Context: an optimization exercise on an open-source flow, tuned for small area, a short achievable clock period and few clock cycles per item. The choices shown serve that exercise and are no tape-out recipe.
Function was checked by simulation only, so behaviour that the tests miss may differ from the original.
Not every run is shown, and edits may drop behaviour that the tests do not exercise.

File: design/flow/config.mk
export PLATFORM = sky130hd
export DESIGN_NAME = PixelSolverMultiCore
export DESIGN_NICKNAME = PixelSolverMultiCore
export VERILOG_FILES = /design/flow/design.v
export SDC_FILE = /design/flow/constraint.sdc
export NUM_CORES = 4
export LEC_CHECK = 0
export CAP_MARGIN = 20
export CORE_MARGIN = 2
export CORE_UTILIZATION = 40
export SLEW_MARGIN = 20
File: design/flow/constraint.sdc
create_clock -name core_clock -period 17.0 [get_ports {clk}]
set_input_delay 3.4000 -clock core_clock [delete_from_list [all_inputs] [get_ports {clk}]]
set_output_delay 3.4000 -clock core_clock [all_outputs]
set_load 0.01 [all_outputs]
File: design/flow/design.v
module PixelSolverMultiCore (
  input               io_cmd_valid,
  output              io_cmd_ready,
  input      [27:0]   io_cmd_payload_x,
  input      [27:0]   io_cmd_payload_y,
  output              io_rsp_valid,
  input               io_rsp_ready,
  output     [5:0]    io_rsp_payload_iteration,
  input               clk,
  input               reset
);
  reg         bv;
  reg  [27:0] bx, by;
  wire        ld;
  assign io_cmd_ready = ~bv;
  always @(posedge clk or posedge reset) begin
    if (reset) bv <= 1'b0;
    else if (bv) bv <= ~ld;
    else bv <= io_cmd_valid;
  end
  always @(posedge clk) begin
    if (!bv) begin
      bx <= io_cmd_payload_x;
      by <= io_cmd_payload_y;
    end
  end
  wire bbig = (bx[27:21] != {7{bx[21]}}) | (by[27:21] != {7{by[21]}});
  wire bcorner = (bx == 28'h8000000) & (by == 28'h8000000);
  reg  [3:0]  head, tail;
  reg  [7:0]  rob_v;
  reg  [5:0]  rob_d [0:7];
  wire robfull = (tail[3] != head[3]) & (tail[2:0] == head[2:0]);
  reg         v1, fd1;
  reg  [21:0] x1, y1, x01, y01;
  reg  [5:0]  it1;
  reg  [2:0]  tag1;
  wire [42:0] a0, a1, b0, b1;
  wire [44:0] p0, p1;
  dp1 u_dp1 (.x(x1), .y(y1), .y0(y01),
             .a0(a0), .a1(a1), .b0(b0), .b1(b1), .p0(p0), .p1(p1));
  reg         v2, fd2;
  reg  [42:0] a0r, a1r, b0r, b1r;
  reg  [44:0] p0r, p1r;
  reg  [21:0] x02, y02;
  reg  [5:0]  it2;
  reg  [2:0]  tag2;
  always @(posedge clk or posedge reset) begin
    if (reset) v2 <= 1'b0;
    else v2 <= v1;
  end
  always @(posedge clk) begin
    a0r <= a0; a1r <= a1; b0r <= b0; b1r <= b1;
    p0r <= p0; p1r <= p1;
    x02 <= x01; y02 <= y01;
    it2 <= it1; tag2 <= tag1; fd2 <= fd1;
  end
  wire [43:0] s0r, s1r, d0r, d1r;
  dp2 u_dp2 (.a0(a0r), .a1(a1r), .b0(b0r), .b1(b1r), .x0(x02),
             .s0(s0r), .s1(s1r), .d0(d0r), .d1(d1r));
  wire [43:0] dsum = d0r + d1r;
  wire [44:0] psum = p0r + p1r;
  wire [43:0] ssum = s0r + s1r;
  wire [23:0] dh = dsum[43:20];
  wire [24:0] ph = psum[44:20];
  wire [1:0]  sh = ssum[43:42];
  wire esc  = sh != 2'd0;
  wire oob  = (dh[23:21] != {3{dh[21]}}) | (ph[24:21] != {4{ph[21]}});
  wire done = fd2 | esc | oob | (it2 == 6'd62);
  wire [5:0] it2p = it2 + 6'd1;
  wire [5:0] res  = (fd2 | esc) ? it2 : it2p;
  wire free = ~v2 | done;
  assign ld = free & bv & ~robfull;
  always @(posedge clk or posedge reset) begin
    if (reset) v1 <= 1'b0;
    else v1 <= ~free | ld;
  end
  always @(posedge clk) begin
    if (ld) begin
      x1 <= {bx[21], bx[20:0] ^ {21{bx[21]}}};
      y1 <= {by[21], by[20:0] ^ {21{by[21]}}};
      x01 <= bx[21:0]; y01 <= by[21:0];
      it1 <= bcorner ? 6'd63 : 6'd1; tag1 <= tail[2:0]; fd1 <= bbig;
    end else begin
      x1 <= {dh[21], dh[20:0] ^ {21{dh[21]}}};
      y1 <= {ph[21], ph[20:0] ^ {21{ph[21]}}};
      x01 <= x02; y01 <= y02;
      it1 <= it2p; tag1 <= tag2; fd1 <= 1'b0;
    end
  end
  reg        ov;
  reg  [5:0] od;
  wire take = ~ov | io_rsp_ready;
  wire hv   = rob_v[head[2:0]];
  assign io_rsp_valid = ov;
  assign io_rsp_payload_iteration = od;
  integer i;
  always @(posedge clk or posedge reset) begin
    if (reset) begin
      ov <= 1'b0; head <= 4'd0; tail <= 4'd0; rob_v <= 8'd0;
    end else begin
      if (ld) tail <= tail + 4'd1;
      if (take) begin
        ov <= hv;
        if (hv) head <= head + 4'd1;
      end
      for (i = 0; i < 8; i = i + 1) begin
        if (v2 & done & (tag2 == i)) rob_v[i] <= 1'b1;
        else if (take & hv & (head[2:0] == i)) rob_v[i] <= 1'b0;
      end
    end
  end
  always @(posedge clk) begin
    if (take & hv) od <= rob_d[head[2:0]];
    for (i = 0; i < 8; i = i + 1)
      if (v2 & done & (tag2 == i)) rob_d[i] <= res;
  end
endmodule
module dp1(input [21:0] x, input [21:0] y, input [21:0] y0,
  output [42:0] a0, output [42:0] a1, output [42:0] b0, output [42:0] b1, output [44:0] p0, output [44:0] p1);
  wire n1 = x[0] ^ x[21];
  wire n2 = x[1] ^ x[21];
  wire n3 = x[2] ^ x[21];
  wire n4 = x[3] ^ x[21];
  wire n5 = x[4] ^ x[21];
  wire n6 = x[5] ^ x[21];
  wire n7 = x[6] ^ x[21];
  wire n8 = x[7] ^ x[21];
  wire n9 = x[8] ^ x[21];
  wire n10 = x[9] ^ x[21];
  wire n11 = x[10] ^ x[21];
  wire n12 = x[11] ^ x[21];
  wire n13 = x[12] ^ x[21];
  wire n14 = x[13] ^ x[21];
  wire n15 = x[14] ^ x[21];
  wire n16 = x[15] ^ x[21];
  wire n17 = x[16] ^ x[21];
  wire n18 = x[17] ^ x[21];
  wire n19 = x[18] ^ x[21];
  wire n20 = x[19] ^ x[21];
  wire n21 = x[20] ^ x[21];
  wire n22 = y[0] ^ y[21];
  wire n23 = y[1] ^ y[21];
  wire n24 = y[2] ^ y[21];
  wire n25 = y[3] ^ y[21];
  wire n26 = y[4] ^ y[21];
  wire n27 = y[5] ^ y[21];
  wire n28 = y[6] ^ y[21];
  wire n29 = y[7] ^ y[21];
  wire n30 = y[8] ^ y[21];
  wire n31 = y[9] ^ y[21];
  wire n32 = y[10] ^ y[21];
  wire n33 = y[11] ^ y[21];
  wire n34 = y[12] ^ y[21];
  wire n35 = y[13] ^ y[21];
  wire n36 = y[14] ^ y[21];
  wire n37 = y[15] ^ y[21];
  wire n38 = y[16] ^ y[21];
  wire n39 = y[17] ^ y[21];
  wire n40 = y[18] ^ y[21];
  wire n41 = y[19] ^ y[21];
  wire n42 = y[20] ^ y[21];
  wire n43 = x[0] & x[1];
  wire n44 = x[0] & x[2];
  wire n45 = x[0] & x[3];
  wire n46 = x[0] & x[4];
  wire n47 = x[0] & x[5];
  wire n48 = x[0] & x[6];
  wire n49 = x[0] & x[7];
  wire n50 = x[0] & x[8];
  wire n51 = x[0] & x[9];
  wire n52 = x[0] & x[10];
  wire n53 = x[0] & x[11];
  wire n54 = x[0] & x[12];
  wire n55 = x[0] & x[13];
  wire n56 = x[0] & x[14];
  wire n57 = x[0] & x[15];
  wire n58 = x[0] & x[16];
  wire n59 = x[0] & x[17];
  wire n60 = x[0] & x[18];
  wire n61 = x[0] & x[19];
  wire n62 = x[0] & x[20];
  wire n63 = x[1] & x[2];
  wire n64 = x[1] & x[3];
  wire n65 = x[1] & x[4];
  wire n66 = x[1] & x[5];
  wire n67 = x[1] & x[6];
  wire n68 = x[1] & x[7];
  wire n69 = x[1] & x[8];
  wire n70 = x[1] & x[9];
  wire n71 = x[1] & x[10];
  wire n72 = x[1] & x[11];
  wire n73 = x[1] & x[12];
  wire n74 = x[1] & x[13];
  wire n75 = x[1] & x[14];
  wire n76 = x[1] & x[15];
  wire n77 = x[1] & x[16];
  wire n78 = x[1] & x[17];
  wire n79 = x[1] & x[18];
  wire n80 = x[1] & x[19];
  wire n81 = x[1] & x[20];
  wire n82 = x[2] & x[3];
  wire n83 = x[2] & x[4];
  wire n84 = x[2] & x[5];
  wire n85 = x[2] & x[6];
  wire n86 = x[2] & x[7];
  wire n87 = x[2] & x[8];
  wire n88 = x[2] & x[9];
  wire n89 = x[2] & x[10];
  wire n90 = x[2] & x[11];
  wire n91 = x[2] & x[12];
  wire n92 = x[2] & x[13];
  wire n93 = x[2] & x[14];
  wire n94 = x[2] & x[15];
  wire n95 = x[2] & x[16];
  wire n96 = x[2] & x[17];
  wire n97 = x[2] & x[18];
  wire n98 = x[2] & x[19];
  wire n99 = x[2] & x[20];
  wire n100 = x[3] & x[4];
  wire n101 = x[3] & x[5];
  wire n102 = x[3] & x[6];
  wire n103 = x[3] & x[7];
  wire n104 = x[3] & x[8];
  wire n105 = x[3] & x[9];
  wire n106 = x[3] & x[10];
  wire n107 = x[3] & x[11];
  wire n108 = x[3] & x[12];
  wire n109 = x[3] & x[13];
  wire n110 = x[3] & x[14];
  wire n111 = x[3] & x[15];
  wire n112 = x[3] & x[16];
  wire n113 = x[3] & x[17];
  wire n114 = x[3] & x[18];
  wire n115 = x[3] & x[19];
  wire n116 = x[3] & x[20];
  wire n117 = x[4] & x[5];
  wire n118 = x[4] & x[6];
  wire n119 = x[4] & x[7];
  wire n120 = x[4] & x[8];
  wire n121 = x[4] & x[9];
  wire n122 = x[4] & x[10];
  wire n123 = x[4] & x[11];
  wire n124 = x[4] & x[12];
  wire n125 = x[4] & x[13];
  wire n126 = x[4] & x[14];
  wire n127 = x[4] & x[15];
  wire n128 = x[4] & x[16];
  wire n129 = x[4] & x[17];
  wire n130 = x[4] & x[18];
  wire n131 = x[4] & x[19];
  wire n132 = x[4] & x[20];
  wire n133 = x[5] & x[6];
  wire n134 = x[5] & x[7];
  wire n135 = x[5] & x[8];
  wire n136 = x[5] & x[9];
  wire n137 = x[5] & x[10];
  wire n138 = x[5] & x[11];
  wire n139 = x[5] & x[12];
  wire n140 = x[5] & x[13];
  wire n141 = x[5] & x[14];
  wire n142 = x[5] & x[15];
  wire n143 = x[5] & x[16];
  wire n144 = x[5] & x[17];
  wire n145 = x[5] & x[18];
  wire n146 = x[5] & x[19];
  wire n147 = x[5] & x[20];
  wire n148 = x[6] & x[7];
  wire n149 = x[6] & x[8];
  wire n150 = x[6] & x[9];
  wire n151 = x[6] & x[10];
  wire n152 = x[6] & x[11];
  wire n153 = x[6] & x[12];
  wire n154 = x[6] & x[13];
  wire n155 = x[6] & x[14];
  wire n156 = x[6] & x[15];
  wire n157 = x[6] & x[16];
  wire n158 = x[6] & x[17];
  wire n159 = x[6] & x[18];
  wire n160 = x[6] & x[19];
  wire n161 = x[6] & x[20];
  wire n162 = x[7] & x[8];
  wire n163 = x[7] & x[9];
  wire n164 = x[7] & x[10];
  wire n165 = x[7] & x[11];
  wire n166 = x[7] & x[12];
  wire n167 = x[7] & x[13];
  wire n168 = x[7] & x[14];
  wire n169 = x[7] & x[15];
  wire n170 = x[7] & x[16];
  wire n171 = x[7] & x[17];
  wire n172 = x[7] & x[18];
  wire n173 = x[7] & x[19];
  wire n174 = x[7] & x[20];
  wire n175 = x[8] & x[9];
  wire n176 = x[8] & x[10];
  wire n177 = x[8] & x[11];
  wire n178 = x[8] & x[12];
  wire n179 = x[8] & x[13];
  wire n180 = x[8] & x[14];
  wire n181 = x[8] & x[15];
  wire n182 = x[8] & x[16];
  wire n183 = x[8] & x[17];
  wire n184 = x[8] & x[18];
  wire n185 = x[8] & x[19];
  wire n186 = x[8] & x[20];
  wire n187 = x[9] & x[10];
  wire n188 = x[9] & x[11];
  wire n189 = x[9] & x[12];
  wire n190 = x[9] & x[13];
  wire n191 = x[9] & x[14];
  wire n192 = x[9] & x[15];
  wire n193 = x[9] & x[16];
  wire n194 = x[9] & x[17];
  wire n195 = x[9] & x[18];
  wire n196 = x[9] & x[19];
  wire n197 = x[9] & x[20];
  wire n198 = x[10] & x[11];
  wire n199 = x[10] & x[12];
  wire n200 = x[10] & x[13];
  wire n201 = x[10] & x[14];
  wire n202 = x[10] & x[15];
  wire n203 = x[10] & x[16];
  wire n204 = x[10] & x[17];
  wire n205 = x[10] & x[18];
  wire n206 = x[10] & x[19];
  wire n207 = x[10] & x[20];
  wire n208 = x[11] & x[12];
  wire n209 = x[11] & x[13];
  wire n210 = x[11] & x[14];
  wire n211 = x[11] & x[15];
  wire n212 = x[11] & x[16];
  wire n213 = x[11] & x[17];
  wire n214 = x[11] & x[18];
  wire n215 = x[11] & x[19];
  wire n216 = x[11] & x[20];
  wire n217 = x[12] & x[13];
  wire n218 = x[12] & x[14];
  wire n219 = x[12] & x[15];
  wire n220 = x[12] & x[16];
  wire n221 = x[12] & x[17];
  wire n222 = x[12] & x[18];
  wire n223 = x[12] & x[19];
  wire n224 = x[12] & x[20];
  wire n225 = x[13] & x[14];
  wire n226 = x[13] & x[15];
  wire n227 = x[13] & x[16];
  wire n228 = x[13] & x[17];
  wire n229 = x[13] & x[18];
  wire n230 = x[13] & x[19];
  wire n231 = x[13] & x[20];
  wire n232 = x[14] & x[15];
  wire n233 = x[14] & x[16];
  wire n234 = x[14] & x[17];
  wire n235 = x[14] & x[18];
  wire n236 = x[14] & x[19];
  wire n237 = x[14] & x[20];
  wire n238 = x[15] & x[16];
  wire n239 = x[15] & x[17];
  wire n240 = x[15] & x[18];
  wire n241 = x[15] & x[19];
  wire n242 = x[15] & x[20];
  wire n243 = x[16] & x[17];
  wire n244 = x[16] & x[18];
  wire n245 = x[16] & x[19];
  wire n246 = x[16] & x[20];
  wire n247 = x[17] & x[18];
  wire n248 = x[17] & x[19];
  wire n249 = x[17] & x[20];
  wire n250 = x[18] & x[19];
  wire n251 = x[18] & x[20];
  wire n252 = x[19] & x[20];
  wire n253 = x[21] & x[0];
  wire n254 = x[21] & x[1];
  wire n255 = x[21] & x[2];
  wire n256 = x[21] & x[3];
  wire n257 = x[21] & x[4];
  wire n258 = x[21] & x[5];
  wire n259 = x[21] & x[6];
  wire n260 = x[21] & x[7];
  wire n261 = x[21] & x[8];
  wire n262 = x[21] & x[9];
  wire n263 = x[21] & x[10];
  wire n264 = x[21] & x[11];
  wire n265 = x[21] & x[12];
  wire n266 = x[21] & x[13];
  wire n267 = x[21] & x[14];
  wire n268 = x[21] & x[15];
  wire n269 = x[21] & x[16];
  wire n270 = x[21] & x[17];
  wire n271 = x[21] & x[18];
  wire n272 = x[21] & x[19];
  wire n273 = x[21] & x[20];
  wire n274 = y[0] & y[1];
  wire n275 = y[0] & y[2];
  wire n276 = y[0] & y[3];
  wire n277 = y[0] & y[4];
  wire n278 = y[0] & y[5];
  wire n279 = y[0] & y[6];
  wire n280 = y[0] & y[7];
  wire n281 = y[0] & y[8];
  wire n282 = y[0] & y[9];
  wire n283 = y[0] & y[10];
  wire n284 = y[0] & y[11];
  wire n285 = y[0] & y[12];
  wire n286 = y[0] & y[13];
  wire n287 = y[0] & y[14];
  wire n288 = y[0] & y[15];
  wire n289 = y[0] & y[16];
  wire n290 = y[0] & y[17];
  wire n291 = y[0] & y[18];
  wire n292 = y[0] & y[19];
  wire n293 = y[0] & y[20];
  wire n294 = y[1] & y[2];
  wire n295 = y[1] & y[3];
  wire n296 = y[1] & y[4];
  wire n297 = y[1] & y[5];
  wire n298 = y[1] & y[6];
  wire n299 = y[1] & y[7];
  wire n300 = y[1] & y[8];
  wire n301 = y[1] & y[9];
  wire n302 = y[1] & y[10];
  wire n303 = y[1] & y[11];
  wire n304 = y[1] & y[12];
  wire n305 = y[1] & y[13];
  wire n306 = y[1] & y[14];
  wire n307 = y[1] & y[15];
  wire n308 = y[1] & y[16];
  wire n309 = y[1] & y[17];
  wire n310 = y[1] & y[18];
  wire n311 = y[1] & y[19];
  wire n312 = y[1] & y[20];
  wire n313 = y[2] & y[3];
  wire n314 = y[2] & y[4];
  wire n315 = y[2] & y[5];
  wire n316 = y[2] & y[6];
  wire n317 = y[2] & y[7];
  wire n318 = y[2] & y[8];
  wire n319 = y[2] & y[9];
  wire n320 = y[2] & y[10];
  wire n321 = y[2] & y[11];
  wire n322 = y[2] & y[12];
  wire n323 = y[2] & y[13];
  wire n324 = y[2] & y[14];
  wire n325 = y[2] & y[15];
  wire n326 = y[2] & y[16];
  wire n327 = y[2] & y[17];
  wire n328 = y[2] & y[18];
  wire n329 = y[2] & y[19];
  wire n330 = y[2] & y[20];
  wire n331 = y[3] & y[4];
  wire n332 = y[3] & y[5];
  wire n333 = y[3] & y[6];
  wire n334 = y[3] & y[7];
  wire n335 = y[3] & y[8];
  wire n336 = y[3] & y[9];
  wire n337 = y[3] & y[10];
  wire n338 = y[3] & y[11];
  wire n339 = y[3] & y[12];
  wire n340 = y[3] & y[13];
  wire n341 = y[3] & y[14];
  wire n342 = y[3] & y[15];
  wire n343 = y[3] & y[16];
  wire n344 = y[3] & y[17];
  wire n345 = y[3] & y[18];
  wire n346 = y[3] & y[19];
  wire n347 = y[3] & y[20];
  wire n348 = y[4] & y[5];
  wire n349 = y[4] & y[6];
  wire n350 = y[4] & y[7];
  wire n351 = y[4] & y[8];
  wire n352 = y[4] & y[9];
  wire n353 = y[4] & y[10];
  wire n354 = y[4] & y[11];
  wire n355 = y[4] & y[12];
  wire n356 = y[4] & y[13];
  wire n357 = y[4] & y[14];
  wire n358 = y[4] & y[15];
  wire n359 = y[4] & y[16];
  wire n360 = y[4] & y[17];
  wire n361 = y[4] & y[18];
  wire n362 = y[4] & y[19];
  wire n363 = y[4] & y[20];
  wire n364 = y[5] & y[6];
  wire n365 = y[5] & y[7];
  wire n366 = y[5] & y[8];
  wire n367 = y[5] & y[9];
  wire n368 = y[5] & y[10];
  wire n369 = y[5] & y[11];
  wire n370 = y[5] & y[12];
  wire n371 = y[5] & y[13];
  wire n372 = y[5] & y[14];
  wire n373 = y[5] & y[15];
  wire n374 = y[5] & y[16];
  wire n375 = y[5] & y[17];
  wire n376 = y[5] & y[18];
  wire n377 = y[5] & y[19];
  wire n378 = y[5] & y[20];
  wire n379 = y[6] & y[7];
  wire n380 = y[6] & y[8];
  wire n381 = y[6] & y[9];
  wire n382 = y[6] & y[10];
  wire n383 = y[6] & y[11];
  wire n384 = y[6] & y[12];
  wire n385 = y[6] & y[13];
  wire n386 = y[6] & y[14];
  wire n387 = y[6] & y[15];
  wire n388 = y[6] & y[16];
  wire n389 = y[6] & y[17];
  wire n390 = y[6] & y[18];
  wire n391 = y[6] & y[19];
  wire n392 = y[6] & y[20];
  wire n393 = y[7] & y[8];
  wire n394 = y[7] & y[9];
  wire n395 = y[7] & y[10];
  wire n396 = y[7] & y[11];
  wire n397 = y[7] & y[12];
  wire n398 = y[7] & y[13];
  wire n399 = y[7] & y[14];
  wire n400 = y[7] & y[15];
  wire n401 = y[7] & y[16];
  wire n402 = y[7] & y[17];
  wire n403 = y[7] & y[18];
  wire n404 = y[7] & y[19];
  wire n405 = y[7] & y[20];
  wire n406 = y[8] & y[9];
  wire n407 = y[8] & y[10];
  wire n408 = y[8] & y[11];
  wire n409 = y[8] & y[12];
  wire n410 = y[8] & y[13];
  wire n411 = y[8] & y[14];
  wire n412 = y[8] & y[15];
  wire n413 = y[8] & y[16];
  wire n414 = y[8] & y[17];
  wire n415 = y[8] & y[18];
  wire n416 = y[8] & y[19];
  wire n417 = y[8] & y[20];
  wire n418 = y[9] & y[10];
  wire n419 = y[9] & y[11];
  wire n420 = y[9] & y[12];
  wire n421 = y[9] & y[13];
  wire n422 = y[9] & y[14];
  wire n423 = y[9] & y[15];
  wire n424 = y[9] & y[16];
  wire n425 = y[9] & y[17];
  wire n426 = y[9] & y[18];
  wire n427 = y[9] & y[19];
  wire n428 = y[9] & y[20];
  wire n429 = y[10] & y[11];
  wire n430 = y[10] & y[12];
  wire n431 = y[10] & y[13];
  wire n432 = y[10] & y[14];
  wire n433 = y[10] & y[15];
  wire n434 = y[10] & y[16];
  wire n435 = y[10] & y[17];
  wire n436 = y[10] & y[18];
  wire n437 = y[10] & y[19];
  wire n438 = y[10] & y[20];
  wire n439 = y[11] & y[12];
  wire n440 = y[11] & y[13];
  wire n441 = y[11] & y[14];
  wire n442 = y[11] & y[15];
  wire n443 = y[11] & y[16];
  wire n444 = y[11] & y[17];
  wire n445 = y[11] & y[18];
  wire n446 = y[11] & y[19];
  wire n447 = y[11] & y[20];
  wire n448 = y[12] & y[13];
  wire n449 = y[12] & y[14];
  wire n450 = y[12] & y[15];
  wire n451 = y[12] & y[16];
  wire n452 = y[12] & y[17];
  wire n453 = y[12] & y[18];
  wire n454 = y[12] & y[19];
  wire n455 = y[12] & y[20];
  wire n456 = y[13] & y[14];
  wire n457 = y[13] & y[15];
  wire n458 = y[13] & y[16];
  wire n459 = y[13] & y[17];
  wire n460 = y[13] & y[18];
  wire n461 = y[13] & y[19];
  wire n462 = y[13] & y[20];
  wire n463 = y[14] & y[15];
  wire n464 = y[14] & y[16];
  wire n465 = y[14] & y[17];
  wire n466 = y[14] & y[18];
  wire n467 = y[14] & y[19];
  wire n468 = y[14] & y[20];
  wire n469 = y[15] & y[16];
  wire n470 = y[15] & y[17];
  wire n471 = y[15] & y[18];
  wire n472 = y[15] & y[19];
  wire n473 = y[15] & y[20];
  wire n474 = y[16] & y[17];
  wire n475 = y[16] & y[18];
  wire n476 = y[16] & y[19];
  wire n477 = y[16] & y[20];
  wire n478 = y[17] & y[18];
  wire n479 = y[17] & y[19];
  wire n480 = y[17] & y[20];
  wire n481 = y[18] & y[19];
  wire n482 = y[18] & y[20];
  wire n483 = y[19] & y[20];
  wire n484 = y[21] & y[0];
  wire n485 = y[21] & y[1];
  wire n486 = y[21] & y[2];
  wire n487 = y[21] & y[3];
  wire n488 = y[21] & y[4];
  wire n489 = y[21] & y[5];
  wire n490 = y[21] & y[6];
  wire n491 = y[21] & y[7];
  wire n492 = y[21] & y[8];
  wire n493 = y[21] & y[9];
  wire n494 = y[21] & y[10];
  wire n495 = y[21] & y[11];
  wire n496 = y[21] & y[12];
  wire n497 = y[21] & y[13];
  wire n498 = y[21] & y[14];
  wire n499 = y[21] & y[15];
  wire n500 = y[21] & y[16];
  wire n501 = y[21] & y[17];
  wire n502 = y[21] & y[18];
  wire n503 = y[21] & y[19];
  wire n504 = y[21] & y[20];
  wire n505 = n22 ^ 1'b0;
  wire n506 = (n23 & ~n22 & ~1'b0) | (~n23 & n22 & 1'b0);
  wire n507 = n23;
  wire n508 = (((n505 & n1) | (n506 & 1'b0)) ^ n507);
  wire n509 = (((n505 & n2) | (n506 & n1)) ^ n507);
  wire n510 = (((n505 & n3) | (n506 & n2)) ^ n507);
  wire n511 = (((n505 & n4) | (n506 & n3)) ^ n507);
  wire n512 = (((n505 & n5) | (n506 & n4)) ^ n507);
  wire n513 = (((n505 & n6) | (n506 & n5)) ^ n507);
  wire n514 = (((n505 & n7) | (n506 & n6)) ^ n507);
  wire n515 = (((n505 & n8) | (n506 & n7)) ^ n507);
  wire n516 = (((n505 & n9) | (n506 & n8)) ^ n507);
  wire n517 = (((n505 & n10) | (n506 & n9)) ^ n507);
  wire n518 = (((n505 & n11) | (n506 & n10)) ^ n507);
  wire n519 = (((n505 & n12) | (n506 & n11)) ^ n507);
  wire n520 = (((n505 & n13) | (n506 & n12)) ^ n507);
  wire n521 = (((n505 & n14) | (n506 & n13)) ^ n507);
  wire n522 = (((n505 & n15) | (n506 & n14)) ^ n507);
  wire n523 = (((n505 & n16) | (n506 & n15)) ^ n507);
  wire n524 = (((n505 & n17) | (n506 & n16)) ^ n507);
  wire n525 = (((n505 & n18) | (n506 & n17)) ^ n507);
  wire n526 = (((n505 & n19) | (n506 & n18)) ^ n507);
  wire n527 = (((n505 & n20) | (n506 & n19)) ^ n507);
  wire n528 = (((n505 & n21) | (n506 & n20)) ^ n507);
  wire n529 = (((n505 & x[21]) | (n506 & n21)) ^ n507);
  wire n530 = (((n505 & x[21]) | (n506 & x[21])) ^ n507);
  wire n531 = ~n530;
  wire n532 = n24 ^ n23;
  wire n533 = (n25 & ~n24 & ~n23) | (~n25 & n24 & n23);
  wire n534 = n25;
  wire n535 = (((n532 & n1) | (n533 & 1'b0)) ^ n534);
  wire n536 = (((n532 & n2) | (n533 & n1)) ^ n534);
  wire n537 = (((n532 & n3) | (n533 & n2)) ^ n534);
  wire n538 = (((n532 & n4) | (n533 & n3)) ^ n534);
  wire n539 = (((n532 & n5) | (n533 & n4)) ^ n534);
  wire n540 = (((n532 & n6) | (n533 & n5)) ^ n534);
  wire n541 = (((n532 & n7) | (n533 & n6)) ^ n534);
  wire n542 = (((n532 & n8) | (n533 & n7)) ^ n534);
  wire n543 = (((n532 & n9) | (n533 & n8)) ^ n534);
  wire n544 = (((n532 & n10) | (n533 & n9)) ^ n534);
  wire n545 = (((n532 & n11) | (n533 & n10)) ^ n534);
  wire n546 = (((n532 & n12) | (n533 & n11)) ^ n534);
  wire n547 = (((n532 & n13) | (n533 & n12)) ^ n534);
  wire n548 = (((n532 & n14) | (n533 & n13)) ^ n534);
  wire n549 = (((n532 & n15) | (n533 & n14)) ^ n534);
  wire n550 = (((n532 & n16) | (n533 & n15)) ^ n534);
  wire n551 = (((n532 & n17) | (n533 & n16)) ^ n534);
  wire n552 = (((n532 & n18) | (n533 & n17)) ^ n534);
  wire n553 = (((n532 & n19) | (n533 & n18)) ^ n534);
  wire n554 = (((n532 & n20) | (n533 & n19)) ^ n534);
  wire n555 = (((n532 & n21) | (n533 & n20)) ^ n534);
  wire n556 = (((n532 & x[21]) | (n533 & n21)) ^ n534);
  wire n557 = (((n532 & x[21]) | (n533 & x[21])) ^ n534);
  wire n558 = ~n557;
  wire n559 = n26 ^ n25;
  wire n560 = (n27 & ~n26 & ~n25) | (~n27 & n26 & n25);
  wire n561 = n27;
  wire n562 = (((n559 & n1) | (n560 & 1'b0)) ^ n561);
  wire n563 = (((n559 & n2) | (n560 & n1)) ^ n561);
  wire n564 = (((n559 & n3) | (n560 & n2)) ^ n561);
  wire n565 = (((n559 & n4) | (n560 & n3)) ^ n561);
  wire n566 = (((n559 & n5) | (n560 & n4)) ^ n561);
  wire n567 = (((n559 & n6) | (n560 & n5)) ^ n561);
  wire n568 = (((n559 & n7) | (n560 & n6)) ^ n561);
  wire n569 = (((n559 & n8) | (n560 & n7)) ^ n561);
  wire n570 = (((n559 & n9) | (n560 & n8)) ^ n561);
  wire n571 = (((n559 & n10) | (n560 & n9)) ^ n561);
  wire n572 = (((n559 & n11) | (n560 & n10)) ^ n561);
  wire n573 = (((n559 & n12) | (n560 & n11)) ^ n561);
  wire n574 = (((n559 & n13) | (n560 & n12)) ^ n561);
  wire n575 = (((n559 & n14) | (n560 & n13)) ^ n561);
  wire n576 = (((n559 & n15) | (n560 & n14)) ^ n561);
  wire n577 = (((n559 & n16) | (n560 & n15)) ^ n561);
  wire n578 = (((n559 & n17) | (n560 & n16)) ^ n561);
  wire n579 = (((n559 & n18) | (n560 & n17)) ^ n561);
  wire n580 = (((n559 & n19) | (n560 & n18)) ^ n561);
  wire n581 = (((n559 & n20) | (n560 & n19)) ^ n561);
  wire n582 = (((n559 & n21) | (n560 & n20)) ^ n561);
  wire n583 = (((n559 & x[21]) | (n560 & n21)) ^ n561);
  wire n584 = (((n559 & x[21]) | (n560 & x[21])) ^ n561);
  wire n585 = ~n584;
  wire n586 = n28 ^ n27;
  wire n587 = (n29 & ~n28 & ~n27) | (~n29 & n28 & n27);
  wire n588 = n29;
  wire n589 = (((n586 & n1) | (n587 & 1'b0)) ^ n588);
  wire n590 = (((n586 & n2) | (n587 & n1)) ^ n588);
  wire n591 = (((n586 & n3) | (n587 & n2)) ^ n588);
  wire n592 = (((n586 & n4) | (n587 & n3)) ^ n588);
  wire n593 = (((n586 & n5) | (n587 & n4)) ^ n588);
  wire n594 = (((n586 & n6) | (n587 & n5)) ^ n588);
  wire n595 = (((n586 & n7) | (n587 & n6)) ^ n588);
  wire n596 = (((n586 & n8) | (n587 & n7)) ^ n588);
  wire n597 = (((n586 & n9) | (n587 & n8)) ^ n588);
  wire n598 = (((n586 & n10) | (n587 & n9)) ^ n588);
  wire n599 = (((n586 & n11) | (n587 & n10)) ^ n588);
  wire n600 = (((n586 & n12) | (n587 & n11)) ^ n588);
  wire n601 = (((n586 & n13) | (n587 & n12)) ^ n588);
  wire n602 = (((n586 & n14) | (n587 & n13)) ^ n588);
  wire n603 = (((n586 & n15) | (n587 & n14)) ^ n588);
  wire n604 = (((n586 & n16) | (n587 & n15)) ^ n588);
  wire n605 = (((n586 & n17) | (n587 & n16)) ^ n588);
  wire n606 = (((n586 & n18) | (n587 & n17)) ^ n588);
  wire n607 = (((n586 & n19) | (n587 & n18)) ^ n588);
  wire n608 = (((n586 & n20) | (n587 & n19)) ^ n588);
  wire n609 = (((n586 & n21) | (n587 & n20)) ^ n588);
  wire n610 = (((n586 & x[21]) | (n587 & n21)) ^ n588);
  wire n611 = (((n586 & x[21]) | (n587 & x[21])) ^ n588);
  wire n612 = ~n611;
  wire n613 = n30 ^ n29;
  wire n614 = (n31 & ~n30 & ~n29) | (~n31 & n30 & n29);
  wire n615 = n31;
  wire n616 = (((n613 & n1) | (n614 & 1'b0)) ^ n615);
  wire n617 = (((n613 & n2) | (n614 & n1)) ^ n615);
  wire n618 = (((n613 & n3) | (n614 & n2)) ^ n615);
  wire n619 = (((n613 & n4) | (n614 & n3)) ^ n615);
  wire n620 = (((n613 & n5) | (n614 & n4)) ^ n615);
  wire n621 = (((n613 & n6) | (n614 & n5)) ^ n615);
  wire n622 = (((n613 & n7) | (n614 & n6)) ^ n615);
  wire n623 = (((n613 & n8) | (n614 & n7)) ^ n615);
  wire n624 = (((n613 & n9) | (n614 & n8)) ^ n615);
  wire n625 = (((n613 & n10) | (n614 & n9)) ^ n615);
  wire n626 = (((n613 & n11) | (n614 & n10)) ^ n615);
  wire n627 = (((n613 & n12) | (n614 & n11)) ^ n615);
  wire n628 = (((n613 & n13) | (n614 & n12)) ^ n615);
  wire n629 = (((n613 & n14) | (n614 & n13)) ^ n615);
  wire n630 = (((n613 & n15) | (n614 & n14)) ^ n615);
  wire n631 = (((n613 & n16) | (n614 & n15)) ^ n615);
  wire n632 = (((n613 & n17) | (n614 & n16)) ^ n615);
  wire n633 = (((n613 & n18) | (n614 & n17)) ^ n615);
  wire n634 = (((n613 & n19) | (n614 & n18)) ^ n615);
  wire n635 = (((n613 & n20) | (n614 & n19)) ^ n615);
  wire n636 = (((n613 & n21) | (n614 & n20)) ^ n615);
  wire n637 = (((n613 & x[21]) | (n614 & n21)) ^ n615);
  wire n638 = (((n613 & x[21]) | (n614 & x[21])) ^ n615);
  wire n639 = ~n638;
  wire n640 = n32 ^ n31;
  wire n641 = (n33 & ~n32 & ~n31) | (~n33 & n32 & n31);
  wire n642 = n33;
  wire n643 = (((n640 & n1) | (n641 & 1'b0)) ^ n642);
  wire n644 = (((n640 & n2) | (n641 & n1)) ^ n642);
  wire n645 = (((n640 & n3) | (n641 & n2)) ^ n642);
  wire n646 = (((n640 & n4) | (n641 & n3)) ^ n642);
  wire n647 = (((n640 & n5) | (n641 & n4)) ^ n642);
  wire n648 = (((n640 & n6) | (n641 & n5)) ^ n642);
  wire n649 = (((n640 & n7) | (n641 & n6)) ^ n642);
  wire n650 = (((n640 & n8) | (n641 & n7)) ^ n642);
  wire n651 = (((n640 & n9) | (n641 & n8)) ^ n642);
  wire n652 = (((n640 & n10) | (n641 & n9)) ^ n642);
  wire n653 = (((n640 & n11) | (n641 & n10)) ^ n642);
  wire n654 = (((n640 & n12) | (n641 & n11)) ^ n642);
  wire n655 = (((n640 & n13) | (n641 & n12)) ^ n642);
  wire n656 = (((n640 & n14) | (n641 & n13)) ^ n642);
  wire n657 = (((n640 & n15) | (n641 & n14)) ^ n642);
  wire n658 = (((n640 & n16) | (n641 & n15)) ^ n642);
  wire n659 = (((n640 & n17) | (n641 & n16)) ^ n642);
  wire n660 = (((n640 & n18) | (n641 & n17)) ^ n642);
  wire n661 = (((n640 & n19) | (n641 & n18)) ^ n642);
  wire n662 = (((n640 & n20) | (n641 & n19)) ^ n642);
  wire n663 = (((n640 & n21) | (n641 & n20)) ^ n642);
  wire n664 = (((n640 & x[21]) | (n641 & n21)) ^ n642);
  wire n665 = (((n640 & x[21]) | (n641 & x[21])) ^ n642);
  wire n666 = ~n665;
  wire n667 = n34 ^ n33;
  wire n668 = (n35 & ~n34 & ~n33) | (~n35 & n34 & n33);
  wire n669 = n35;
  wire n670 = (((n667 & n1) | (n668 & 1'b0)) ^ n669);
  wire n671 = (((n667 & n2) | (n668 & n1)) ^ n669);
  wire n672 = (((n667 & n3) | (n668 & n2)) ^ n669);
  wire n673 = (((n667 & n4) | (n668 & n3)) ^ n669);
  wire n674 = (((n667 & n5) | (n668 & n4)) ^ n669);
  wire n675 = (((n667 & n6) | (n668 & n5)) ^ n669);
  wire n676 = (((n667 & n7) | (n668 & n6)) ^ n669);
  wire n677 = (((n667 & n8) | (n668 & n7)) ^ n669);
  wire n678 = (((n667 & n9) | (n668 & n8)) ^ n669);
  wire n679 = (((n667 & n10) | (n668 & n9)) ^ n669);
  wire n680 = (((n667 & n11) | (n668 & n10)) ^ n669);
  wire n681 = (((n667 & n12) | (n668 & n11)) ^ n669);
  wire n682 = (((n667 & n13) | (n668 & n12)) ^ n669);
  wire n683 = (((n667 & n14) | (n668 & n13)) ^ n669);
  wire n684 = (((n667 & n15) | (n668 & n14)) ^ n669);
  wire n685 = (((n667 & n16) | (n668 & n15)) ^ n669);
  wire n686 = (((n667 & n17) | (n668 & n16)) ^ n669);
  wire n687 = (((n667 & n18) | (n668 & n17)) ^ n669);
  wire n688 = (((n667 & n19) | (n668 & n18)) ^ n669);
  wire n689 = (((n667 & n20) | (n668 & n19)) ^ n669);
  wire n690 = (((n667 & n21) | (n668 & n20)) ^ n669);
  wire n691 = (((n667 & x[21]) | (n668 & n21)) ^ n669);
  wire n692 = (((n667 & x[21]) | (n668 & x[21])) ^ n669);
  wire n693 = ~n692;
  wire n694 = n36 ^ n35;
  wire n695 = (n37 & ~n36 & ~n35) | (~n37 & n36 & n35);
  wire n696 = n37;
  wire n697 = (((n694 & n1) | (n695 & 1'b0)) ^ n696);
  wire n698 = (((n694 & n2) | (n695 & n1)) ^ n696);
  wire n699 = (((n694 & n3) | (n695 & n2)) ^ n696);
  wire n700 = (((n694 & n4) | (n695 & n3)) ^ n696);
  wire n701 = (((n694 & n5) | (n695 & n4)) ^ n696);
  wire n702 = (((n694 & n6) | (n695 & n5)) ^ n696);
  wire n703 = (((n694 & n7) | (n695 & n6)) ^ n696);
  wire n704 = (((n694 & n8) | (n695 & n7)) ^ n696);
  wire n705 = (((n694 & n9) | (n695 & n8)) ^ n696);
  wire n706 = (((n694 & n10) | (n695 & n9)) ^ n696);
  wire n707 = (((n694 & n11) | (n695 & n10)) ^ n696);
  wire n708 = (((n694 & n12) | (n695 & n11)) ^ n696);
  wire n709 = (((n694 & n13) | (n695 & n12)) ^ n696);
  wire n710 = (((n694 & n14) | (n695 & n13)) ^ n696);
  wire n711 = (((n694 & n15) | (n695 & n14)) ^ n696);
  wire n712 = (((n694 & n16) | (n695 & n15)) ^ n696);
  wire n713 = (((n694 & n17) | (n695 & n16)) ^ n696);
  wire n714 = (((n694 & n18) | (n695 & n17)) ^ n696);
  wire n715 = (((n694 & n19) | (n695 & n18)) ^ n696);
  wire n716 = (((n694 & n20) | (n695 & n19)) ^ n696);
  wire n717 = (((n694 & n21) | (n695 & n20)) ^ n696);
  wire n718 = (((n694 & x[21]) | (n695 & n21)) ^ n696);
  wire n719 = (((n694 & x[21]) | (n695 & x[21])) ^ n696);
  wire n720 = ~n719;
  wire n721 = n38 ^ n37;
  wire n722 = (n39 & ~n38 & ~n37) | (~n39 & n38 & n37);
  wire n723 = n39;
  wire n724 = (((n721 & n1) | (n722 & 1'b0)) ^ n723);
  wire n725 = (((n721 & n2) | (n722 & n1)) ^ n723);
  wire n726 = (((n721 & n3) | (n722 & n2)) ^ n723);
  wire n727 = (((n721 & n4) | (n722 & n3)) ^ n723);
  wire n728 = (((n721 & n5) | (n722 & n4)) ^ n723);
  wire n729 = (((n721 & n6) | (n722 & n5)) ^ n723);
  wire n730 = (((n721 & n7) | (n722 & n6)) ^ n723);
  wire n731 = (((n721 & n8) | (n722 & n7)) ^ n723);
  wire n732 = (((n721 & n9) | (n722 & n8)) ^ n723);
  wire n733 = (((n721 & n10) | (n722 & n9)) ^ n723);
  wire n734 = (((n721 & n11) | (n722 & n10)) ^ n723);
  wire n735 = (((n721 & n12) | (n722 & n11)) ^ n723);
  wire n736 = (((n721 & n13) | (n722 & n12)) ^ n723);
  wire n737 = (((n721 & n14) | (n722 & n13)) ^ n723);
  wire n738 = (((n721 & n15) | (n722 & n14)) ^ n723);
  wire n739 = (((n721 & n16) | (n722 & n15)) ^ n723);
  wire n740 = (((n721 & n17) | (n722 & n16)) ^ n723);
  wire n741 = (((n721 & n18) | (n722 & n17)) ^ n723);
  wire n742 = (((n721 & n19) | (n722 & n18)) ^ n723);
  wire n743 = (((n721 & n20) | (n722 & n19)) ^ n723);
  wire n744 = (((n721 & n21) | (n722 & n20)) ^ n723);
  wire n745 = (((n721 & x[21]) | (n722 & n21)) ^ n723);
  wire n746 = (((n721 & x[21]) | (n722 & x[21])) ^ n723);
  wire n747 = ~n746;
  wire n748 = n40 ^ n39;
  wire n749 = (n41 & ~n40 & ~n39) | (~n41 & n40 & n39);
  wire n750 = n41;
  wire n751 = (((n748 & n1) | (n749 & 1'b0)) ^ n750);
  wire n752 = (((n748 & n2) | (n749 & n1)) ^ n750);
  wire n753 = (((n748 & n3) | (n749 & n2)) ^ n750);
  wire n754 = (((n748 & n4) | (n749 & n3)) ^ n750);
  wire n755 = (((n748 & n5) | (n749 & n4)) ^ n750);
  wire n756 = (((n748 & n6) | (n749 & n5)) ^ n750);
  wire n757 = (((n748 & n7) | (n749 & n6)) ^ n750);
  wire n758 = (((n748 & n8) | (n749 & n7)) ^ n750);
  wire n759 = (((n748 & n9) | (n749 & n8)) ^ n750);
  wire n760 = (((n748 & n10) | (n749 & n9)) ^ n750);
  wire n761 = (((n748 & n11) | (n749 & n10)) ^ n750);
  wire n762 = (((n748 & n12) | (n749 & n11)) ^ n750);
  wire n763 = (((n748 & n13) | (n749 & n12)) ^ n750);
  wire n764 = (((n748 & n14) | (n749 & n13)) ^ n750);
  wire n765 = (((n748 & n15) | (n749 & n14)) ^ n750);
  wire n766 = (((n748 & n16) | (n749 & n15)) ^ n750);
  wire n767 = (((n748 & n17) | (n749 & n16)) ^ n750);
  wire n768 = (((n748 & n18) | (n749 & n17)) ^ n750);
  wire n769 = (((n748 & n19) | (n749 & n18)) ^ n750);
  wire n770 = (((n748 & n20) | (n749 & n19)) ^ n750);
  wire n771 = (((n748 & n21) | (n749 & n20)) ^ n750);
  wire n772 = (((n748 & x[21]) | (n749 & n21)) ^ n750);
  wire n773 = (((n748 & x[21]) | (n749 & x[21])) ^ n750);
  wire n774 = ~n773;
  wire n775 = n42 ^ n41;
  wire n776 = (y[21] & ~n42 & ~n41) | (~y[21] & n42 & n41);
  wire n777 = y[21];
  wire n778 = (((n775 & n1) | (n776 & 1'b0)) ^ n777);
  wire n779 = (((n775 & n2) | (n776 & n1)) ^ n777);
  wire n780 = (((n775 & n3) | (n776 & n2)) ^ n777);
  wire n781 = (((n775 & n4) | (n776 & n3)) ^ n777);
  wire n782 = (((n775 & n5) | (n776 & n4)) ^ n777);
  wire n783 = (((n775 & n6) | (n776 & n5)) ^ n777);
  wire n784 = (((n775 & n7) | (n776 & n6)) ^ n777);
  wire n785 = (((n775 & n8) | (n776 & n7)) ^ n777);
  wire n786 = (((n775 & n9) | (n776 & n8)) ^ n777);
  wire n787 = (((n775 & n10) | (n776 & n9)) ^ n777);
  wire n788 = (((n775 & n11) | (n776 & n10)) ^ n777);
  wire n789 = (((n775 & n12) | (n776 & n11)) ^ n777);
  wire n790 = (((n775 & n13) | (n776 & n12)) ^ n777);
  wire n791 = (((n775 & n14) | (n776 & n13)) ^ n777);
  wire n792 = (((n775 & n15) | (n776 & n14)) ^ n777);
  wire n793 = (((n775 & n16) | (n776 & n15)) ^ n777);
  wire n794 = (((n775 & n17) | (n776 & n16)) ^ n777);
  wire n795 = (((n775 & n18) | (n776 & n17)) ^ n777);
  wire n796 = (((n775 & n19) | (n776 & n18)) ^ n777);
  wire n797 = (((n775 & n20) | (n776 & n19)) ^ n777);
  wire n798 = (((n775 & n21) | (n776 & n20)) ^ n777);
  wire n799 = (((n775 & x[21]) | (n776 & n21)) ^ n777);
  wire n800 = (((n775 & x[21]) | (n776 & x[21])) ^ n777);
  wire n801 = ~n800;
  wire n802 = ~y0[21];
  wire n803 = x[8] ^ n57;
  wire n804 = x[8] & n57;
  wire n805 = n58 ^ n76;
  wire n806 = n58 & n76;
  wire n807 = x[9] ^ n59 ^ n77;
  wire n808 = (x[9] & n59) | (x[9] & n77) | (n59 & n77);
  wire n809 = n94 ^ n110;
  wire n810 = n94 & n110;
  wire n811 = n60 ^ n78 ^ n95;
  wire n812 = (n60 & n78) | (n60 & n95) | (n78 & n95);
  wire n813 = n111 ^ n126;
  wire n814 = n111 & n126;
  wire n815 = x[10] ^ n61 ^ n79;
  wire n816 = (x[10] & n61) | (x[10] & n79) | (n61 & n79);
  wire n817 = n96 ^ n112 ^ n127;
  wire n818 = (n96 & n112) | (n96 & n127) | (n112 & n127);
  wire n819 = n141 ^ n154;
  wire n820 = n141 & n154;
  wire n821 = n62 ^ n80 ^ n97;
  wire n822 = (n62 & n80) | (n62 & n97) | (n80 & n97);
  wire n823 = n113 ^ n128 ^ n142;
  wire n824 = (n113 & n128) | (n113 & n142) | (n128 & n142);
  wire n825 = n155 ^ n167;
  wire n826 = n155 & n167;
  wire n827 = x[11] ^ n81 ^ n98;
  wire n828 = (x[11] & n81) | (x[11] & n98) | (n81 & n98);
  wire n829 = n114 ^ n129 ^ n143;
  wire n830 = (n114 & n129) | (n114 & n143) | (n129 & n143);
  wire n831 = n156 ^ n168;
  wire n832 = n156 & n168;
  wire n833 = n99 ^ n115 ^ n130;
  wire n834 = (n99 & n115) | (n99 & n130) | (n115 & n130);
  wire n835 = n144 ^ n157;
  wire n836 = n144 & n157;
  wire n837 = x[12] ^ n116 ^ n131;
  wire n838 = (x[12] & n116) | (x[12] & n131) | (n116 & n131);
  wire n839 = n145 ^ n158;
  wire n840 = n145 & n158;
  wire n841 = n132 ^ n146;
  wire n842 = n132 & n146;
  wire n843 = x[13] ^ n147;
  wire n844 = x[13] & n147;
  wire n845 = x[5] ^ n51;
  wire n846 = x[5] & n51;
  wire n847 = n52 ^ n70;
  wire n848 = n52 & n70;
  wire n849 = x[6] ^ n53 ^ n71;
  wire n850 = (x[6] & n53) | (x[6] & n71) | (n53 & n71);
  wire n851 = n88 ^ n104;
  wire n852 = n88 & n104;
  wire n853 = n54 ^ n72 ^ n89;
  wire n854 = (n54 & n72) | (n54 & n89) | (n72 & n89);
  wire n855 = n105 ^ n120;
  wire n856 = n105 & n120;
  wire n857 = x[7] ^ n55 ^ n73;
  wire n858 = (x[7] & n55) | (x[7] & n73) | (n55 & n73);
  wire n859 = n90 ^ n106 ^ n121;
  wire n860 = (n90 & n106) | (n90 & n121) | (n106 & n121);
  wire n861 = n135 ^ n148;
  wire n862 = n135 & n148;
  wire n863 = n56 ^ n74 ^ n91;
  wire n864 = (n56 & n74) | (n56 & n91) | (n74 & n91);
  wire n865 = n107 ^ n122 ^ n136;
  wire n866 = (n107 & n122) | (n107 & n136) | (n122 & n136);
  wire n867 = n149 ^ n267;
  wire n868 = n149 & n267;
  wire n869 = n75 ^ n92 ^ n108;
  wire n870 = (n75 & n92) | (n75 & n108) | (n92 & n108);
  wire n871 = n123 ^ n137 ^ n150;
  wire n872 = (n123 & n137) | (n123 & n150) | (n137 & n150);
  wire n873 = n162 ^ n268 ^ n803;
  wire n874 = (n162 & n268) | (n162 & n803) | (n268 & n803);
  wire n875 = n93 ^ n109 ^ n124;
  wire n876 = (n93 & n109) | (n93 & n124) | (n109 & n124);
  wire n877 = n138 ^ n151 ^ n163;
  wire n878 = (n138 & n151) | (n138 & n163) | (n151 & n163);
  wire n879 = n269 ^ n804 ^ n805;
  wire n880 = (n269 & n804) | (n269 & n805) | (n804 & n805);
  wire n881 = n125 ^ n139 ^ n152;
  wire n882 = (n125 & n139) | (n125 & n152) | (n139 & n152);
  wire n883 = n164 ^ n175 ^ n270;
  wire n884 = (n164 & n175) | (n164 & n270) | (n175 & n270);
  wire n885 = n806 ^ n809 ^ n807;
  wire n886 = (n806 & n809) | (n806 & n807) | (n809 & n807);
  wire n887 = n140 ^ n153 ^ n165;
  wire n888 = (n140 & n153) | (n140 & n165) | (n153 & n165);
  wire n889 = n176 ^ n271 ^ n810;
  wire n890 = (n176 & n271) | (n176 & n810) | (n271 & n810);
  wire n891 = n813 ^ n808 ^ n811;
  wire n892 = (n813 & n808) | (n813 & n811) | (n808 & n811);
  wire n893 = n166 ^ n177 ^ n187;
  wire n894 = (n166 & n177) | (n166 & n187) | (n177 & n187);
  wire n895 = n272 ^ n814 ^ n819;
  wire n896 = (n272 & n814) | (n272 & n819) | (n814 & n819);
  wire n897 = n812 ^ n815 ^ n817;
  wire n898 = (n812 & n815) | (n812 & n817) | (n815 & n817);
  wire n899 = n178 ^ n188 ^ n273;
  wire n900 = (n178 & n188) | (n178 & n273) | (n188 & n273);
  wire n901 = n820 ^ n825 ^ n816;
  wire n902 = (n820 & n825) | (n820 & n816) | (n825 & n816);
  wire n903 = n818 ^ n821 ^ n823;
  wire n904 = (n818 & n821) | (n818 & n823) | (n821 & n823);
  wire n905 = n179 ^ n189 ^ n198;
  wire n906 = (n179 & n189) | (n179 & n198) | (n189 & n198);
  wire n907 = n826 ^ n831 ^ n822;
  wire n908 = (n826 & n831) | (n826 & n822) | (n831 & n822);
  wire n909 = n824 ^ n827 ^ n829;
  wire n910 = (n824 & n827) | (n824 & n829) | (n827 & n829);
  wire n911 = n169 ^ n180 ^ n190;
  wire n912 = (n169 & n180) | (n169 & n190) | (n180 & n190);
  wire n913 = n199 ^ n832 ^ n835;
  wire n914 = (n199 & n832) | (n199 & n835) | (n832 & n835);
  wire n915 = n828 ^ n830 ^ n833;
  wire n916 = (n828 & n830) | (n828 & n833) | (n830 & n833);
  wire n917 = n170 ^ n181 ^ n191;
  wire n918 = (n170 & n181) | (n170 & n191) | (n181 & n191);
  wire n919 = n200 ^ n208 ^ n836;
  wire n920 = (n200 & n208) | (n200 & n836) | (n208 & n836);
  wire n921 = n839 ^ n834 ^ n837;
  wire n922 = (n839 & n834) | (n839 & n837) | (n834 & n837);
  wire n923 = n159 ^ n171 ^ n182;
  wire n924 = (n159 & n171) | (n159 & n182) | (n171 & n182);
  wire n925 = n192 ^ n201 ^ n209;
  wire n926 = (n192 & n201) | (n192 & n209) | (n201 & n209);
  wire n927 = n840 ^ n841 ^ n838;
  wire n928 = (n840 & n841) | (n840 & n838) | (n841 & n838);
  wire n929 = n160 ^ n172 ^ n183;
  wire n930 = (n160 & n172) | (n160 & n183) | (n172 & n183);
  wire n931 = n193 ^ n202 ^ n210;
  wire n932 = (n193 & n202) | (n193 & n210) | (n202 & n210);
  wire n933 = n217 ^ n842 ^ n843;
  wire n934 = (n217 & n842) | (n217 & n843) | (n842 & n843);
  wire n935 = n161 ^ n173 ^ n184;
  wire n936 = (n161 & n173) | (n161 & n184) | (n173 & n184);
  wire n937 = n194 ^ n203 ^ n211;
  wire n938 = (n194 & n203) | (n194 & n211) | (n203 & n211);
  wire n939 = n218 ^ n844;
  wire n940 = n218 & n844;
  wire n941 = x[14] ^ n174 ^ n185;
  wire n942 = (x[14] & n174) | (x[14] & n185) | (n174 & n185);
  wire n943 = n195 ^ n204 ^ n212;
  wire n944 = (n195 & n204) | (n195 & n212) | (n204 & n212);
  wire n945 = n219 ^ n225;
  wire n946 = n219 & n225;
  wire n947 = n186 ^ n196 ^ n205;
  wire n948 = (n186 & n196) | (n186 & n205) | (n196 & n205);
  wire n949 = n213 ^ n220;
  wire n950 = n213 & n220;
  wire n951 = x[15] ^ n197 ^ n206;
  wire n952 = (x[15] & n197) | (x[15] & n206) | (n197 & n206);
  wire n953 = n214 ^ n221;
  wire n954 = n214 & n221;
  wire n955 = n207 ^ n215;
  wire n956 = n207 & n215;
  wire n957 = x[16] ^ n216;
  wire n958 = x[16] & n216;
  wire n959 = x[3] ^ n47;
  wire n960 = x[3] & n47;
  wire n961 = n48 ^ n66;
  wire n962 = n48 & n66;
  wire n963 = x[4] ^ n49 ^ n67;
  wire n964 = (x[4] & n49) | (x[4] & n67) | (n49 & n67);
  wire n965 = n84 ^ n100;
  wire n966 = n84 & n100;
  wire n967 = n50 ^ n68 ^ n85;
  wire n968 = (n50 & n68) | (n50 & n85) | (n68 & n85);
  wire n969 = n101 ^ n261;
  wire n970 = n101 & n261;
  wire n971 = n69 ^ n86 ^ n102;
  wire n972 = (n69 & n86) | (n69 & n102) | (n86 & n102);
  wire n973 = n117 ^ n262 ^ n845;
  wire n974 = (n117 & n262) | (n117 & n845) | (n262 & n845);
  wire n975 = n87 ^ n103 ^ n118;
  wire n976 = (n87 & n103) | (n87 & n118) | (n103 & n118);
  wire n977 = n263 ^ n846 ^ n847;
  wire n978 = (n263 & n846) | (n263 & n847) | (n846 & n847);
  wire n979 = n119 ^ n133 ^ n264;
  wire n980 = (n119 & n133) | (n119 & n264) | (n133 & n264);
  wire n981 = n848 ^ n851 ^ n849;
  wire n982 = (n848 & n851) | (n848 & n849) | (n851 & n849);
  wire n983 = n134 ^ n265 ^ n852;
  wire n984 = (n134 & n265) | (n134 & n852) | (n265 & n852);
  wire n985 = n855 ^ n850 ^ n853;
  wire n986 = (n855 & n850) | (n855 & n853) | (n850 & n853);
  wire n987 = n266 ^ n856 ^ n861;
  wire n988 = (n266 & n856) | (n266 & n861) | (n856 & n861);
  wire n989 = n854 ^ n857 ^ n859;
  wire n990 = (n854 & n857) | (n854 & n859) | (n857 & n859);
  wire n991 = n862 ^ n867 ^ n858;
  wire n992 = (n862 & n867) | (n862 & n858) | (n867 & n858);
  wire n993 = n860 ^ n863 ^ n865;
  wire n994 = (n860 & n863) | (n860 & n865) | (n863 & n865);
  wire n995 = n868 ^ n864 ^ n866;
  wire n996 = (n868 & n864) | (n868 & n866) | (n864 & n866);
  wire n997 = n869 ^ n871 ^ n873;
  wire n998 = (n869 & n871) | (n869 & n873) | (n871 & n873);
  wire n999 = n870 ^ n872 ^ n875;
  wire n1000 = (n870 & n872) | (n870 & n875) | (n872 & n875);
  wire n1001 = n877 ^ n874 ^ n879;
  wire n1002 = (n877 & n874) | (n877 & n879) | (n874 & n879);
  wire n1003 = n876 ^ n878 ^ n881;
  wire n1004 = (n876 & n878) | (n876 & n881) | (n878 & n881);
  wire n1005 = n883 ^ n880 ^ n885;
  wire n1006 = (n883 & n880) | (n883 & n885) | (n880 & n885);
  wire n1007 = n882 ^ n884 ^ n887;
  wire n1008 = (n882 & n884) | (n882 & n887) | (n884 & n887);
  wire n1009 = n889 ^ n886 ^ n891;
  wire n1010 = (n889 & n886) | (n889 & n891) | (n886 & n891);
  wire n1011 = n888 ^ n893 ^ n890;
  wire n1012 = (n888 & n893) | (n888 & n890) | (n893 & n890);
  wire n1013 = n895 ^ n892 ^ n897;
  wire n1014 = (n895 & n892) | (n895 & n897) | (n892 & n897);
  wire n1015 = n894 ^ n899 ^ n896;
  wire n1016 = (n894 & n899) | (n894 & n896) | (n899 & n896);
  wire n1017 = n898 ^ n901 ^ n903;
  wire n1018 = (n898 & n901) | (n898 & n903) | (n901 & n903);
  wire n1019 = n900 ^ n905 ^ n902;
  wire n1020 = (n900 & n905) | (n900 & n902) | (n905 & n902);
  wire n1021 = n904 ^ n907 ^ n909;
  wire n1022 = (n904 & n907) | (n904 & n909) | (n907 & n909);
  wire n1023 = n906 ^ n911 ^ n913;
  wire n1024 = (n906 & n911) | (n906 & n913) | (n911 & n913);
  wire n1025 = n908 ^ n910 ^ n915;
  wire n1026 = (n908 & n910) | (n908 & n915) | (n910 & n915);
  wire n1027 = n912 ^ n917 ^ n914;
  wire n1028 = (n912 & n917) | (n912 & n914) | (n917 & n914);
  wire n1029 = n919 ^ n916 ^ n921;
  wire n1030 = (n919 & n916) | (n919 & n921) | (n916 & n921);
  wire n1031 = n918 ^ n923 ^ n925;
  wire n1032 = (n918 & n923) | (n918 & n925) | (n923 & n925);
  wire n1033 = n920 ^ n922 ^ n927;
  wire n1034 = (n920 & n922) | (n920 & n927) | (n922 & n927);
  wire n1035 = n924 ^ n926 ^ n929;
  wire n1036 = (n924 & n926) | (n924 & n929) | (n926 & n929);
  wire n1037 = n931 ^ n933 ^ n928;
  wire n1038 = (n931 & n933) | (n931 & n928) | (n933 & n928);
  wire n1039 = n930 ^ n932 ^ n935;
  wire n1040 = (n930 & n932) | (n930 & n935) | (n932 & n935);
  wire n1041 = n937 ^ n939 ^ n934;
  wire n1042 = (n937 & n939) | (n937 & n934) | (n939 & n934);
  wire n1043 = n945 ^ n936 ^ n938;
  wire n1044 = (n945 & n936) | (n945 & n938) | (n936 & n938);
  wire n1045 = n941 ^ n943 ^ n940;
  wire n1046 = (n941 & n943) | (n941 & n940) | (n943 & n940);
  wire n1047 = n226 ^ n946 ^ n949;
  wire n1048 = (n226 & n946) | (n226 & n949) | (n946 & n949);
  wire n1049 = n942 ^ n944 ^ n947;
  wire n1050 = (n942 & n944) | (n942 & n947) | (n944 & n947);
  wire n1051 = n227 ^ n232 ^ n950;
  wire n1052 = (n227 & n232) | (n227 & n950) | (n232 & n950);
  wire n1053 = n953 ^ n948 ^ n951;
  wire n1054 = (n953 & n948) | (n953 & n951) | (n948 & n951);
  wire n1055 = n222 ^ n228 ^ n233;
  wire n1056 = (n222 & n228) | (n222 & n233) | (n228 & n233);
  wire n1057 = n954 ^ n955 ^ n952;
  wire n1058 = (n954 & n955) | (n954 & n952) | (n955 & n952);
  wire n1059 = n223 ^ n229 ^ n234;
  wire n1060 = (n223 & n229) | (n223 & n234) | (n229 & n234);
  wire n1061 = n238 ^ n956 ^ n957;
  wire n1062 = (n238 & n956) | (n238 & n957) | (n956 & n957);
  wire n1063 = n224 ^ n230 ^ n235;
  wire n1064 = (n224 & n230) | (n224 & n235) | (n230 & n235);
  wire n1065 = n239 ^ n958;
  wire n1066 = n239 & n958;
  wire n1067 = x[17] ^ n231 ^ n236;
  wire n1068 = (x[17] & n231) | (x[17] & n236) | (n231 & n236);
  wire n1069 = n240 ^ n243;
  wire n1070 = n240 & n243;
  wire n1071 = n237 ^ n241;
  wire n1072 = n237 & n241;
  wire n1073 = x[18] ^ n242;
  wire n1074 = x[18] & n242;
  wire n1075 = x[2] ^ n45;
  wire n1076 = x[2] & n45;
  wire n1077 = n46 ^ n64;
  wire n1078 = n46 & n64;
  wire n1079 = n65 ^ n82 ^ n258;
  wire n1080 = (n65 & n82) | (n65 & n258) | (n82 & n258);
  wire n1081 = n83 ^ n259 ^ n960;
  wire n1082 = (n83 & n259) | (n83 & n960) | (n259 & n960);
  wire n1083 = n260 ^ n962 ^ n965;
  wire n1084 = (n260 & n962) | (n260 & n965) | (n962 & n965);
  wire n1085 = n966 ^ n969 ^ n964;
  wire n1086 = (n966 & n969) | (n966 & n964) | (n969 & n964);
  wire n1087 = n970 ^ n968 ^ n971;
  wire n1088 = (n970 & n968) | (n970 & n971) | (n968 & n971);
  wire n1089 = n972 ^ n975 ^ n974;
  wire n1090 = (n972 & n975) | (n972 & n974) | (n975 & n974);
  wire n1091 = n976 ^ n979 ^ n978;
  wire n1092 = (n976 & n979) | (n976 & n978) | (n979 & n978);
  wire n1093 = n980 ^ n983 ^ n982;
  wire n1094 = (n980 & n983) | (n980 & n982) | (n983 & n982);
  wire n1095 = n984 ^ n987 ^ n986;
  wire n1096 = (n984 & n987) | (n984 & n986) | (n987 & n986);
  wire n1097 = n988 ^ n990 ^ n991;
  wire n1098 = (n988 & n990) | (n988 & n991) | (n990 & n991);
  wire n1099 = n992 ^ n994 ^ n995;
  wire n1100 = (n992 & n994) | (n992 & n995) | (n994 & n995);
  wire n1101 = n996 ^ n999 ^ n998;
  wire n1102 = (n996 & n999) | (n996 & n998) | (n999 & n998);
  wire n1103 = n1000 ^ n1003 ^ n1002;
  wire n1104 = (n1000 & n1003) | (n1000 & n1002) | (n1003 & n1002);
  wire n1105 = n1004 ^ n1007 ^ n1006;
  wire n1106 = (n1004 & n1007) | (n1004 & n1006) | (n1007 & n1006);
  wire n1107 = n1008 ^ n1011 ^ n1010;
  wire n1108 = (n1008 & n1011) | (n1008 & n1010) | (n1011 & n1010);
  wire n1109 = n1012 ^ n1015 ^ n1014;
  wire n1110 = (n1012 & n1015) | (n1012 & n1014) | (n1015 & n1014);
  wire n1111 = n1016 ^ n1018 ^ n1019;
  wire n1112 = (n1016 & n1018) | (n1016 & n1019) | (n1018 & n1019);
  wire n1113 = n1023 ^ n1020 ^ n1022;
  wire n1114 = (n1023 & n1020) | (n1023 & n1022) | (n1020 & n1022);
  wire n1115 = n1024 ^ n1027 ^ n1026;
  wire n1116 = (n1024 & n1027) | (n1024 & n1026) | (n1027 & n1026);
  wire n1117 = n1031 ^ n1028 ^ n1030;
  wire n1118 = (n1031 & n1028) | (n1031 & n1030) | (n1028 & n1030);
  wire n1119 = n1032 ^ n1035 ^ n1034;
  wire n1120 = (n1032 & n1035) | (n1032 & n1034) | (n1035 & n1034);
  wire n1121 = n1036 ^ n1039 ^ n1041;
  wire n1122 = (n1036 & n1039) | (n1036 & n1041) | (n1039 & n1041);
  wire n1123 = n1040 ^ n1043 ^ n1045;
  wire n1124 = (n1040 & n1043) | (n1040 & n1045) | (n1043 & n1045);
  wire n1125 = n1047 ^ n1044 ^ n1049;
  wire n1126 = (n1047 & n1044) | (n1047 & n1049) | (n1044 & n1049);
  wire n1127 = n1048 ^ n1051 ^ n1050;
  wire n1128 = (n1048 & n1051) | (n1048 & n1050) | (n1051 & n1050);
  wire n1129 = n1055 ^ n1052 ^ n1054;
  wire n1130 = (n1055 & n1052) | (n1055 & n1054) | (n1052 & n1054);
  wire n1131 = n1056 ^ n1059 ^ n1061;
  wire n1132 = (n1056 & n1059) | (n1056 & n1061) | (n1059 & n1061);
  wire n1133 = n1060 ^ n1063 ^ n1065;
  wire n1134 = (n1060 & n1063) | (n1060 & n1065) | (n1063 & n1065);
  wire n1135 = n1069 ^ n1064 ^ n1067;
  wire n1136 = (n1069 & n1064) | (n1069 & n1067) | (n1064 & n1067);
  wire n1137 = n244 ^ n1070 ^ n1071;
  wire n1138 = (n244 & n1070) | (n244 & n1071) | (n1070 & n1071);
  wire n1139 = n245 ^ n247 ^ n1072;
  wire n1140 = (n245 & n247) | (n245 & n1072) | (n247 & n1072);
  wire n1141 = n246 ^ n248;
  wire n1142 = n246 & n248;
  wire n1143 = x[19] ^ n249;
  wire n1144 = x[19] & n249;
  wire n1145 = x[1] ^ n43;
  wire n1146 = x[1] & n43;
  wire n1147 = n44 ^ n255;
  wire n1148 = n44 & n255;
  wire n1149 = n63 ^ n256 ^ n1075;
  wire n1150 = (n63 & n256) | (n63 & n1075) | (n256 & n1075);
  wire n1151 = n257 ^ n1076 ^ n1077;
  wire n1152 = (n257 & n1076) | (n257 & n1077) | (n1076 & n1077);
  wire n1153 = n1078 ^ n959 ^ n1079;
  wire n1154 = (n1078 & n959) | (n1078 & n1079) | (n959 & n1079);
  wire n1155 = n961 ^ n1080 ^ n1081;
  wire n1156 = (n961 & n1080) | (n961 & n1081) | (n1080 & n1081);
  wire n1157 = n963 ^ n1082 ^ n1083;
  wire n1158 = (n963 & n1082) | (n963 & n1083) | (n1082 & n1083);
  wire n1159 = n967 ^ n1084 ^ n1085;
  wire n1160 = (n967 & n1084) | (n967 & n1085) | (n1084 & n1085);
  wire n1161 = n973 ^ n1086 ^ n1087;
  wire n1162 = (n973 & n1086) | (n973 & n1087) | (n1086 & n1087);
  wire n1163 = n977 ^ n1088 ^ n1089;
  wire n1164 = (n977 & n1088) | (n977 & n1089) | (n1088 & n1089);
  wire n1165 = n981 ^ n1090 ^ n1091;
  wire n1166 = (n981 & n1090) | (n981 & n1091) | (n1090 & n1091);
  wire n1167 = n985 ^ n1092 ^ n1093;
  wire n1168 = (n985 & n1092) | (n985 & n1093) | (n1092 & n1093);
  wire n1169 = n989 ^ n1094 ^ n1095;
  wire n1170 = (n989 & n1094) | (n989 & n1095) | (n1094 & n1095);
  wire n1171 = n993 ^ n1096 ^ n1097;
  wire n1172 = (n993 & n1096) | (n993 & n1097) | (n1096 & n1097);
  wire n1173 = n997 ^ n1098 ^ n1099;
  wire n1174 = (n997 & n1098) | (n997 & n1099) | (n1098 & n1099);
  wire n1175 = n1001 ^ n1100 ^ n1101;
  wire n1176 = (n1001 & n1100) | (n1001 & n1101) | (n1100 & n1101);
  wire n1177 = n1005 ^ n1102 ^ n1103;
  wire n1178 = (n1005 & n1102) | (n1005 & n1103) | (n1102 & n1103);
  wire n1179 = n1009 ^ n1104 ^ n1105;
  wire n1180 = (n1009 & n1104) | (n1009 & n1105) | (n1104 & n1105);
  wire n1181 = n1013 ^ n1106 ^ n1107;
  wire n1182 = (n1013 & n1106) | (n1013 & n1107) | (n1106 & n1107);
  wire n1183 = n1017 ^ n1108 ^ n1109;
  wire n1184 = (n1017 & n1108) | (n1017 & n1109) | (n1108 & n1109);
  wire n1185 = n1021 ^ n1110 ^ n1111;
  wire n1186 = (n1021 & n1110) | (n1021 & n1111) | (n1110 & n1111);
  wire n1187 = n1025 ^ n1112 ^ n1113;
  wire n1188 = (n1025 & n1112) | (n1025 & n1113) | (n1112 & n1113);
  wire n1189 = n1029 ^ n1114 ^ n1115;
  wire n1190 = (n1029 & n1114) | (n1029 & n1115) | (n1114 & n1115);
  wire n1191 = n1033 ^ n1116 ^ n1117;
  wire n1192 = (n1033 & n1116) | (n1033 & n1117) | (n1116 & n1117);
  wire n1193 = n1037 ^ n1118 ^ n1119;
  wire n1194 = (n1037 & n1118) | (n1037 & n1119) | (n1118 & n1119);
  wire n1195 = n1038 ^ n1121 ^ n1120;
  wire n1196 = (n1038 & n1121) | (n1038 & n1120) | (n1121 & n1120);
  wire n1197 = n1042 ^ n1123 ^ n1122;
  wire n1198 = (n1042 & n1123) | (n1042 & n1122) | (n1123 & n1122);
  wire n1199 = n1046 ^ n1125 ^ n1124;
  wire n1200 = (n1046 & n1125) | (n1046 & n1124) | (n1125 & n1124);
  wire n1201 = n1053 ^ n1126 ^ n1127;
  wire n1202 = (n1053 & n1126) | (n1053 & n1127) | (n1126 & n1127);
  wire n1203 = n1057 ^ n1128 ^ n1129;
  wire n1204 = (n1057 & n1128) | (n1057 & n1129) | (n1128 & n1129);
  wire n1205 = n1058 ^ n1131 ^ n1130;
  wire n1206 = (n1058 & n1131) | (n1058 & n1130) | (n1131 & n1130);
  wire n1207 = n1062 ^ n1133 ^ n1132;
  wire n1208 = (n1062 & n1133) | (n1062 & n1132) | (n1133 & n1132);
  wire n1209 = n1066 ^ n1135 ^ n1134;
  wire n1210 = (n1066 & n1135) | (n1066 & n1134) | (n1135 & n1134);
  wire n1211 = n1068 ^ n1137 ^ n1136;
  wire n1212 = (n1068 & n1137) | (n1068 & n1136) | (n1137 & n1136);
  wire n1213 = n1073 ^ n1138 ^ n1139;
  wire n1214 = (n1073 & n1138) | (n1073 & n1139) | (n1138 & n1139);
  wire n1215 = n1141 ^ n1074 ^ n1140;
  wire n1216 = (n1141 & n1074) | (n1141 & n1140) | (n1074 & n1140);
  wire n1217 = n250 ^ n1142 ^ n1143;
  wire n1218 = (n250 & n1142) | (n250 & n1143) | (n1142 & n1143);
  wire n1219 = n251 ^ n1144;
  wire n1220 = n251 & n1144;
  wire n1221 = x[20] ^ n252;
  wire n1222 = x[20] & n252;
  wire n1223 = y[8] ^ n288;
  wire n1224 = y[8] & n288;
  wire n1225 = n289 ^ n307;
  wire n1226 = n289 & n307;
  wire n1227 = y[9] ^ n290 ^ n308;
  wire n1228 = (y[9] & n290) | (y[9] & n308) | (n290 & n308);
  wire n1229 = n325 ^ n341;
  wire n1230 = n325 & n341;
  wire n1231 = n291 ^ n309 ^ n326;
  wire n1232 = (n291 & n309) | (n291 & n326) | (n309 & n326);
  wire n1233 = n342 ^ n357;
  wire n1234 = n342 & n357;
  wire n1235 = y[10] ^ n292 ^ n310;
  wire n1236 = (y[10] & n292) | (y[10] & n310) | (n292 & n310);
  wire n1237 = n327 ^ n343 ^ n358;
  wire n1238 = (n327 & n343) | (n327 & n358) | (n343 & n358);
  wire n1239 = n372 ^ n385;
  wire n1240 = n372 & n385;
  wire n1241 = n293 ^ n311 ^ n328;
  wire n1242 = (n293 & n311) | (n293 & n328) | (n311 & n328);
  wire n1243 = n344 ^ n359 ^ n373;
  wire n1244 = (n344 & n359) | (n344 & n373) | (n359 & n373);
  wire n1245 = n386 ^ n398;
  wire n1246 = n386 & n398;
  wire n1247 = y[11] ^ n312 ^ n329;
  wire n1248 = (y[11] & n312) | (y[11] & n329) | (n312 & n329);
  wire n1249 = n345 ^ n360 ^ n374;
  wire n1250 = (n345 & n360) | (n345 & n374) | (n360 & n374);
  wire n1251 = n387 ^ n399;
  wire n1252 = n387 & n399;
  wire n1253 = n330 ^ n346 ^ n361;
  wire n1254 = (n330 & n346) | (n330 & n361) | (n346 & n361);
  wire n1255 = n375 ^ n388;
  wire n1256 = n375 & n388;
  wire n1257 = y[12] ^ n347 ^ n362;
  wire n1258 = (y[12] & n347) | (y[12] & n362) | (n347 & n362);
  wire n1259 = n376 ^ n389;
  wire n1260 = n376 & n389;
  wire n1261 = n363 ^ n377;
  wire n1262 = n363 & n377;
  wire n1263 = y[13] ^ n378;
  wire n1264 = y[13] & n378;
  wire n1265 = y[5] ^ n282;
  wire n1266 = y[5] & n282;
  wire n1267 = n283 ^ n301;
  wire n1268 = n283 & n301;
  wire n1269 = y[6] ^ n284 ^ n302;
  wire n1270 = (y[6] & n284) | (y[6] & n302) | (n284 & n302);
  wire n1271 = n319 ^ n335;
  wire n1272 = n319 & n335;
  wire n1273 = n285 ^ n303 ^ n320;
  wire n1274 = (n285 & n303) | (n285 & n320) | (n303 & n320);
  wire n1275 = n336 ^ n351;
  wire n1276 = n336 & n351;
  wire n1277 = y[7] ^ n286 ^ n304;
  wire n1278 = (y[7] & n286) | (y[7] & n304) | (n286 & n304);
  wire n1279 = n321 ^ n337 ^ n352;
  wire n1280 = (n321 & n337) | (n321 & n352) | (n337 & n352);
  wire n1281 = n366 ^ n379;
  wire n1282 = n366 & n379;
  wire n1283 = n287 ^ n305 ^ n322;
  wire n1284 = (n287 & n305) | (n287 & n322) | (n305 & n322);
  wire n1285 = n338 ^ n353 ^ n367;
  wire n1286 = (n338 & n353) | (n338 & n367) | (n353 & n367);
  wire n1287 = n380 ^ n498;
  wire n1288 = n380 & n498;
  wire n1289 = n306 ^ n323 ^ n339;
  wire n1290 = (n306 & n323) | (n306 & n339) | (n323 & n339);
  wire n1291 = n354 ^ n368 ^ n381;
  wire n1292 = (n354 & n368) | (n354 & n381) | (n368 & n381);
  wire n1293 = n393 ^ n499 ^ n1223;
  wire n1294 = (n393 & n499) | (n393 & n1223) | (n499 & n1223);
  wire n1295 = n324 ^ n340 ^ n355;
  wire n1296 = (n324 & n340) | (n324 & n355) | (n340 & n355);
  wire n1297 = n369 ^ n382 ^ n394;
  wire n1298 = (n369 & n382) | (n369 & n394) | (n382 & n394);
  wire n1299 = n500 ^ n1224 ^ n1225;
  wire n1300 = (n500 & n1224) | (n500 & n1225) | (n1224 & n1225);
  wire n1301 = n356 ^ n370 ^ n383;
  wire n1302 = (n356 & n370) | (n356 & n383) | (n370 & n383);
  wire n1303 = n395 ^ n406 ^ n501;
  wire n1304 = (n395 & n406) | (n395 & n501) | (n406 & n501);
  wire n1305 = n1226 ^ n1229 ^ n1227;
  wire n1306 = (n1226 & n1229) | (n1226 & n1227) | (n1229 & n1227);
  wire n1307 = n371 ^ n384 ^ n396;
  wire n1308 = (n371 & n384) | (n371 & n396) | (n384 & n396);
  wire n1309 = n407 ^ n502 ^ n1230;
  wire n1310 = (n407 & n502) | (n407 & n1230) | (n502 & n1230);
  wire n1311 = n1233 ^ n1228 ^ n1231;
  wire n1312 = (n1233 & n1228) | (n1233 & n1231) | (n1228 & n1231);
  wire n1313 = n397 ^ n408 ^ n418;
  wire n1314 = (n397 & n408) | (n397 & n418) | (n408 & n418);
  wire n1315 = n503 ^ n1234 ^ n1239;
  wire n1316 = (n503 & n1234) | (n503 & n1239) | (n1234 & n1239);
  wire n1317 = n1232 ^ n1235 ^ n1237;
  wire n1318 = (n1232 & n1235) | (n1232 & n1237) | (n1235 & n1237);
  wire n1319 = n409 ^ n419 ^ n504;
  wire n1320 = (n409 & n419) | (n409 & n504) | (n419 & n504);
  wire n1321 = n1240 ^ n1245 ^ n1236;
  wire n1322 = (n1240 & n1245) | (n1240 & n1236) | (n1245 & n1236);
  wire n1323 = n1238 ^ n1241 ^ n1243;
  wire n1324 = (n1238 & n1241) | (n1238 & n1243) | (n1241 & n1243);
  wire n1325 = n410 ^ n420 ^ n429;
  wire n1326 = (n410 & n420) | (n410 & n429) | (n420 & n429);
  wire n1327 = n1246 ^ n1251 ^ n1242;
  wire n1328 = (n1246 & n1251) | (n1246 & n1242) | (n1251 & n1242);
  wire n1329 = n1244 ^ n1247 ^ n1249;
  wire n1330 = (n1244 & n1247) | (n1244 & n1249) | (n1247 & n1249);
  wire n1331 = n400 ^ n411 ^ n421;
  wire n1332 = (n400 & n411) | (n400 & n421) | (n411 & n421);
  wire n1333 = n430 ^ n1252 ^ n1255;
  wire n1334 = (n430 & n1252) | (n430 & n1255) | (n1252 & n1255);
  wire n1335 = n1248 ^ n1250 ^ n1253;
  wire n1336 = (n1248 & n1250) | (n1248 & n1253) | (n1250 & n1253);
  wire n1337 = n401 ^ n412 ^ n422;
  wire n1338 = (n401 & n412) | (n401 & n422) | (n412 & n422);
  wire n1339 = n431 ^ n439 ^ n1256;
  wire n1340 = (n431 & n439) | (n431 & n1256) | (n439 & n1256);
  wire n1341 = n1259 ^ n1254 ^ n1257;
  wire n1342 = (n1259 & n1254) | (n1259 & n1257) | (n1254 & n1257);
  wire n1343 = n390 ^ n402 ^ n413;
  wire n1344 = (n390 & n402) | (n390 & n413) | (n402 & n413);
  wire n1345 = n423 ^ n432 ^ n440;
  wire n1346 = (n423 & n432) | (n423 & n440) | (n432 & n440);
  wire n1347 = n1260 ^ n1261 ^ n1258;
  wire n1348 = (n1260 & n1261) | (n1260 & n1258) | (n1261 & n1258);
  wire n1349 = n391 ^ n403 ^ n414;
  wire n1350 = (n391 & n403) | (n391 & n414) | (n403 & n414);
  wire n1351 = n424 ^ n433 ^ n441;
  wire n1352 = (n424 & n433) | (n424 & n441) | (n433 & n441);
  wire n1353 = n448 ^ n1262 ^ n1263;
  wire n1354 = (n448 & n1262) | (n448 & n1263) | (n1262 & n1263);
  wire n1355 = n392 ^ n404 ^ n415;
  wire n1356 = (n392 & n404) | (n392 & n415) | (n404 & n415);
  wire n1357 = n425 ^ n434 ^ n442;
  wire n1358 = (n425 & n434) | (n425 & n442) | (n434 & n442);
  wire n1359 = n449 ^ n1264;
  wire n1360 = n449 & n1264;
  wire n1361 = y[14] ^ n405 ^ n416;
  wire n1362 = (y[14] & n405) | (y[14] & n416) | (n405 & n416);
  wire n1363 = n426 ^ n435 ^ n443;
  wire n1364 = (n426 & n435) | (n426 & n443) | (n435 & n443);
  wire n1365 = n450 ^ n456;
  wire n1366 = n450 & n456;
  wire n1367 = n417 ^ n427 ^ n436;
  wire n1368 = (n417 & n427) | (n417 & n436) | (n427 & n436);
  wire n1369 = n444 ^ n451;
  wire n1370 = n444 & n451;
  wire n1371 = y[15] ^ n428 ^ n437;
  wire n1372 = (y[15] & n428) | (y[15] & n437) | (n428 & n437);
  wire n1373 = n445 ^ n452;
  wire n1374 = n445 & n452;
  wire n1375 = n438 ^ n446;
  wire n1376 = n438 & n446;
  wire n1377 = y[16] ^ n447;
  wire n1378 = y[16] & n447;
  wire n1379 = y[3] ^ n278;
  wire n1380 = y[3] & n278;
  wire n1381 = n279 ^ n297;
  wire n1382 = n279 & n297;
  wire n1383 = y[4] ^ n280 ^ n298;
  wire n1384 = (y[4] & n280) | (y[4] & n298) | (n280 & n298);
  wire n1385 = n315 ^ n331;
  wire n1386 = n315 & n331;
  wire n1387 = n281 ^ n299 ^ n316;
  wire n1388 = (n281 & n299) | (n281 & n316) | (n299 & n316);
  wire n1389 = n332 ^ n492;
  wire n1390 = n332 & n492;
  wire n1391 = n300 ^ n317 ^ n333;
  wire n1392 = (n300 & n317) | (n300 & n333) | (n317 & n333);
  wire n1393 = n348 ^ n493 ^ n1265;
  wire n1394 = (n348 & n493) | (n348 & n1265) | (n493 & n1265);
  wire n1395 = n318 ^ n334 ^ n349;
  wire n1396 = (n318 & n334) | (n318 & n349) | (n334 & n349);
  wire n1397 = n494 ^ n1266 ^ n1267;
  wire n1398 = (n494 & n1266) | (n494 & n1267) | (n1266 & n1267);
  wire n1399 = n350 ^ n364 ^ n495;
  wire n1400 = (n350 & n364) | (n350 & n495) | (n364 & n495);
  wire n1401 = n1268 ^ n1271 ^ n1269;
  wire n1402 = (n1268 & n1271) | (n1268 & n1269) | (n1271 & n1269);
  wire n1403 = n365 ^ n496 ^ n1272;
  wire n1404 = (n365 & n496) | (n365 & n1272) | (n496 & n1272);
  wire n1405 = n1275 ^ n1270 ^ n1273;
  wire n1406 = (n1275 & n1270) | (n1275 & n1273) | (n1270 & n1273);
  wire n1407 = n497 ^ n1276 ^ n1281;
  wire n1408 = (n497 & n1276) | (n497 & n1281) | (n1276 & n1281);
  wire n1409 = n1274 ^ n1277 ^ n1279;
  wire n1410 = (n1274 & n1277) | (n1274 & n1279) | (n1277 & n1279);
  wire n1411 = n1282 ^ n1287 ^ n1278;
  wire n1412 = (n1282 & n1287) | (n1282 & n1278) | (n1287 & n1278);
  wire n1413 = n1280 ^ n1283 ^ n1285;
  wire n1414 = (n1280 & n1283) | (n1280 & n1285) | (n1283 & n1285);
  wire n1415 = n1288 ^ n1284 ^ n1286;
  wire n1416 = (n1288 & n1284) | (n1288 & n1286) | (n1284 & n1286);
  wire n1417 = n1289 ^ n1291 ^ n1293;
  wire n1418 = (n1289 & n1291) | (n1289 & n1293) | (n1291 & n1293);
  wire n1419 = n1290 ^ n1292 ^ n1295;
  wire n1420 = (n1290 & n1292) | (n1290 & n1295) | (n1292 & n1295);
  wire n1421 = n1297 ^ n1294 ^ n1299;
  wire n1422 = (n1297 & n1294) | (n1297 & n1299) | (n1294 & n1299);
  wire n1423 = n1296 ^ n1298 ^ n1301;
  wire n1424 = (n1296 & n1298) | (n1296 & n1301) | (n1298 & n1301);
  wire n1425 = n1303 ^ n1300 ^ n1305;
  wire n1426 = (n1303 & n1300) | (n1303 & n1305) | (n1300 & n1305);
  wire n1427 = n1302 ^ n1304 ^ n1307;
  wire n1428 = (n1302 & n1304) | (n1302 & n1307) | (n1304 & n1307);
  wire n1429 = n1309 ^ n1306 ^ n1311;
  wire n1430 = (n1309 & n1306) | (n1309 & n1311) | (n1306 & n1311);
  wire n1431 = n1308 ^ n1313 ^ n1310;
  wire n1432 = (n1308 & n1313) | (n1308 & n1310) | (n1313 & n1310);
  wire n1433 = n1315 ^ n1312 ^ n1317;
  wire n1434 = (n1315 & n1312) | (n1315 & n1317) | (n1312 & n1317);
  wire n1435 = n1314 ^ n1319 ^ n1316;
  wire n1436 = (n1314 & n1319) | (n1314 & n1316) | (n1319 & n1316);
  wire n1437 = n1318 ^ n1321 ^ n1323;
  wire n1438 = (n1318 & n1321) | (n1318 & n1323) | (n1321 & n1323);
  wire n1439 = n1320 ^ n1325 ^ n1322;
  wire n1440 = (n1320 & n1325) | (n1320 & n1322) | (n1325 & n1322);
  wire n1441 = n1324 ^ n1327 ^ n1329;
  wire n1442 = (n1324 & n1327) | (n1324 & n1329) | (n1327 & n1329);
  wire n1443 = n1326 ^ n1331 ^ n1333;
  wire n1444 = (n1326 & n1331) | (n1326 & n1333) | (n1331 & n1333);
  wire n1445 = n1328 ^ n1330 ^ n1335;
  wire n1446 = (n1328 & n1330) | (n1328 & n1335) | (n1330 & n1335);
  wire n1447 = n1332 ^ n1337 ^ n1334;
  wire n1448 = (n1332 & n1337) | (n1332 & n1334) | (n1337 & n1334);
  wire n1449 = n1339 ^ n1336 ^ n1341;
  wire n1450 = (n1339 & n1336) | (n1339 & n1341) | (n1336 & n1341);
  wire n1451 = n1338 ^ n1343 ^ n1345;
  wire n1452 = (n1338 & n1343) | (n1338 & n1345) | (n1343 & n1345);
  wire n1453 = n1340 ^ n1342 ^ n1347;
  wire n1454 = (n1340 & n1342) | (n1340 & n1347) | (n1342 & n1347);
  wire n1455 = n1344 ^ n1346 ^ n1349;
  wire n1456 = (n1344 & n1346) | (n1344 & n1349) | (n1346 & n1349);
  wire n1457 = n1351 ^ n1353 ^ n1348;
  wire n1458 = (n1351 & n1353) | (n1351 & n1348) | (n1353 & n1348);
  wire n1459 = n1350 ^ n1352 ^ n1355;
  wire n1460 = (n1350 & n1352) | (n1350 & n1355) | (n1352 & n1355);
  wire n1461 = n1357 ^ n1359 ^ n1354;
  wire n1462 = (n1357 & n1359) | (n1357 & n1354) | (n1359 & n1354);
  wire n1463 = n1365 ^ n1356 ^ n1358;
  wire n1464 = (n1365 & n1356) | (n1365 & n1358) | (n1356 & n1358);
  wire n1465 = n1361 ^ n1363 ^ n1360;
  wire n1466 = (n1361 & n1363) | (n1361 & n1360) | (n1363 & n1360);
  wire n1467 = n457 ^ n1366 ^ n1369;
  wire n1468 = (n457 & n1366) | (n457 & n1369) | (n1366 & n1369);
  wire n1469 = n1362 ^ n1364 ^ n1367;
  wire n1470 = (n1362 & n1364) | (n1362 & n1367) | (n1364 & n1367);
  wire n1471 = n458 ^ n463 ^ n1370;
  wire n1472 = (n458 & n463) | (n458 & n1370) | (n463 & n1370);
  wire n1473 = n1373 ^ n1368 ^ n1371;
  wire n1474 = (n1373 & n1368) | (n1373 & n1371) | (n1368 & n1371);
  wire n1475 = n453 ^ n459 ^ n464;
  wire n1476 = (n453 & n459) | (n453 & n464) | (n459 & n464);
  wire n1477 = n1374 ^ n1375 ^ n1372;
  wire n1478 = (n1374 & n1375) | (n1374 & n1372) | (n1375 & n1372);
  wire n1479 = n454 ^ n460 ^ n465;
  wire n1480 = (n454 & n460) | (n454 & n465) | (n460 & n465);
  wire n1481 = n469 ^ n1376 ^ n1377;
  wire n1482 = (n469 & n1376) | (n469 & n1377) | (n1376 & n1377);
  wire n1483 = n455 ^ n461 ^ n466;
  wire n1484 = (n455 & n461) | (n455 & n466) | (n461 & n466);
  wire n1485 = n470 ^ n1378;
  wire n1486 = n470 & n1378;
  wire n1487 = y[17] ^ n462 ^ n467;
  wire n1488 = (y[17] & n462) | (y[17] & n467) | (n462 & n467);
  wire n1489 = n471 ^ n474;
  wire n1490 = n471 & n474;
  wire n1491 = n468 ^ n472;
  wire n1492 = n468 & n472;
  wire n1493 = y[18] ^ n473;
  wire n1494 = y[18] & n473;
  wire n1495 = y[2] ^ n276;
  wire n1496 = y[2] & n276;
  wire n1497 = n277 ^ n295;
  wire n1498 = n277 & n295;
  wire n1499 = n296 ^ n313 ^ n489;
  wire n1500 = (n296 & n313) | (n296 & n489) | (n313 & n489);
  wire n1501 = n314 ^ n490 ^ n1380;
  wire n1502 = (n314 & n490) | (n314 & n1380) | (n490 & n1380);
  wire n1503 = n491 ^ n1382 ^ n1385;
  wire n1504 = (n491 & n1382) | (n491 & n1385) | (n1382 & n1385);
  wire n1505 = n1386 ^ n1389 ^ n1384;
  wire n1506 = (n1386 & n1389) | (n1386 & n1384) | (n1389 & n1384);
  wire n1507 = n1390 ^ n1388 ^ n1391;
  wire n1508 = (n1390 & n1388) | (n1390 & n1391) | (n1388 & n1391);
  wire n1509 = n1392 ^ n1395 ^ n1394;
  wire n1510 = (n1392 & n1395) | (n1392 & n1394) | (n1395 & n1394);
  wire n1511 = n1396 ^ n1399 ^ n1398;
  wire n1512 = (n1396 & n1399) | (n1396 & n1398) | (n1399 & n1398);
  wire n1513 = n1400 ^ n1403 ^ n1402;
  wire n1514 = (n1400 & n1403) | (n1400 & n1402) | (n1403 & n1402);
  wire n1515 = n1404 ^ n1407 ^ n1406;
  wire n1516 = (n1404 & n1407) | (n1404 & n1406) | (n1407 & n1406);
  wire n1517 = n1408 ^ n1410 ^ n1411;
  wire n1518 = (n1408 & n1410) | (n1408 & n1411) | (n1410 & n1411);
  wire n1519 = n1412 ^ n1414 ^ n1415;
  wire n1520 = (n1412 & n1414) | (n1412 & n1415) | (n1414 & n1415);
  wire n1521 = n1416 ^ n1419 ^ n1418;
  wire n1522 = (n1416 & n1419) | (n1416 & n1418) | (n1419 & n1418);
  wire n1523 = n1420 ^ n1423 ^ n1422;
  wire n1524 = (n1420 & n1423) | (n1420 & n1422) | (n1423 & n1422);
  wire n1525 = n1424 ^ n1427 ^ n1426;
  wire n1526 = (n1424 & n1427) | (n1424 & n1426) | (n1427 & n1426);
  wire n1527 = n1428 ^ n1431 ^ n1430;
  wire n1528 = (n1428 & n1431) | (n1428 & n1430) | (n1431 & n1430);
  wire n1529 = n1432 ^ n1435 ^ n1434;
  wire n1530 = (n1432 & n1435) | (n1432 & n1434) | (n1435 & n1434);
  wire n1531 = n1436 ^ n1438 ^ n1439;
  wire n1532 = (n1436 & n1438) | (n1436 & n1439) | (n1438 & n1439);
  wire n1533 = n1443 ^ n1440 ^ n1442;
  wire n1534 = (n1443 & n1440) | (n1443 & n1442) | (n1440 & n1442);
  wire n1535 = n1444 ^ n1447 ^ n1446;
  wire n1536 = (n1444 & n1447) | (n1444 & n1446) | (n1447 & n1446);
  wire n1537 = n1451 ^ n1448 ^ n1450;
  wire n1538 = (n1451 & n1448) | (n1451 & n1450) | (n1448 & n1450);
  wire n1539 = n1452 ^ n1455 ^ n1454;
  wire n1540 = (n1452 & n1455) | (n1452 & n1454) | (n1455 & n1454);
  wire n1541 = n1456 ^ n1459 ^ n1461;
  wire n1542 = (n1456 & n1459) | (n1456 & n1461) | (n1459 & n1461);
  wire n1543 = n1460 ^ n1463 ^ n1465;
  wire n1544 = (n1460 & n1463) | (n1460 & n1465) | (n1463 & n1465);
  wire n1545 = n1467 ^ n1464 ^ n1469;
  wire n1546 = (n1467 & n1464) | (n1467 & n1469) | (n1464 & n1469);
  wire n1547 = n1468 ^ n1471 ^ n1470;
  wire n1548 = (n1468 & n1471) | (n1468 & n1470) | (n1471 & n1470);
  wire n1549 = n1475 ^ n1472 ^ n1474;
  wire n1550 = (n1475 & n1472) | (n1475 & n1474) | (n1472 & n1474);
  wire n1551 = n1476 ^ n1479 ^ n1481;
  wire n1552 = (n1476 & n1479) | (n1476 & n1481) | (n1479 & n1481);
  wire n1553 = n1480 ^ n1483 ^ n1485;
  wire n1554 = (n1480 & n1483) | (n1480 & n1485) | (n1483 & n1485);
  wire n1555 = n1489 ^ n1484 ^ n1487;
  wire n1556 = (n1489 & n1484) | (n1489 & n1487) | (n1484 & n1487);
  wire n1557 = n475 ^ n1490 ^ n1491;
  wire n1558 = (n475 & n1490) | (n475 & n1491) | (n1490 & n1491);
  wire n1559 = n476 ^ n478 ^ n1492;
  wire n1560 = (n476 & n478) | (n476 & n1492) | (n478 & n1492);
  wire n1561 = n477 ^ n479;
  wire n1562 = n477 & n479;
  wire n1563 = y[19] ^ n480;
  wire n1564 = y[19] & n480;
  wire n1565 = y[1] ^ n274;
  wire n1566 = y[1] & n274;
  wire n1567 = n275 ^ n486;
  wire n1568 = n275 & n486;
  wire n1569 = n294 ^ n487 ^ n1495;
  wire n1570 = (n294 & n487) | (n294 & n1495) | (n487 & n1495);
  wire n1571 = n488 ^ n1496 ^ n1497;
  wire n1572 = (n488 & n1496) | (n488 & n1497) | (n1496 & n1497);
  wire n1573 = n1498 ^ n1379 ^ n1499;
  wire n1574 = (n1498 & n1379) | (n1498 & n1499) | (n1379 & n1499);
  wire n1575 = n1381 ^ n1500 ^ n1501;
  wire n1576 = (n1381 & n1500) | (n1381 & n1501) | (n1500 & n1501);
  wire n1577 = n1383 ^ n1502 ^ n1503;
  wire n1578 = (n1383 & n1502) | (n1383 & n1503) | (n1502 & n1503);
  wire n1579 = n1387 ^ n1504 ^ n1505;
  wire n1580 = (n1387 & n1504) | (n1387 & n1505) | (n1504 & n1505);
  wire n1581 = n1393 ^ n1506 ^ n1507;
  wire n1582 = (n1393 & n1506) | (n1393 & n1507) | (n1506 & n1507);
  wire n1583 = n1397 ^ n1508 ^ n1509;
  wire n1584 = (n1397 & n1508) | (n1397 & n1509) | (n1508 & n1509);
  wire n1585 = n1401 ^ n1510 ^ n1511;
  wire n1586 = (n1401 & n1510) | (n1401 & n1511) | (n1510 & n1511);
  wire n1587 = n1405 ^ n1512 ^ n1513;
  wire n1588 = (n1405 & n1512) | (n1405 & n1513) | (n1512 & n1513);
  wire n1589 = n1409 ^ n1514 ^ n1515;
  wire n1590 = (n1409 & n1514) | (n1409 & n1515) | (n1514 & n1515);
  wire n1591 = n1413 ^ n1516 ^ n1517;
  wire n1592 = (n1413 & n1516) | (n1413 & n1517) | (n1516 & n1517);
  wire n1593 = n1417 ^ n1518 ^ n1519;
  wire n1594 = (n1417 & n1518) | (n1417 & n1519) | (n1518 & n1519);
  wire n1595 = n1421 ^ n1520 ^ n1521;
  wire n1596 = (n1421 & n1520) | (n1421 & n1521) | (n1520 & n1521);
  wire n1597 = n1425 ^ n1522 ^ n1523;
  wire n1598 = (n1425 & n1522) | (n1425 & n1523) | (n1522 & n1523);
  wire n1599 = n1429 ^ n1524 ^ n1525;
  wire n1600 = (n1429 & n1524) | (n1429 & n1525) | (n1524 & n1525);
  wire n1601 = n1433 ^ n1526 ^ n1527;
  wire n1602 = (n1433 & n1526) | (n1433 & n1527) | (n1526 & n1527);
  wire n1603 = n1437 ^ n1528 ^ n1529;
  wire n1604 = (n1437 & n1528) | (n1437 & n1529) | (n1528 & n1529);
  wire n1605 = n1441 ^ n1530 ^ n1531;
  wire n1606 = (n1441 & n1530) | (n1441 & n1531) | (n1530 & n1531);
  wire n1607 = n1445 ^ n1532 ^ n1533;
  wire n1608 = (n1445 & n1532) | (n1445 & n1533) | (n1532 & n1533);
  wire n1609 = n1449 ^ n1534 ^ n1535;
  wire n1610 = (n1449 & n1534) | (n1449 & n1535) | (n1534 & n1535);
  wire n1611 = n1453 ^ n1536 ^ n1537;
  wire n1612 = (n1453 & n1536) | (n1453 & n1537) | (n1536 & n1537);
  wire n1613 = n1457 ^ n1538 ^ n1539;
  wire n1614 = (n1457 & n1538) | (n1457 & n1539) | (n1538 & n1539);
  wire n1615 = n1458 ^ n1541 ^ n1540;
  wire n1616 = (n1458 & n1541) | (n1458 & n1540) | (n1541 & n1540);
  wire n1617 = n1462 ^ n1543 ^ n1542;
  wire n1618 = (n1462 & n1543) | (n1462 & n1542) | (n1543 & n1542);
  wire n1619 = n1466 ^ n1545 ^ n1544;
  wire n1620 = (n1466 & n1545) | (n1466 & n1544) | (n1545 & n1544);
  wire n1621 = n1473 ^ n1546 ^ n1547;
  wire n1622 = (n1473 & n1546) | (n1473 & n1547) | (n1546 & n1547);
  wire n1623 = n1477 ^ n1548 ^ n1549;
  wire n1624 = (n1477 & n1548) | (n1477 & n1549) | (n1548 & n1549);
  wire n1625 = n1478 ^ n1551 ^ n1550;
  wire n1626 = (n1478 & n1551) | (n1478 & n1550) | (n1551 & n1550);
  wire n1627 = n1482 ^ n1553 ^ n1552;
  wire n1628 = (n1482 & n1553) | (n1482 & n1552) | (n1553 & n1552);
  wire n1629 = n1486 ^ n1555 ^ n1554;
  wire n1630 = (n1486 & n1555) | (n1486 & n1554) | (n1555 & n1554);
  wire n1631 = n1488 ^ n1557 ^ n1556;
  wire n1632 = (n1488 & n1557) | (n1488 & n1556) | (n1557 & n1556);
  wire n1633 = n1493 ^ n1558 ^ n1559;
  wire n1634 = (n1493 & n1558) | (n1493 & n1559) | (n1558 & n1559);
  wire n1635 = n1561 ^ n1494 ^ n1560;
  wire n1636 = (n1561 & n1494) | (n1561 & n1560) | (n1494 & n1560);
  wire n1637 = n481 ^ n1562 ^ n1563;
  wire n1638 = (n481 & n1562) | (n481 & n1563) | (n1562 & n1563);
  wire n1639 = n482 ^ n1564;
  wire n1640 = n482 & n1564;
  wire n1641 = y[20] ^ n483;
  wire n1642 = y[20] & n483;
  wire n1643 = n723 ^ n524;
  wire n1644 = n723 & n524;
  wire n1645 = n525 ^ n550;
  wire n1646 = n525 & n550;
  wire n1647 = n750 ^ n526 ^ n551;
  wire n1648 = (n750 & n526) | (n750 & n551) | (n526 & n551);
  wire n1649 = n576 ^ n601;
  wire n1650 = n576 & n601;
  wire n1651 = y0[0] ^ n527 ^ n552;
  wire n1652 = (y0[0] & n527) | (y0[0] & n552) | (n527 & n552);
  wire n1653 = n577 ^ n602 ^ n627;
  wire n1654 = (n577 & n602) | (n577 & n627) | (n602 & n627);
  wire n1655 = y0[1] ^ n777 ^ n528;
  wire n1656 = (y0[1] & n777) | (y0[1] & n528) | (n777 & n528);
  wire n1657 = n553 ^ n578 ^ n603;
  wire n1658 = (n553 & n578) | (n553 & n603) | (n578 & n603);
  wire n1659 = n628 ^ n653 ^ n678;
  wire n1660 = (n628 & n653) | (n628 & n678) | (n653 & n678);
  wire n1661 = y0[2] ^ n529 ^ n554;
  wire n1662 = (y0[2] & n529) | (y0[2] & n554) | (n529 & n554);
  wire n1663 = n579 ^ n604 ^ n629;
  wire n1664 = (n579 & n604) | (n579 & n629) | (n604 & n629);
  wire n1665 = n654 ^ n679 ^ n704;
  wire n1666 = (n654 & n679) | (n654 & n704) | (n679 & n704);
  wire n1667 = ~(y0[3] ^ n555);
  wire n1668 = y0[3] | n555;
  wire n1669 = n580 ^ n605 ^ n630;
  wire n1670 = (n580 & n605) | (n580 & n630) | (n605 & n630);
  wire n1671 = n655 ^ n680 ^ n705;
  wire n1672 = (n655 & n680) | (n655 & n705) | (n680 & n705);
  wire n1673 = n730 ^ n755;
  wire n1674 = n730 & n755;
  wire n1675 = ~(y0[4] ^ n556);
  wire n1676 = y0[4] | n556;
  wire n1677 = n581 ^ n606 ^ n631;
  wire n1678 = (n581 & n606) | (n581 & n631) | (n606 & n631);
  wire n1679 = n656 ^ n681 ^ n706;
  wire n1680 = (n656 & n681) | (n656 & n706) | (n681 & n706);
  wire n1681 = n731 ^ n756;
  wire n1682 = n731 & n756;
  wire n1683 = y0[5] ^ n582 ^ n607;
  wire n1684 = (y0[5] & n582) | (y0[5] & n607) | (n582 & n607);
  wire n1685 = n632 ^ n657 ^ n682;
  wire n1686 = (n632 & n657) | (n632 & n682) | (n657 & n682);
  wire n1687 = n707 ^ n732 ^ n757;
  wire n1688 = (n707 & n732) | (n707 & n757) | (n732 & n757);
  wire n1689 = ~(y0[6] ^ n583);
  wire n1690 = y0[6] | n583;
  wire n1691 = n608 ^ n633 ^ n658;
  wire n1692 = (n608 & n633) | (n608 & n658) | (n633 & n658);
  wire n1693 = n683 ^ n708;
  wire n1694 = n683 & n708;
  wire n1695 = y0[7] ^ n609 ^ n634;
  wire n1696 = (y0[7] & n609) | (y0[7] & n634) | (n609 & n634);
  wire n1697 = n659 ^ n684 ^ n709;
  wire n1698 = (n659 & n684) | (n659 & n709) | (n684 & n709);
  wire n1699 = ~(y0[8] ^ n610);
  wire n1700 = y0[8] | n610;
  wire n1701 = n635 ^ n660;
  wire n1702 = n635 & n660;
  wire n1703 = y0[9] ^ n636 ^ n661;
  wire n1704 = (y0[9] & n636) | (y0[9] & n661) | (n636 & n661);
  wire n1705 = ~y0[10];
  wire n1706 = n642 ^ n518;
  wire n1707 = n642 & n518;
  wire n1708 = n519 ^ n544;
  wire n1709 = n519 & n544;
  wire n1710 = n669 ^ n520 ^ n545;
  wire n1711 = (n669 & n520) | (n669 & n545) | (n520 & n545);
  wire n1712 = n570 ^ n595;
  wire n1713 = n570 & n595;
  wire n1714 = n521 ^ n546 ^ n571;
  wire n1715 = (n521 & n546) | (n521 & n571) | (n546 & n571);
  wire n1716 = n596 ^ n621;
  wire n1717 = n596 & n621;
  wire n1718 = n696 ^ n522 ^ n547;
  wire n1719 = (n696 & n522) | (n696 & n547) | (n522 & n547);
  wire n1720 = n572 ^ n597 ^ n622;
  wire n1721 = (n572 & n597) | (n572 & n622) | (n597 & n622);
  wire n1722 = n647 ^ n672;
  wire n1723 = n647 & n672;
  wire n1724 = n523 ^ n548 ^ n573;
  wire n1725 = (n523 & n548) | (n523 & n573) | (n548 & n573);
  wire n1726 = n598 ^ n623 ^ n648;
  wire n1727 = (n598 & n623) | (n598 & n648) | (n623 & n648);
  wire n1728 = n673 ^ n698;
  wire n1729 = n673 & n698;
  wire n1730 = n549 ^ n574 ^ n599;
  wire n1731 = (n549 & n574) | (n549 & n599) | (n574 & n599);
  wire n1732 = n624 ^ n649 ^ n674;
  wire n1733 = (n624 & n649) | (n624 & n674) | (n649 & n674);
  wire n1734 = n699 ^ n724 ^ n1643;
  wire n1735 = (n699 & n724) | (n699 & n1643) | (n724 & n1643);
  wire n1736 = n575 ^ n600 ^ n625;
  wire n1737 = (n575 & n600) | (n575 & n625) | (n600 & n625);
  wire n1738 = n650 ^ n675 ^ n700;
  wire n1739 = (n650 & n675) | (n650 & n700) | (n675 & n700);
  wire n1740 = n725 ^ n1644 ^ n1645;
  wire n1741 = (n725 & n1644) | (n725 & n1645) | (n1644 & n1645);
  wire n1742 = n626 ^ n651 ^ n676;
  wire n1743 = (n626 & n651) | (n626 & n676) | (n651 & n676);
  wire n1744 = n701 ^ n726 ^ n751;
  wire n1745 = (n701 & n726) | (n701 & n751) | (n726 & n751);
  wire n1746 = n1646 ^ n1649 ^ n1647;
  wire n1747 = (n1646 & n1649) | (n1646 & n1647) | (n1649 & n1647);
  wire n1748 = n652 ^ n677 ^ n702;
  wire n1749 = (n652 & n677) | (n652 & n702) | (n677 & n702);
  wire n1750 = n727 ^ n752 ^ n1650;
  wire n1751 = (n727 & n752) | (n727 & n1650) | (n752 & n1650);
  wire n1752 = n1648 ^ n1651 ^ n1653;
  wire n1753 = (n1648 & n1651) | (n1648 & n1653) | (n1651 & n1653);
  wire n1754 = n703 ^ n728 ^ n753;
  wire n1755 = (n703 & n728) | (n703 & n753) | (n728 & n753);
  wire n1756 = n778 ^ n1652 ^ n1654;
  wire n1757 = (n778 & n1652) | (n778 & n1654) | (n1652 & n1654);
  wire n1758 = n1655 ^ n1657 ^ n1659;
  wire n1759 = (n1655 & n1657) | (n1655 & n1659) | (n1657 & n1659);
  wire n1760 = n729 ^ n754 ^ n779;
  wire n1761 = (n729 & n754) | (n729 & n779) | (n754 & n779);
  wire n1762 = n1656 ^ n1658 ^ n1660;
  wire n1763 = (n1656 & n1658) | (n1656 & n1660) | (n1658 & n1660);
  wire n1764 = n1661 ^ n1663 ^ n1665;
  wire n1765 = (n1661 & n1663) | (n1661 & n1665) | (n1663 & n1665);
  wire n1766 = n780 ^ n531 ^ n1673;
  wire n1767 = (n780 & n531) | (n780 & n1673) | (n531 & n1673);
  wire n1768 = n1662 ^ n1664 ^ n1666;
  wire n1769 = (n1662 & n1664) | (n1662 & n1666) | (n1664 & n1666);
  wire n1770 = n1667 ^ n1669 ^ n1671;
  wire n1771 = (n1667 & n1669) | (n1667 & n1671) | (n1669 & n1671);
  wire n1772 = n781 ^ n1674 ^ n1681;
  wire n1773 = (n781 & n1674) | (n781 & n1681) | (n1674 & n1681);
  wire n1774 = n1668 ^ n1670 ^ n1672;
  wire n1775 = (n1668 & n1670) | (n1668 & n1672) | (n1670 & n1672);
  wire n1776 = n1675 ^ n1677 ^ n1679;
  wire n1777 = (n1675 & n1677) | (n1675 & n1679) | (n1677 & n1679);
  wire n1778 = n782 ^ n558 ^ n1682;
  wire n1779 = (n782 & n558) | (n782 & n1682) | (n558 & n1682);
  wire n1780 = n1676 ^ n1678 ^ n1680;
  wire n1781 = (n1676 & n1678) | (n1676 & n1680) | (n1678 & n1680);
  wire n1782 = n1683 ^ n1685 ^ n1687;
  wire n1783 = (n1683 & n1685) | (n1683 & n1687) | (n1685 & n1687);
  wire n1784 = n733 ^ n758 ^ n783;
  wire n1785 = (n733 & n758) | (n733 & n783) | (n758 & n783);
  wire n1786 = n1693 ^ n1684 ^ n1686;
  wire n1787 = (n1693 & n1684) | (n1693 & n1686) | (n1684 & n1686);
  wire n1788 = n1688 ^ n1689 ^ n1691;
  wire n1789 = (n1688 & n1689) | (n1688 & n1691) | (n1689 & n1691);
  wire n1790 = n734 ^ n759 ^ n784;
  wire n1791 = (n734 & n759) | (n734 & n784) | (n759 & n784);
  wire n1792 = n585 ^ n1694 ^ n1690;
  wire n1793 = (n585 & n1694) | (n585 & n1690) | (n1694 & n1690);
  wire n1794 = n1692 ^ n1695 ^ n1697;
  wire n1795 = (n1692 & n1695) | (n1692 & n1697) | (n1695 & n1697);
  wire n1796 = n685 ^ n710 ^ n735;
  wire n1797 = (n685 & n710) | (n685 & n735) | (n710 & n735);
  wire n1798 = n760 ^ n785 ^ n1701;
  wire n1799 = (n760 & n785) | (n760 & n1701) | (n785 & n1701);
  wire n1800 = n1696 ^ n1698 ^ n1699;
  wire n1801 = (n1696 & n1698) | (n1696 & n1699) | (n1698 & n1699);
  wire n1802 = n686 ^ n711 ^ n736;
  wire n1803 = (n686 & n711) | (n686 & n736) | (n711 & n736);
  wire n1804 = n761 ^ n786 ^ n612;
  wire n1805 = (n761 & n786) | (n761 & n612) | (n786 & n612);
  wire n1806 = n1702 ^ n1700 ^ n1703;
  wire n1807 = (n1702 & n1700) | (n1702 & n1703) | (n1700 & n1703);
  wire n1808 = n1705 ^ n637 ^ n662;
  wire n1809 = (n1705 & n637) | (n1705 & n662) | (n637 & n662);
  wire n1810 = n687 ^ n712 ^ n737;
  wire n1811 = (n687 & n712) | (n687 & n737) | (n712 & n737);
  wire n1812 = n762 ^ n787 ^ n1704;
  wire n1813 = (n762 & n787) | (n762 & n1704) | (n787 & n1704);
  wire n1814 = y0[10] ^ y0[11] ^ n663;
  wire n1815 = (y0[10] & y0[11]) | (y0[10] & n663) | (y0[11] & n663);
  wire n1816 = n688 ^ n713 ^ n738;
  wire n1817 = (n688 & n713) | (n688 & n738) | (n713 & n738);
  wire n1818 = n763 ^ n788 ^ n639;
  wire n1819 = (n763 & n788) | (n763 & n639) | (n788 & n639);
  wire n1820 = ~(y0[12] ^ n664);
  wire n1821 = y0[12] | n664;
  wire n1822 = n689 ^ n714 ^ n739;
  wire n1823 = (n689 & n714) | (n689 & n739) | (n714 & n739);
  wire n1824 = n764 ^ n789;
  wire n1825 = n764 & n789;
  wire n1826 = y0[13] ^ n690 ^ n715;
  wire n1827 = (y0[13] & n690) | (y0[13] & n715) | (n690 & n715);
  wire n1828 = n740 ^ n765 ^ n790;
  wire n1829 = (n740 & n765) | (n740 & n790) | (n765 & n790);
  wire n1830 = ~(y0[14] ^ n691);
  wire n1831 = y0[14] | n691;
  wire n1832 = n716 ^ n741;
  wire n1833 = n716 & n741;
  wire n1834 = y0[15] ^ n717 ^ n742;
  wire n1835 = (y0[15] & n717) | (y0[15] & n742) | (n717 & n742);
  wire n1836 = ~y0[16];
  wire n1837 = n588 ^ n514;
  wire n1838 = n588 & n514;
  wire n1839 = n515 ^ n540;
  wire n1840 = n515 & n540;
  wire n1841 = n615 ^ n516 ^ n541;
  wire n1842 = (n615 & n516) | (n615 & n541) | (n516 & n541);
  wire n1843 = n566 ^ n591;
  wire n1844 = n566 & n591;
  wire n1845 = n517 ^ n542 ^ n567;
  wire n1846 = (n517 & n542) | (n517 & n567) | (n542 & n567);
  wire n1847 = n592 ^ n617;
  wire n1848 = n592 & n617;
  wire n1849 = n543 ^ n568 ^ n593;
  wire n1850 = (n543 & n568) | (n543 & n593) | (n568 & n593);
  wire n1851 = n618 ^ n643 ^ n1706;
  wire n1852 = (n618 & n643) | (n618 & n1706) | (n643 & n1706);
  wire n1853 = n569 ^ n594 ^ n619;
  wire n1854 = (n569 & n594) | (n569 & n619) | (n594 & n619);
  wire n1855 = n644 ^ n1707 ^ n1708;
  wire n1856 = (n644 & n1707) | (n644 & n1708) | (n1707 & n1708);
  wire n1857 = n620 ^ n645 ^ n670;
  wire n1858 = (n620 & n645) | (n620 & n670) | (n645 & n670);
  wire n1859 = n1709 ^ n1712 ^ n1710;
  wire n1860 = (n1709 & n1712) | (n1709 & n1710) | (n1712 & n1710);
  wire n1861 = n646 ^ n671 ^ n1713;
  wire n1862 = (n646 & n671) | (n646 & n1713) | (n671 & n1713);
  wire n1863 = n1716 ^ n1711 ^ n1714;
  wire n1864 = (n1716 & n1711) | (n1716 & n1714) | (n1711 & n1714);
  wire n1865 = n697 ^ n1717 ^ n1722;
  wire n1866 = (n697 & n1717) | (n697 & n1722) | (n1717 & n1722);
  wire n1867 = n1715 ^ n1718 ^ n1720;
  wire n1868 = (n1715 & n1718) | (n1715 & n1720) | (n1718 & n1720);
  wire n1869 = n1723 ^ n1728 ^ n1719;
  wire n1870 = (n1723 & n1728) | (n1723 & n1719) | (n1728 & n1719);
  wire n1871 = n1721 ^ n1724 ^ n1726;
  wire n1872 = (n1721 & n1724) | (n1721 & n1726) | (n1724 & n1726);
  wire n1873 = n1729 ^ n1725 ^ n1727;
  wire n1874 = (n1729 & n1725) | (n1729 & n1727) | (n1725 & n1727);
  wire n1875 = n1730 ^ n1732 ^ n1734;
  wire n1876 = (n1730 & n1732) | (n1730 & n1734) | (n1732 & n1734);
  wire n1877 = n1731 ^ n1733 ^ n1736;
  wire n1878 = (n1731 & n1733) | (n1731 & n1736) | (n1733 & n1736);
  wire n1879 = n1738 ^ n1735 ^ n1740;
  wire n1880 = (n1738 & n1735) | (n1738 & n1740) | (n1735 & n1740);
  wire n1881 = n1737 ^ n1739 ^ n1742;
  wire n1882 = (n1737 & n1739) | (n1737 & n1742) | (n1739 & n1742);
  wire n1883 = n1744 ^ n1741 ^ n1746;
  wire n1884 = (n1744 & n1741) | (n1744 & n1746) | (n1741 & n1746);
  wire n1885 = n1743 ^ n1745 ^ n1748;
  wire n1886 = (n1743 & n1745) | (n1743 & n1748) | (n1745 & n1748);
  wire n1887 = n1750 ^ n1747 ^ n1752;
  wire n1888 = (n1750 & n1747) | (n1750 & n1752) | (n1747 & n1752);
  wire n1889 = n1749 ^ n1754 ^ n1751;
  wire n1890 = (n1749 & n1754) | (n1749 & n1751) | (n1754 & n1751);
  wire n1891 = n1753 ^ n1756 ^ n1758;
  wire n1892 = (n1753 & n1756) | (n1753 & n1758) | (n1756 & n1758);
  wire n1893 = n1755 ^ n1760 ^ n1757;
  wire n1894 = (n1755 & n1760) | (n1755 & n1757) | (n1760 & n1757);
  wire n1895 = n1759 ^ n1762 ^ n1764;
  wire n1896 = (n1759 & n1762) | (n1759 & n1764) | (n1762 & n1764);
  wire n1897 = n1761 ^ n1766 ^ n1763;
  wire n1898 = (n1761 & n1766) | (n1761 & n1763) | (n1766 & n1763);
  wire n1899 = n1765 ^ n1768 ^ n1770;
  wire n1900 = (n1765 & n1768) | (n1765 & n1770) | (n1768 & n1770);
  wire n1901 = n1767 ^ n1772 ^ n1769;
  wire n1902 = (n1767 & n1772) | (n1767 & n1769) | (n1772 & n1769);
  wire n1903 = n1771 ^ n1774 ^ n1776;
  wire n1904 = (n1771 & n1774) | (n1771 & n1776) | (n1774 & n1776);
  wire n1905 = n1773 ^ n1778 ^ n1775;
  wire n1906 = (n1773 & n1778) | (n1773 & n1775) | (n1778 & n1775);
  wire n1907 = n1777 ^ n1780 ^ n1782;
  wire n1908 = (n1777 & n1780) | (n1777 & n1782) | (n1780 & n1782);
  wire n1909 = n1784 ^ n1779 ^ n1781;
  wire n1910 = (n1784 & n1779) | (n1784 & n1781) | (n1779 & n1781);
  wire n1911 = n1783 ^ n1786 ^ n1788;
  wire n1912 = (n1783 & n1786) | (n1783 & n1788) | (n1786 & n1788);
  wire n1913 = n1785 ^ n1790 ^ n1787;
  wire n1914 = (n1785 & n1790) | (n1785 & n1787) | (n1790 & n1787);
  wire n1915 = n1789 ^ n1792 ^ n1794;
  wire n1916 = (n1789 & n1792) | (n1789 & n1794) | (n1792 & n1794);
  wire n1917 = n1791 ^ n1796 ^ n1798;
  wire n1918 = (n1791 & n1796) | (n1791 & n1798) | (n1796 & n1798);
  wire n1919 = n1793 ^ n1795 ^ n1800;
  wire n1920 = (n1793 & n1795) | (n1793 & n1800) | (n1795 & n1800);
  wire n1921 = n1797 ^ n1802 ^ n1804;
  wire n1922 = (n1797 & n1802) | (n1797 & n1804) | (n1802 & n1804);
  wire n1923 = n1799 ^ n1801 ^ n1806;
  wire n1924 = (n1799 & n1801) | (n1799 & n1806) | (n1801 & n1806);
  wire n1925 = n1803 ^ n1808 ^ n1810;
  wire n1926 = (n1803 & n1808) | (n1803 & n1810) | (n1808 & n1810);
  wire n1927 = n1805 ^ n1807 ^ n1812;
  wire n1928 = (n1805 & n1807) | (n1805 & n1812) | (n1807 & n1812);
  wire n1929 = n1809 ^ n1811 ^ n1814;
  wire n1930 = (n1809 & n1811) | (n1809 & n1814) | (n1811 & n1814);
  wire n1931 = n1816 ^ n1818 ^ n1813;
  wire n1932 = (n1816 & n1818) | (n1816 & n1813) | (n1818 & n1813);
  wire n1933 = n1824 ^ n1815 ^ n1817;
  wire n1934 = (n1824 & n1815) | (n1824 & n1817) | (n1815 & n1817);
  wire n1935 = n1820 ^ n1822 ^ n1819;
  wire n1936 = (n1820 & n1822) | (n1820 & n1819) | (n1822 & n1819);
  wire n1937 = n666 ^ n1825 ^ n1821;
  wire n1938 = (n666 & n1825) | (n666 & n1821) | (n1825 & n1821);
  wire n1939 = n1823 ^ n1826 ^ n1828;
  wire n1940 = (n1823 & n1826) | (n1823 & n1828) | (n1826 & n1828);
  wire n1941 = n766 ^ n791 ^ n1832;
  wire n1942 = (n766 & n791) | (n766 & n1832) | (n791 & n1832);
  wire n1943 = n1827 ^ n1829 ^ n1830;
  wire n1944 = (n1827 & n1829) | (n1827 & n1830) | (n1829 & n1830);
  wire n1945 = n767 ^ n792 ^ n693;
  wire n1946 = (n767 & n792) | (n767 & n693) | (n792 & n693);
  wire n1947 = n1833 ^ n1831 ^ n1834;
  wire n1948 = (n1833 & n1831) | (n1833 & n1834) | (n1831 & n1834);
  wire n1949 = n1836 ^ n718 ^ n743;
  wire n1950 = (n1836 & n718) | (n1836 & n743) | (n718 & n743);
  wire n1951 = n768 ^ n793 ^ n1835;
  wire n1952 = (n768 & n793) | (n768 & n1835) | (n793 & n1835);
  wire n1953 = y0[16] ^ y0[17] ^ n744;
  wire n1954 = (y0[16] & y0[17]) | (y0[16] & n744) | (y0[17] & n744);
  wire n1955 = n769 ^ n794 ^ n720;
  wire n1956 = (n769 & n794) | (n769 & n720) | (n794 & n720);
  wire n1957 = ~(y0[18] ^ n745);
  wire n1958 = y0[18] | n745;
  wire n1959 = n770 ^ n795;
  wire n1960 = n770 & n795;
  wire n1961 = y0[19] ^ n771 ^ n796;
  wire n1962 = (y0[19] & n771) | (y0[19] & n796) | (n771 & n796);
  wire n1963 = ~y0[20];
  wire n1964 = ~n802;
  wire n1965 = n561 ^ n512;
  wire n1966 = n561 & n512;
  wire n1967 = n513 ^ n538;
  wire n1968 = n513 & n538;
  wire n1969 = n539 ^ n564 ^ n589;
  wire n1970 = (n539 & n564) | (n539 & n589) | (n564 & n589);
  wire n1971 = n565 ^ n590 ^ n1838;
  wire n1972 = (n565 & n590) | (n565 & n1838) | (n590 & n1838);
  wire n1973 = n616 ^ n1840 ^ n1843;
  wire n1974 = (n616 & n1840) | (n616 & n1843) | (n1840 & n1843);
  wire n1975 = n1844 ^ n1847 ^ n1842;
  wire n1976 = (n1844 & n1847) | (n1844 & n1842) | (n1847 & n1842);
  wire n1977 = n1848 ^ n1846 ^ n1849;
  wire n1978 = (n1848 & n1846) | (n1848 & n1849) | (n1846 & n1849);
  wire n1979 = n1850 ^ n1853 ^ n1852;
  wire n1980 = (n1850 & n1853) | (n1850 & n1852) | (n1853 & n1852);
  wire n1981 = n1854 ^ n1857 ^ n1856;
  wire n1982 = (n1854 & n1857) | (n1854 & n1856) | (n1857 & n1856);
  wire n1983 = n1858 ^ n1861 ^ n1860;
  wire n1984 = (n1858 & n1861) | (n1858 & n1860) | (n1861 & n1860);
  wire n1985 = n1862 ^ n1865 ^ n1864;
  wire n1986 = (n1862 & n1865) | (n1862 & n1864) | (n1865 & n1864);
  wire n1987 = n1866 ^ n1868 ^ n1869;
  wire n1988 = (n1866 & n1868) | (n1866 & n1869) | (n1868 & n1869);
  wire n1989 = n1870 ^ n1872 ^ n1873;
  wire n1990 = (n1870 & n1872) | (n1870 & n1873) | (n1872 & n1873);
  wire n1991 = n1874 ^ n1877 ^ n1876;
  wire n1992 = (n1874 & n1877) | (n1874 & n1876) | (n1877 & n1876);
  wire n1993 = n1878 ^ n1881 ^ n1880;
  wire n1994 = (n1878 & n1881) | (n1878 & n1880) | (n1881 & n1880);
  wire n1995 = n1882 ^ n1885 ^ n1884;
  wire n1996 = (n1882 & n1885) | (n1882 & n1884) | (n1885 & n1884);
  wire n1997 = n1886 ^ n1889 ^ n1888;
  wire n1998 = (n1886 & n1889) | (n1886 & n1888) | (n1889 & n1888);
  wire n1999 = n1890 ^ n1892 ^ n1893;
  wire n2000 = (n1890 & n1892) | (n1890 & n1893) | (n1892 & n1893);
  wire n2001 = n1894 ^ n1896 ^ n1897;
  wire n2002 = (n1894 & n1896) | (n1894 & n1897) | (n1896 & n1897);
  wire n2003 = n1898 ^ n1900 ^ n1901;
  wire n2004 = (n1898 & n1900) | (n1898 & n1901) | (n1900 & n1901);
  wire n2005 = n1902 ^ n1904 ^ n1905;
  wire n2006 = (n1902 & n1904) | (n1902 & n1905) | (n1904 & n1905);
  wire n2007 = n1906 ^ n1908 ^ n1909;
  wire n2008 = (n1906 & n1908) | (n1906 & n1909) | (n1908 & n1909);
  wire n2009 = n1910 ^ n1912 ^ n1913;
  wire n2010 = (n1910 & n1912) | (n1910 & n1913) | (n1912 & n1913);
  wire n2011 = n1917 ^ n1914 ^ n1916;
  wire n2012 = (n1917 & n1914) | (n1917 & n1916) | (n1914 & n1916);
  wire n2013 = n1921 ^ n1918 ^ n1920;
  wire n2014 = (n1921 & n1918) | (n1921 & n1920) | (n1918 & n1920);
  wire n2015 = n1925 ^ n1922 ^ n1924;
  wire n2016 = (n1925 & n1922) | (n1925 & n1924) | (n1922 & n1924);
  wire n2017 = n1926 ^ n1929 ^ n1928;
  wire n2018 = (n1926 & n1929) | (n1926 & n1928) | (n1929 & n1928);
  wire n2019 = n1930 ^ n1933 ^ n1935;
  wire n2020 = (n1930 & n1933) | (n1930 & n1935) | (n1933 & n1935);
  wire n2021 = n1934 ^ n1937 ^ n1939;
  wire n2022 = (n1934 & n1937) | (n1934 & n1939) | (n1937 & n1939);
  wire n2023 = n1941 ^ n1938 ^ n1940;
  wire n2024 = (n1941 & n1938) | (n1941 & n1940) | (n1938 & n1940);
  wire n2025 = n1945 ^ n1942 ^ n1944;
  wire n2026 = (n1945 & n1942) | (n1945 & n1944) | (n1942 & n1944);
  wire n2027 = n1949 ^ n1946 ^ n1948;
  wire n2028 = (n1949 & n1946) | (n1949 & n1948) | (n1946 & n1948);
  wire n2029 = n1950 ^ n1953 ^ n1955;
  wire n2030 = (n1950 & n1953) | (n1950 & n1955) | (n1953 & n1955);
  wire n2031 = n1959 ^ n1954 ^ n1957;
  wire n2032 = (n1959 & n1954) | (n1959 & n1957) | (n1954 & n1957);
  wire n2033 = n747 ^ n1960 ^ n1958;
  wire n2034 = (n747 & n1960) | (n747 & n1958) | (n1960 & n1958);
  wire n2035 = n1963 ^ n772 ^ n797;
  wire n2036 = (n1963 & n772) | (n1963 & n797) | (n772 & n797);
  wire n2037 = y0[20] ^ n1964 ^ n798;
  wire n2038 = (y0[20] & n1964) | (y0[20] & n798) | (n1964 & n798);
  wire n2039 = n534 ^ n510;
  wire n2040 = n534 & n510;
  wire n2041 = n511 ^ n536;
  wire n2042 = n511 & n536;
  wire n2043 = n537 ^ n562 ^ n1965;
  wire n2044 = (n537 & n562) | (n537 & n1965) | (n562 & n1965);
  wire n2045 = n563 ^ n1966 ^ n1967;
  wire n2046 = (n563 & n1966) | (n563 & n1967) | (n1966 & n1967);
  wire n2047 = n1968 ^ n1837 ^ n1969;
  wire n2048 = (n1968 & n1837) | (n1968 & n1969) | (n1837 & n1969);
  wire n2049 = n1839 ^ n1970 ^ n1971;
  wire n2050 = (n1839 & n1970) | (n1839 & n1971) | (n1970 & n1971);
  wire n2051 = n1841 ^ n1972 ^ n1973;
  wire n2052 = (n1841 & n1972) | (n1841 & n1973) | (n1972 & n1973);
  wire n2053 = n1845 ^ n1974 ^ n1975;
  wire n2054 = (n1845 & n1974) | (n1845 & n1975) | (n1974 & n1975);
  wire n2055 = n1851 ^ n1976 ^ n1977;
  wire n2056 = (n1851 & n1976) | (n1851 & n1977) | (n1976 & n1977);
  wire n2057 = n1855 ^ n1978 ^ n1979;
  wire n2058 = (n1855 & n1978) | (n1855 & n1979) | (n1978 & n1979);
  wire n2059 = n1859 ^ n1980 ^ n1981;
  wire n2060 = (n1859 & n1980) | (n1859 & n1981) | (n1980 & n1981);
  wire n2061 = n1863 ^ n1982 ^ n1983;
  wire n2062 = (n1863 & n1982) | (n1863 & n1983) | (n1982 & n1983);
  wire n2063 = n1867 ^ n1984 ^ n1985;
  wire n2064 = (n1867 & n1984) | (n1867 & n1985) | (n1984 & n1985);
  wire n2065 = n1871 ^ n1986 ^ n1987;
  wire n2066 = (n1871 & n1986) | (n1871 & n1987) | (n1986 & n1987);
  wire n2067 = n1875 ^ n1988 ^ n1989;
  wire n2068 = (n1875 & n1988) | (n1875 & n1989) | (n1988 & n1989);
  wire n2069 = n1879 ^ n1990 ^ n1991;
  wire n2070 = (n1879 & n1990) | (n1879 & n1991) | (n1990 & n1991);
  wire n2071 = n1883 ^ n1992 ^ n1993;
  wire n2072 = (n1883 & n1992) | (n1883 & n1993) | (n1992 & n1993);
  wire n2073 = n1887 ^ n1994 ^ n1995;
  wire n2074 = (n1887 & n1994) | (n1887 & n1995) | (n1994 & n1995);
  wire n2075 = n1891 ^ n1996 ^ n1997;
  wire n2076 = (n1891 & n1996) | (n1891 & n1997) | (n1996 & n1997);
  wire n2077 = n1895 ^ n1998 ^ n1999;
  wire n2078 = (n1895 & n1998) | (n1895 & n1999) | (n1998 & n1999);
  wire n2079 = n1899 ^ n2000 ^ n2001;
  wire n2080 = (n1899 & n2000) | (n1899 & n2001) | (n2000 & n2001);
  wire n2081 = n1903 ^ n2002 ^ n2003;
  wire n2082 = (n1903 & n2002) | (n1903 & n2003) | (n2002 & n2003);
  wire n2083 = n1907 ^ n2004 ^ n2005;
  wire n2084 = (n1907 & n2004) | (n1907 & n2005) | (n2004 & n2005);
  wire n2085 = n1911 ^ n2006 ^ n2007;
  wire n2086 = (n1911 & n2006) | (n1911 & n2007) | (n2006 & n2007);
  wire n2087 = n1915 ^ n2008 ^ n2009;
  wire n2088 = (n1915 & n2008) | (n1915 & n2009) | (n2008 & n2009);
  wire n2089 = n1919 ^ n2010 ^ n2011;
  wire n2090 = (n1919 & n2010) | (n1919 & n2011) | (n2010 & n2011);
  wire n2091 = n1923 ^ n2012 ^ n2013;
  wire n2092 = (n1923 & n2012) | (n1923 & n2013) | (n2012 & n2013);
  wire n2093 = n1927 ^ n2014 ^ n2015;
  wire n2094 = (n1927 & n2014) | (n1927 & n2015) | (n2014 & n2015);
  wire n2095 = n1931 ^ n2016 ^ n2017;
  wire n2096 = (n1931 & n2016) | (n1931 & n2017) | (n2016 & n2017);
  wire n2097 = n1932 ^ n2019 ^ n2018;
  wire n2098 = (n1932 & n2019) | (n1932 & n2018) | (n2019 & n2018);
  wire n2099 = n1936 ^ n2021 ^ n2020;
  wire n2100 = (n1936 & n2021) | (n1936 & n2020) | (n2021 & n2020);
  wire n2101 = n1943 ^ n2022 ^ n2023;
  wire n2102 = (n1943 & n2022) | (n1943 & n2023) | (n2022 & n2023);
  wire n2103 = n1947 ^ n2024 ^ n2025;
  wire n2104 = (n1947 & n2024) | (n1947 & n2025) | (n2024 & n2025);
  wire n2105 = n1951 ^ n2026 ^ n2027;
  wire n2106 = (n1951 & n2026) | (n1951 & n2027) | (n2026 & n2027);
  wire n2107 = n1952 ^ n2029 ^ n2028;
  wire n2108 = (n1952 & n2029) | (n1952 & n2028) | (n2029 & n2028);
  wire n2109 = n1956 ^ n2031 ^ n2030;
  wire n2110 = (n1956 & n2031) | (n1956 & n2030) | (n2031 & n2030);
  wire n2111 = n1961 ^ n2032 ^ n2033;
  wire n2112 = (n1961 & n2032) | (n1961 & n2033) | (n2032 & n2033);
  wire n2113 = n2035 ^ n1962 ^ n2034;
  wire n2114 = (n2035 & n1962) | (n2035 & n2034) | (n1962 & n2034);
  wire n2115 = n774 ^ n2036 ^ n2037;
  wire n2116 = (n774 & n2036) | (n774 & n2037) | (n2036 & n2037);
  wire n2117 = n802 ^ n799 ^ n2038;
  wire n2118 = (n802 & n799) | (n802 & n2038) | (n799 & n2038);
  assign a0 = {1'b0, n1222, n1220, n1218, n1216, n1214, n1212, n1210, n1208, n1206, n1204, n1202, n1200, n1198, n1196, n1194, n1192, n1190, n1188, n1186, n1184, n1182, n1180, n1178, n1176, n1174, n1172, n1170, n1168, n1166, n1164, n1162, n1160, n1158, n1156, n1154, n1152, n1150, n1148, n1146, n1145, n253, x[0]};
  assign a1 = {1'b0, 1'b0, n1221, n1219, n1217, n1215, n1213, n1211, n1209, n1207, n1205, n1203, n1201, n1199, n1197, n1195, n1193, n1191, n1189, n1187, n1185, n1183, n1181, n1179, n1177, n1175, n1173, n1171, n1169, n1167, n1165, n1163, n1161, n1159, n1157, n1155, n1153, n1151, n1149, n1147, n254, 1'b0, x[21]};
  assign b0 = {1'b0, n1642, n1640, n1638, n1636, n1634, n1632, n1630, n1628, n1626, n1624, n1622, n1620, n1618, n1616, n1614, n1612, n1610, n1608, n1606, n1604, n1602, n1600, n1598, n1596, n1594, n1592, n1590, n1588, n1586, n1584, n1582, n1580, n1578, n1576, n1574, n1572, n1570, n1568, n1566, n1565, n484, y[0]};
  assign b1 = {1'b0, 1'b0, n1641, n1639, n1637, n1635, n1633, n1631, n1629, n1627, n1625, n1623, n1621, n1619, n1617, n1615, n1613, n1611, n1609, n1607, n1605, n1603, n1601, n1599, n1597, n1595, n1593, n1591, n1589, n1587, n1585, n1583, n1581, n1579, n1577, n1575, n1573, n1571, n1569, n1567, n485, 1'b0, y[21]};
  assign p0 = {1'b1, n2118, n2116, n2114, n2112, n2110, n2108, n2106, n2104, n2102, n2100, n2098, n2096, n2094, n2092, n2090, n2088, n2086, n2084, n2082, n2080, n2078, n2076, n2074, n2072, n2070, n2068, n2066, n2064, n2062, n2060, n2058, n2056, n2054, n2052, n2050, n2048, n2046, n2044, n2042, n2040, n2039, n509, n507, 1'b0};
  assign p1 = {1'b0, n801, n2117, n2115, n2113, n2111, n2109, n2107, n2105, n2103, n2101, n2099, n2097, n2095, n2093, n2091, n2089, n2087, n2085, n2083, n2081, n2079, n2077, n2075, n2073, n2071, n2069, n2067, n2065, n2063, n2061, n2059, n2057, n2055, n2053, n2051, n2049, n2047, n2045, n2043, n2041, n535, 1'b0, n508, 1'b0};
endmodule
module dp2(input [42:0] a0, input [42:0] a1, input [42:0] b0, input [42:0] b1, input [21:0] x0,
  output [43:0] s0, output [43:0] s1, output [43:0] d0, output [43:0] d1);
  wire n2119 = ~b0[0];
  wire n2120 = ~b1[0];
  wire n2121 = ~b0[1];
  wire n2122 = ~b1[1];
  wire n2123 = ~b0[2];
  wire n2124 = ~b1[2];
  wire n2125 = ~b0[3];
  wire n2126 = ~b1[3];
  wire n2127 = ~b0[4];
  wire n2128 = ~b1[4];
  wire n2129 = ~b0[5];
  wire n2130 = ~b1[5];
  wire n2131 = ~b0[6];
  wire n2132 = ~b1[6];
  wire n2133 = ~b0[7];
  wire n2134 = ~b1[7];
  wire n2135 = ~b0[8];
  wire n2136 = ~b1[8];
  wire n2137 = ~b0[9];
  wire n2138 = ~b1[9];
  wire n2139 = ~b0[10];
  wire n2140 = ~b1[10];
  wire n2141 = ~b0[11];
  wire n2142 = ~b1[11];
  wire n2143 = ~b0[12];
  wire n2144 = ~b1[12];
  wire n2145 = ~b0[13];
  wire n2146 = ~b1[13];
  wire n2147 = ~b0[14];
  wire n2148 = ~b1[14];
  wire n2149 = ~b0[15];
  wire n2150 = ~b1[15];
  wire n2151 = ~b0[16];
  wire n2152 = ~b1[16];
  wire n2153 = ~b0[17];
  wire n2154 = ~b1[17];
  wire n2155 = ~b0[18];
  wire n2156 = ~b1[18];
  wire n2157 = ~b0[19];
  wire n2158 = ~b1[19];
  wire n2159 = ~b0[20];
  wire n2160 = ~b1[20];
  wire n2161 = ~b0[21];
  wire n2162 = ~b1[21];
  wire n2163 = ~b0[22];
  wire n2164 = ~b1[22];
  wire n2165 = ~b0[23];
  wire n2166 = ~b1[23];
  wire n2167 = ~b0[24];
  wire n2168 = ~b1[24];
  wire n2169 = ~b0[25];
  wire n2170 = ~b1[25];
  wire n2171 = ~b0[26];
  wire n2172 = ~b1[26];
  wire n2173 = ~b0[27];
  wire n2174 = ~b1[27];
  wire n2175 = ~b0[28];
  wire n2176 = ~b1[28];
  wire n2177 = ~b0[29];
  wire n2178 = ~b1[29];
  wire n2179 = ~b0[30];
  wire n2180 = ~b1[30];
  wire n2181 = ~b0[31];
  wire n2182 = ~b1[31];
  wire n2183 = ~b0[32];
  wire n2184 = ~b1[32];
  wire n2185 = ~b0[33];
  wire n2186 = ~b1[33];
  wire n2187 = ~b0[34];
  wire n2188 = ~b1[34];
  wire n2189 = ~b0[35];
  wire n2190 = ~b1[35];
  wire n2191 = ~b0[36];
  wire n2192 = ~b1[36];
  wire n2193 = ~b0[37];
  wire n2194 = ~b1[37];
  wire n2195 = ~b0[38];
  wire n2196 = ~b1[38];
  wire n2197 = ~b0[39];
  wire n2198 = ~b1[39];
  wire n2199 = ~b0[40];
  wire n2200 = ~b1[40];
  wire n2201 = ~b0[41];
  wire n2202 = ~b1[41];
  wire n2203 = ~b0[42];
  wire n2204 = ~b1[42];
  wire n2205 = ~x0[21];
  wire n2206 = a0[0] ^ a1[0];
  wire n2207 = a0[0] & a1[0];
  wire n2208 = a0[1] ^ a1[1] ^ b0[1];
  wire n2209 = (a0[1] & a1[1]) | (a0[1] & b0[1]) | (a1[1] & b0[1]);
  wire n2210 = a0[2] ^ a1[2] ^ b0[2];
  wire n2211 = (a0[2] & a1[2]) | (a0[2] & b0[2]) | (a1[2] & b0[2]);
  wire n2212 = a0[3] ^ a1[3] ^ b0[3];
  wire n2213 = (a0[3] & a1[3]) | (a0[3] & b0[3]) | (a1[3] & b0[3]);
  wire n2214 = a0[4] ^ a1[4] ^ b0[4];
  wire n2215 = (a0[4] & a1[4]) | (a0[4] & b0[4]) | (a1[4] & b0[4]);
  wire n2216 = a0[5] ^ a1[5] ^ b0[5];
  wire n2217 = (a0[5] & a1[5]) | (a0[5] & b0[5]) | (a1[5] & b0[5]);
  wire n2218 = a0[6] ^ a1[6] ^ b0[6];
  wire n2219 = (a0[6] & a1[6]) | (a0[6] & b0[6]) | (a1[6] & b0[6]);
  wire n2220 = a0[7] ^ a1[7] ^ b0[7];
  wire n2221 = (a0[7] & a1[7]) | (a0[7] & b0[7]) | (a1[7] & b0[7]);
  wire n2222 = a0[8] ^ a1[8] ^ b0[8];
  wire n2223 = (a0[8] & a1[8]) | (a0[8] & b0[8]) | (a1[8] & b0[8]);
  wire n2224 = a0[9] ^ a1[9] ^ b0[9];
  wire n2225 = (a0[9] & a1[9]) | (a0[9] & b0[9]) | (a1[9] & b0[9]);
  wire n2226 = a0[10] ^ a1[10] ^ b0[10];
  wire n2227 = (a0[10] & a1[10]) | (a0[10] & b0[10]) | (a1[10] & b0[10]);
  wire n2228 = a0[11] ^ a1[11] ^ b0[11];
  wire n2229 = (a0[11] & a1[11]) | (a0[11] & b0[11]) | (a1[11] & b0[11]);
  wire n2230 = a0[12] ^ a1[12] ^ b0[12];
  wire n2231 = (a0[12] & a1[12]) | (a0[12] & b0[12]) | (a1[12] & b0[12]);
  wire n2232 = a0[13] ^ a1[13] ^ b0[13];
  wire n2233 = (a0[13] & a1[13]) | (a0[13] & b0[13]) | (a1[13] & b0[13]);
  wire n2234 = a0[14] ^ a1[14] ^ b0[14];
  wire n2235 = (a0[14] & a1[14]) | (a0[14] & b0[14]) | (a1[14] & b0[14]);
  wire n2236 = a0[15] ^ a1[15] ^ b0[15];
  wire n2237 = (a0[15] & a1[15]) | (a0[15] & b0[15]) | (a1[15] & b0[15]);
  wire n2238 = a0[16] ^ a1[16] ^ b0[16];
  wire n2239 = (a0[16] & a1[16]) | (a0[16] & b0[16]) | (a1[16] & b0[16]);
  wire n2240 = a0[17] ^ a1[17] ^ b0[17];
  wire n2241 = (a0[17] & a1[17]) | (a0[17] & b0[17]) | (a1[17] & b0[17]);
  wire n2242 = a0[18] ^ a1[18] ^ b0[18];
  wire n2243 = (a0[18] & a1[18]) | (a0[18] & b0[18]) | (a1[18] & b0[18]);
  wire n2244 = a0[19] ^ a1[19] ^ b0[19];
  wire n2245 = (a0[19] & a1[19]) | (a0[19] & b0[19]) | (a1[19] & b0[19]);
  wire n2246 = a0[20] ^ a1[20] ^ b0[20];
  wire n2247 = (a0[20] & a1[20]) | (a0[20] & b0[20]) | (a1[20] & b0[20]);
  wire n2248 = a0[21] ^ a1[21] ^ b0[21];
  wire n2249 = (a0[21] & a1[21]) | (a0[21] & b0[21]) | (a1[21] & b0[21]);
  wire n2250 = a0[22] ^ a1[22] ^ b0[22];
  wire n2251 = (a0[22] & a1[22]) | (a0[22] & b0[22]) | (a1[22] & b0[22]);
  wire n2252 = a0[23] ^ a1[23] ^ b0[23];
  wire n2253 = (a0[23] & a1[23]) | (a0[23] & b0[23]) | (a1[23] & b0[23]);
  wire n2254 = a0[24] ^ a1[24] ^ b0[24];
  wire n2255 = (a0[24] & a1[24]) | (a0[24] & b0[24]) | (a1[24] & b0[24]);
  wire n2256 = a0[25] ^ a1[25] ^ b0[25];
  wire n2257 = (a0[25] & a1[25]) | (a0[25] & b0[25]) | (a1[25] & b0[25]);
  wire n2258 = a0[26] ^ a1[26] ^ b0[26];
  wire n2259 = (a0[26] & a1[26]) | (a0[26] & b0[26]) | (a1[26] & b0[26]);
  wire n2260 = a0[27] ^ a1[27] ^ b0[27];
  wire n2261 = (a0[27] & a1[27]) | (a0[27] & b0[27]) | (a1[27] & b0[27]);
  wire n2262 = a0[28] ^ a1[28] ^ b0[28];
  wire n2263 = (a0[28] & a1[28]) | (a0[28] & b0[28]) | (a1[28] & b0[28]);
  wire n2264 = a0[29] ^ a1[29] ^ b0[29];
  wire n2265 = (a0[29] & a1[29]) | (a0[29] & b0[29]) | (a1[29] & b0[29]);
  wire n2266 = a0[30] ^ a1[30] ^ b0[30];
  wire n2267 = (a0[30] & a1[30]) | (a0[30] & b0[30]) | (a1[30] & b0[30]);
  wire n2268 = a0[31] ^ a1[31] ^ b0[31];
  wire n2269 = (a0[31] & a1[31]) | (a0[31] & b0[31]) | (a1[31] & b0[31]);
  wire n2270 = a0[32] ^ a1[32] ^ b0[32];
  wire n2271 = (a0[32] & a1[32]) | (a0[32] & b0[32]) | (a1[32] & b0[32]);
  wire n2272 = a0[33] ^ a1[33] ^ b0[33];
  wire n2273 = (a0[33] & a1[33]) | (a0[33] & b0[33]) | (a1[33] & b0[33]);
  wire n2274 = a0[34] ^ a1[34] ^ b0[34];
  wire n2275 = (a0[34] & a1[34]) | (a0[34] & b0[34]) | (a1[34] & b0[34]);
  wire n2276 = a0[35] ^ a1[35] ^ b0[35];
  wire n2277 = (a0[35] & a1[35]) | (a0[35] & b0[35]) | (a1[35] & b0[35]);
  wire n2278 = a0[36] ^ a1[36] ^ b0[36];
  wire n2279 = (a0[36] & a1[36]) | (a0[36] & b0[36]) | (a1[36] & b0[36]);
  wire n2280 = a0[37] ^ a1[37] ^ b0[37];
  wire n2281 = (a0[37] & a1[37]) | (a0[37] & b0[37]) | (a1[37] & b0[37]);
  wire n2282 = a0[38] ^ a1[38] ^ b0[38];
  wire n2283 = (a0[38] & a1[38]) | (a0[38] & b0[38]) | (a1[38] & b0[38]);
  wire n2284 = a0[39] ^ a1[39] ^ b0[39];
  wire n2285 = (a0[39] & a1[39]) | (a0[39] & b0[39]) | (a1[39] & b0[39]);
  wire n2286 = a0[40] ^ a1[40] ^ b0[40];
  wire n2287 = (a0[40] & a1[40]) | (a0[40] & b0[40]) | (a1[40] & b0[40]);
  wire n2288 = a0[41] ^ a1[41] ^ b0[41];
  wire n2289 = (a0[41] & a1[41]) | (a0[41] & b0[41]) | (a1[41] & b0[41]);
  wire n2290 = a0[42] ^ a1[42] ^ b0[42];
  wire n2291 = (a0[42] & a1[42]) | (a0[42] & b0[42]) | (a1[42] & b0[42]);
  wire n2292 = b0[0] ^ b1[0];
  wire n2293 = b0[0] & b1[0];
  wire n2294 = b1[1] ^ n2207 ^ n2208;
  wire n2295 = (b1[1] & n2207) | (b1[1] & n2208) | (n2207 & n2208);
  wire n2296 = b1[2] ^ n2209 ^ n2210;
  wire n2297 = (b1[2] & n2209) | (b1[2] & n2210) | (n2209 & n2210);
  wire n2298 = b1[3] ^ n2211 ^ n2212;
  wire n2299 = (b1[3] & n2211) | (b1[3] & n2212) | (n2211 & n2212);
  wire n2300 = b1[4] ^ n2213 ^ n2214;
  wire n2301 = (b1[4] & n2213) | (b1[4] & n2214) | (n2213 & n2214);
  wire n2302 = b1[5] ^ n2215 ^ n2216;
  wire n2303 = (b1[5] & n2215) | (b1[5] & n2216) | (n2215 & n2216);
  wire n2304 = b1[6] ^ n2217 ^ n2218;
  wire n2305 = (b1[6] & n2217) | (b1[6] & n2218) | (n2217 & n2218);
  wire n2306 = b1[7] ^ n2219 ^ n2220;
  wire n2307 = (b1[7] & n2219) | (b1[7] & n2220) | (n2219 & n2220);
  wire n2308 = b1[8] ^ n2221 ^ n2222;
  wire n2309 = (b1[8] & n2221) | (b1[8] & n2222) | (n2221 & n2222);
  wire n2310 = b1[9] ^ n2223 ^ n2224;
  wire n2311 = (b1[9] & n2223) | (b1[9] & n2224) | (n2223 & n2224);
  wire n2312 = b1[10] ^ n2225 ^ n2226;
  wire n2313 = (b1[10] & n2225) | (b1[10] & n2226) | (n2225 & n2226);
  wire n2314 = b1[11] ^ n2227 ^ n2228;
  wire n2315 = (b1[11] & n2227) | (b1[11] & n2228) | (n2227 & n2228);
  wire n2316 = b1[12] ^ n2229 ^ n2230;
  wire n2317 = (b1[12] & n2229) | (b1[12] & n2230) | (n2229 & n2230);
  wire n2318 = b1[13] ^ n2231 ^ n2232;
  wire n2319 = (b1[13] & n2231) | (b1[13] & n2232) | (n2231 & n2232);
  wire n2320 = b1[14] ^ n2233 ^ n2234;
  wire n2321 = (b1[14] & n2233) | (b1[14] & n2234) | (n2233 & n2234);
  wire n2322 = b1[15] ^ n2235 ^ n2236;
  wire n2323 = (b1[15] & n2235) | (b1[15] & n2236) | (n2235 & n2236);
  wire n2324 = b1[16] ^ n2237 ^ n2238;
  wire n2325 = (b1[16] & n2237) | (b1[16] & n2238) | (n2237 & n2238);
  wire n2326 = b1[17] ^ n2239 ^ n2240;
  wire n2327 = (b1[17] & n2239) | (b1[17] & n2240) | (n2239 & n2240);
  wire n2328 = b1[18] ^ n2241 ^ n2242;
  wire n2329 = (b1[18] & n2241) | (b1[18] & n2242) | (n2241 & n2242);
  wire n2330 = b1[19] ^ n2243 ^ n2244;
  wire n2331 = (b1[19] & n2243) | (b1[19] & n2244) | (n2243 & n2244);
  wire n2332 = b1[20] ^ n2245 ^ n2246;
  wire n2333 = (b1[20] & n2245) | (b1[20] & n2246) | (n2245 & n2246);
  wire n2334 = b1[21] ^ n2247 ^ n2248;
  wire n2335 = (b1[21] & n2247) | (b1[21] & n2248) | (n2247 & n2248);
  wire n2336 = b1[22] ^ n2249 ^ n2250;
  wire n2337 = (b1[22] & n2249) | (b1[22] & n2250) | (n2249 & n2250);
  wire n2338 = b1[23] ^ n2251 ^ n2252;
  wire n2339 = (b1[23] & n2251) | (b1[23] & n2252) | (n2251 & n2252);
  wire n2340 = b1[24] ^ n2253 ^ n2254;
  wire n2341 = (b1[24] & n2253) | (b1[24] & n2254) | (n2253 & n2254);
  wire n2342 = b1[25] ^ n2255 ^ n2256;
  wire n2343 = (b1[25] & n2255) | (b1[25] & n2256) | (n2255 & n2256);
  wire n2344 = b1[26] ^ n2257 ^ n2258;
  wire n2345 = (b1[26] & n2257) | (b1[26] & n2258) | (n2257 & n2258);
  wire n2346 = b1[27] ^ n2259 ^ n2260;
  wire n2347 = (b1[27] & n2259) | (b1[27] & n2260) | (n2259 & n2260);
  wire n2348 = b1[28] ^ n2261 ^ n2262;
  wire n2349 = (b1[28] & n2261) | (b1[28] & n2262) | (n2261 & n2262);
  wire n2350 = b1[29] ^ n2263 ^ n2264;
  wire n2351 = (b1[29] & n2263) | (b1[29] & n2264) | (n2263 & n2264);
  wire n2352 = b1[30] ^ n2265 ^ n2266;
  wire n2353 = (b1[30] & n2265) | (b1[30] & n2266) | (n2265 & n2266);
  wire n2354 = b1[31] ^ n2267 ^ n2268;
  wire n2355 = (b1[31] & n2267) | (b1[31] & n2268) | (n2267 & n2268);
  wire n2356 = b1[32] ^ n2269 ^ n2270;
  wire n2357 = (b1[32] & n2269) | (b1[32] & n2270) | (n2269 & n2270);
  wire n2358 = b1[33] ^ n2271 ^ n2272;
  wire n2359 = (b1[33] & n2271) | (b1[33] & n2272) | (n2271 & n2272);
  wire n2360 = b1[34] ^ n2273 ^ n2274;
  wire n2361 = (b1[34] & n2273) | (b1[34] & n2274) | (n2273 & n2274);
  wire n2362 = b1[35] ^ n2275 ^ n2276;
  wire n2363 = (b1[35] & n2275) | (b1[35] & n2276) | (n2275 & n2276);
  wire n2364 = b1[36] ^ n2277 ^ n2278;
  wire n2365 = (b1[36] & n2277) | (b1[36] & n2278) | (n2277 & n2278);
  wire n2366 = b1[37] ^ n2279 ^ n2280;
  wire n2367 = (b1[37] & n2279) | (b1[37] & n2280) | (n2279 & n2280);
  wire n2368 = b1[38] ^ n2281 ^ n2282;
  wire n2369 = (b1[38] & n2281) | (b1[38] & n2282) | (n2281 & n2282);
  wire n2370 = b1[39] ^ n2283 ^ n2284;
  wire n2371 = (b1[39] & n2283) | (b1[39] & n2284) | (n2283 & n2284);
  wire n2372 = b1[40] ^ n2285 ^ n2286;
  wire n2373 = (b1[40] & n2285) | (b1[40] & n2286) | (n2285 & n2286);
  wire n2374 = b1[41] ^ n2287 ^ n2288;
  wire n2375 = (b1[41] & n2287) | (b1[41] & n2288) | (n2287 & n2288);
  wire n2376 = b1[42] ^ n2289 ^ n2290;
  wire n2377 = (b1[42] & n2289) | (b1[42] & n2290) | (n2289 & n2290);
  wire n2378 = ~a0[1];
  wire n2379 = a0[2] ^ a1[2];
  wire n2380 = a0[2] & a1[2];
  wire n2381 = a0[3] ^ a1[3];
  wire n2382 = a0[3] & a1[3];
  wire n2383 = a0[4] ^ a1[4];
  wire n2384 = a0[4] & a1[4];
  wire n2385 = a0[5] ^ a1[5];
  wire n2386 = a0[5] & a1[5];
  wire n2387 = a0[6] ^ a1[6];
  wire n2388 = a0[6] & a1[6];
  wire n2389 = a0[7] ^ a1[7];
  wire n2390 = a0[7] & a1[7];
  wire n2391 = a0[8] ^ a1[8];
  wire n2392 = a0[8] & a1[8];
  wire n2393 = a0[9] ^ a1[9];
  wire n2394 = a0[9] & a1[9];
  wire n2395 = a0[10] ^ a1[10];
  wire n2396 = a0[10] & a1[10];
  wire n2397 = a0[11] ^ a1[11];
  wire n2398 = a0[11] & a1[11];
  wire n2399 = a0[12] ^ a1[12];
  wire n2400 = a0[12] & a1[12];
  wire n2401 = a0[13] ^ a1[13];
  wire n2402 = a0[13] & a1[13];
  wire n2403 = a0[14] ^ a1[14];
  wire n2404 = a0[14] & a1[14];
  wire n2405 = a0[15] ^ a1[15];
  wire n2406 = a0[15] & a1[15];
  wire n2407 = a0[16] ^ a1[16];
  wire n2408 = a0[16] & a1[16];
  wire n2409 = a0[17] ^ a1[17];
  wire n2410 = a0[17] & a1[17];
  wire n2411 = a0[18] ^ a1[18];
  wire n2412 = a0[18] & a1[18];
  wire n2413 = a0[19] ^ a1[19];
  wire n2414 = a0[19] & a1[19];
  wire n2415 = a0[20] ^ a1[20] ^ x0[0];
  wire n2416 = (a0[20] & a1[20]) | (a0[20] & x0[0]) | (a1[20] & x0[0]);
  wire n2417 = a0[21] ^ a1[21] ^ x0[1];
  wire n2418 = (a0[21] & a1[21]) | (a0[21] & x0[1]) | (a1[21] & x0[1]);
  wire n2419 = a0[22] ^ a1[22] ^ x0[2];
  wire n2420 = (a0[22] & a1[22]) | (a0[22] & x0[2]) | (a1[22] & x0[2]);
  wire n2421 = a0[23] ^ a1[23] ^ x0[3];
  wire n2422 = (a0[23] & a1[23]) | (a0[23] & x0[3]) | (a1[23] & x0[3]);
  wire n2423 = a0[24] ^ a1[24] ^ x0[4];
  wire n2424 = (a0[24] & a1[24]) | (a0[24] & x0[4]) | (a1[24] & x0[4]);
  wire n2425 = a0[25] ^ a1[25] ^ x0[5];
  wire n2426 = (a0[25] & a1[25]) | (a0[25] & x0[5]) | (a1[25] & x0[5]);
  wire n2427 = a0[26] ^ a1[26] ^ x0[6];
  wire n2428 = (a0[26] & a1[26]) | (a0[26] & x0[6]) | (a1[26] & x0[6]);
  wire n2429 = a0[27] ^ a1[27] ^ x0[7];
  wire n2430 = (a0[27] & a1[27]) | (a0[27] & x0[7]) | (a1[27] & x0[7]);
  wire n2431 = a0[28] ^ a1[28] ^ x0[8];
  wire n2432 = (a0[28] & a1[28]) | (a0[28] & x0[8]) | (a1[28] & x0[8]);
  wire n2433 = a0[29] ^ a1[29] ^ x0[9];
  wire n2434 = (a0[29] & a1[29]) | (a0[29] & x0[9]) | (a1[29] & x0[9]);
  wire n2435 = a0[30] ^ a1[30] ^ x0[10];
  wire n2436 = (a0[30] & a1[30]) | (a0[30] & x0[10]) | (a1[30] & x0[10]);
  wire n2437 = a0[31] ^ a1[31] ^ x0[11];
  wire n2438 = (a0[31] & a1[31]) | (a0[31] & x0[11]) | (a1[31] & x0[11]);
  wire n2439 = a0[32] ^ a1[32] ^ x0[12];
  wire n2440 = (a0[32] & a1[32]) | (a0[32] & x0[12]) | (a1[32] & x0[12]);
  wire n2441 = a0[33] ^ a1[33] ^ x0[13];
  wire n2442 = (a0[33] & a1[33]) | (a0[33] & x0[13]) | (a1[33] & x0[13]);
  wire n2443 = a0[34] ^ a1[34] ^ x0[14];
  wire n2444 = (a0[34] & a1[34]) | (a0[34] & x0[14]) | (a1[34] & x0[14]);
  wire n2445 = a0[35] ^ a1[35] ^ x0[15];
  wire n2446 = (a0[35] & a1[35]) | (a0[35] & x0[15]) | (a1[35] & x0[15]);
  wire n2447 = a0[36] ^ a1[36] ^ x0[16];
  wire n2448 = (a0[36] & a1[36]) | (a0[36] & x0[16]) | (a1[36] & x0[16]);
  wire n2449 = a0[37] ^ a1[37] ^ x0[17];
  wire n2450 = (a0[37] & a1[37]) | (a0[37] & x0[17]) | (a1[37] & x0[17]);
  wire n2451 = a0[38] ^ a1[38] ^ x0[18];
  wire n2452 = (a0[38] & a1[38]) | (a0[38] & x0[18]) | (a1[38] & x0[18]);
  wire n2453 = a0[39] ^ a1[39] ^ x0[19];
  wire n2454 = (a0[39] & a1[39]) | (a0[39] & x0[19]) | (a1[39] & x0[19]);
  wire n2455 = a0[40] ^ a1[40] ^ x0[20];
  wire n2456 = (a0[40] & a1[40]) | (a0[40] & x0[20]) | (a1[40] & x0[20]);
  wire n2457 = ~(a0[41] ^ a1[41]);
  wire n2458 = a0[41] | a1[41];
  wire n2459 = n2201 ^ n2202;
  wire n2460 = n2201 & n2202;
  wire n2461 = ~(a0[42] ^ a1[42]);
  wire n2462 = a0[42] | a1[42];
  wire n2463 = n2203 ^ n2204;
  wire n2464 = n2203 & n2204;
  wire n2465 = a0[0] ^ a1[0];
  wire n2466 = a0[0] & a1[0];
  wire n2467 = a1[1] ^ n2121 ^ n2122;
  wire n2468 = (a1[1] & n2121) | (a1[1] & n2122) | (n2121 & n2122);
  wire n2469 = a0[1] ^ n2123 ^ n2124;
  wire n2470 = (a0[1] & n2123) | (a0[1] & n2124) | (n2123 & n2124);
  wire n2471 = n2125 ^ n2126 ^ n2380;
  wire n2472 = (n2125 & n2126) | (n2125 & n2380) | (n2126 & n2380);
  wire n2473 = n2127 ^ n2128 ^ n2382;
  wire n2474 = (n2127 & n2128) | (n2127 & n2382) | (n2128 & n2382);
  wire n2475 = n2129 ^ n2130 ^ n2384;
  wire n2476 = (n2129 & n2130) | (n2129 & n2384) | (n2130 & n2384);
  wire n2477 = n2131 ^ n2132 ^ n2386;
  wire n2478 = (n2131 & n2132) | (n2131 & n2386) | (n2132 & n2386);
  wire n2479 = n2133 ^ n2134 ^ n2388;
  wire n2480 = (n2133 & n2134) | (n2133 & n2388) | (n2134 & n2388);
  wire n2481 = n2135 ^ n2136 ^ n2390;
  wire n2482 = (n2135 & n2136) | (n2135 & n2390) | (n2136 & n2390);
  wire n2483 = n2137 ^ n2138 ^ n2392;
  wire n2484 = (n2137 & n2138) | (n2137 & n2392) | (n2138 & n2392);
  wire n2485 = n2139 ^ n2140 ^ n2394;
  wire n2486 = (n2139 & n2140) | (n2139 & n2394) | (n2140 & n2394);
  wire n2487 = n2141 ^ n2142 ^ n2396;
  wire n2488 = (n2141 & n2142) | (n2141 & n2396) | (n2142 & n2396);
  wire n2489 = n2143 ^ n2144 ^ n2398;
  wire n2490 = (n2143 & n2144) | (n2143 & n2398) | (n2144 & n2398);
  wire n2491 = n2145 ^ n2146 ^ n2400;
  wire n2492 = (n2145 & n2146) | (n2145 & n2400) | (n2146 & n2400);
  wire n2493 = n2147 ^ n2148 ^ n2402;
  wire n2494 = (n2147 & n2148) | (n2147 & n2402) | (n2148 & n2402);
  wire n2495 = n2149 ^ n2150 ^ n2404;
  wire n2496 = (n2149 & n2150) | (n2149 & n2404) | (n2150 & n2404);
  wire n2497 = n2151 ^ n2152 ^ n2406;
  wire n2498 = (n2151 & n2152) | (n2151 & n2406) | (n2152 & n2406);
  wire n2499 = n2153 ^ n2154 ^ n2408;
  wire n2500 = (n2153 & n2154) | (n2153 & n2408) | (n2154 & n2408);
  wire n2501 = n2155 ^ n2156 ^ n2410;
  wire n2502 = (n2155 & n2156) | (n2155 & n2410) | (n2156 & n2410);
  wire n2503 = n2157 ^ n2158 ^ n2412;
  wire n2504 = (n2157 & n2158) | (n2157 & n2412) | (n2158 & n2412);
  wire n2505 = n2159 ^ n2160 ^ n2414;
  wire n2506 = (n2159 & n2160) | (n2159 & n2414) | (n2160 & n2414);
  wire n2507 = n2161 ^ n2162 ^ n2416;
  wire n2508 = (n2161 & n2162) | (n2161 & n2416) | (n2162 & n2416);
  wire n2509 = n2163 ^ n2164 ^ n2418;
  wire n2510 = (n2163 & n2164) | (n2163 & n2418) | (n2164 & n2418);
  wire n2511 = n2165 ^ n2166 ^ n2420;
  wire n2512 = (n2165 & n2166) | (n2165 & n2420) | (n2166 & n2420);
  wire n2513 = n2167 ^ n2168 ^ n2422;
  wire n2514 = (n2167 & n2168) | (n2167 & n2422) | (n2168 & n2422);
  wire n2515 = n2169 ^ n2170 ^ n2424;
  wire n2516 = (n2169 & n2170) | (n2169 & n2424) | (n2170 & n2424);
  wire n2517 = n2171 ^ n2172 ^ n2426;
  wire n2518 = (n2171 & n2172) | (n2171 & n2426) | (n2172 & n2426);
  wire n2519 = n2173 ^ n2174 ^ n2428;
  wire n2520 = (n2173 & n2174) | (n2173 & n2428) | (n2174 & n2428);
  wire n2521 = n2175 ^ n2176 ^ n2430;
  wire n2522 = (n2175 & n2176) | (n2175 & n2430) | (n2176 & n2430);
  wire n2523 = n2177 ^ n2178 ^ n2432;
  wire n2524 = (n2177 & n2178) | (n2177 & n2432) | (n2178 & n2432);
  wire n2525 = n2179 ^ n2180 ^ n2434;
  wire n2526 = (n2179 & n2180) | (n2179 & n2434) | (n2180 & n2434);
  wire n2527 = n2181 ^ n2182 ^ n2436;
  wire n2528 = (n2181 & n2182) | (n2181 & n2436) | (n2182 & n2436);
  wire n2529 = n2183 ^ n2184 ^ n2438;
  wire n2530 = (n2183 & n2184) | (n2183 & n2438) | (n2184 & n2438);
  wire n2531 = n2185 ^ n2186 ^ n2440;
  wire n2532 = (n2185 & n2186) | (n2185 & n2440) | (n2186 & n2440);
  wire n2533 = n2187 ^ n2188 ^ n2442;
  wire n2534 = (n2187 & n2188) | (n2187 & n2442) | (n2188 & n2442);
  wire n2535 = n2189 ^ n2190 ^ n2444;
  wire n2536 = (n2189 & n2190) | (n2189 & n2444) | (n2190 & n2444);
  wire n2537 = n2191 ^ n2192 ^ n2446;
  wire n2538 = (n2191 & n2192) | (n2191 & n2446) | (n2192 & n2446);
  wire n2539 = n2193 ^ n2194 ^ n2448;
  wire n2540 = (n2193 & n2194) | (n2193 & n2448) | (n2194 & n2448);
  wire n2541 = n2195 ^ n2196 ^ n2450;
  wire n2542 = (n2195 & n2196) | (n2195 & n2450) | (n2196 & n2450);
  wire n2543 = n2197 ^ n2198 ^ n2452;
  wire n2544 = (n2197 & n2198) | (n2197 & n2452) | (n2198 & n2452);
  wire n2545 = n2199 ^ n2200 ^ n2454;
  wire n2546 = (n2199 & n2200) | (n2199 & n2454) | (n2200 & n2454);
  wire n2547 = n2205 ^ n2459 ^ n2456;
  wire n2548 = (n2205 & n2459) | (n2205 & n2456) | (n2459 & n2456);
  wire n2549 = n2460 ^ n2463 ^ n2458;
  wire n2550 = (n2460 & n2463) | (n2460 & n2458) | (n2463 & n2458);
  wire n2551 = ~n2464;
  wire n2552 = n2119 ^ n2120;
  wire n2553 = n2119 & n2120;
  wire n2554 = n2466 ^ n2378 ^ n2467;
  wire n2555 = (n2466 & n2378) | (n2466 & n2467) | (n2378 & n2467);
  wire n2556 = n2379 ^ n2468 ^ n2469;
  wire n2557 = (n2379 & n2468) | (n2379 & n2469) | (n2468 & n2469);
  wire n2558 = n2381 ^ n2470 ^ n2471;
  wire n2559 = (n2381 & n2470) | (n2381 & n2471) | (n2470 & n2471);
  wire n2560 = n2383 ^ n2472 ^ n2473;
  wire n2561 = (n2383 & n2472) | (n2383 & n2473) | (n2472 & n2473);
  wire n2562 = n2385 ^ n2474 ^ n2475;
  wire n2563 = (n2385 & n2474) | (n2385 & n2475) | (n2474 & n2475);
  wire n2564 = n2387 ^ n2476 ^ n2477;
  wire n2565 = (n2387 & n2476) | (n2387 & n2477) | (n2476 & n2477);
  wire n2566 = n2389 ^ n2478 ^ n2479;
  wire n2567 = (n2389 & n2478) | (n2389 & n2479) | (n2478 & n2479);
  wire n2568 = n2391 ^ n2480 ^ n2481;
  wire n2569 = (n2391 & n2480) | (n2391 & n2481) | (n2480 & n2481);
  wire n2570 = n2393 ^ n2482 ^ n2483;
  wire n2571 = (n2393 & n2482) | (n2393 & n2483) | (n2482 & n2483);
  wire n2572 = n2395 ^ n2484 ^ n2485;
  wire n2573 = (n2395 & n2484) | (n2395 & n2485) | (n2484 & n2485);
  wire n2574 = n2397 ^ n2486 ^ n2487;
  wire n2575 = (n2397 & n2486) | (n2397 & n2487) | (n2486 & n2487);
  wire n2576 = n2399 ^ n2488 ^ n2489;
  wire n2577 = (n2399 & n2488) | (n2399 & n2489) | (n2488 & n2489);
  wire n2578 = n2401 ^ n2490 ^ n2491;
  wire n2579 = (n2401 & n2490) | (n2401 & n2491) | (n2490 & n2491);
  wire n2580 = n2403 ^ n2492 ^ n2493;
  wire n2581 = (n2403 & n2492) | (n2403 & n2493) | (n2492 & n2493);
  wire n2582 = n2405 ^ n2494 ^ n2495;
  wire n2583 = (n2405 & n2494) | (n2405 & n2495) | (n2494 & n2495);
  wire n2584 = n2407 ^ n2496 ^ n2497;
  wire n2585 = (n2407 & n2496) | (n2407 & n2497) | (n2496 & n2497);
  wire n2586 = n2409 ^ n2498 ^ n2499;
  wire n2587 = (n2409 & n2498) | (n2409 & n2499) | (n2498 & n2499);
  wire n2588 = n2411 ^ n2500 ^ n2501;
  wire n2589 = (n2411 & n2500) | (n2411 & n2501) | (n2500 & n2501);
  wire n2590 = n2413 ^ n2502 ^ n2503;
  wire n2591 = (n2413 & n2502) | (n2413 & n2503) | (n2502 & n2503);
  wire n2592 = n2415 ^ n2504 ^ n2505;
  wire n2593 = (n2415 & n2504) | (n2415 & n2505) | (n2504 & n2505);
  wire n2594 = n2417 ^ n2506 ^ n2507;
  wire n2595 = (n2417 & n2506) | (n2417 & n2507) | (n2506 & n2507);
  wire n2596 = n2419 ^ n2508 ^ n2509;
  wire n2597 = (n2419 & n2508) | (n2419 & n2509) | (n2508 & n2509);
  wire n2598 = n2421 ^ n2510 ^ n2511;
  wire n2599 = (n2421 & n2510) | (n2421 & n2511) | (n2510 & n2511);
  wire n2600 = n2423 ^ n2512 ^ n2513;
  wire n2601 = (n2423 & n2512) | (n2423 & n2513) | (n2512 & n2513);
  wire n2602 = n2425 ^ n2514 ^ n2515;
  wire n2603 = (n2425 & n2514) | (n2425 & n2515) | (n2514 & n2515);
  wire n2604 = n2427 ^ n2516 ^ n2517;
  wire n2605 = (n2427 & n2516) | (n2427 & n2517) | (n2516 & n2517);
  wire n2606 = n2429 ^ n2518 ^ n2519;
  wire n2607 = (n2429 & n2518) | (n2429 & n2519) | (n2518 & n2519);
  wire n2608 = n2431 ^ n2520 ^ n2521;
  wire n2609 = (n2431 & n2520) | (n2431 & n2521) | (n2520 & n2521);
  wire n2610 = n2433 ^ n2522 ^ n2523;
  wire n2611 = (n2433 & n2522) | (n2433 & n2523) | (n2522 & n2523);
  wire n2612 = n2435 ^ n2524 ^ n2525;
  wire n2613 = (n2435 & n2524) | (n2435 & n2525) | (n2524 & n2525);
  wire n2614 = n2437 ^ n2526 ^ n2527;
  wire n2615 = (n2437 & n2526) | (n2437 & n2527) | (n2526 & n2527);
  wire n2616 = n2439 ^ n2528 ^ n2529;
  wire n2617 = (n2439 & n2528) | (n2439 & n2529) | (n2528 & n2529);
  wire n2618 = n2441 ^ n2530 ^ n2531;
  wire n2619 = (n2441 & n2530) | (n2441 & n2531) | (n2530 & n2531);
  wire n2620 = n2443 ^ n2532 ^ n2533;
  wire n2621 = (n2443 & n2532) | (n2443 & n2533) | (n2532 & n2533);
  wire n2622 = n2445 ^ n2534 ^ n2535;
  wire n2623 = (n2445 & n2534) | (n2445 & n2535) | (n2534 & n2535);
  wire n2624 = n2447 ^ n2536 ^ n2537;
  wire n2625 = (n2447 & n2536) | (n2447 & n2537) | (n2536 & n2537);
  wire n2626 = n2449 ^ n2538 ^ n2539;
  wire n2627 = (n2449 & n2538) | (n2449 & n2539) | (n2538 & n2539);
  wire n2628 = n2451 ^ n2540 ^ n2541;
  wire n2629 = (n2451 & n2540) | (n2451 & n2541) | (n2540 & n2541);
  wire n2630 = n2453 ^ n2542 ^ n2543;
  wire n2631 = (n2453 & n2542) | (n2453 & n2543) | (n2542 & n2543);
  wire n2632 = n2455 ^ n2544 ^ n2545;
  wire n2633 = (n2455 & n2544) | (n2455 & n2545) | (n2544 & n2545);
  wire n2634 = n2457 ^ n2546 ^ n2547;
  wire n2635 = (n2457 & n2546) | (n2457 & n2547) | (n2546 & n2547);
  wire n2636 = n2461 ^ n2548 ^ n2549;
  wire n2637 = (n2461 & n2548) | (n2461 & n2549) | (n2548 & n2549);
  wire n2638 = n2462 ^ n2551 ^ n2550;
  wire n2639 = (n2462 & n2551) | (n2462 & n2550) | (n2551 & n2550);
  assign s0 = {n2377, n2375, n2373, n2371, n2369, n2367, n2365, n2363, n2361, n2359, n2357, n2355, n2353, n2351, n2349, n2347, n2345, n2343, n2341, n2339, n2337, n2335, n2333, n2331, n2329, n2327, n2325, n2323, n2321, n2319, n2317, n2315, n2313, n2311, n2309, n2307, n2305, n2303, n2301, n2299, n2297, n2295, n2293, n2292};
  assign s1 = {n2291, n2376, n2374, n2372, n2370, n2368, n2366, n2364, n2362, n2360, n2358, n2356, n2354, n2352, n2350, n2348, n2346, n2344, n2342, n2340, n2338, n2336, n2334, n2332, n2330, n2328, n2326, n2324, n2322, n2320, n2318, n2316, n2314, n2312, n2310, n2308, n2306, n2304, n2302, n2300, n2298, n2296, n2294, n2206};
  assign d0 = {n2637, n2635, n2633, n2631, n2629, n2627, n2625, n2623, n2621, n2619, n2617, n2615, n2613, n2611, n2609, n2607, n2605, n2603, n2601, n2599, n2597, n2595, n2593, n2591, n2589, n2587, n2585, n2583, n2581, n2579, n2577, n2575, n2573, n2571, n2569, n2567, n2565, n2563, n2561, n2559, n2557, n2555, n2553, n2552};
  assign d1 = {n2638, n2636, n2634, n2632, n2630, n2628, n2626, n2624, n2622, n2620, n2618, n2616, n2614, n2612, n2610, n2608, n2606, n2604, n2602, n2600, n2598, n2596, n2594, n2592, n2590, n2588, n2586, n2584, n2582, n2580, n2578, n2576, n2574, n2572, n2570, n2568, n2566, n2564, n2562, n2560, n2558, n2556, n2554, n2465};
endmodule
File: design/flow/flow/run.sh
#!/bin/bash
# Standard ORFS layout, with repair_timing asked to over-fix setup by a
# margin, so that the layout is optimised below the design's clock period.
set -euo pipefail
export SETUP_SLACK_MARGIN=12
bash standard.sh > flow_make.log 2>&1
File: design/flow/standard.sh
#!/bin/bash
# synth_recipe.tcl (not shown) runs the flow's synth.tcl, then flattens the netlist and writes it again
# the make line also repeats each setting of config.mk as NAME=value (left out here)
make -C /OpenROAD-flow-scripts/flow DESIGN_CONFIG=/design/flow/config.mk WORK_HOME=/design/flow/orfs CLKGATE_MAP_FILE= SYNTH_SCRIPT=/design/flow/synth_recipe.tcl "${@:-finish}"
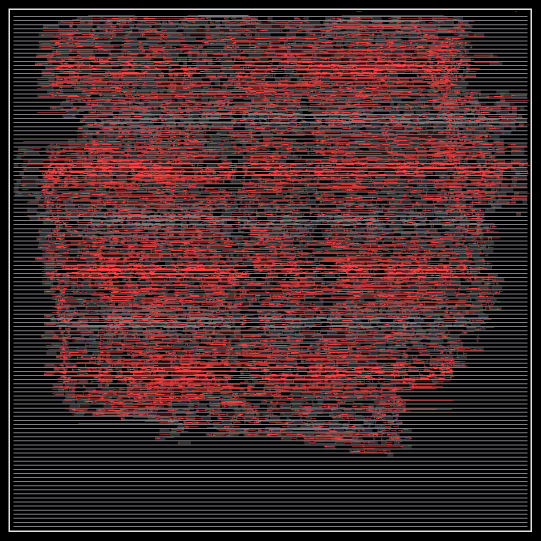
Run 1: M1 wires
Drawn at 1.5 px/um. Supply wires on this layer in grey.
- main direction: horizontal
- share of all routed wire: 45%
- nets with wire on the layer: 5442
- wire length on this layer: 59.6 mm
via count: 32200
met1 Use GR: 0.316

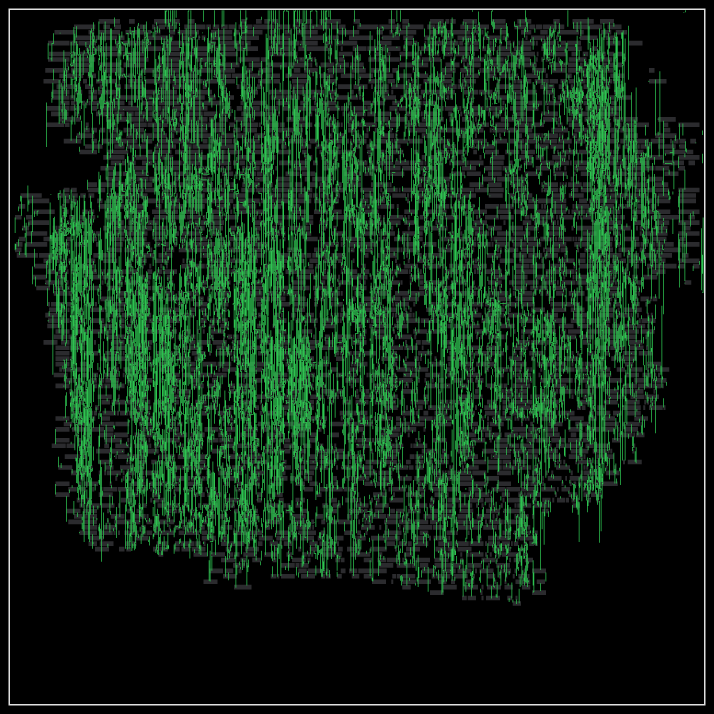
Run 1: the metal 2 layer
Drawn at 2 px/um.
- nets with wire on the layer: 4804
- wire length on this layer: 58.2 mm
- share of all routed wire: 44%
GRT met2 Usage: 0.339
total wirelength of the detailed-routed design: 131000 um

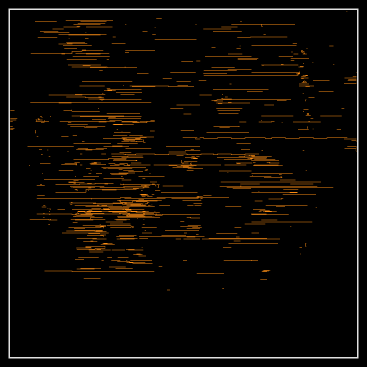
Run 1: metal 3
Drawn at 1 px/um.
- longest straight run: 121 um
- share of all routed wire: 7.6%
- wire length on this layer: 9980 um
- main direction: horizontal
- nets with wire on the layer: 334

-- run 1: state kept, by name (all words and copies together) (netlist names), 6 cells and up --
register and count:
b1r 40, it1 6, x01 22, y01 22
rob_d 48, a1r 40, p0r 43, bx 28
y02 22, a0r 42, x1 22, p1r 42
x02 22, y1 22, b0r 42, od 6
rob_v 8, by 28, it2 6
-- run 1: worst max-delay path by stage --
stage,from,endpoint,slack (ps),cells after the start
after floorplan,bv,io_cmd_ready,12070,1
after global placement,a0r[23],x01[1],9600,19
after detailed placement,a0r[22],x01[6],9550,19
after CTS,a0r[23],x01[6],11680,21
after global routing,a0r[31],y1[0],11470,23
final,a0r[23],x01[6],11600,21
-- run 1: kinds of logic after synthesis --
logic type               share of synthesized area
multiplexers                                0.0142
XOR/XNOR                                    0.0701
AO/OA/AOI/OAI                               0.0839
buffers and inverters                       0.0961
flip-flops                                   0.251
AND/OR/NAND/NOR                             0.0892
adder cells (fa/ha/maj)                      0.395
-- run 1: per-stage QoR --
step | hold slack [ps] | utilization | instances
floorplan | 310 | - | 4607
global placement | 309 | 0.425 | 6069
detailed placement | 312 | 0.425 | 6069
CTS | 324 | 0.453 | 6216
global route | 328 | 0.462 | 6252
finish | 322 | 0.462 | 6253
-- run 1: cell usage in the layout, fill, tap and decap left out, drive strengths merged, types with 6 or more instances in the layout --
cell type      instances
nor3                  14
and2                 304
edfxtp               110
o21bai                 6
a31oi                 13
xor2                 138
or4                    6
buf                  168
clkinv                17
dfxtp                401
o21a                  11
clkbuf                88
mux2i                  7
a211oi                12
inv                  962
dlygate4sd2            8
nand4                 24
mux2                  49
a21o                  47
a22oi                217
and3                  10
nand3                 55
nor2b                 11
nand3b                 8
fa                   728
a222oi                 8
a21oi                139
clkdlybuf4s50         59
o31ai                  7
nand2                208
nand2b                28
xnor2                239
ha                   322
nor4                  14
dfrtp                 20
o21ai                 95
nor2                 110
-- run 1: cell type report --
class	count	area (um^2)
clock buffer	76	1620
inverter	959	3610
sequential	531	11900
antenna	1	2.50
clock inverter	28	340
multi-input combinational	2886	31700
fill	10700	62700
tap	1524	1910
timing repair buffer	248	2790
-- run 1: metal layers --
metal / GRT usage / routed length [um] / vias up
met4: 0.0572 / 3220 / 6
met1: 0.316 / 59600 / 16300
met2: 0.339 / 58200 / 1200
li1: - / - / 14500
met3: 0.0357 / 9980 / 222
met5: 0 / 29 / -
-- run 1: repair_timing --
item	CTS	global route
gates cloned	13	12
endpoints found under the setup margin	200	172
gates resized for setup	175	169
pin swaps	42	31
buffers inserted	30	24
==> reports/results.txt, run 1 <==
Status -> finished clean
Most area-consuming cells after synthesis -> fa_1, dfxtp_1, ha_1, inv_1, edfxtp_1
Setup tns final -> 0 ps
Initial cell density of the core -> 0.404
Clock net sink count -> 531
Final-report max-slew violation count -> 0
Max-capacitance violation count -> 0
Area of the mapped netlist -> 47100 um^2
Total routing resource utilization after global routing -> 0.218
Growth of design area from synthesis to finish -> 14.4%
Crit Path Category -> flip-flop to flip-flop
Boundary pin count -> 68
Height of the chip -> 347 um
Endpoint of the worst hold path -> x02[19]
Setup repair after global routing missed its margin -> true
Required time at the worst-slack endpoint -> 17540 ps
Worst setup margin -> 11600 ps
Wire length of the first global-routing pass -> 203000 um
Total CTS buffers -> 56
Top-area cell type share of the netlist area -> 0.310
Count of buffering cells on the critical path with inverters included -> 6
Die area -> 120000 um^2
Synthesized net count -> 5717
Prevailing post-synth register cell -> dfxtp_1
Final-stage net count -> 5792
Biggest fanout along the worst timing path -> 8
Period minus WS final -> 5400 ps
Reg-to-reg endpoint -> x01[6]
Portion of the clock cycle consumed by the worst path in the final layout -> 0.317
Number of unique standard cell types used by synthesis -> 69
Largest stage delay, worst path -> 520 ps
Start point of the worst hold path -> x01[19]
Skew-Pair Late Insertion Delay -> 690 ps
Register bit total from synthesis -> 531
Most common cell in the synthesized netlist -> inv_1
Antenna violations before repair -> 7
Synthesized area per cell -> 10.2 um^2
Cells after synthesis -> 4607
Die width -> 347 um
Total gr overflow -> 0
Clock tree from TritonCTS -> yes
Number of rows created at floorplan -> 125
Cells along the critical path -> inv_2, fa_2, fa_1, inv_2, fa_1, ha_4, a21o_1, a21o_1, a221oi_4, buf_6, nand4_1, a21oi_1, nor2_1, xor2_1, nand2_1, o21ba_4, o31ai_4, buf_12, buf_12, buf_16, mux2_2
Max stage delay cell, worst path -> fa_1
Summed area of non-filler cells in the final layout -> 53900 um^2
Cell depth of the worst flop-to-flop path -> 21
Count of synthesis-stage warnings from yosys -> 2
Most instantiated cells after synthesis -> inv_1, fa_1, dfxtp_1
Worst r2r src -> a0r[23]
Number of design-rule violations left by the first detailed-router iteration -> 2550
Standard cell area after detailed placement -> 49500 um^2
Max-Slew Margin vs Limit -> 0.253
Critical path capture point type -> flip-flop
Critical Path Source Type -> flip-flop
IO buf count -> 67
Sequential cell area fraction in the yosys report -> 0.251
CTS Root Buffer Type -> clkbuf_16
Quantity of hold-fixing buffers added after cts -> 0
# setup viols final -> 0
Final worst clock skew -> 94.4 ps
Residual DRC -> 0
Vias in the first global route -> 33900
Testbench counts for the RTL of run 1, summed over its fixed seeds: cycles 141,970, items 7,200.
Run 1, signal wires on met4:
Drawn at 1.5 px/um. Supply wires on this layer in grey.
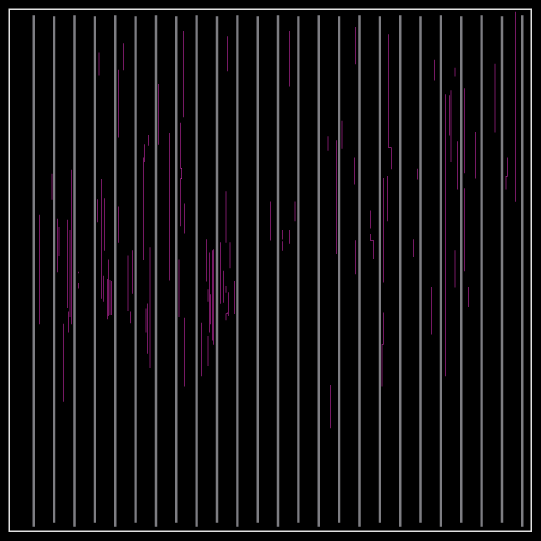

==> run 2: changes to the inputs <==
--- a/design/flow/design.v
+++ b/design/flow/design.v
@@ -33,4 +33,5 @@
   reg         v1, fd1;
   reg  [21:0] x1, y1, x01, y01;
+  reg  [21:0] sx1, sy1;
   reg  [5:0]  it1;
   reg  [2:0]  tag1;
@@ -43,4 +44,6 @@
   reg  [44:0] p0r, p1r;
   reg  [21:0] x02, y02;
+  reg  [21:0] sx2, sy2;
+  reg         cyc2;
   reg  [5:0]  it2;
   reg  [2:0]  tag2;
@@ -53,4 +56,10 @@
     p0r <= p0; p1r <= p1;
     x02 <= x01; y02 <= y01;
+    cyc2 <= (x1 == sx1) & (y1 == sy1) & (it1 != 6'd1);
+    if (it1[1:0] == 2'd0) begin
+      sx2 <= x1; sy2 <= y1;
+    end else begin
+      sx2 <= sx1; sy2 <= sy1;
+    end
     it2 <= it1; tag2 <= tag1; fd2 <= fd1;
   end
@@ -66,7 +75,7 @@
   wire esc  = sh != 2'd0;
   wire oob  = (dh[23:21] != {3{dh[21]}}) | (ph[24:21] != {4{ph[21]}});
-  wire done = fd2 | esc | oob | (it2 == 6'd62);
+  wire done = fd2 | esc | oob | cyc2 | (it2 == 6'd62);
   wire [5:0] it2p = it2 + 6'd1;
-  wire [5:0] res  = (fd2 | esc) ? it2 : it2p;
+  wire [5:0] res  = (fd2 | esc) ? it2 : (cyc2 ? 6'd63 : it2p);
   wire free = ~v2 | done;
   assign ld = free & bv & ~robfull;
@@ -79,4 +88,6 @@
       x1 <= {bx[21], bx[20:0] ^ {21{bx[21]}}};
       y1 <= {by[21], by[20:0] ^ {21{by[21]}}};
+      sx1 <= {bx[21], bx[20:0] ^ {21{bx[21]}}};
+      sy1 <= {by[21], by[20:0] ^ {21{by[21]}}};
       x01 <= bx[21:0]; y01 <= by[21:0];
       it1 <= bcorner ? 6'd63 : 6'd1; tag1 <= tail[2:0]; fd1 <= bbig;
@@ -85,4 +96,5 @@
       y1 <= {ph[21], ph[20:0] ^ {21{ph[21]}}};
       x01 <= x02; y01 <= y02;
+      sx1 <= sx2; sy1 <= sy2;
       it1 <= it2p; tag1 <= tag2; fd1 <= 1'b0;
     end
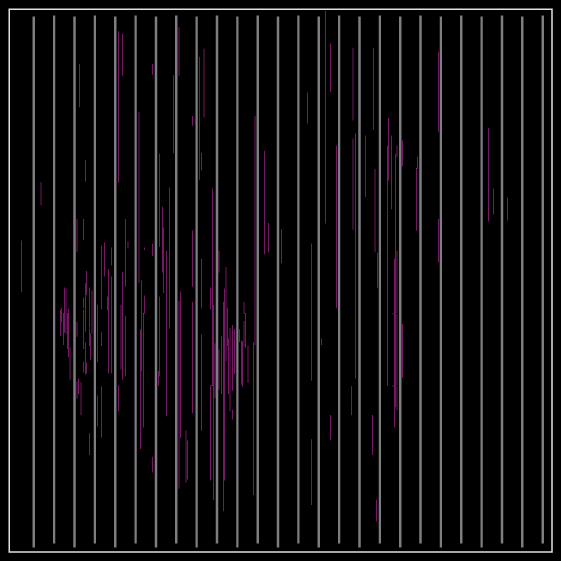
Run 2: signal wires on met4
Drawn at 1.5 px/um. Supply wires on this layer in grey.
- main direction: vertical
- share of all routed wire: 4.1%
- longest straight run: 169 um
- wire length on this layer: 6120 um
- nets with wire on the layer: 86
total wirelength of the detailed-routed design: 149000 um
via count: 35100

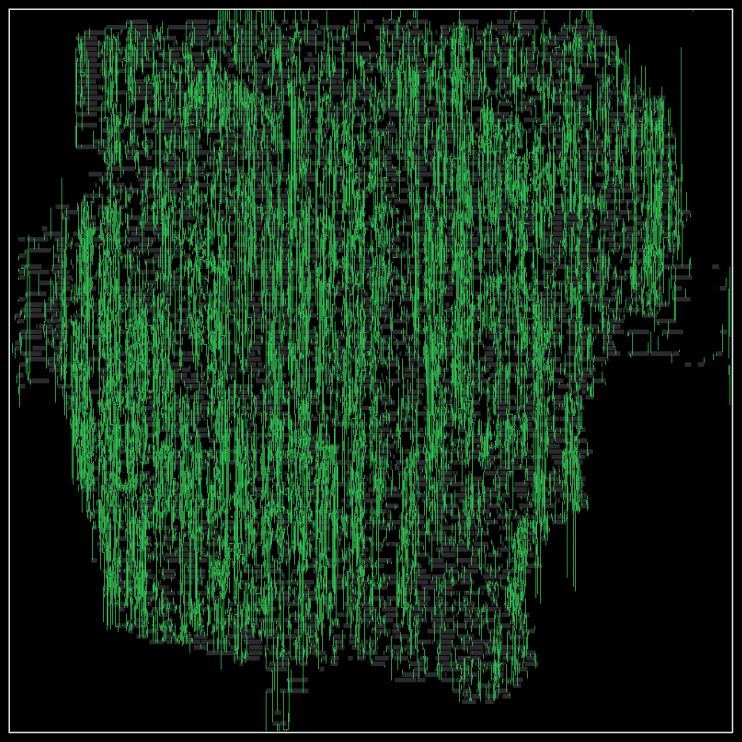
Run 2: the metal 2 layer
Drawn at 2 px/um.
- main direction: vertical
- wire length on this layer: 68.8 mm
GRT met2 Usage: 0.370

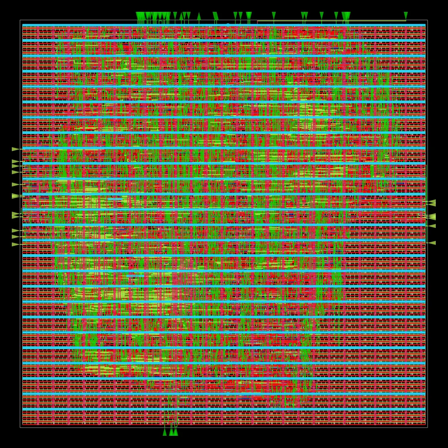
Run 2: top view of the die
number of rows created at floorplan: 130
height of the chip: 361 um

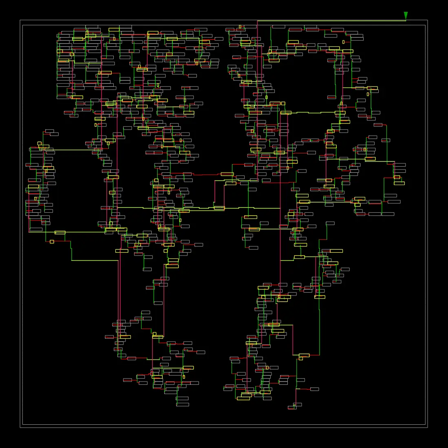
Run 2: clock wiring as the flow saved it
final worst clock skew: 38.3 ps
number of clock buffers in the layout: 104

==> reports/results.txt, run 2 <==
Growth of design area from synthesis to finish -> 14.6%
Die width -> 361 um (+4.0%)
Synthesized area per cell -> 10.4 um^2 (+2.0%)
Biggest fanout along the worst timing path -> 7 (-1)
Worst setup margin -> 11870 ps (+270 ps)
Cells along the critical path -> inv_2, fa_2, fa_1, inv_2, fa_1, ha_4, a21o_1, a311oi_2, o31ai_4, a21o_1, a211o_1, or3_4, a21o_1, mux2i_4, buf_12, a41o_4, buf_8, buf_12, buf_16, mux2_2
Most instantiated cells after synthesis -> inv_1, fa_1, dfxtp_1
Final-report max-slew violation count -> 0 (unchanged)
Worst setup path start -> x02[0]
Count of synthesis-stage warnings from yosys -> 2 (unchanged)
Synthesized net count -> 5998 (+4.9%)
Sequential cell area fraction in the yosys report -> 0.267 (+0.0159)
Period minus WS final -> 5130 ps (-270 ps)
Largest stage delay, worst path -> 550 ps (+30 ps)
Max stage delay cell, worst path -> fa_1
# setup viols final -> 0 (unchanged)
Skew-Pair Late Insertion Delay -> 670 ps (-20 ps)
Most area-consuming cells after synthesis -> fa_1, dfxtp_1, ha_1, inv_1, edfxtp_1
Adder-cell share of the synthesized area -> 0.365 (-0.0300)
Wire length of the first global-routing pass -> 227000 um (+12%)
Antenna violations before repair -> 3 (-4)
IO buf count -> 67 (unchanged)
Critical path capture point type -> flip-flop
Max-capacitance violation count -> 0 (unchanged)
Top-area cell type share of the netlist area -> 0.286 (-0.0235)
Area of the mapped netlist -> 50900 um^2 (+8.2%)
Start point of the worst hold path -> x01[4]
Fraction of the mapped netlist area in simple logic gates -> 0.0839 (-0.00524)
Setup repair after global routing missed its margin -> true
Main combinational cell family by area after synthesis -> adder cells
Worst hold slack -> 324 ps (+1.71 ps)
Clock tree from TritonCTS -> yes
Status -> finished clean
Largest registers ranked by flip-flop count -> rob_d (48), p0r (43)
Max-Slew Margin vs Limit -> 0.161 (-0.0922)
Worst r2r src -> x02[0]
Number of unique standard cell types used by synthesis -> 77 (+12%)
Portion of the clock cycle consumed by the worst path in the final layout -> 0.302 (-0.0159)
Commonest non-fill, non-tap cell in the layout -> inv_1
Cells after synthesis -> 4888 (+6.1%)
Xor/xnor cell area share of the yosys netlist -> 0.0707 (+0.000577)
Fraction of synthesized area in multiplexers -> 0.0437 (+0.0296)
Testbench counts for the RTL of run 2, summed over its fixed seeds: cycles 114,659, items 7,200.
-- run 2: cell count changes after synthesis, sizes merged, moves of 18 or more --
cell | before | now
mux2 | 49 | 144
nor2 | 110 | 63
dfxtp | 401 | 490
inv | 958 | 983
nor3 | 14 | 32
clkbuf | 184 | 217
a21oi | 139 | 81
mux2i | 7 | 56
-- run 2: cells by family after synthesis --
kind of cell             after synthesis
buffers and inverters               1243
XOR/XNOR                             408
AND/OR/NAND/NOR                      809
AO/OA/AOI/OAI                        556
multiplexers                         202
adder cells (fa/ha/maj)             1050
flip-flops                           620
-- run 2: cell type report --
type,count,area (um^2)
fill,11600,67700
multi-input combinational,3030,33500
sequential,620,13600
inverter,985,3720
timing repair buffer,256,2830
clock buffer,104,2100
tap,1650,2060
clock inverter,34,482
timing repair inverter,1,8.76
antenna,1,2.50
-- run 2: timing repair --
action / in CTS / in global routing
pin swaps: 30 / 17
gates resized for setup: 168 / 106
gates cloned: 13 / 11
hold buffers: 0 / 0
endpoints found under the setup margin: 290 / 216
buffers inserted: 46 / 16
-- run 2: final timing paths --
check	endpoint	slack, ps	cells after the start
max	x1[4]	11870	20
min	x02[4]	320	0
max reg2reg	x1[4]	11870	20
min reg2reg	x02[4]	320	0
max in group asynchronous	bv	13140	2
min in group asynchronous	ov	3260	2
-- run 2: per-stage QoR --
| step | cell area [um^2] | util | cells |
|---|---|---|---|
| floorplan | 50900 | - | 4888 |
| global placement | 53500 | 0.424 | 6455 |
| detailed placement | 53500 | 0.424 | 6455 |
| CTS | 57600 | 0.457 | 6652 |
| global route | 58400 | 0.463 | 6680 |
| finish | 58400 | 0.463 | 6681 |
-- run 2: metal layers --
metal	wire, um	track usage
met2	68800	0.370
met1	64200	0.307
met3	10100	0.0372
met4	6120	0.0872
met5	24	0
Run 2, M1 wires:
Drawn at 1.5 px/um. Supply wires on this layer in grey.
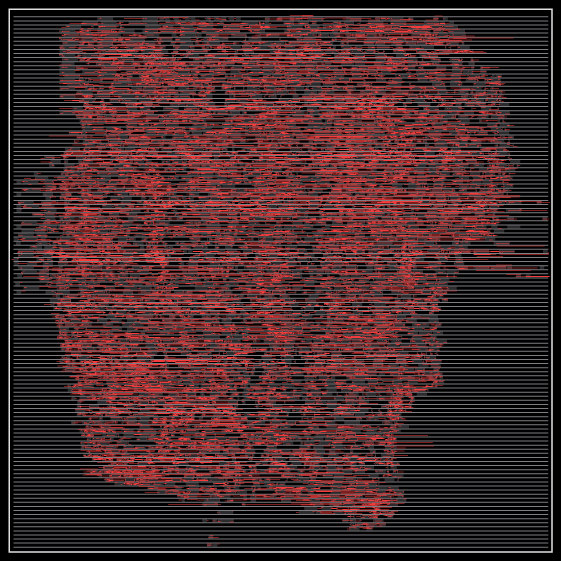

==> run 3: changes to the inputs <==
--- a/design/flow/design.v
+++ b/design/flow/design.v
@@ -85,5 +85,5 @@
   end
   always @(posedge clk) begin
-    if (ld) begin
+    if (free) begin
       x1 <= {bx[21], bx[20:0] ^ {21{bx[21]}}};
       y1 <= {by[21], by[20:0] ^ {21{by[21]}}};
==> design/flow/flow/run.sh (replaced) <==
#!/bin/bash
# Layout flow: the standard synthesis, then an inverter-polarity pass on the
# synthesized netlist (flow/invopt.py: full adders are self-dual, so most
# inverters between them can go), then the standard ORFS layout with
# repair_timing asked to over-fix setup by a margin, so that the layout is
# optimised below the design's clock period.
set -euo pipefail
HERE=$(pwd)
RES=$HERE/orfs/results/$FLOW_PLATFORM/PixelSolverMultiCore/base
bash standard.sh "$RES/1_2_yosys.v" > flow_synth.log 2>&1
cp "$RES/1_2_yosys.v" "$HERE/synth_standard.v"
python3 flow/invopt.py "$HERE/synth_standard.v" "$RES/1_2_yosys.v" > flow_invopt.log 2>&1
export SETUP_SLACK_MARGIN=13
bash standard.sh > flow_make.log 2>&1
==> design/flow/flow/invopt.py (new file) <==
#!/usr/bin/env python3
"""Inverter polarity optimisation on a Yosys-written sky130hd netlist.

A full adder is self-dual: FA(~a, ~b, ~c) = (~sum, ~cout).  Synthesis leaves
many inverters between full adders.  This pass removes every inverter, then
chooses for each full adder whether it computes its outputs in true or in
complemented form (flipping its inputs accordingly) so that as few signals as
possible are needed in both polarities, and adds back one inverter for each
signal that still is.  Registers, ports and all other cells are unchanged.

usage: invopt.py in.v out.v
"""
import re, sys, collections

OUT_PINS = {"X", "Y", "Q", "Q_N", "SUM", "COUT", "HI", "LO"}
src = open(sys.argv[1]).read()
m = re.search(r"^module\s+(\S+)\s*\((.*?)\);", src, re.S | re.M)
ports = set(p.strip() for p in m.group(2).split(","))
inst_re = re.compile(r"^\s*(sky130_fd_sc_hd__\w+)\s+(\S+(?: )?)\s*\((.*?)\);\s*$", re.S | re.M)
pin_re = re.compile(r"\.(\w+)\(([^()]*)\)")

body_start = src.index(";", m.end() - 1) + 1
cells = []
for im in inst_re.finditer(src):
    typ, name, pins = im.group(1), im.group(2).strip(), im.group(3)
    pl = [(p, n.strip()) for p, n in pin_re.findall(pins)]
    cells.append([typ, name, pl, im.start(), im.end()])
first = cells[0][3]; last = cells[-1][4]
head = src[:first]; tail = src[last:]
assert "assign" not in src[first:last]

def is_inv(c):
    return re.match(r"sky130_fd_sc_hd__(clk)?inv_\d+$", c[0]) is not None
def is_fa(c):
    return re.match(r"sky130_fd_sc_hd__fa_\d+$", c[0]) is not None
def portnet(n):
    base = n.split("[")[0].strip().lstrip("\\")
    return base in ports or n in ports

driver = {}
for i, c in enumerate(cells):
    for p, n in c[2]:
        if p in OUT_PINS:
            driver[n] = (i, p)

# inverters eligible for removal: output not a port net
removable = set()
for i, c in enumerate(cells):
    if is_inv(c):
        y = dict(c[2])["Y"]
        if not portnet(y):
            removable.add(i)

memo = {}
def lit(n):
    """net -> (base net, polarity) following removable inverters."""
    if n in memo: return memo[n]
    d = driver.get(n)
    if d is not None and d[0] in removable:
        a = dict(cells[d[0]][2])["A"]
        b, p = lit(a)
        r = (b, p ^ 1)
    else:
        r = (n, 0)
    memo[n] = r
    return r

fa_ids = [i for i, c in enumerate(cells) if is_fa(c)]
phi = {i: 0 for i in fa_ids}
# FA driving base nets
fa_of_base = {}
for i in fa_ids:
    for p, n in cells[i][2]:
        if p in ("SUM", "COUT"):
            if portnet(n):
                phi[i] = None  # fixed, never flip
            fa_of_base[n] = i
# requirements: base -> list of (cell id or -1, pol)
req = collections.defaultdict(list)
uses = collections.defaultdict(list)  # fa id -> list of bases it consumes
for i, c in enumerate(cells):
    if i in removable: continue
    for p, n in c[2]:
        if p in OUT_PINS: continue
        if n.startswith(("1'", "0'")) or n == "": continue
        b, pol = lit(n)
        req[b].append((i, pol))
        if is_fa(c): uses[i].append(b)
# port nets driven through removable inverters cannot happen (excluded); ports read as outputs are consumers too
def prov(b):
    i = fa_of_base.get(b)
    if i is None or phi[i] is None: return 0
    return phi[i]
def eff(i, pol):
    if i in phi and phi[i]: return pol ^ 1
    return pol
def cost(b):
    p = prov(b)
    for i, pol in req[b]:
        if eff(i, pol) != p: return 1
    return 0
total0 = sum(cost(b) for b in req)
n_inv0 = len(removable)
changed = True
it = 0
while changed and it < 50:
    changed = False; it += 1
    for i in fa_ids:
        if phi[i] is None: continue
        aff = set(uses[i])
        for p, n in cells[i][2]:
            if p in ("SUM", "COUT"): aff.add(n)
        before = sum(cost(b) for b in aff)
        phi[i] ^= 1
        after = sum(cost(b) for b in aff)
        if after < before:
            changed = True
        else:
            phi[i] ^= 1
total1 = sum(cost(b) for b in req)
print(f"inverters removed {n_inv0}, signals needing inverters before {total0} after {total1}, passes {it}", file=sys.stderr)

# emit
def esc(n):
    return n + " " if n.startswith("\\") else n
inv_net = {}
new_cells = []
k = 0
for b in req:
    if cost(b):
        k += 1
        nn = f"_invopt_{k}_"
        inv_net[b] = nn
        new_cells.append(f"  sky130_fd_sc_hd__inv_1 _invopt_c{k}_ (\n    .A({esc(b)}),\n    .Y({nn})\n  );\n")
out = []
for i, c in enumerate(cells):
    if i in removable: continue
    lines = []
    for p, n in c[2]:
        if p not in OUT_PINS and not n.startswith(("1'", "0'")) and n != "":
            b, pol = lit(n)
            e = eff(i, pol)
            n = b if e == prov(b) else inv_net[b]
        lines.append(f"    .{p}({esc(n)})")
    out.append(f"  {c[0]} {esc(c[1])} (\n" + ",\n".join(lines) + "\n  );\n")
decl = "".join(f"  wire _invopt_{j}_;\n" for j in range(1, k + 1))
open(sys.argv[2], "w").write(head + decl + "".join(out) + "".join(new_cells) + tail)
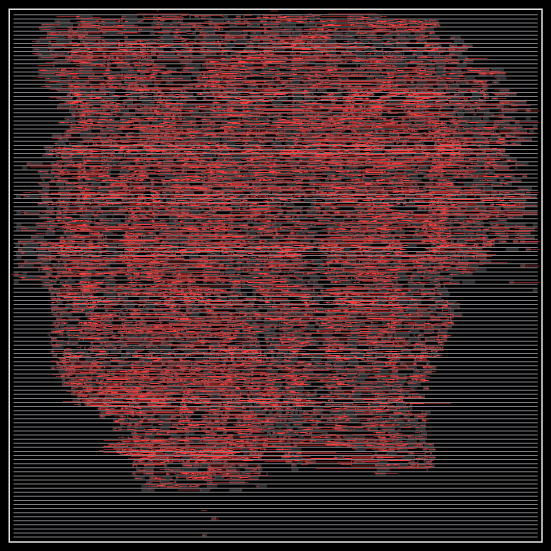
Run 3: M1 wires
Drawn at 1.5 px/um. Supply wires on this layer in grey.
- longest straight run: 114 um
- main direction: horizontal
- nets with wire on the layer: 5186
via count: 34200
total wirelength of the detailed-routed design: 153000 um
met1 Use GR: 0.337

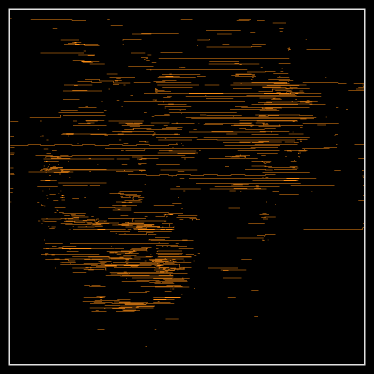
Run 3: metal 3
Drawn at 1 px/um.
- main direction: horizontal
- share of all routed wire: 8.5%
- nets with wire on the layer: 426
- wire length on this layer: 12900 um
- longest straight run: 150 um

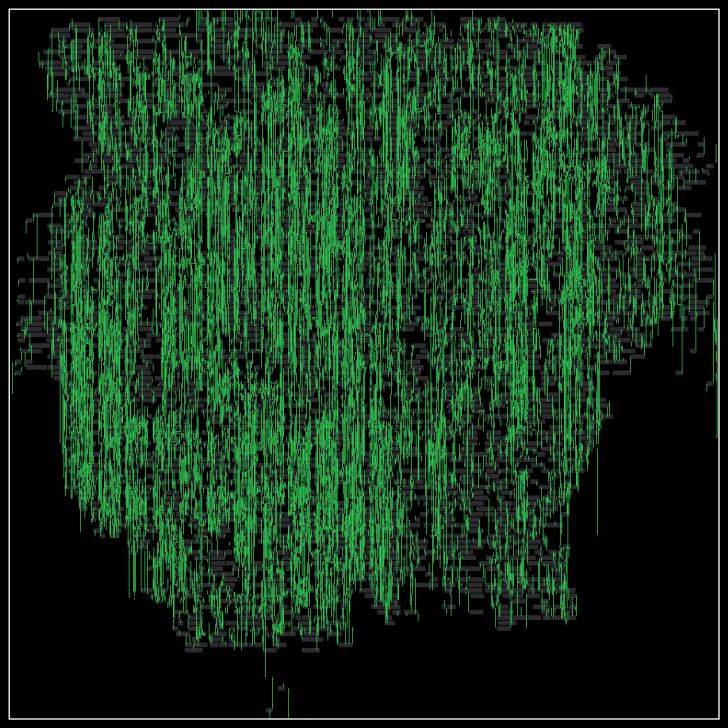
Run 3: the metal 2 layer
Drawn at 2 px/um.
- wire length on this layer: 68.4 mm
- longest straight run: 128 um
- main direction: vertical
- share of all routed wire: 45%
GRT met2 Usage: 0.378

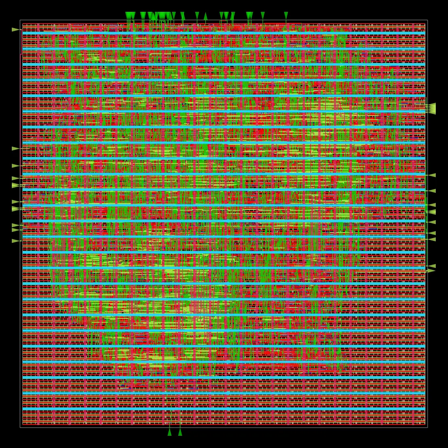
Run 3: top view of the die
height of the chip: 354 um
boundary pin count: 68

==> reports/results.txt, run 3 <==
Status -> finished clean
Max-capacitance violation count -> 0 (unchanged)
Most Used Layer, Global Route -> met2
Clock tree from TritonCTS -> yes
IO buf count -> 67 (unchanged)
Worst setup margin -> 11930 ps (+54.5 ps)
Largest registers ranked by flip-flop count -> rob_d (48), p0r (43)
Portion of the clock cycle consumed by the worst path in the final layout -> 0.298 (-0.00321)
Final worst clock skew -> 51.9 ps (+13.6 ps)
# setup viols final -> 0 (unchanged)
Die width -> 354 um (-1.9%)
Largest stage delay, worst path -> 600 ps (+50 ps)
Total placed cells including tap cells -> 5849 (-9.4%)
Wire length of the first global-routing pass -> 230000 um (+1.5%)
Fill cell instance count of the final layout -> 10800 (-6.8%)
Largest register FFs -> 48
Maximum number of pins on one net before global-route repair -> 47
Cells after synthesis -> 4323 (-12%)
Critical path capture point type -> flip-flop
Share of final-layout standard cells stronger than drive strength 1 -> 0.191
Commonest non-fill, non-tap cell in the layout -> fa_1
Detailed placement HPWL -> 102000 um
Total CTS buffers -> 73
Synthesized net count -> 5433 (-9.4%)
Routing usage on met3 -> 0.0525 (+0.0153)
Fin cells -> 6198 (-7.2%)
Antenna violations before repair -> 3 (unchanged)
Count of synthesis-stage warnings from yosys -> 2 (unchanged)
Area of the mapped netlist -> 49000 um^2 (-3.7%)
Die area -> 125000 um^2
Cells along the critical path -> fa_2, fa_1, ha_1, nand4_1, or4_4, nor4_4, o211ai_1, o211ai_1, mux2i_4, buf_12, nand3_4, and3b_4, o211a_4, buf_12, buf_6, buf_16, mux2_2
Quantity of hold-fixing buffers added after cts -> 0 (unchanged)
Max-Slew Margin vs Limit -> 0.328 (+0.167)
Skew-Pair Late Insertion Delay -> 680 ps (about the same)
Synthesized area per cell -> 11.3 um^2 (+8.8%)
Growth of design area from synthesis to finish -> 20.2%
Setup repair after global routing missed its margin -> true
Period minus WS final -> 5070 ps (-54.5 ps)
Biggest fanout along the worst timing path -> 7 (unchanged)
Final-report max-slew violation count -> 0 (unchanged)
Number of rows created at floorplan -> 128 (-1.5%)
Count of buffering cells on the critical path with inverters included -> 4
Testbench counts for the RTL of run 3, summed over its fixed seeds: cycles 114,659, items 7,200.
## run 3: cell type report
| cell class | count | area (um^2) | share of cell area |
|---|---|---|---|
| Antenna cell | 1 | 2.50 | 0.0000424 |
| Tap cell | 1625 | 2030 | 0.0345 |
| Inverter | 361 | 1380 | 0.0233 |
| Clock buffer | 98 | 2030 | 0.0344 |
| Timing Repair Buffer | 367 | 4480 | 0.0760 |
| Clock inverter | 37 | 514 | 0.00872 |
| Sequential cell | 620 | 13600 | 0.231 |
| Multi-Input combinational cell | 3087 | 34900 | 0.591 |
| Timing Repair inverter | 2 | 12.5 | 0.000212 |
## run 3: worst paths after layout
kind,start,end,slack [ps],depth (start not counted)
max reg2reg,a0r[40],x01[2],11930,17
min,x01[2],x02[2],300,0
min in group asynchronous,reset,rob_v[3],3230,2
max,a0r[40],x01[2],11930,17
max in group asynchronous,reset,tail[1],13230,2
min reg2reg,x01[2],x02[2],300,0
## run 3: worst register-to-register path, delay by kind of cell, from the launching register on
kind / cells / cell delay [ps]
flops: 1 / 350
compound gates: 3 / 630
mux: 2 / 670
buf+inv: 4 / 550
simple gates: 5 / 1460
fa+ha+maj: 3 / 1290
## run 3: repair_timing
item / 4_1_cts / 5_1_grt
endpoints found under the hold margin: 0 / 0
pin swaps: 127 / 81
gates cloned: 35 / 3
resized for setup: 392 / 139
buffers inserted: 137 / 38
setup endpoints to repair: 326 / 306
## run 3: layer usage
metal / share of wire / vias to the layer above
li1: - / 14800
met1: 0.43 / 17700
met2: 0.45 / 1438
met3: 0.085 / 335
met4: 0.037 / 0
met5: 0 / -
## run 3: stage by stage
stage | instance area [um^2] | utilization | hold WS, ps
global placement | 51800 | 0.425 | 310
finish | 59000 | 0.484 | 304
floorplan | 49600 | - | 310
detailed placement | 51800 | 0.425 | 312
CTS | 58000 | 0.476 | 301
global route | 59000 | 0.484 | 324
Run 3, signal wires on met4:
Drawn at 1.5 px/um. Supply wires on this layer in grey.
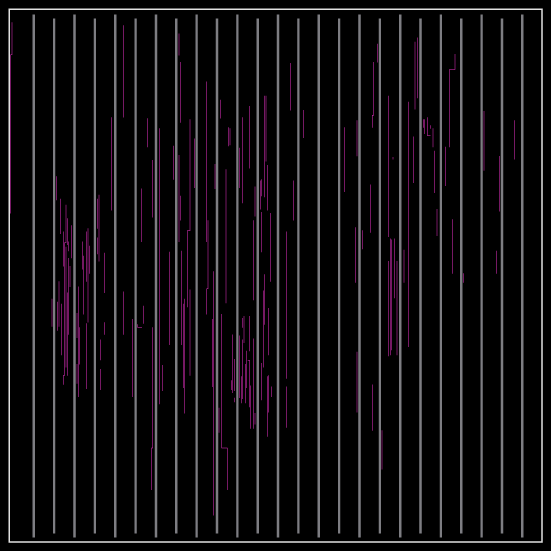

==> run 4: changes to the inputs <==
--- a/design/flow/design.v
+++ b/design/flow/design.v
@@ -10,21 +10,24 @@
   input               reset
 );
-  reg         bv;
-  reg  [27:0] bx, by;
+  reg  [21:0] bx, by;
+  reg         bbig, bcorner;
   wire        ld;
-  assign io_cmd_ready = ~bv;
+  reg         rdy;
+  wire        bv = ~rdy;
+  assign io_cmd_ready = rdy;
   always @(posedge clk or posedge reset) begin
-    if (reset) bv <= 1'b0;
-    else if (bv) bv <= ~ld;
-    else bv <= io_cmd_valid;
+    if (reset) rdy <= 1'b1;
+    else if (!rdy) rdy <= ld;
+    else rdy <= ~io_cmd_valid;
   end
   always @(posedge clk) begin
-    if (!bv) begin
-      bx <= io_cmd_payload_x;
-      by <= io_cmd_payload_y;
+    if (rdy) begin
+      bx <= io_cmd_payload_x[21:0];
+      by <= io_cmd_payload_y[21:0];
+      bbig <= (io_cmd_payload_x[27:21] != {7{io_cmd_payload_x[21]}}) |
+              (io_cmd_payload_y[27:21] != {7{io_cmd_payload_y[21]}});
+      bcorner <= (io_cmd_payload_x == 28'h8000000) & (io_cmd_payload_y == 28'h8000000);
     end
   end
-  wire bbig = (bx[27:21] != {7{bx[21]}}) | (by[27:21] != {7{by[21]}});
-  wire bcorner = (bx == 28'h8000000) & (by == 28'h8000000);
   reg  [3:0]  head, tail;
   reg  [7:0]  rob_v;
@@ -90,5 +93,5 @@
       sx1 <= {bx[21], bx[20:0] ^ {21{bx[21]}}};
       sy1 <= {by[21], by[20:0] ^ {21{by[21]}}};
-      x01 <= bx[21:0]; y01 <= by[21:0];
+      x01 <= bx; y01 <= by;
       it1 <= bcorner ? 6'd63 : 6'd1; tag1 <= tail[2:0]; fd1 <= bbig;
     end else begin
--- a/design/flow/flow/run.sh
+++ b/design/flow/flow/run.sh
@@ -11,4 +11,4 @@
 cp "$RES/1_2_yosys.v" "$HERE/synth_standard.v"
 python3 flow/invopt.py "$HERE/synth_standard.v" "$RES/1_2_yosys.v" > flow_invopt.log 2>&1
-export SETUP_SLACK_MARGIN=13
+export SETUP_SLACK_MARGIN=12.2
 bash standard.sh > flow_make.log 2>&1
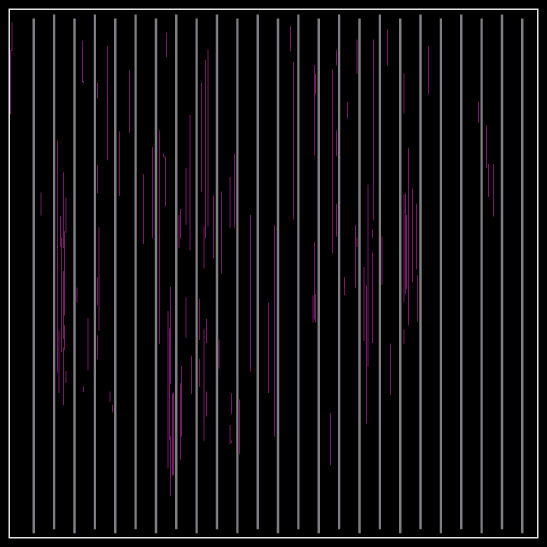
Run 4: signal wires on met4
Drawn at 1.5 px/um. Supply wires on this layer in grey.
- share of all routed wire: 3.3%
- main direction: vertical
- longest straight run: 142 um
- nets with wire on the layer: 80

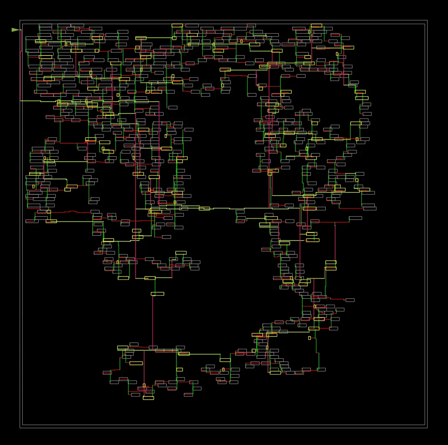
Run 4: clock wiring as the flow saved it
total CTS buffers: 70
Skew-Pair Late Insertion Delay: 660 ps
Seq cells: 610
clock net sink count: 610

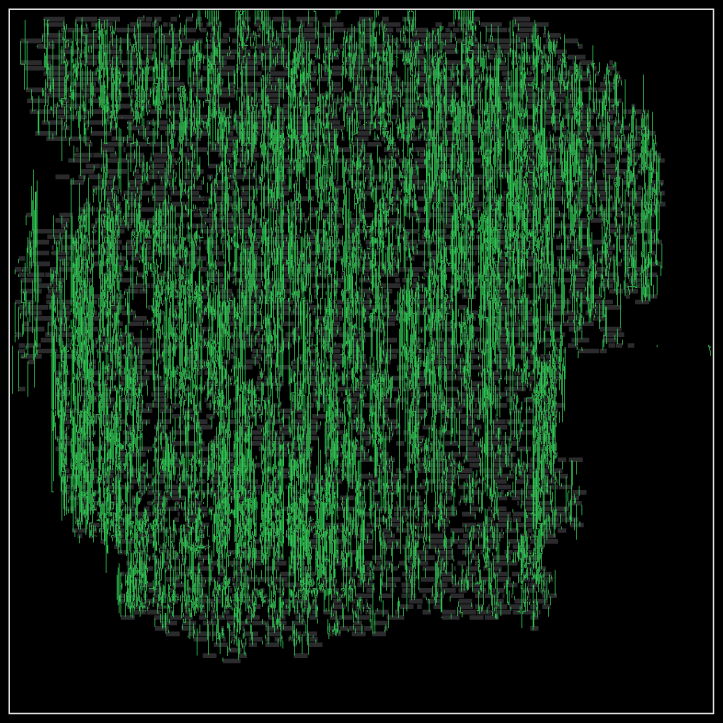
Run 4: the metal 2 layer
Drawn at 2 px/um.
- longest straight run: 111 um
- wire length on this layer: 67.3 mm
- share of all routed wire: 46%
- nets with wire on the layer: 4809
- main direction: vertical

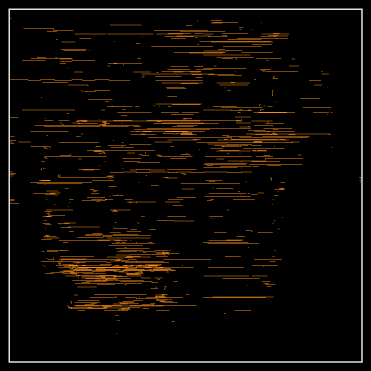
Run 4: metal 3
Drawn at 1 px/um.
- wire length on this layer: 11400 um
- main direction: horizontal
- share of all routed wire: 7.8%
- nets with wire on the layer: 360

==> reports/results.txt, run 4 <==
Post-layout util -> 0.465 (-0.0193)
Max-Slew Margin vs Limit -> 0.242 (-0.0856)
Setup tns final -> 0 ps
Top library cells by usage in the layout, fill and taps aside -> fa_1, dfxtp_1, inv_1, and2_1, ha_1
Total wirelength of the detailed-routed design -> 147000 um (-3.8%)
Residual DRC -> 0
Largest register FFs -> 48 (unchanged)
Initial cell density of the core -> 0.403
Fill cell instance count of the final layout -> 11000 (+1.5%)
Minimum setup slack among reg-to-reg paths -> 11780 ps (-150 ps)
Register bank with the most flops -> rob_d
Critical path capture point type -> flip-flop
Endpoint of the worst hold path -> x02[17]
Total area of multi-input combinational cells -> 33400 um^2 (-4.3%)
Biggest fanout along the worst timing path -> 8 (+1)
Iteration count of the initial detailed-routing pass -> 6
Clock tree from TritonCTS -> yes
Share of final-layout standard cells stronger than drive strength 1 -> 0.128 (-0.0630)
Crit Path Category -> flip-flop to flip-flop
Status -> finished clean
Arrival time reported for the critical path endpoint -> 5750 ps
Antenna cells -> 0 (-1)
Detailed placement HPWL -> 102000 um (-0.51%)
Final-stage net count -> 5569
Final Hold Vio Count -> 0
H-tree levels -> 3
Growth of design area from synthesis to finish -> 15.5%
Register clock-pin slew on the reported worst setup and hold paths -> 60 ps
Final antenna-violating net count -> 0
Setup repair after global routing missed its margin -> true
Cell depth of the worst flop-to-flop path -> 18 (+1)
Worst hold slack -> 326 ps (+22.5 ps)
Start point of the worst hold path -> x01[17]
Pre-CTS worst setup slack -> 10340 ps
Number of rows created at floorplan -> 127 (-0.78%)
Synthesized area per cell -> 11.0 um^2 (-2.7%)
Summed area of non-filler cells in the final layout -> 55700 um^2 (-5.5%)
Worst r2r src -> a0r[22]
Worst setup margin -> 11780 ps (-149 ps)
Die area -> 123000 um^2 (-1.6%)
Max Clock Freq -> 192 MHz
Vias in the first global route -> 35400
Die width -> 351 um (-0.78%)
Max-capacitance violation count -> 0 (unchanged)
Routed wire length per instance -> 24.0 um
CTS max path bufs -> 3
Final-report max-slew violation count -> 0 (unchanged)
Period minus WS final -> 5220 ps (+149 ps)
Hold Path Stages -> 0 (unchanged)
Required time at the worst-slack endpoint -> 17530 ps
Boundary pin count -> 68 (unchanged)
Largest registers ranked by flip-flop count -> rob_d (48), p0r (43)
Count of synthesis-stage warnings from yosys -> 2 (unchanged)
Total gr overflow -> 0
Standard cell area after detailed placement -> 50800 um^2 (-2.0%)
Total placed cells including tap cells -> 5889 (+0.68%)
Fin cells -> 6130 (-1.1%)
IO buf count -> 67 (unchanged)
Area of the mapped netlist -> 48300 um^2 (-1.6%)
Detail-routed via count per cell -> 5.48
Register cell area after layout -> 13300 um^2 (-2.3%)
Total routing resource utilization after global routing -> 0.238
Worst slew pin tran -> 1130 ps
Gp weighted congestion -> 0.915
Via count -> 33600 (-1.8%)
Reg-to-reg endpoint -> x01[2]
Core area -> 120000 um^2
Synthesized net count -> 5480 (+0.87%)
Critical Path Source Type -> flip-flop
Height of the chip -> 351 um (-0.78%)
Portion of the clock cycle consumed by the worst path in the final layout -> 0.307 (+0.00877)
Wire length of the first global-routing pass -> 220000 um (-4.3%)
Commonest non-fill, non-tap cell in the layout -> fa_1
Final worst clock skew -> 36.6 ps (-15.3 ps)
Antenna violations before repair -> 3 (unchanged)
Number of design-rule violations left by the first detailed-router iteration -> 2625
# setup viols final -> 0 (unchanged)
Maximum number of pins on one net before global-route repair -> 48 (+2.1%)
Class of the tightest hold or removal check -> flip-flop to flip-flop
CTS Root Buffer Type -> clkbuf_16
Cells after synthesis -> 4372 (+1.1%)
Testbench counts for the RTL of run 4, summed over its fixed seeds: cycles 114,659, items 7,200.
==> run 4: area by class of cell <==
class	instances	area share
Clock inverter	34	0.00775
Timing Repair Buffer	285	0.0584
Sequential cell	610	0.239
Multi-Input combinational cell	3133	0.599
Inverter	361	0.0245
Clock buffer	95	0.0351
Tap cell	1612	0.0362
==> run 4: how the worst max path moves through the flow <==
stage / startpoint / end / slack [ps] / cells after the start
after floorplan: x02[0] / x01[17] / 12190 / 15
after global placement: a0r[21] / x01[0] / 10420 / 16
after detailed placement: a0r[21] / x01[0] / 10340 / 16
after CTS: x02[11] / x01[1] / 11890 / 16
after global routing: a0r[21] / x01[6] / 11690 / 18
final: a0r[22] / x01[2] / 11780 / 18
==> run 4: what timing repair did <==
item                       in CTS  in global routing
setup buffers                  42                 36
cloned                         19                 15
pin swaps                      35                 20
hold buffers                    0                  0
gates resized for setup       201                 84
setup endpoints to repair     297                259
==> run 4: critical path, cell delays in order (launching register included) <==
cell	delay (ps)
dfxtp_2	340
fa_2	410
fa_1	530
fa_1	450
ha_4	320
and3_4	200
and4_4	260
o211ai_1	100
buf_4	160
a31oi_4	200
buf_12	150
o21a_4	150
o211ai_4	130
or4_4	470
a2111oi_4	320
buf_6	210
buf_12	170
buf_16	150
mux2_2	340
==> run 4: metal layers <==
metal	global-route usage	part of all wire	up-vias
met4	0.0829	0.032	2
li1	-	-	14700
met2	0.377	0.46	1322
met3	0.0434	0.078	235
met1	0.326	0.43	17300
met5	0	0.000089	-
Run 4, M1 wires:
Drawn at 1.5 px/um. Supply wires on this layer in grey.
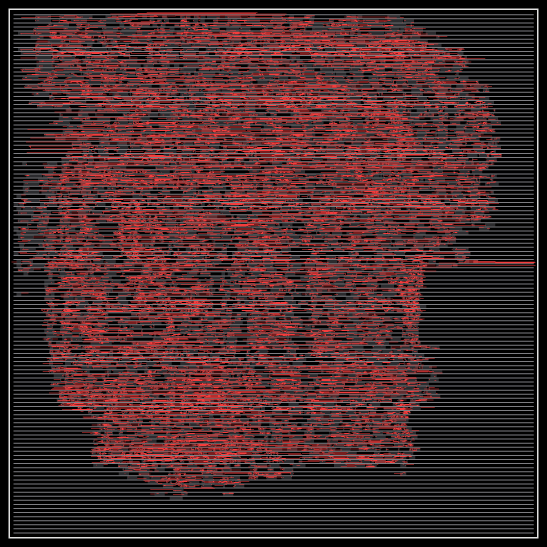

==> run 5: changes to the inputs <==
--- a/design/flow/config.mk
+++ b/design/flow/config.mk
@@ -8,4 +8,6 @@
 export CAP_MARGIN = 20
 export CORE_MARGIN = 2
-export CORE_UTILIZATION = 40
+export CORE_UTILIZATION = 55
+export CTS_CLUSTER_DIAMETER = 100
+export CTS_CLUSTER_SIZE = 30
 export SLEW_MARGIN = 20
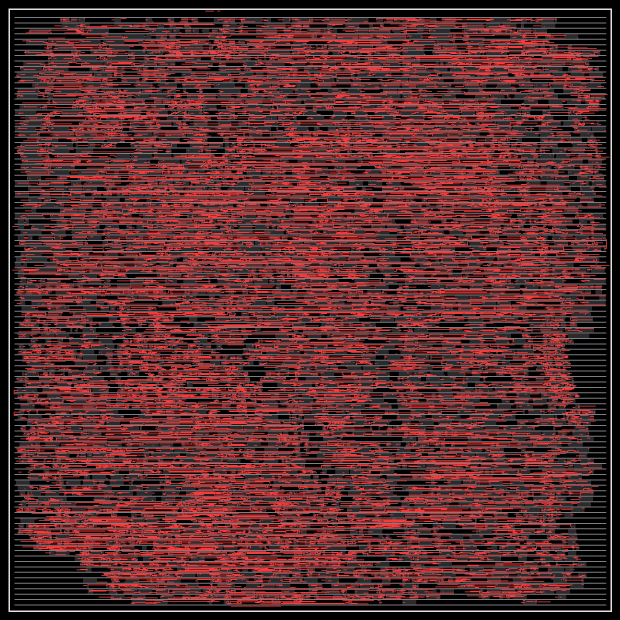
Run 5: M1 wires
Drawn at 2 px/um. Supply wires on this layer in grey.
- nets with wire on the layer: 5091
- longest straight run: 69.9 um
- wire length on this layer: 65.1 mm
- share of all routed wire: 44%
- main direction: horizontal
met1 Use GR: 0.473
via count: 33400
total wirelength of the detailed-routed design: 148000 um

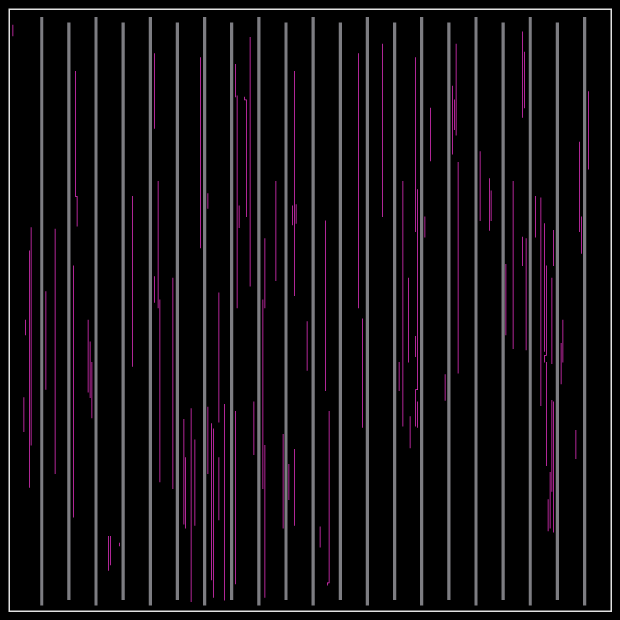
Run 5: signal wires on met4
Drawn at 2 px/um. Supply wires on this layer in grey.
- share of all routed wire: 3.3%
- main direction: vertical
- longest straight run: 127 um

==> reports/results.txt, run 5 <==
Status -> finished clean
Growth of design area from synthesis to finish -> 12.6%
Arrival time reported for the critical path endpoint -> 5810 ps (+60 ps)
IO buf count -> 67 (unchanged)
H-tree levels -> 1 (-2)
Count of synthesis-stage warnings from yosys -> 2 (unchanged)
Pre-CTS worst setup slack -> 10240 ps (-97.6 ps)
Setup repair after global routing missed its margin -> true
Routed wire length per instance -> 26.5 um (+10%)
Iteration count of the initial detailed-routing pass -> 5 (-1)
Detailed placement HPWL -> 101000 um (-0.62%)
Critical Path Source Type -> flip-flop
Cells along the critical path -> fa_2, fa_1, fa_1, ha_4, and3_4, and4_4, o211ai_1, a31oi_4, o21a_1, o211ai_4, or4_4, a2111oi_4, buf_6, buf_16, buf_12, mux2_4
Initial cell density of the core -> 0.555 (+0.153)
Start point of the worst hold path -> x01[4]
Max-Slew Margin vs Limit -> 0.141 (-0.101)
Number of design-rule violations left by the first detailed-router iteration -> 2827 (+7.7%)
Register bank with the most flops -> rob_d
Cell class contributing the biggest share of worst-path delay -> adder cells
Detail-routed via count per cell -> 5.96 (+8.7%)
Max stage delay cell, worst path -> fa_1
Area of the mapped netlist -> 48300 um^2 (unchanged)
Top library cells by usage in the layout, fill and taps aside -> fa_1, dfxtp_1, inv_1, and2_1, ha_1
Dominant cell type by count on the critical path -> fa_1
Worst slew pin tran -> 1270 ps (+145 ps)
Crit Path Category -> flip-flop to flip-flop
Boundary pin count -> 68 (unchanged)
Final antenna-violating net count -> 0 (unchanged)
Portion of the clock cycle consumed by the worst path in the final layout -> 0.308 (+0.000976)
Period minus WS final -> 5240 ps (+16.6 ps)
Register clock-pin slew on the reported worst setup and hold paths -> 110 ps (+50 ps)
Summed area of non-filler cells in the final layout -> 54300 um^2 (-2.5%)
Gp weighted congestion -> 0.904 (-1.2%)
Die width -> 300 um (-15%)
Wire length of the first global-routing pass -> 219000 um (-0.72%)
Synthesized area per cell -> 11.0 um^2 (unchanged)
CTS max path bufs -> 3 (unchanged)
Final-stage net count -> 5537 (-0.57%)
Total gr overflow -> 0 (unchanged)
Clock tree from TritonCTS -> yes
Largest register FFs -> 48 (unchanged)
Antenna violations before repair -> 3 (unchanged)
Max Clock Freq -> 191 MHz (-0.32%)
Class of the tightest hold or removal check -> flip-flop to flip-flop
CTS Root Buffer Type -> clkbuf_16
Height of the chip -> 300 um (-15%)
Final-report max-slew violation count -> 0 (unchanged)
# setup viols final -> 0 (unchanged)
Total CTS buffers -> 30 (-57%)
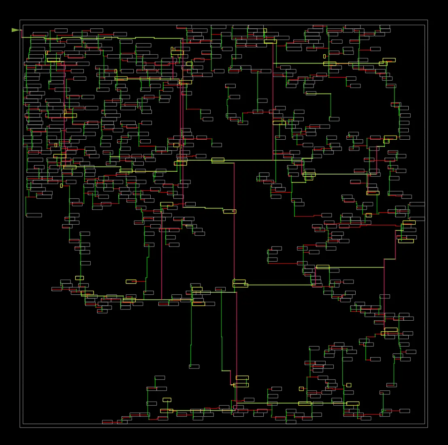
Run 5: clock wiring as the flow saved it
final worst clock skew: 46.8 ps
Skew-Pair Late Insertion Delay: 690 ps

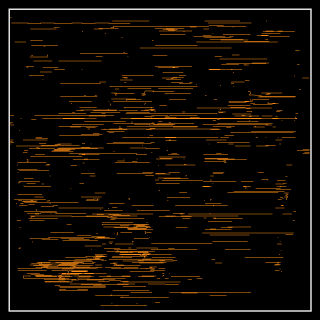
Run 5: metal 3
Drawn at 1 px/um.
- share of all routed wire: 7.8%
- longest straight run: 97.8 um
- nets with wire on the layer: 375
- wire length on this layer: 11500 um
routing usage on met3: 0.0472

run 5: stage by stage:
step                 util  cells
floorplan               -   4372
global placement    0.578   5439
detailed placement  0.578   5439
CTS                 0.612   5564
global route        0.625   5607
finish              0.625   5609
run 5: what timing repair did:
action / in CTS / in global routing
endpoints found under the setup margin: 294 / 265
cloned: 21 / 17
hold endpoints to repair: 0 / 0
setup buffers: 50 / 25
pin swaps: 62 / 39
resized for setup: 227 / 171
run 5: path summary, 6_finish.rpt:
path | slack (ps) | cells past startpoint | to
max in group asynchronous | 13290 | 2 | v2
hold / removal | 330 | 0 | x02[4]
setup / recovery | 11760 | 16 | x01[9]
setup reg to reg | 11760 | 16 | x01[9]
hold reg to reg | 330 | 0 | x02[4]
min in group asynchronous | 3180 | 2 | ov
run 5: area by class of cell:
cell class	count	area (um^2)
Timing Repair Buffer	293	3440
Antenna cell	3	7.51
Inverter	361	1360
Fill cell	7119	32500
Tap cell	1155	1450
Clock inverter	17	272
Multi-Input combinational cell	3133	33700
Sequential cell	610	13300
Clock buffer	37	777
run 5: worst register-to-register path, delay by kind of cell (launching register included):
| kind | cells | cell delay (ps) |
|---|---|---|
| buffers and inverters | 3 | 530 |
| adder cells (fa/ha/maj) | 4 | 1710 |
| AO/OA/AOI/OAI | 5 | 1330 |
| multiplexers | 1 | 300 |
| AND/OR/NAND/NOR | 3 | 920 |
| flip-flops | 1 | 350 |
run 5: per-layer routing:
layer	GRT usage	routed length [um]	vias up
li1	-	-	14600
met1	0.473	65100	17300
met3	0.0472	11500	210
met4	0.0936	4940	0
met2	0.507	66800	1359
met5	0	0	-
Run 5, top view of the die:
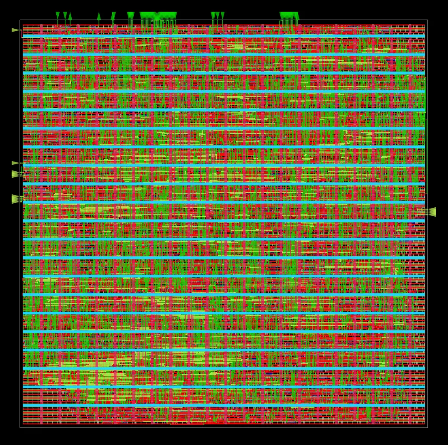

--- run 6: outline of the changes from run 5 ---
design/flow/design.v: 2787 -> 3422 lines; modules unchanged: 0
  PixelSolverMultiCore: edited, 132 -> 143 lines
  dp1: edited, 2127 -> 2196 lines
  dp2: edited, 528 -> 532 lines
  add44: new, 272 lines
  add45: new, 279 lines
==> module PixelSolverMultiCore as of run 6 <==
module PixelSolverMultiCore (
  input               io_cmd_valid,
  output              io_cmd_ready,
  input      [27:0]   io_cmd_payload_x,
  input      [27:0]   io_cmd_payload_y,
  output              io_rsp_valid,
  input               io_rsp_ready,
  output     [5:0]    io_rsp_payload_iteration,
  input               clk,
  input               reset
);
  reg  [21:0] bx, by;
  reg         bbig, bcorner;
  wire        ld;
  reg         bv;
  assign io_cmd_ready = ~bv;
  always @(posedge clk or posedge reset) begin
    if (reset) bv <= 1'b0;
    else if (bv) bv <= ~ld;
    else bv <= io_cmd_valid;
  end
  always @(posedge clk) begin
    if (!bv) begin
      bx <= io_cmd_payload_x[21:0];
      by <= io_cmd_payload_y[21:0];
      bbig <= (io_cmd_payload_x[27:21] != {7{io_cmd_payload_x[21]}}) |
              (io_cmd_payload_y[27:21] != {7{io_cmd_payload_y[21]}});
      bcorner <= (io_cmd_payload_x == 28'h8000000) & (io_cmd_payload_y == 28'h8000000);
    end
  end
  reg  [3:0]  head, tail;
  reg  [7:0]  rob_v;
  reg  [5:0]  rob_d [0:7];
  wire robfull = (tail[3] != head[3]) & (tail[2:0] == head[2:0]);
  reg         v1, new1;
  reg  [21:0] x1, y1, x01, y01;
  reg  [21:0] sx1, sy1;
  reg  [5:0]  it1;
  reg  [2:0]  tag1;
  wire [21:0] bxq = {bx[21], bx[20:0] ^ {21{bx[21]}}};
  wire [21:0] byq = {by[21], by[20:0] ^ {21{by[21]}}};
  wire [21:0] x0s = new1 ? bx : x01;
  wire [21:0] y0s = new1 ? by : y01;
  wire [43:0] a0, a1, b0, b1;
  wire [44:0] p0, p1;
  dp1 u_dp1 (.x(x1), .y(y1), .x0(x0s), .y0(y0s),
             .a0(a0), .a1(a1), .b0(b0), .b1(b1), .p0(p0), .p1(p1));
  reg         v2, fd2;
  reg  [43:0] a0r, a1r, b0r, b1r;
  reg  [44:0] p0r, p1r;
  reg  [21:0] x02, y02;
  reg  [21:0] sx2, sy2;
  reg         cyc2;
  reg  [5:0]  it2;
  reg  [2:0]  tag2;
  always @(posedge clk or posedge reset) begin
    if (reset) v2 <= 1'b0;
    else v2 <= v1;
  end
  always @(posedge clk) begin
    a0r <= a0; a1r <= a1; b0r <= b0; b1r <= b1;
    p0r <= p0; p1r <= p1;
    x02 <= x0s; y02 <= y0s;
    cyc2 <= ~new1 & (x1 == sx1) & (y1 == sy1);
    if (new1) begin
      sx2 <= bxq; sy2 <= byq;
      it2 <= bcorner ? 6'd63 : 6'd1;
      tag2 <= tail[2:0] - 3'd1;
      fd2 <= bbig;
    end else begin
      if (it1[1:0] == 2'd0) begin
        sx2 <= x1; sy2 <= y1;
      end else begin
        sx2 <= sx1; sy2 <= sy1;
      end
      it2 <= it1; tag2 <= tag1; fd2 <= 1'b0;
    end
  end
  wire [43:0] s0r, s1r, d0r, d1r;
  dp2 u_dp2 (.a0(a0r), .a1(a1r), .b0(b0r), .b1(b1r),
             .s0(s0r), .s1(s1r), .d0(d0r), .d1(d1r));
  wire [43:0] dsum, ssum;
  wire [44:0] psum;
  add44 u_dadd (.a(d0r), .b(d1r), .s(dsum));
  add45 u_padd (.a(p0r), .b(p1r), .s(psum));
  add44 u_sadd (.a(s0r), .b(s1r), .s(ssum));
  wire [23:0] dh = dsum[43:20];
  wire [24:0] ph = psum[44:20];
  wire [1:0]  sh = ssum[43:42];
  wire esc  = sh != 2'd0;
  wire oob  = (dh[23:21] != {3{dh[21]}}) | (ph[24:21] != {4{ph[21]}});
  wire done = fd2 | esc | oob | cyc2 | (it2 == 6'd62);
  wire [5:0] it2p = it2 + 6'd1;
  wire [5:0] res  = (fd2 | esc) ? it2 : (cyc2 ? 6'd63 : it2p);
  wire free = ~v2 | done;
  assign ld = free & bv & ~robfull;
  always @(posedge clk or posedge reset) begin
    if (reset) begin
      v1 <= 1'b0; new1 <= 1'b0;
    end else begin
      v1 <= ~free | ld;
      new1 <= ld;
    end
  end
  always @(posedge clk) begin
    if (free) begin
      x1 <= bxq; y1 <= byq;
    end else begin
      x1 <= {dh[21], dh[20:0] ^ {21{dh[21]}}};
      y1 <= {ph[21], ph[20:0] ^ {21{ph[21]}}};
    end
    x01 <= x02; y01 <= y02;
    sx1 <= sx2; sy1 <= sy2;
    it1 <= it2p; tag1 <= tag2;
  end
  reg        ov;
  reg  [5:0] od;
  wire take = ~ov | io_rsp_ready;
  wire hv   = rob_v[head[2:0]];
  assign io_rsp_valid = ov;
  assign io_rsp_payload_iteration = od;
  integer i;
  always @(posedge clk or posedge reset) begin
    if (reset) begin
      ov <= 1'b0; head <= 4'd0; tail <= 4'd0; rob_v <= 8'd0;
    end else begin
      if (ld) tail <= tail + 4'd1;
      if (take) begin
        ov <= hv;
        if (hv) head <= head + 4'd1;
      end
      for (i = 0; i < 8; i = i + 1) begin
        if (v2 & done & (tag2 == i)) rob_v[i] <= 1'b1;
        else if (take & hv & (head[2:0] == i)) rob_v[i] <= 1'b0;
      end
    end
  end
  always @(posedge clk) begin
    if (take & hv) od <= rob_d[head[2:0]];
    for (i = 0; i < 8; i = i + 1)
      if (v2 & done & (tag2 == i)) rob_d[i] <= res;
  end
endmodule
--- a/design/flow/flow/run.sh
+++ b/design/flow/flow/run.sh
@@ -11,4 +11,4 @@
 cp "$RES/1_2_yosys.v" "$HERE/synth_standard.v"
 python3 flow/invopt.py "$HERE/synth_standard.v" "$RES/1_2_yosys.v" > flow_invopt.log 2>&1
-export SETUP_SLACK_MARGIN=12.2
+export SETUP_SLACK_MARGIN=12.3
 bash standard.sh > flow_make.log 2>&1
--- a/design/flow/config.mk
+++ b/design/flow/config.mk
@@ -9,5 +9,3 @@
 export CORE_MARGIN = 2
 export CORE_UTILIZATION = 55
-export CTS_CLUSTER_DIAMETER = 100
-export CTS_CLUSTER_SIZE = 30
 export SLEW_MARGIN = 20
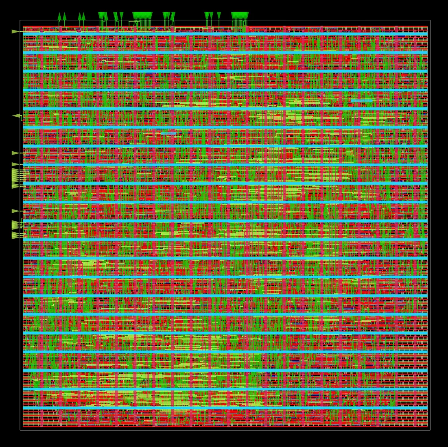
Run 6: top view of the die
die area: 89000 um^2
fin cells: 5476
height of the chip: 298 um
total wirelength of the detailed-routed design: 138000 um

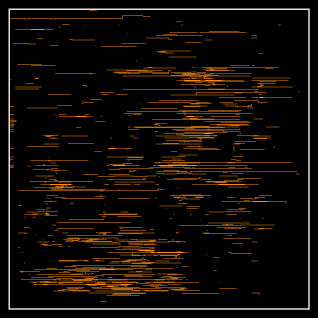
Run 6: metal 3
Drawn at 1 px/um.
- longest straight run: 137 um
- nets with wire on the layer: 335

==> reports/results.txt, run 6 <==
Synthesized area per cell -> 11.4 um^2 (+3.0%)
Max-Slew Margin vs Limit -> 0.297 (+0.156)
Largest register FFs -> 48 (unchanged)
Total gr overflow -> 0 (unchanged)
Clock tree from TritonCTS -> yes
Initial cell density of the core -> 0.557 (+0.00126)
CTS Root Buffer Type -> clkbuf_16
Register clock-pin slew on the reported worst setup and hold paths -> 60 ps (-50 ps)
Boundary pin count -> 68 (unchanged)
Largest stage delay, worst path -> 520 ps
Period minus WS final -> 4970 ps (-267 ps)
Arrival time reported for the critical path endpoint -> 5490 ps (-320 ps)
Routed wire length per instance -> 25.3 um (-4.5%)
Final-report max-slew violation count -> 0 (unchanged)
Antenna cells -> 0 (-3)
Detail-routed via count per cell -> 5.80 (-2.7%)
IO buf count -> 67 (unchanged)
Skew-Pair Late Insertion Delay -> 650 ps (-40 ps)
Crit Path Category -> flip-flop to flip-flop
Final antenna-violating net count -> 0 (unchanged)
Total CTS buffers -> 72 (+140%)
Cells along the critical path -> ha_2, fa_1, fa_1, ha_1, and3_4, a221o_1, a221oi_4, o31ai_4, a21oi_4, buf_12, o31ai_4, and4_1, or4_4, nor4_4, buf_6, nand2_8, buf_12, mux2_4
# setup viols final -> 0 (unchanged)
Die width -> 298 um (-0.65%)
H-tree levels -> 3 (+2)
Count of synthesis-stage warnings from yosys -> 2 (unchanged)
Detailed placement HPWL -> 97200 um (-3.9%)
Antenna violations before repair -> 6 (+3)
Top library cells by usage in the layout, fill and taps aside -> fa_1, dfxtp_1, inv_1, ha_1, xnor2_1
Register bank with the most flops -> rob_d
Number of design-rule violations left by the first detailed-router iteration -> 2831 (+0.14%)
Total placed cells including tap cells -> 5271 (-3.1%)
Final worst clock skew -> 45.2 ps (-1.56 ps)
Final-stage net count -> 5410 (-2.3%)
Wire length of the first global-routing pass -> 209000 um (-4.6%)
Max Clock Freq -> 201 MHz (+5.4%)
Gp weighted congestion -> 0.899 (-0.56%)
Status -> finished clean
Class of the tightest hold or removal check -> flip-flop to flip-flop
Iteration count of the initial detailed-routing pass -> 6 (+1)
Growth of design area from synthesis to finish -> 12.8%
Pre-CTS worst setup slack -> 10730 ps (+485 ps)
Portion of the clock cycle consumed by the worst path in the final layout -> 0.292 (-0.0157)
Area of the mapped netlist -> 47600 um^2 (-1.3%)
Worst slew pin tran -> 1050 ps (-217 ps)
CTS max path bufs -> 3 (unchanged)
Critical Path Source Type -> flip-flop
Max stage delay cell, worst path -> or4_4
Setup repair after global routing missed its margin -> true
Testbench counts for the RTL of run 6, summed over its fixed seeds: cycles 114,659, items 7,200.
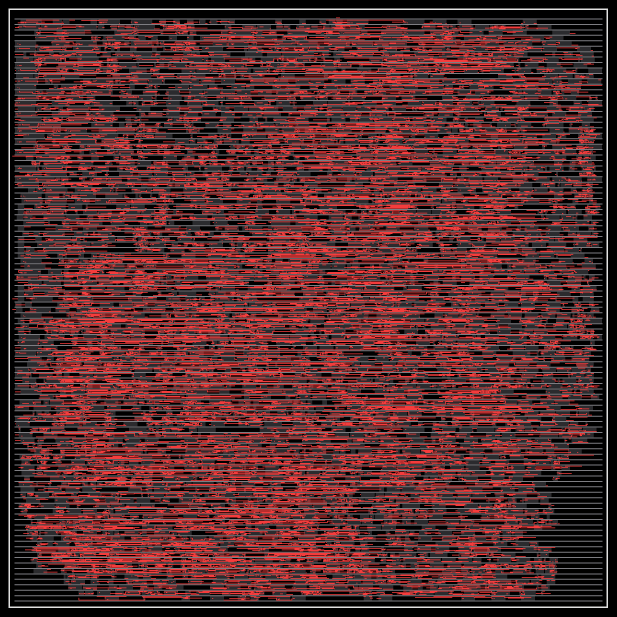
Run 6: M1 wires
Drawn at 2 px/um. Supply wires on this layer in grey.
- nets with wire on the layer: 4936
- share of all routed wire: 44%
- main direction: horizontal
- wire length on this layer: 60.7 mm
met1 Use GR: 0.455
via count: 31700

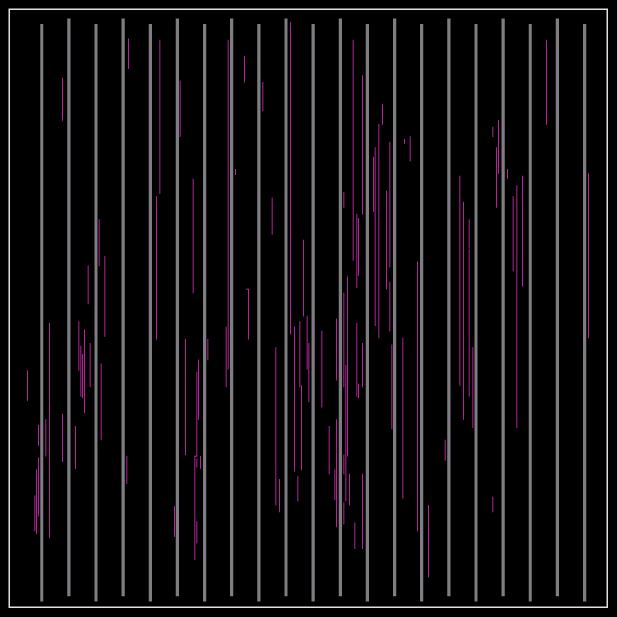
Run 6: signal wires on met4
Drawn at 2 px/um. Supply wires on this layer in grey.
- share of all routed wire: 2.9%
- wire length on this layer: 4020 um

## run 6: path summary, 6_finish.rpt
kind	start	end	slack, ps	cells after the start
max	a0r[16]	x1[5]	12030	18
min	y02[0]	y01[0]	300	0
max reg2reg	a0r[16]	x1[5]	12030	18
min reg2reg	y02[0]	y01[0]	300	0
max in group asynchronous	reset	new1	13090	2
min in group asynchronous	reset	ov	3260	2
## run 6: layout make-up
type	count	area (um^2)
Fill cell	6934	31800
Inverter	413	1560
Sequential cell	614	13400
Timing Repair Buffer	257	2690
Clock buffer	92	1980
Tap cell	1144	1430
Clock inverter	39	395
Multi-Input combinational cell	2917	32300
## run 6: per-layer routing
layer / share of wire / GRT usage
met5: 0.00017 / 0
met4: 0.029 / 0.0925
met3: 0.086 / 0.0553
met2: 0.45 / 0.483
met1: 0.44 / 0.455
## run 6: timing repair
| item | 4_1_cts | 5_1_grt |
|---|---|---|
| hold endpoints to repair | 0 | 0 |
| setup endpoints to repair | 212 | 136 |
| buffers inserted | 30 | 25 |
| gates cloned | 5 | 14 |
| resized for setup | 101 | 108 |
| pin swaps | 6 | 20 |
## run 6: critical path: cells and delay by family, from the launching register on
| family | cells | cell delay, ps |
|---|---|---|
| buffers and inverters | 3 | 550 |
| AO/OA/AOI/OAI | 5 | 1110 |
| multiplexers | 1 | 300 |
| AND/OR/NAND/NOR | 5 | 1180 |
| adder cells (fa/ha/maj) | 4 | 1370 |
| flip-flops | 1 | 330 |
## run 6: per-stage QoR
step / area [um^2] / util
final: 53700 / 0.628
after global routing: 53700 / 0.628
after CTS: 52900 / 0.618
after detailed placement: 49700 / 0.581
after global placement: 49700 / 0.581
after floorplan: 47600 / -
Run 6, the metal 2 layer:
Drawn at 2 px/um.
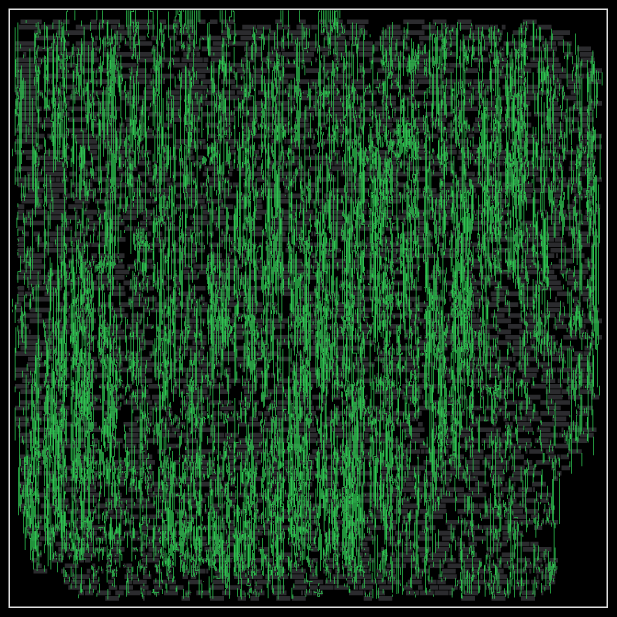

==> run 7: changes to the inputs <==
--- a/design/flow/config.mk
+++ b/design/flow/config.mk
@@ -6,4 +6,5 @@
 export NUM_CORES = 4
 export LEC_CHECK = 0
+export ABC_AREA = 1
 export CAP_MARGIN = 20
 export CORE_MARGIN = 2
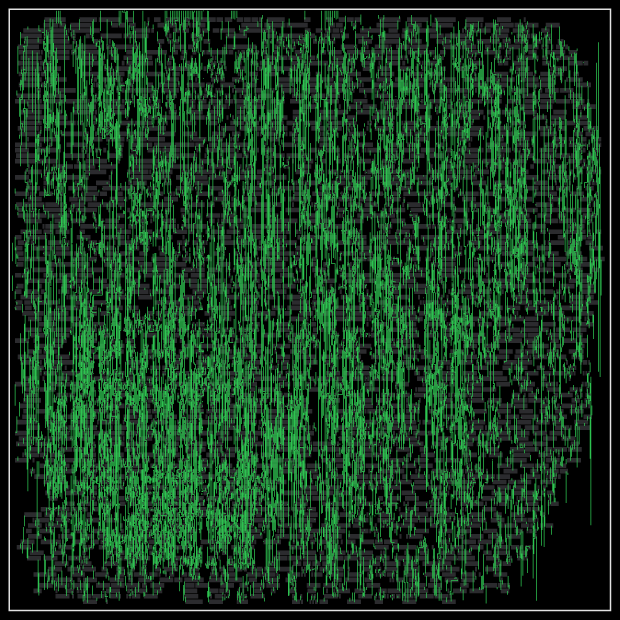
Run 7: the metal 2 layer
Drawn at 2 px/um.
- main direction: vertical
- nets with wire on the layer: 4940
- wire length on this layer: 61.0 mm

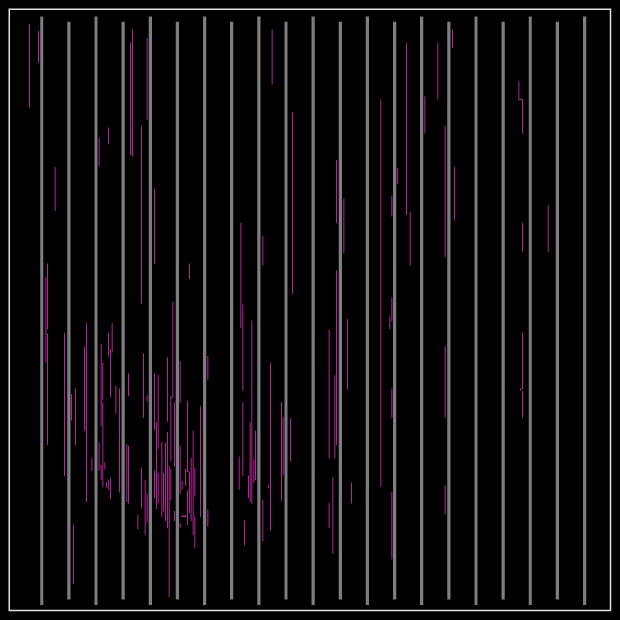
Run 7: signal wires on met4
Drawn at 2 px/um. Supply wires on this layer in grey.
- longest straight run: 194 um
- share of all routed wire: 2.8%
- nets with wire on the layer: 90
- wire length on this layer: 3780 um
- main direction: vertical

==> reports/results.txt, run 7 <==
Register cell area after layout -> 13400 um^2 (about the same)
Boundary pin count -> 68 (unchanged)
Synthesized area per cell -> 9.96 um^2 (-12%)
Start point of the worst hold path -> y02[10]
Setup repair after global routing missed its margin -> true
Wire length of the first global-routing pass -> 208000 um (-0.54%)
Detail-routed via count per cell -> 5.52 (-4.7%)
Total wirelength of the detailed-routed design -> 137000 um (-0.67%)
Iteration count of the initial detailed-routing pass -> 6 (unchanged)
Total CTS buffers -> 71 (-1.4%)
Antenna violations before repair -> 1 (-5)
Worst r2r src -> y1[21]
Crit Path Category -> flip-flop to output port
Pre-CTS worst setup slack -> 10690 ps (-40.9 ps)
Initial cell density of the core -> 0.555 (-0.00150)
Minimum setup slack among reg-to-reg paths -> 12260 ps (+230 ps)
Number of rows created at floorplan -> 108
Largest register FFs -> 48 (unchanged)
Post-layout util -> 0.621 (-0.00686)
Number of design-rule violations left by the first detailed-router iteration -> 3002 (+6.0%)
Growth of design area from synthesis to finish -> 11.9%
Arrival time reported for the critical path endpoint -> 1370 ps (-4120 ps)
Final antenna-violating net count -> 0 (unchanged)
Die area -> 90000 um^2 (+1.1%)
Hold Path Stages -> 0 (unchanged)
Top library cells by usage in the layout, fill and taps aside -> nand2_1, fa_1, inv_1, dfxtp_1, xor2_1
Final-report max-slew violation count -> 0 (unchanged)
Setup tns final -> 0 ps
Clock tree from TritonCTS -> yes
Endpoint of the worst hold path -> y01[10]
Total area of multi-input combinational cells -> 31400 um^2 (-2.8%)
H-tree levels -> 3 (unchanged)
Final worst clock skew -> 28.4 ps (-16.8 ps)
Reg-to-reg endpoint -> p1r[29]
Routed wire length per instance -> 22.4 um (-11%)
Residual DRC -> 0
Max Clock Freq -> 210 MHz (+4.2%)
Die width -> 300 um (+0.56%)
Critical path capture point type -> output port
Height of the chip -> 300 um (+0.56%)
Total gr overflow -> 0 (unchanged)
Portion of the clock cycle consumed by the worst path in the final layout -> 0.280 (-0.0119)
CTS max path bufs -> 3 (unchanged)
Worst slew pin tran -> 1020 ps (-35.9 ps)
Cell depth of the worst flop-to-flop path -> 15 (-3)
Skew-Pair Late Insertion Delay -> 650 ps (about the same)
Final-stage net count -> 6045 (+12%)
Register clock-pin slew on the reported worst setup and hold paths -> 60 ps (about the same)
# setup viols final -> 0 (unchanged)
Area of the mapped netlist -> 48200 um^2 (+1.1%)
Status -> finished clean
Detailed placement HPWL -> 98900 um (+1.7%)
Count of synthesis-stage warnings from yosys -> 2 (unchanged)
IO buf count -> 67 (unchanged)
Class of the tightest hold or removal check -> flip-flop to flip-flop
Max-Slew Margin vs Limit -> 0.315 (+0.0177)
Register bank with the most flops -> rob_d
Via count -> 33800 (+6.5%)
Gp weighted congestion -> 0.891 (-0.87%)
Final Hold Vio Count -> 0
Critical Path Source Type -> flip-flop
CTS Root Buffer Type -> clkbuf_16
Period minus WS final -> 4770 ps (-202 ps)
Fill cell instance count of the final layout -> 7327 (+5.7%)
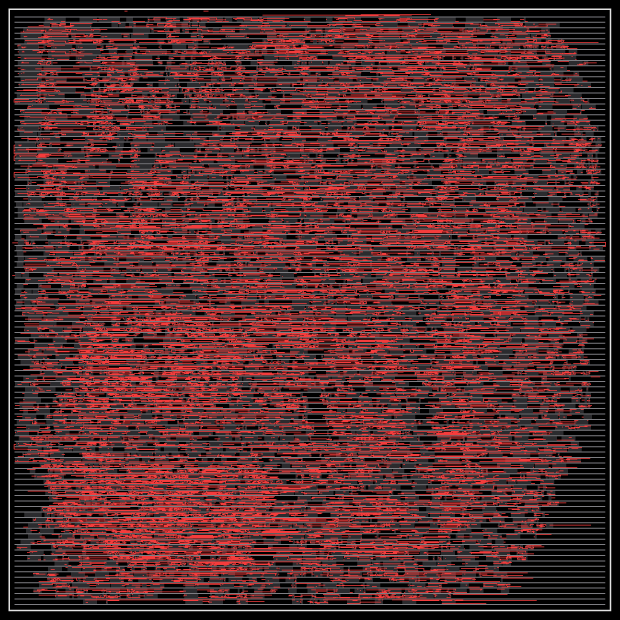
Run 7: M1 wires
Drawn at 2 px/um. Supply wires on this layer in grey.
- main direction: horizontal
- nets with wire on the layer: 5595
- share of all routed wire: 44%
- wire length on this layer: 60.4 mm

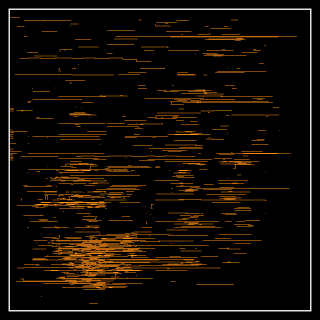
Run 7: metal 3
Drawn at 1 px/um.
- wire length on this layer: 12200 um
- share of all routed wire: 8.9%
- nets with wire on the layer: 412
- longest straight run: 181 um
- main direction: horizontal

run 7: how the worst max path moves through the flow:
stage	start	endpoint	slack, ps	depth (start not counted)
after CTS	bv	io_cmd_ready	12200	3
after global routing	bv	io_cmd_ready	12190	3
after floorplan	y1[21]	p1r[26]	12280	17
after detailed placement	y1[21]	p1r[22]	10690	15
after global placement	y1[21]	p1r[24]	10850	15
final	bv	io_cmd_ready	12230	3
run 7: through the flow:
stage          cells  instance area [um^2]
2_1_floorplan   4837                 48200
3_3_place_gp    5877                 49800
3_5_place_dp    5877                 49800
4_1_cts         6054                 52900
5_1_grt         6122                 53900
6_report        6123                 53900
run 7: area by class of cell:
class | instances | share of cell area
Multi-Input combinational cell | 3218 | 0.582
Clock inverter | 31 | 0.00671
Antenna cell | 1 | 0.0000464
Sequential cell | 614 | 0.249
Clock buffer | 99 | 0.0368
Inverter | 753 | 0.0553
Tap cell | 1155 | 0.0268
Timing Repair Buffer | 227 | 0.0410
Timing Repair inverter | 25 | 0.00265
run 7: critical path, stage by stage (launching register included):
cell and delay (ps):
dfrtp_2 390, clkinvlp_4 110, buf_12 130, buf_6 110
run 7: timing repair:
item | in CTS | in global routing
pin swaps | 5 | 36
resized for setup | 102 | 112
setup endpoints to repair | 218 | 129
buffers inserted | 33 | 51
gates cloned | 14 | 17
run 7: layer usage:
metal  up-vias  wire [um]  global-route usage
li1      15300          -                   -
met1     16800      60400               0.446
met2      1422      61000               0.471
met3       274      12200              0.0571
met4         0       3780              0.0832
met5         -          0                   0
Run 7, top view of the die:
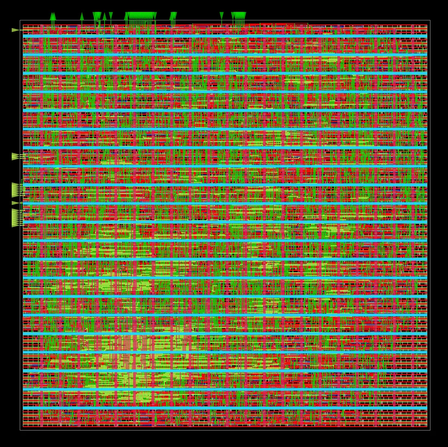

==> run 8: too many edits to list; what changed since run 7 <==
design/flow/design.v: 3422 -> 3366 lines; modules unchanged: 3
  dp1: edited, 2196 -> 2225 lines
  dp2: edited, 532 -> 447 lines
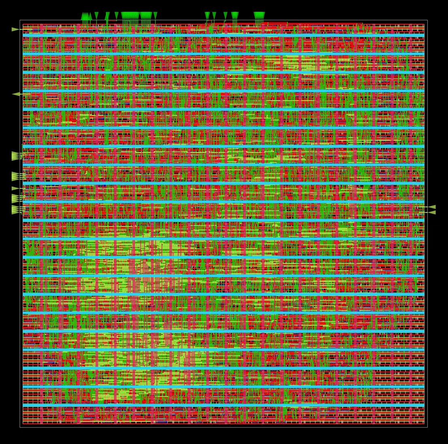
Run 8: top view of the die
height of the chip: 300 um
total wirelength of the detailed-routed design: 141000 um
die area: 89800 um^2
fin cells: 6206

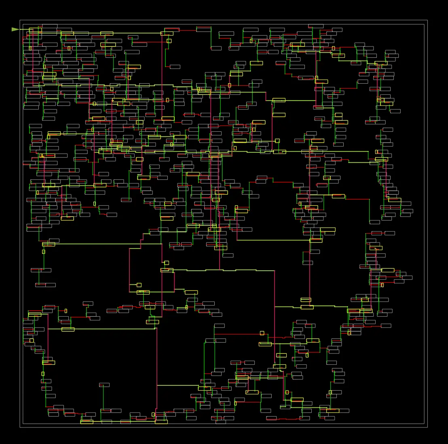
Run 8: clock wiring as the flow saved it
Skew-Pair Late Insertion Delay: 640 ps
number of clock buffers in the layout: 99

==> reports/results.txt, run 8 <==
Synthesized area per cell -> 9.83 um^2 (-1.2%)
Number of rows created at floorplan -> 108 (unchanged)
Largest stage delay, worst path -> 570 ps (+180 ps)
Total gr overflow -> 0 (unchanged)
Share of final-layout standard cells stronger than drive strength 1 -> 0.101
Worst setup path start -> io_cmd_payload_x[0]
Status -> finished clean
Final antenna-violating net count -> 0 (unchanged)
Gp weighted congestion -> 0.895 (+0.47%)
Maximum number of pins on one net before global-route repair -> 78
Start point of the worst hold path -> y02[3]
Total CTS buffers -> 72 (+1.4%)
Count of buffering cells on the critical path with inverters included -> 1 (-2)
IO buf count -> 67 (unchanged)
Clock net sink count -> 616
Max stage delay cell, worst path -> clkdlybuf4s50_1
Setup repair after global routing missed its margin -> true
H-tree levels -> 3 (unchanged)
Register bank with the most flops -> rob_d
Quantity of hold-fixing buffers added after cts -> 0
Final-report max-slew violation count -> 0 (unchanged)
Wire length of the first global-routing pass -> 213000 um (+2.4%)
Final-stage net count -> 6099 (+0.89%)
Setup tns final -> 0 ps (unchanged)
Number of design-rule violations left by the first detailed-router iteration -> 3426 (+14%)
# setup viols final -> 0 (unchanged)
Core area -> 86600 um^2
CTS max path bufs -> 3 (unchanged)
Commonest non-fill, non-tap cell in the layout -> nand2_1
Final Hold Vio Count -> 0 (unchanged)
Pre-CTS worst setup slack -> 10960 ps (+276 ps)
Max-capacitance violation count -> 0
Detail-routed via count per cell -> 5.56 (+0.73%)
Clock tree from TritonCTS -> yes
Biggest fanout along the worst timing path -> 2
Arrival time reported for the critical path endpoint -> 5150 ps (+3780 ps)
Max-Slew Margin vs Limit -> 0.314 (-0.000582)
Residual DRC -> 0 (unchanged)
Max Clock Freq -> 214 MHz (+2.0%)
Critical path capture point type -> flip-flop
Crit Path Category -> input port to flip-flop
Boundary pin count -> 68 (unchanged)
Routed wire length per instance -> 22.7 um (+0.95%)
Area of the mapped netlist -> 48100 um^2 (-0.23%)
Post-layout util -> 0.624 (+0.00249)
Vias in the first global route -> 35400
Largest register FFs -> 48 (unchanged)
Class of the tightest hold or removal check -> flip-flop to flip-flop
Critical Path Source Type -> input port
Worst r2r src -> y1[21]
Initial cell density of the core -> 0.555 (about the same)
Worst setup margin -> 12330 ps
Iteration count of the initial detailed-routing pass -> 6 (unchanged)
Die width -> 300 um (-0.12%)
Worst hold slack -> 322 ps
Top library cells by usage in the layout, fill and taps aside -> nand2_1, inv_1, fa_1, dfxtp_1, xor2_1
CTS Root Buffer Type -> clkbuf_16
Growth of design area from synthesis to finish -> 12.4%
Count of synthesis-stage warnings from yosys -> 2 (unchanged)
Cell class contributing the biggest share of worst-path delay -> simple AND/OR/NAND/NOR gates
Cells along the critical path -> clkdlybuf4s50_1, nor2_4, nand3b_1, nor4b_4, nand4_1, nor3_1
Cells after synthesis -> 4886
Detailed placement HPWL -> 99200 um (+0.33%)
Period minus WS final -> 4680 ps (-93.3 ps)
Register clock-pin slew on the reported worst setup and hold paths -> 60 ps (about the same)
Worst slew pin tran -> 1020 ps (+0.865 ps)
Final worst clock skew -> 32.6 ps (+4.19 ps)
Portion of the clock cycle consumed by the worst path in the final layout -> 0.275 (-0.00549)
Antenna violations before repair -> 2 (+1)
Required time at the worst-slack endpoint -> 17470 ps
Synthesized net count -> 5991
Total routing resource utilization after global routing -> 0.314
Minimum setup slack among reg-to-reg paths -> 12350 ps (+90 ps)
Testbench counts for the RTL of run 8, summed over its fixed seeds: cycles 114,659, items 7,200.
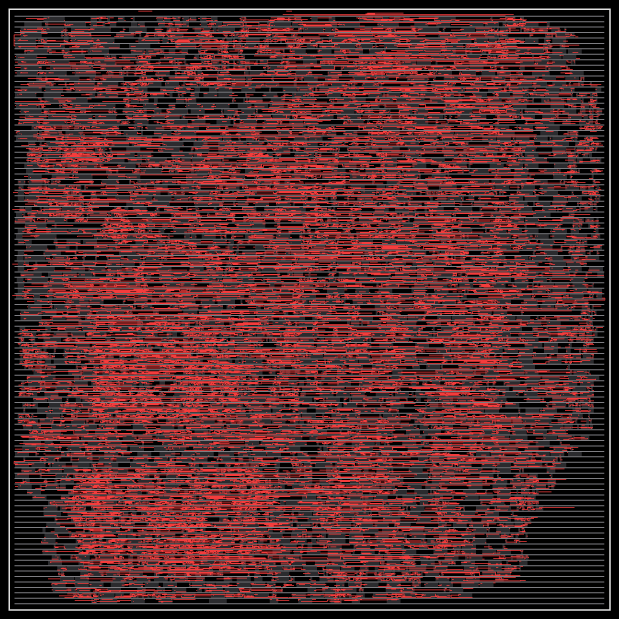
Run 8: M1 wires
Drawn at 2 px/um. Supply wires on this layer in grey.
- longest straight run: 116 um
- main direction: horizontal
- share of all routed wire: 43%
- wire length on this layer: 60.5 mm

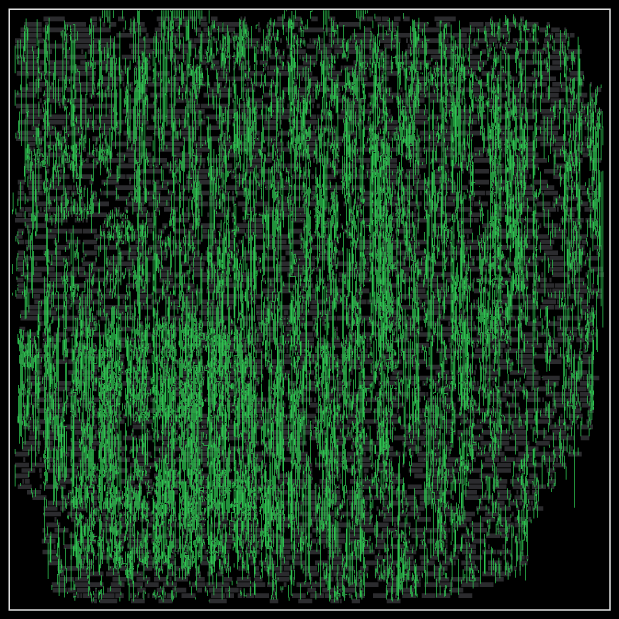
Run 8: the metal 2 layer
Drawn at 2 px/um.
- nets with wire on the layer: 4984
- main direction: vertical
via count: 34500
GRT met2 Usage: 0.485

==> run 8: layer usage <==
layer	part of all wire	up-vias	GRT usage	wire length, um
met3	0.097	323	0.0686	13700
li1	-	15400	-	-
met5	0	-	0	0
met2	0.44	1607	0.485	61800
met4	0.033	0	0.0937	4580
met1	0.43	17200	0.448	60500
==> run 8: final cells by class <==
class,count,area [um^2]
timing repair buffer,260,2390
antenna,1,2.50
inverter,819,3210
clock buffer,99,2010
sequential,616,13500
fill,7233,32600
multi-input combinational,3198,31100
clock inverter,31,273
timing repair inverter,27,163
tap,1155,1450
==> run 8: worst register-to-register path, stage by stage (launching register included) <==
cell	delay (ps)
dfxtp_4	390
buf_12	170
ha_1	340
buf_12	150
clkinvlp_4	80
buf_4	110
nand2_1	60
nand2_2	120
clkinvlp_4	270
o22ai_1	260
xor2_1	230
fa_1	470
fa_1	490
fa_1	400
fa_1	480
fa_1	490
inv_1	40
==> run 8: per-stage QoR <==
stage,instances,cell area [um^2]
4_1_cts,6112,52900
5_1_grt,6205,54000
3_3_place_gp,5921,49700
3_5_place_dp,5921,49700
2_1_floorplan,4886,48100
6_report,6206,54000
==> run 8: path summary, 6_finish.rpt <==
path,depth (start not counted),endpoint
max in group asynchronous,2,new1
worst min register to register,0,y01[3]
worst max register to register,16,p1r[26]
min in group asynchronous,2,ov
worst min-delay path,0,y01[3]
worst max-delay path,6,bcorner
==> run 8: repair_timing <==
item,CTS,global route
endpoints found under the setup margin,208,205
cloned,21,14
setup buffers,40,79
pin swaps,7,34
resized for setup,141,94
Run 8, signal wires on met4:
Drawn at 2 px/um. Supply wires on this layer in grey.
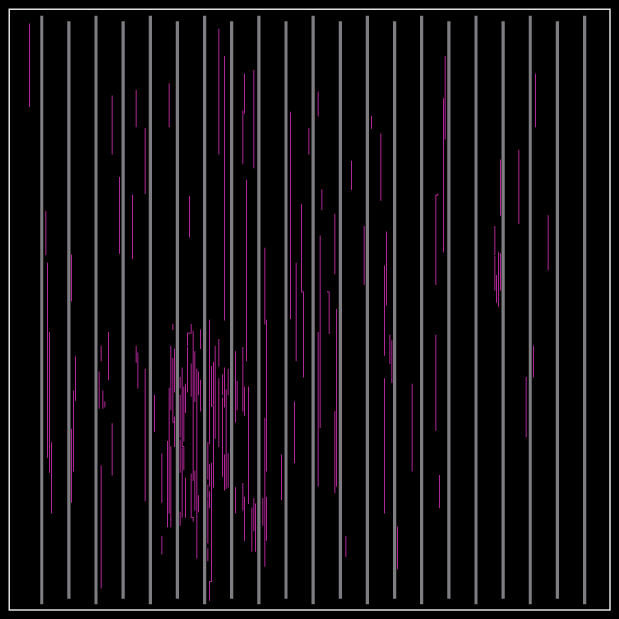

==> run 9: changes to the inputs <==
--- a/design/flow/config.mk
+++ b/design/flow/config.mk
@@ -10,3 +10,5 @@
 export CORE_MARGIN = 2
 export CORE_UTILIZATION = 55
+export CTS_CLUSTER_DIAMETER = 70
+export CTS_CLUSTER_SIZE = 20
 export SLEW_MARGIN = 20
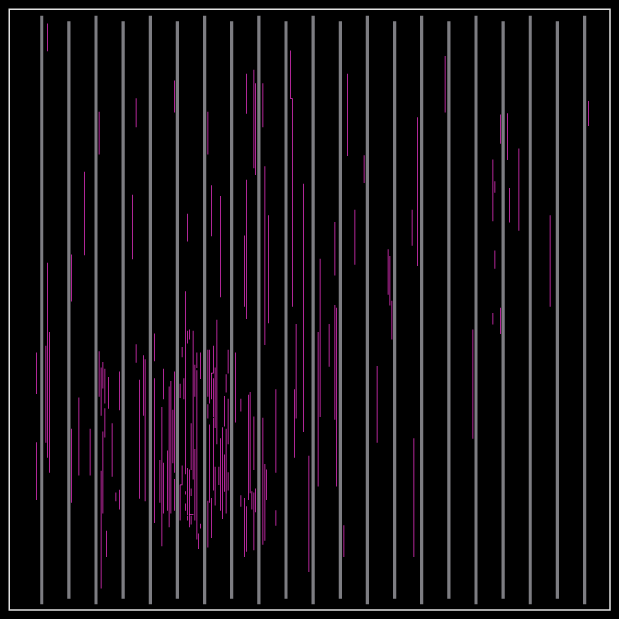
Run 9: signal wires on met4
Drawn at 2 px/um. Supply wires on this layer in grey.
- wire length on this layer: 4800 um
- nets with wire on the layer: 113
via count: 34300
total wirelength of the detailed-routed design: 140000 um

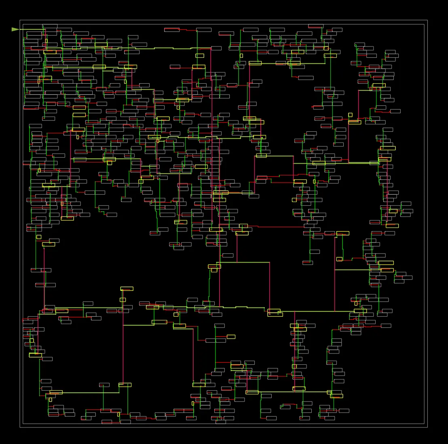
Run 9: clock wiring as the flow saved it
Seq cells: 616
final worst clock skew: 56.3 ps

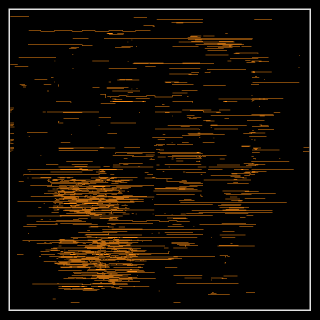
Run 9: metal 3
Drawn at 1 px/um.
- wire length on this layer: 13200 um
- longest straight run: 149 um
- share of all routed wire: 9.4%
- main direction: horizontal
- nets with wire on the layer: 463
routing usage on met3: 0.0644

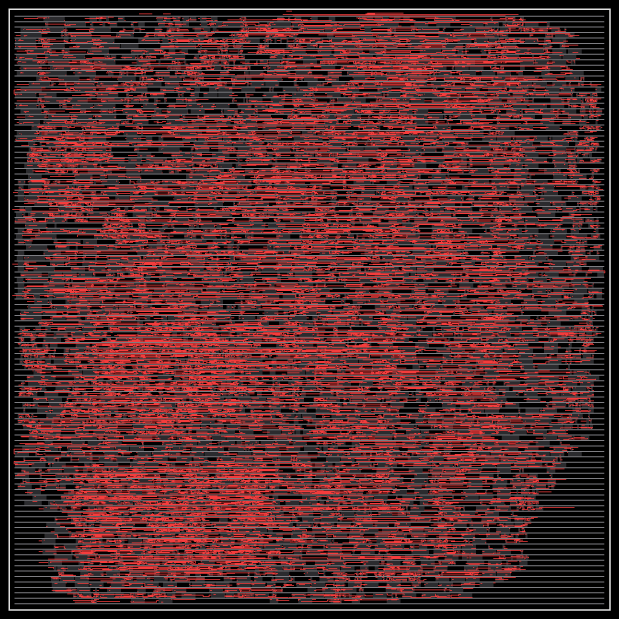
Run 9: M1 wires
Drawn at 2 px/um. Supply wires on this layer in grey.
- share of all routed wire: 43%
- wire length on this layer: 60.5 mm
- nets with wire on the layer: 5565
- longest straight run: 118 um
- main direction: horizontal

==> reports/results.txt, run 9 <==
Final antenna-violating net count -> 0 (unchanged)
Core area -> 86600 um^2 (unchanged)
# setup viols final -> 0 (unchanged)
Register cell area after layout -> 13500 um^2 (about the same)
Total area of multi-input combinational cells -> 31100 um^2 (about the same)
Commonest non-fill, non-tap cell in the layout -> nand2_1
Endpoint of the worst hold path -> y01[10]
Worst slew pin tran -> 981 ps (-38.8 ps)
Max stage delay cell, worst path -> nor4_1
Synthesized area per cell -> 9.83 um^2 (unchanged)
Share of final-layout standard cells stronger than drive strength 1 -> 0.0918 (-0.00876)
Largest register FFs -> 48 (unchanged)
Setup repair after global routing missed its margin -> true
Gp weighted congestion -> 0.895 (unchanged)
Antenna violations before repair -> 4 (+2)
Initial cell density of the core -> 0.555 (unchanged)
Residual DRC -> 0 (unchanged)
Portion of the clock cycle consumed by the worst path in the final layout -> 0.278 (+0.00331)
Max Clock Freq -> 211 MHz (-1.2%)
Total CTS buffers -> 49 (-32%)
Fin cells -> 6143 (-1.0%)
Top library cells by usage in the layout, fill and taps aside -> nand2_1, inv_1, fa_1, dfxtp_1, xor2_1
Vias in the first global route -> 35300 (-0.31%)
Routed wire length per instance -> 22.9 um (+0.96%)
Fill cell instance count of the final layout -> 7243 (+0.14%)
Arrival time reported for the critical path endpoint -> 5230 ps (+80 ps)
IO buf count -> 67 (unchanged)
Status -> finished clean
Total routing resource utilization after global routing -> 0.315 (+0.000477)
Period minus WS final -> 4730 ps (+56.2 ps)
H-tree levels -> 2 (-1)
Biggest fanout along the worst timing path -> 2 (unchanged)
Worst r2r src -> x1[21]
Summed area of non-filler cells in the final layout -> 53400 um^2 (-1.2%)
Detail-routed via count per cell -> 5.59 (+0.51%)
Max-capacitance violation count -> 0 (unchanged)
CTS Root Buffer Type -> clkbuf_16
Detailed placement HPWL -> 99200 um (unchanged)
Register clock-pin slew on the reported worst setup and hold paths -> 80 ps (+20 ps)
Standard cell area after detailed placement -> 49700 um^2 (unchanged)
Quantity of hold-fixing buffers added after cts -> 0 (unchanged)
Die area -> 89800 um^2 (unchanged)
Iteration count of the initial detailed-routing pass -> 6 (unchanged)
Minimum setup slack among reg-to-reg paths -> 12350 ps (about the same)
CTS max path bufs -> 3 (unchanged)
Cell depth of the worst flop-to-flop path -> 11 (-5)
Clock net sink count -> 616 (unchanged)
Required time at the worst-slack endpoint -> 17500 ps (+30 ps)
[run 9: changes by cell type in the layout (fill, tap and decap cells not counted), moves of 5 or more]
cell | previous run | this run
buf_12 | 12 | 17
buf_4 | 166 | 136
clkbuf_1 | 17 | 10
clkbuf_16 | 76 | 55
clkbuf_8 | 9 | 0
clkinv_2 | 19 | 4
[run 9: area by class of cell]
type | instances | area share
Clock inverter | 29 | 0.00788
Clock buffer | 62 | 0.0251
Sequential cell | 616 | 0.252
Timing Repair Buffer | 235 | 0.0421
Inverter | 819 | 0.0603
Multi-Input combinational cell | 3197 | 0.582
Antenna cell | 1 | 0.0000469
Tap cell | 1155 | 0.0271
Timing Repair inverter | 29 | 0.00312
[run 9: how the worst max path moves through the flow]
stage                    to                  from  slack (ps)  cells after the start
5_1_grt             p1r[21]                 y1[9]       12240                     15
3_5_place_dp        p1r[26]                y1[21]       10960                     15
6_report            bcorner  io_cmd_payload_x[19]       12270                      4
3_3_place_gp        p1r[26]                y1[21]       11080                     15
2_1_floorplan       p1r[26]                y1[21]       12310                     17
4_1_cts        io_cmd_ready                    bv       12250                      2
[run 9: per-layer routing]
metal,part of all wire,vias up,GRT usage
li1,-,15300,-
met1,0.43,17100,0.452
met2,0.44,1588,0.488
met3,0.094,337,0.0644
met4,0.034,2,0.0860
met5,0.000093,-,0
[run 9: timing repair]
action / CTS / global route
setup buffers: 63 / 32
cloned: 26 / 9
pin swaps: 10 / 37
setup endpoints to repair: 193 / 203
hold endpoints to repair: 0 / 0
gates resized for setup: 161 / 90
[run 9: through the flow]
step / hold WS [ps] / utilization
final: 279 / 0.616
after detailed placement: 312 / 0.574
after floorplan: 310 / -
after global placement: 310 / 0.574
after CTS: 246 / 0.607
after global routing: 264 / 0.616

## re-timing with driven ports
No port has a modelled driver above. Below, the same layouts with a new extraction and two added sets of constraints. Step 1 assumes that a clkbuf_16 drives the clock port and a buf_2 every other input. Step 2 moves the port delays by t, midway between the first and last clock arrival at a register: inputs arrive t later, outputs are due t later. That takes back most of the time a late clock gives input paths. Slacks: ideal / step 1 / step 2; pairs: ideal / step 1.
run	t (ns)	setup WS [ns]	worst hold slack (ns)	worst register clock-pin slew, ns
run 1	0.713	11.604 / 11.604 / 11.604	0.322 / 0.322 / 0.322	0.07 / 0.07
run 2	0.724	11.874 / 11.874 / 11.874	0.324 / 0.324 / 0.324	0.08 / 0.08
run 3	0.728	11.928 / 11.902 / 11.928	0.304 / 0.304 / 0.304	0.07 / 0.07
run 4	0.714	11.779 / 11.779 / 11.497	0.326 / 0.326 / 0.326	0.07 / 0.07
run 5	0.736	11.763 / 11.763 / 11.594	0.332 / 0.332 / 0.332	0.12 / 0.12
run 6	0.705	12.030 / 12.030 / 11.728	0.305 / 0.305 / 0.305	0.08 / 0.08
run 7	0.703	12.232 / 12.162 / 11.757	0.316 / 0.316 / 0.316	0.06 / 0.06
run 8	0.698	12.325 / 12.277 / 11.674	0.322 / 0.322 / 0.322	0.07 / 0.07
run 9	0.709	12.269 / 12.238 / 11.586	0.279 / 0.279 / 0.279	0.09 / 0.09
After both steps every run listed still meets setup and hold. The setup slack of run 9, which loses most, moves by -0.031 ns with the drivers and by -0.683 ns with both steps.
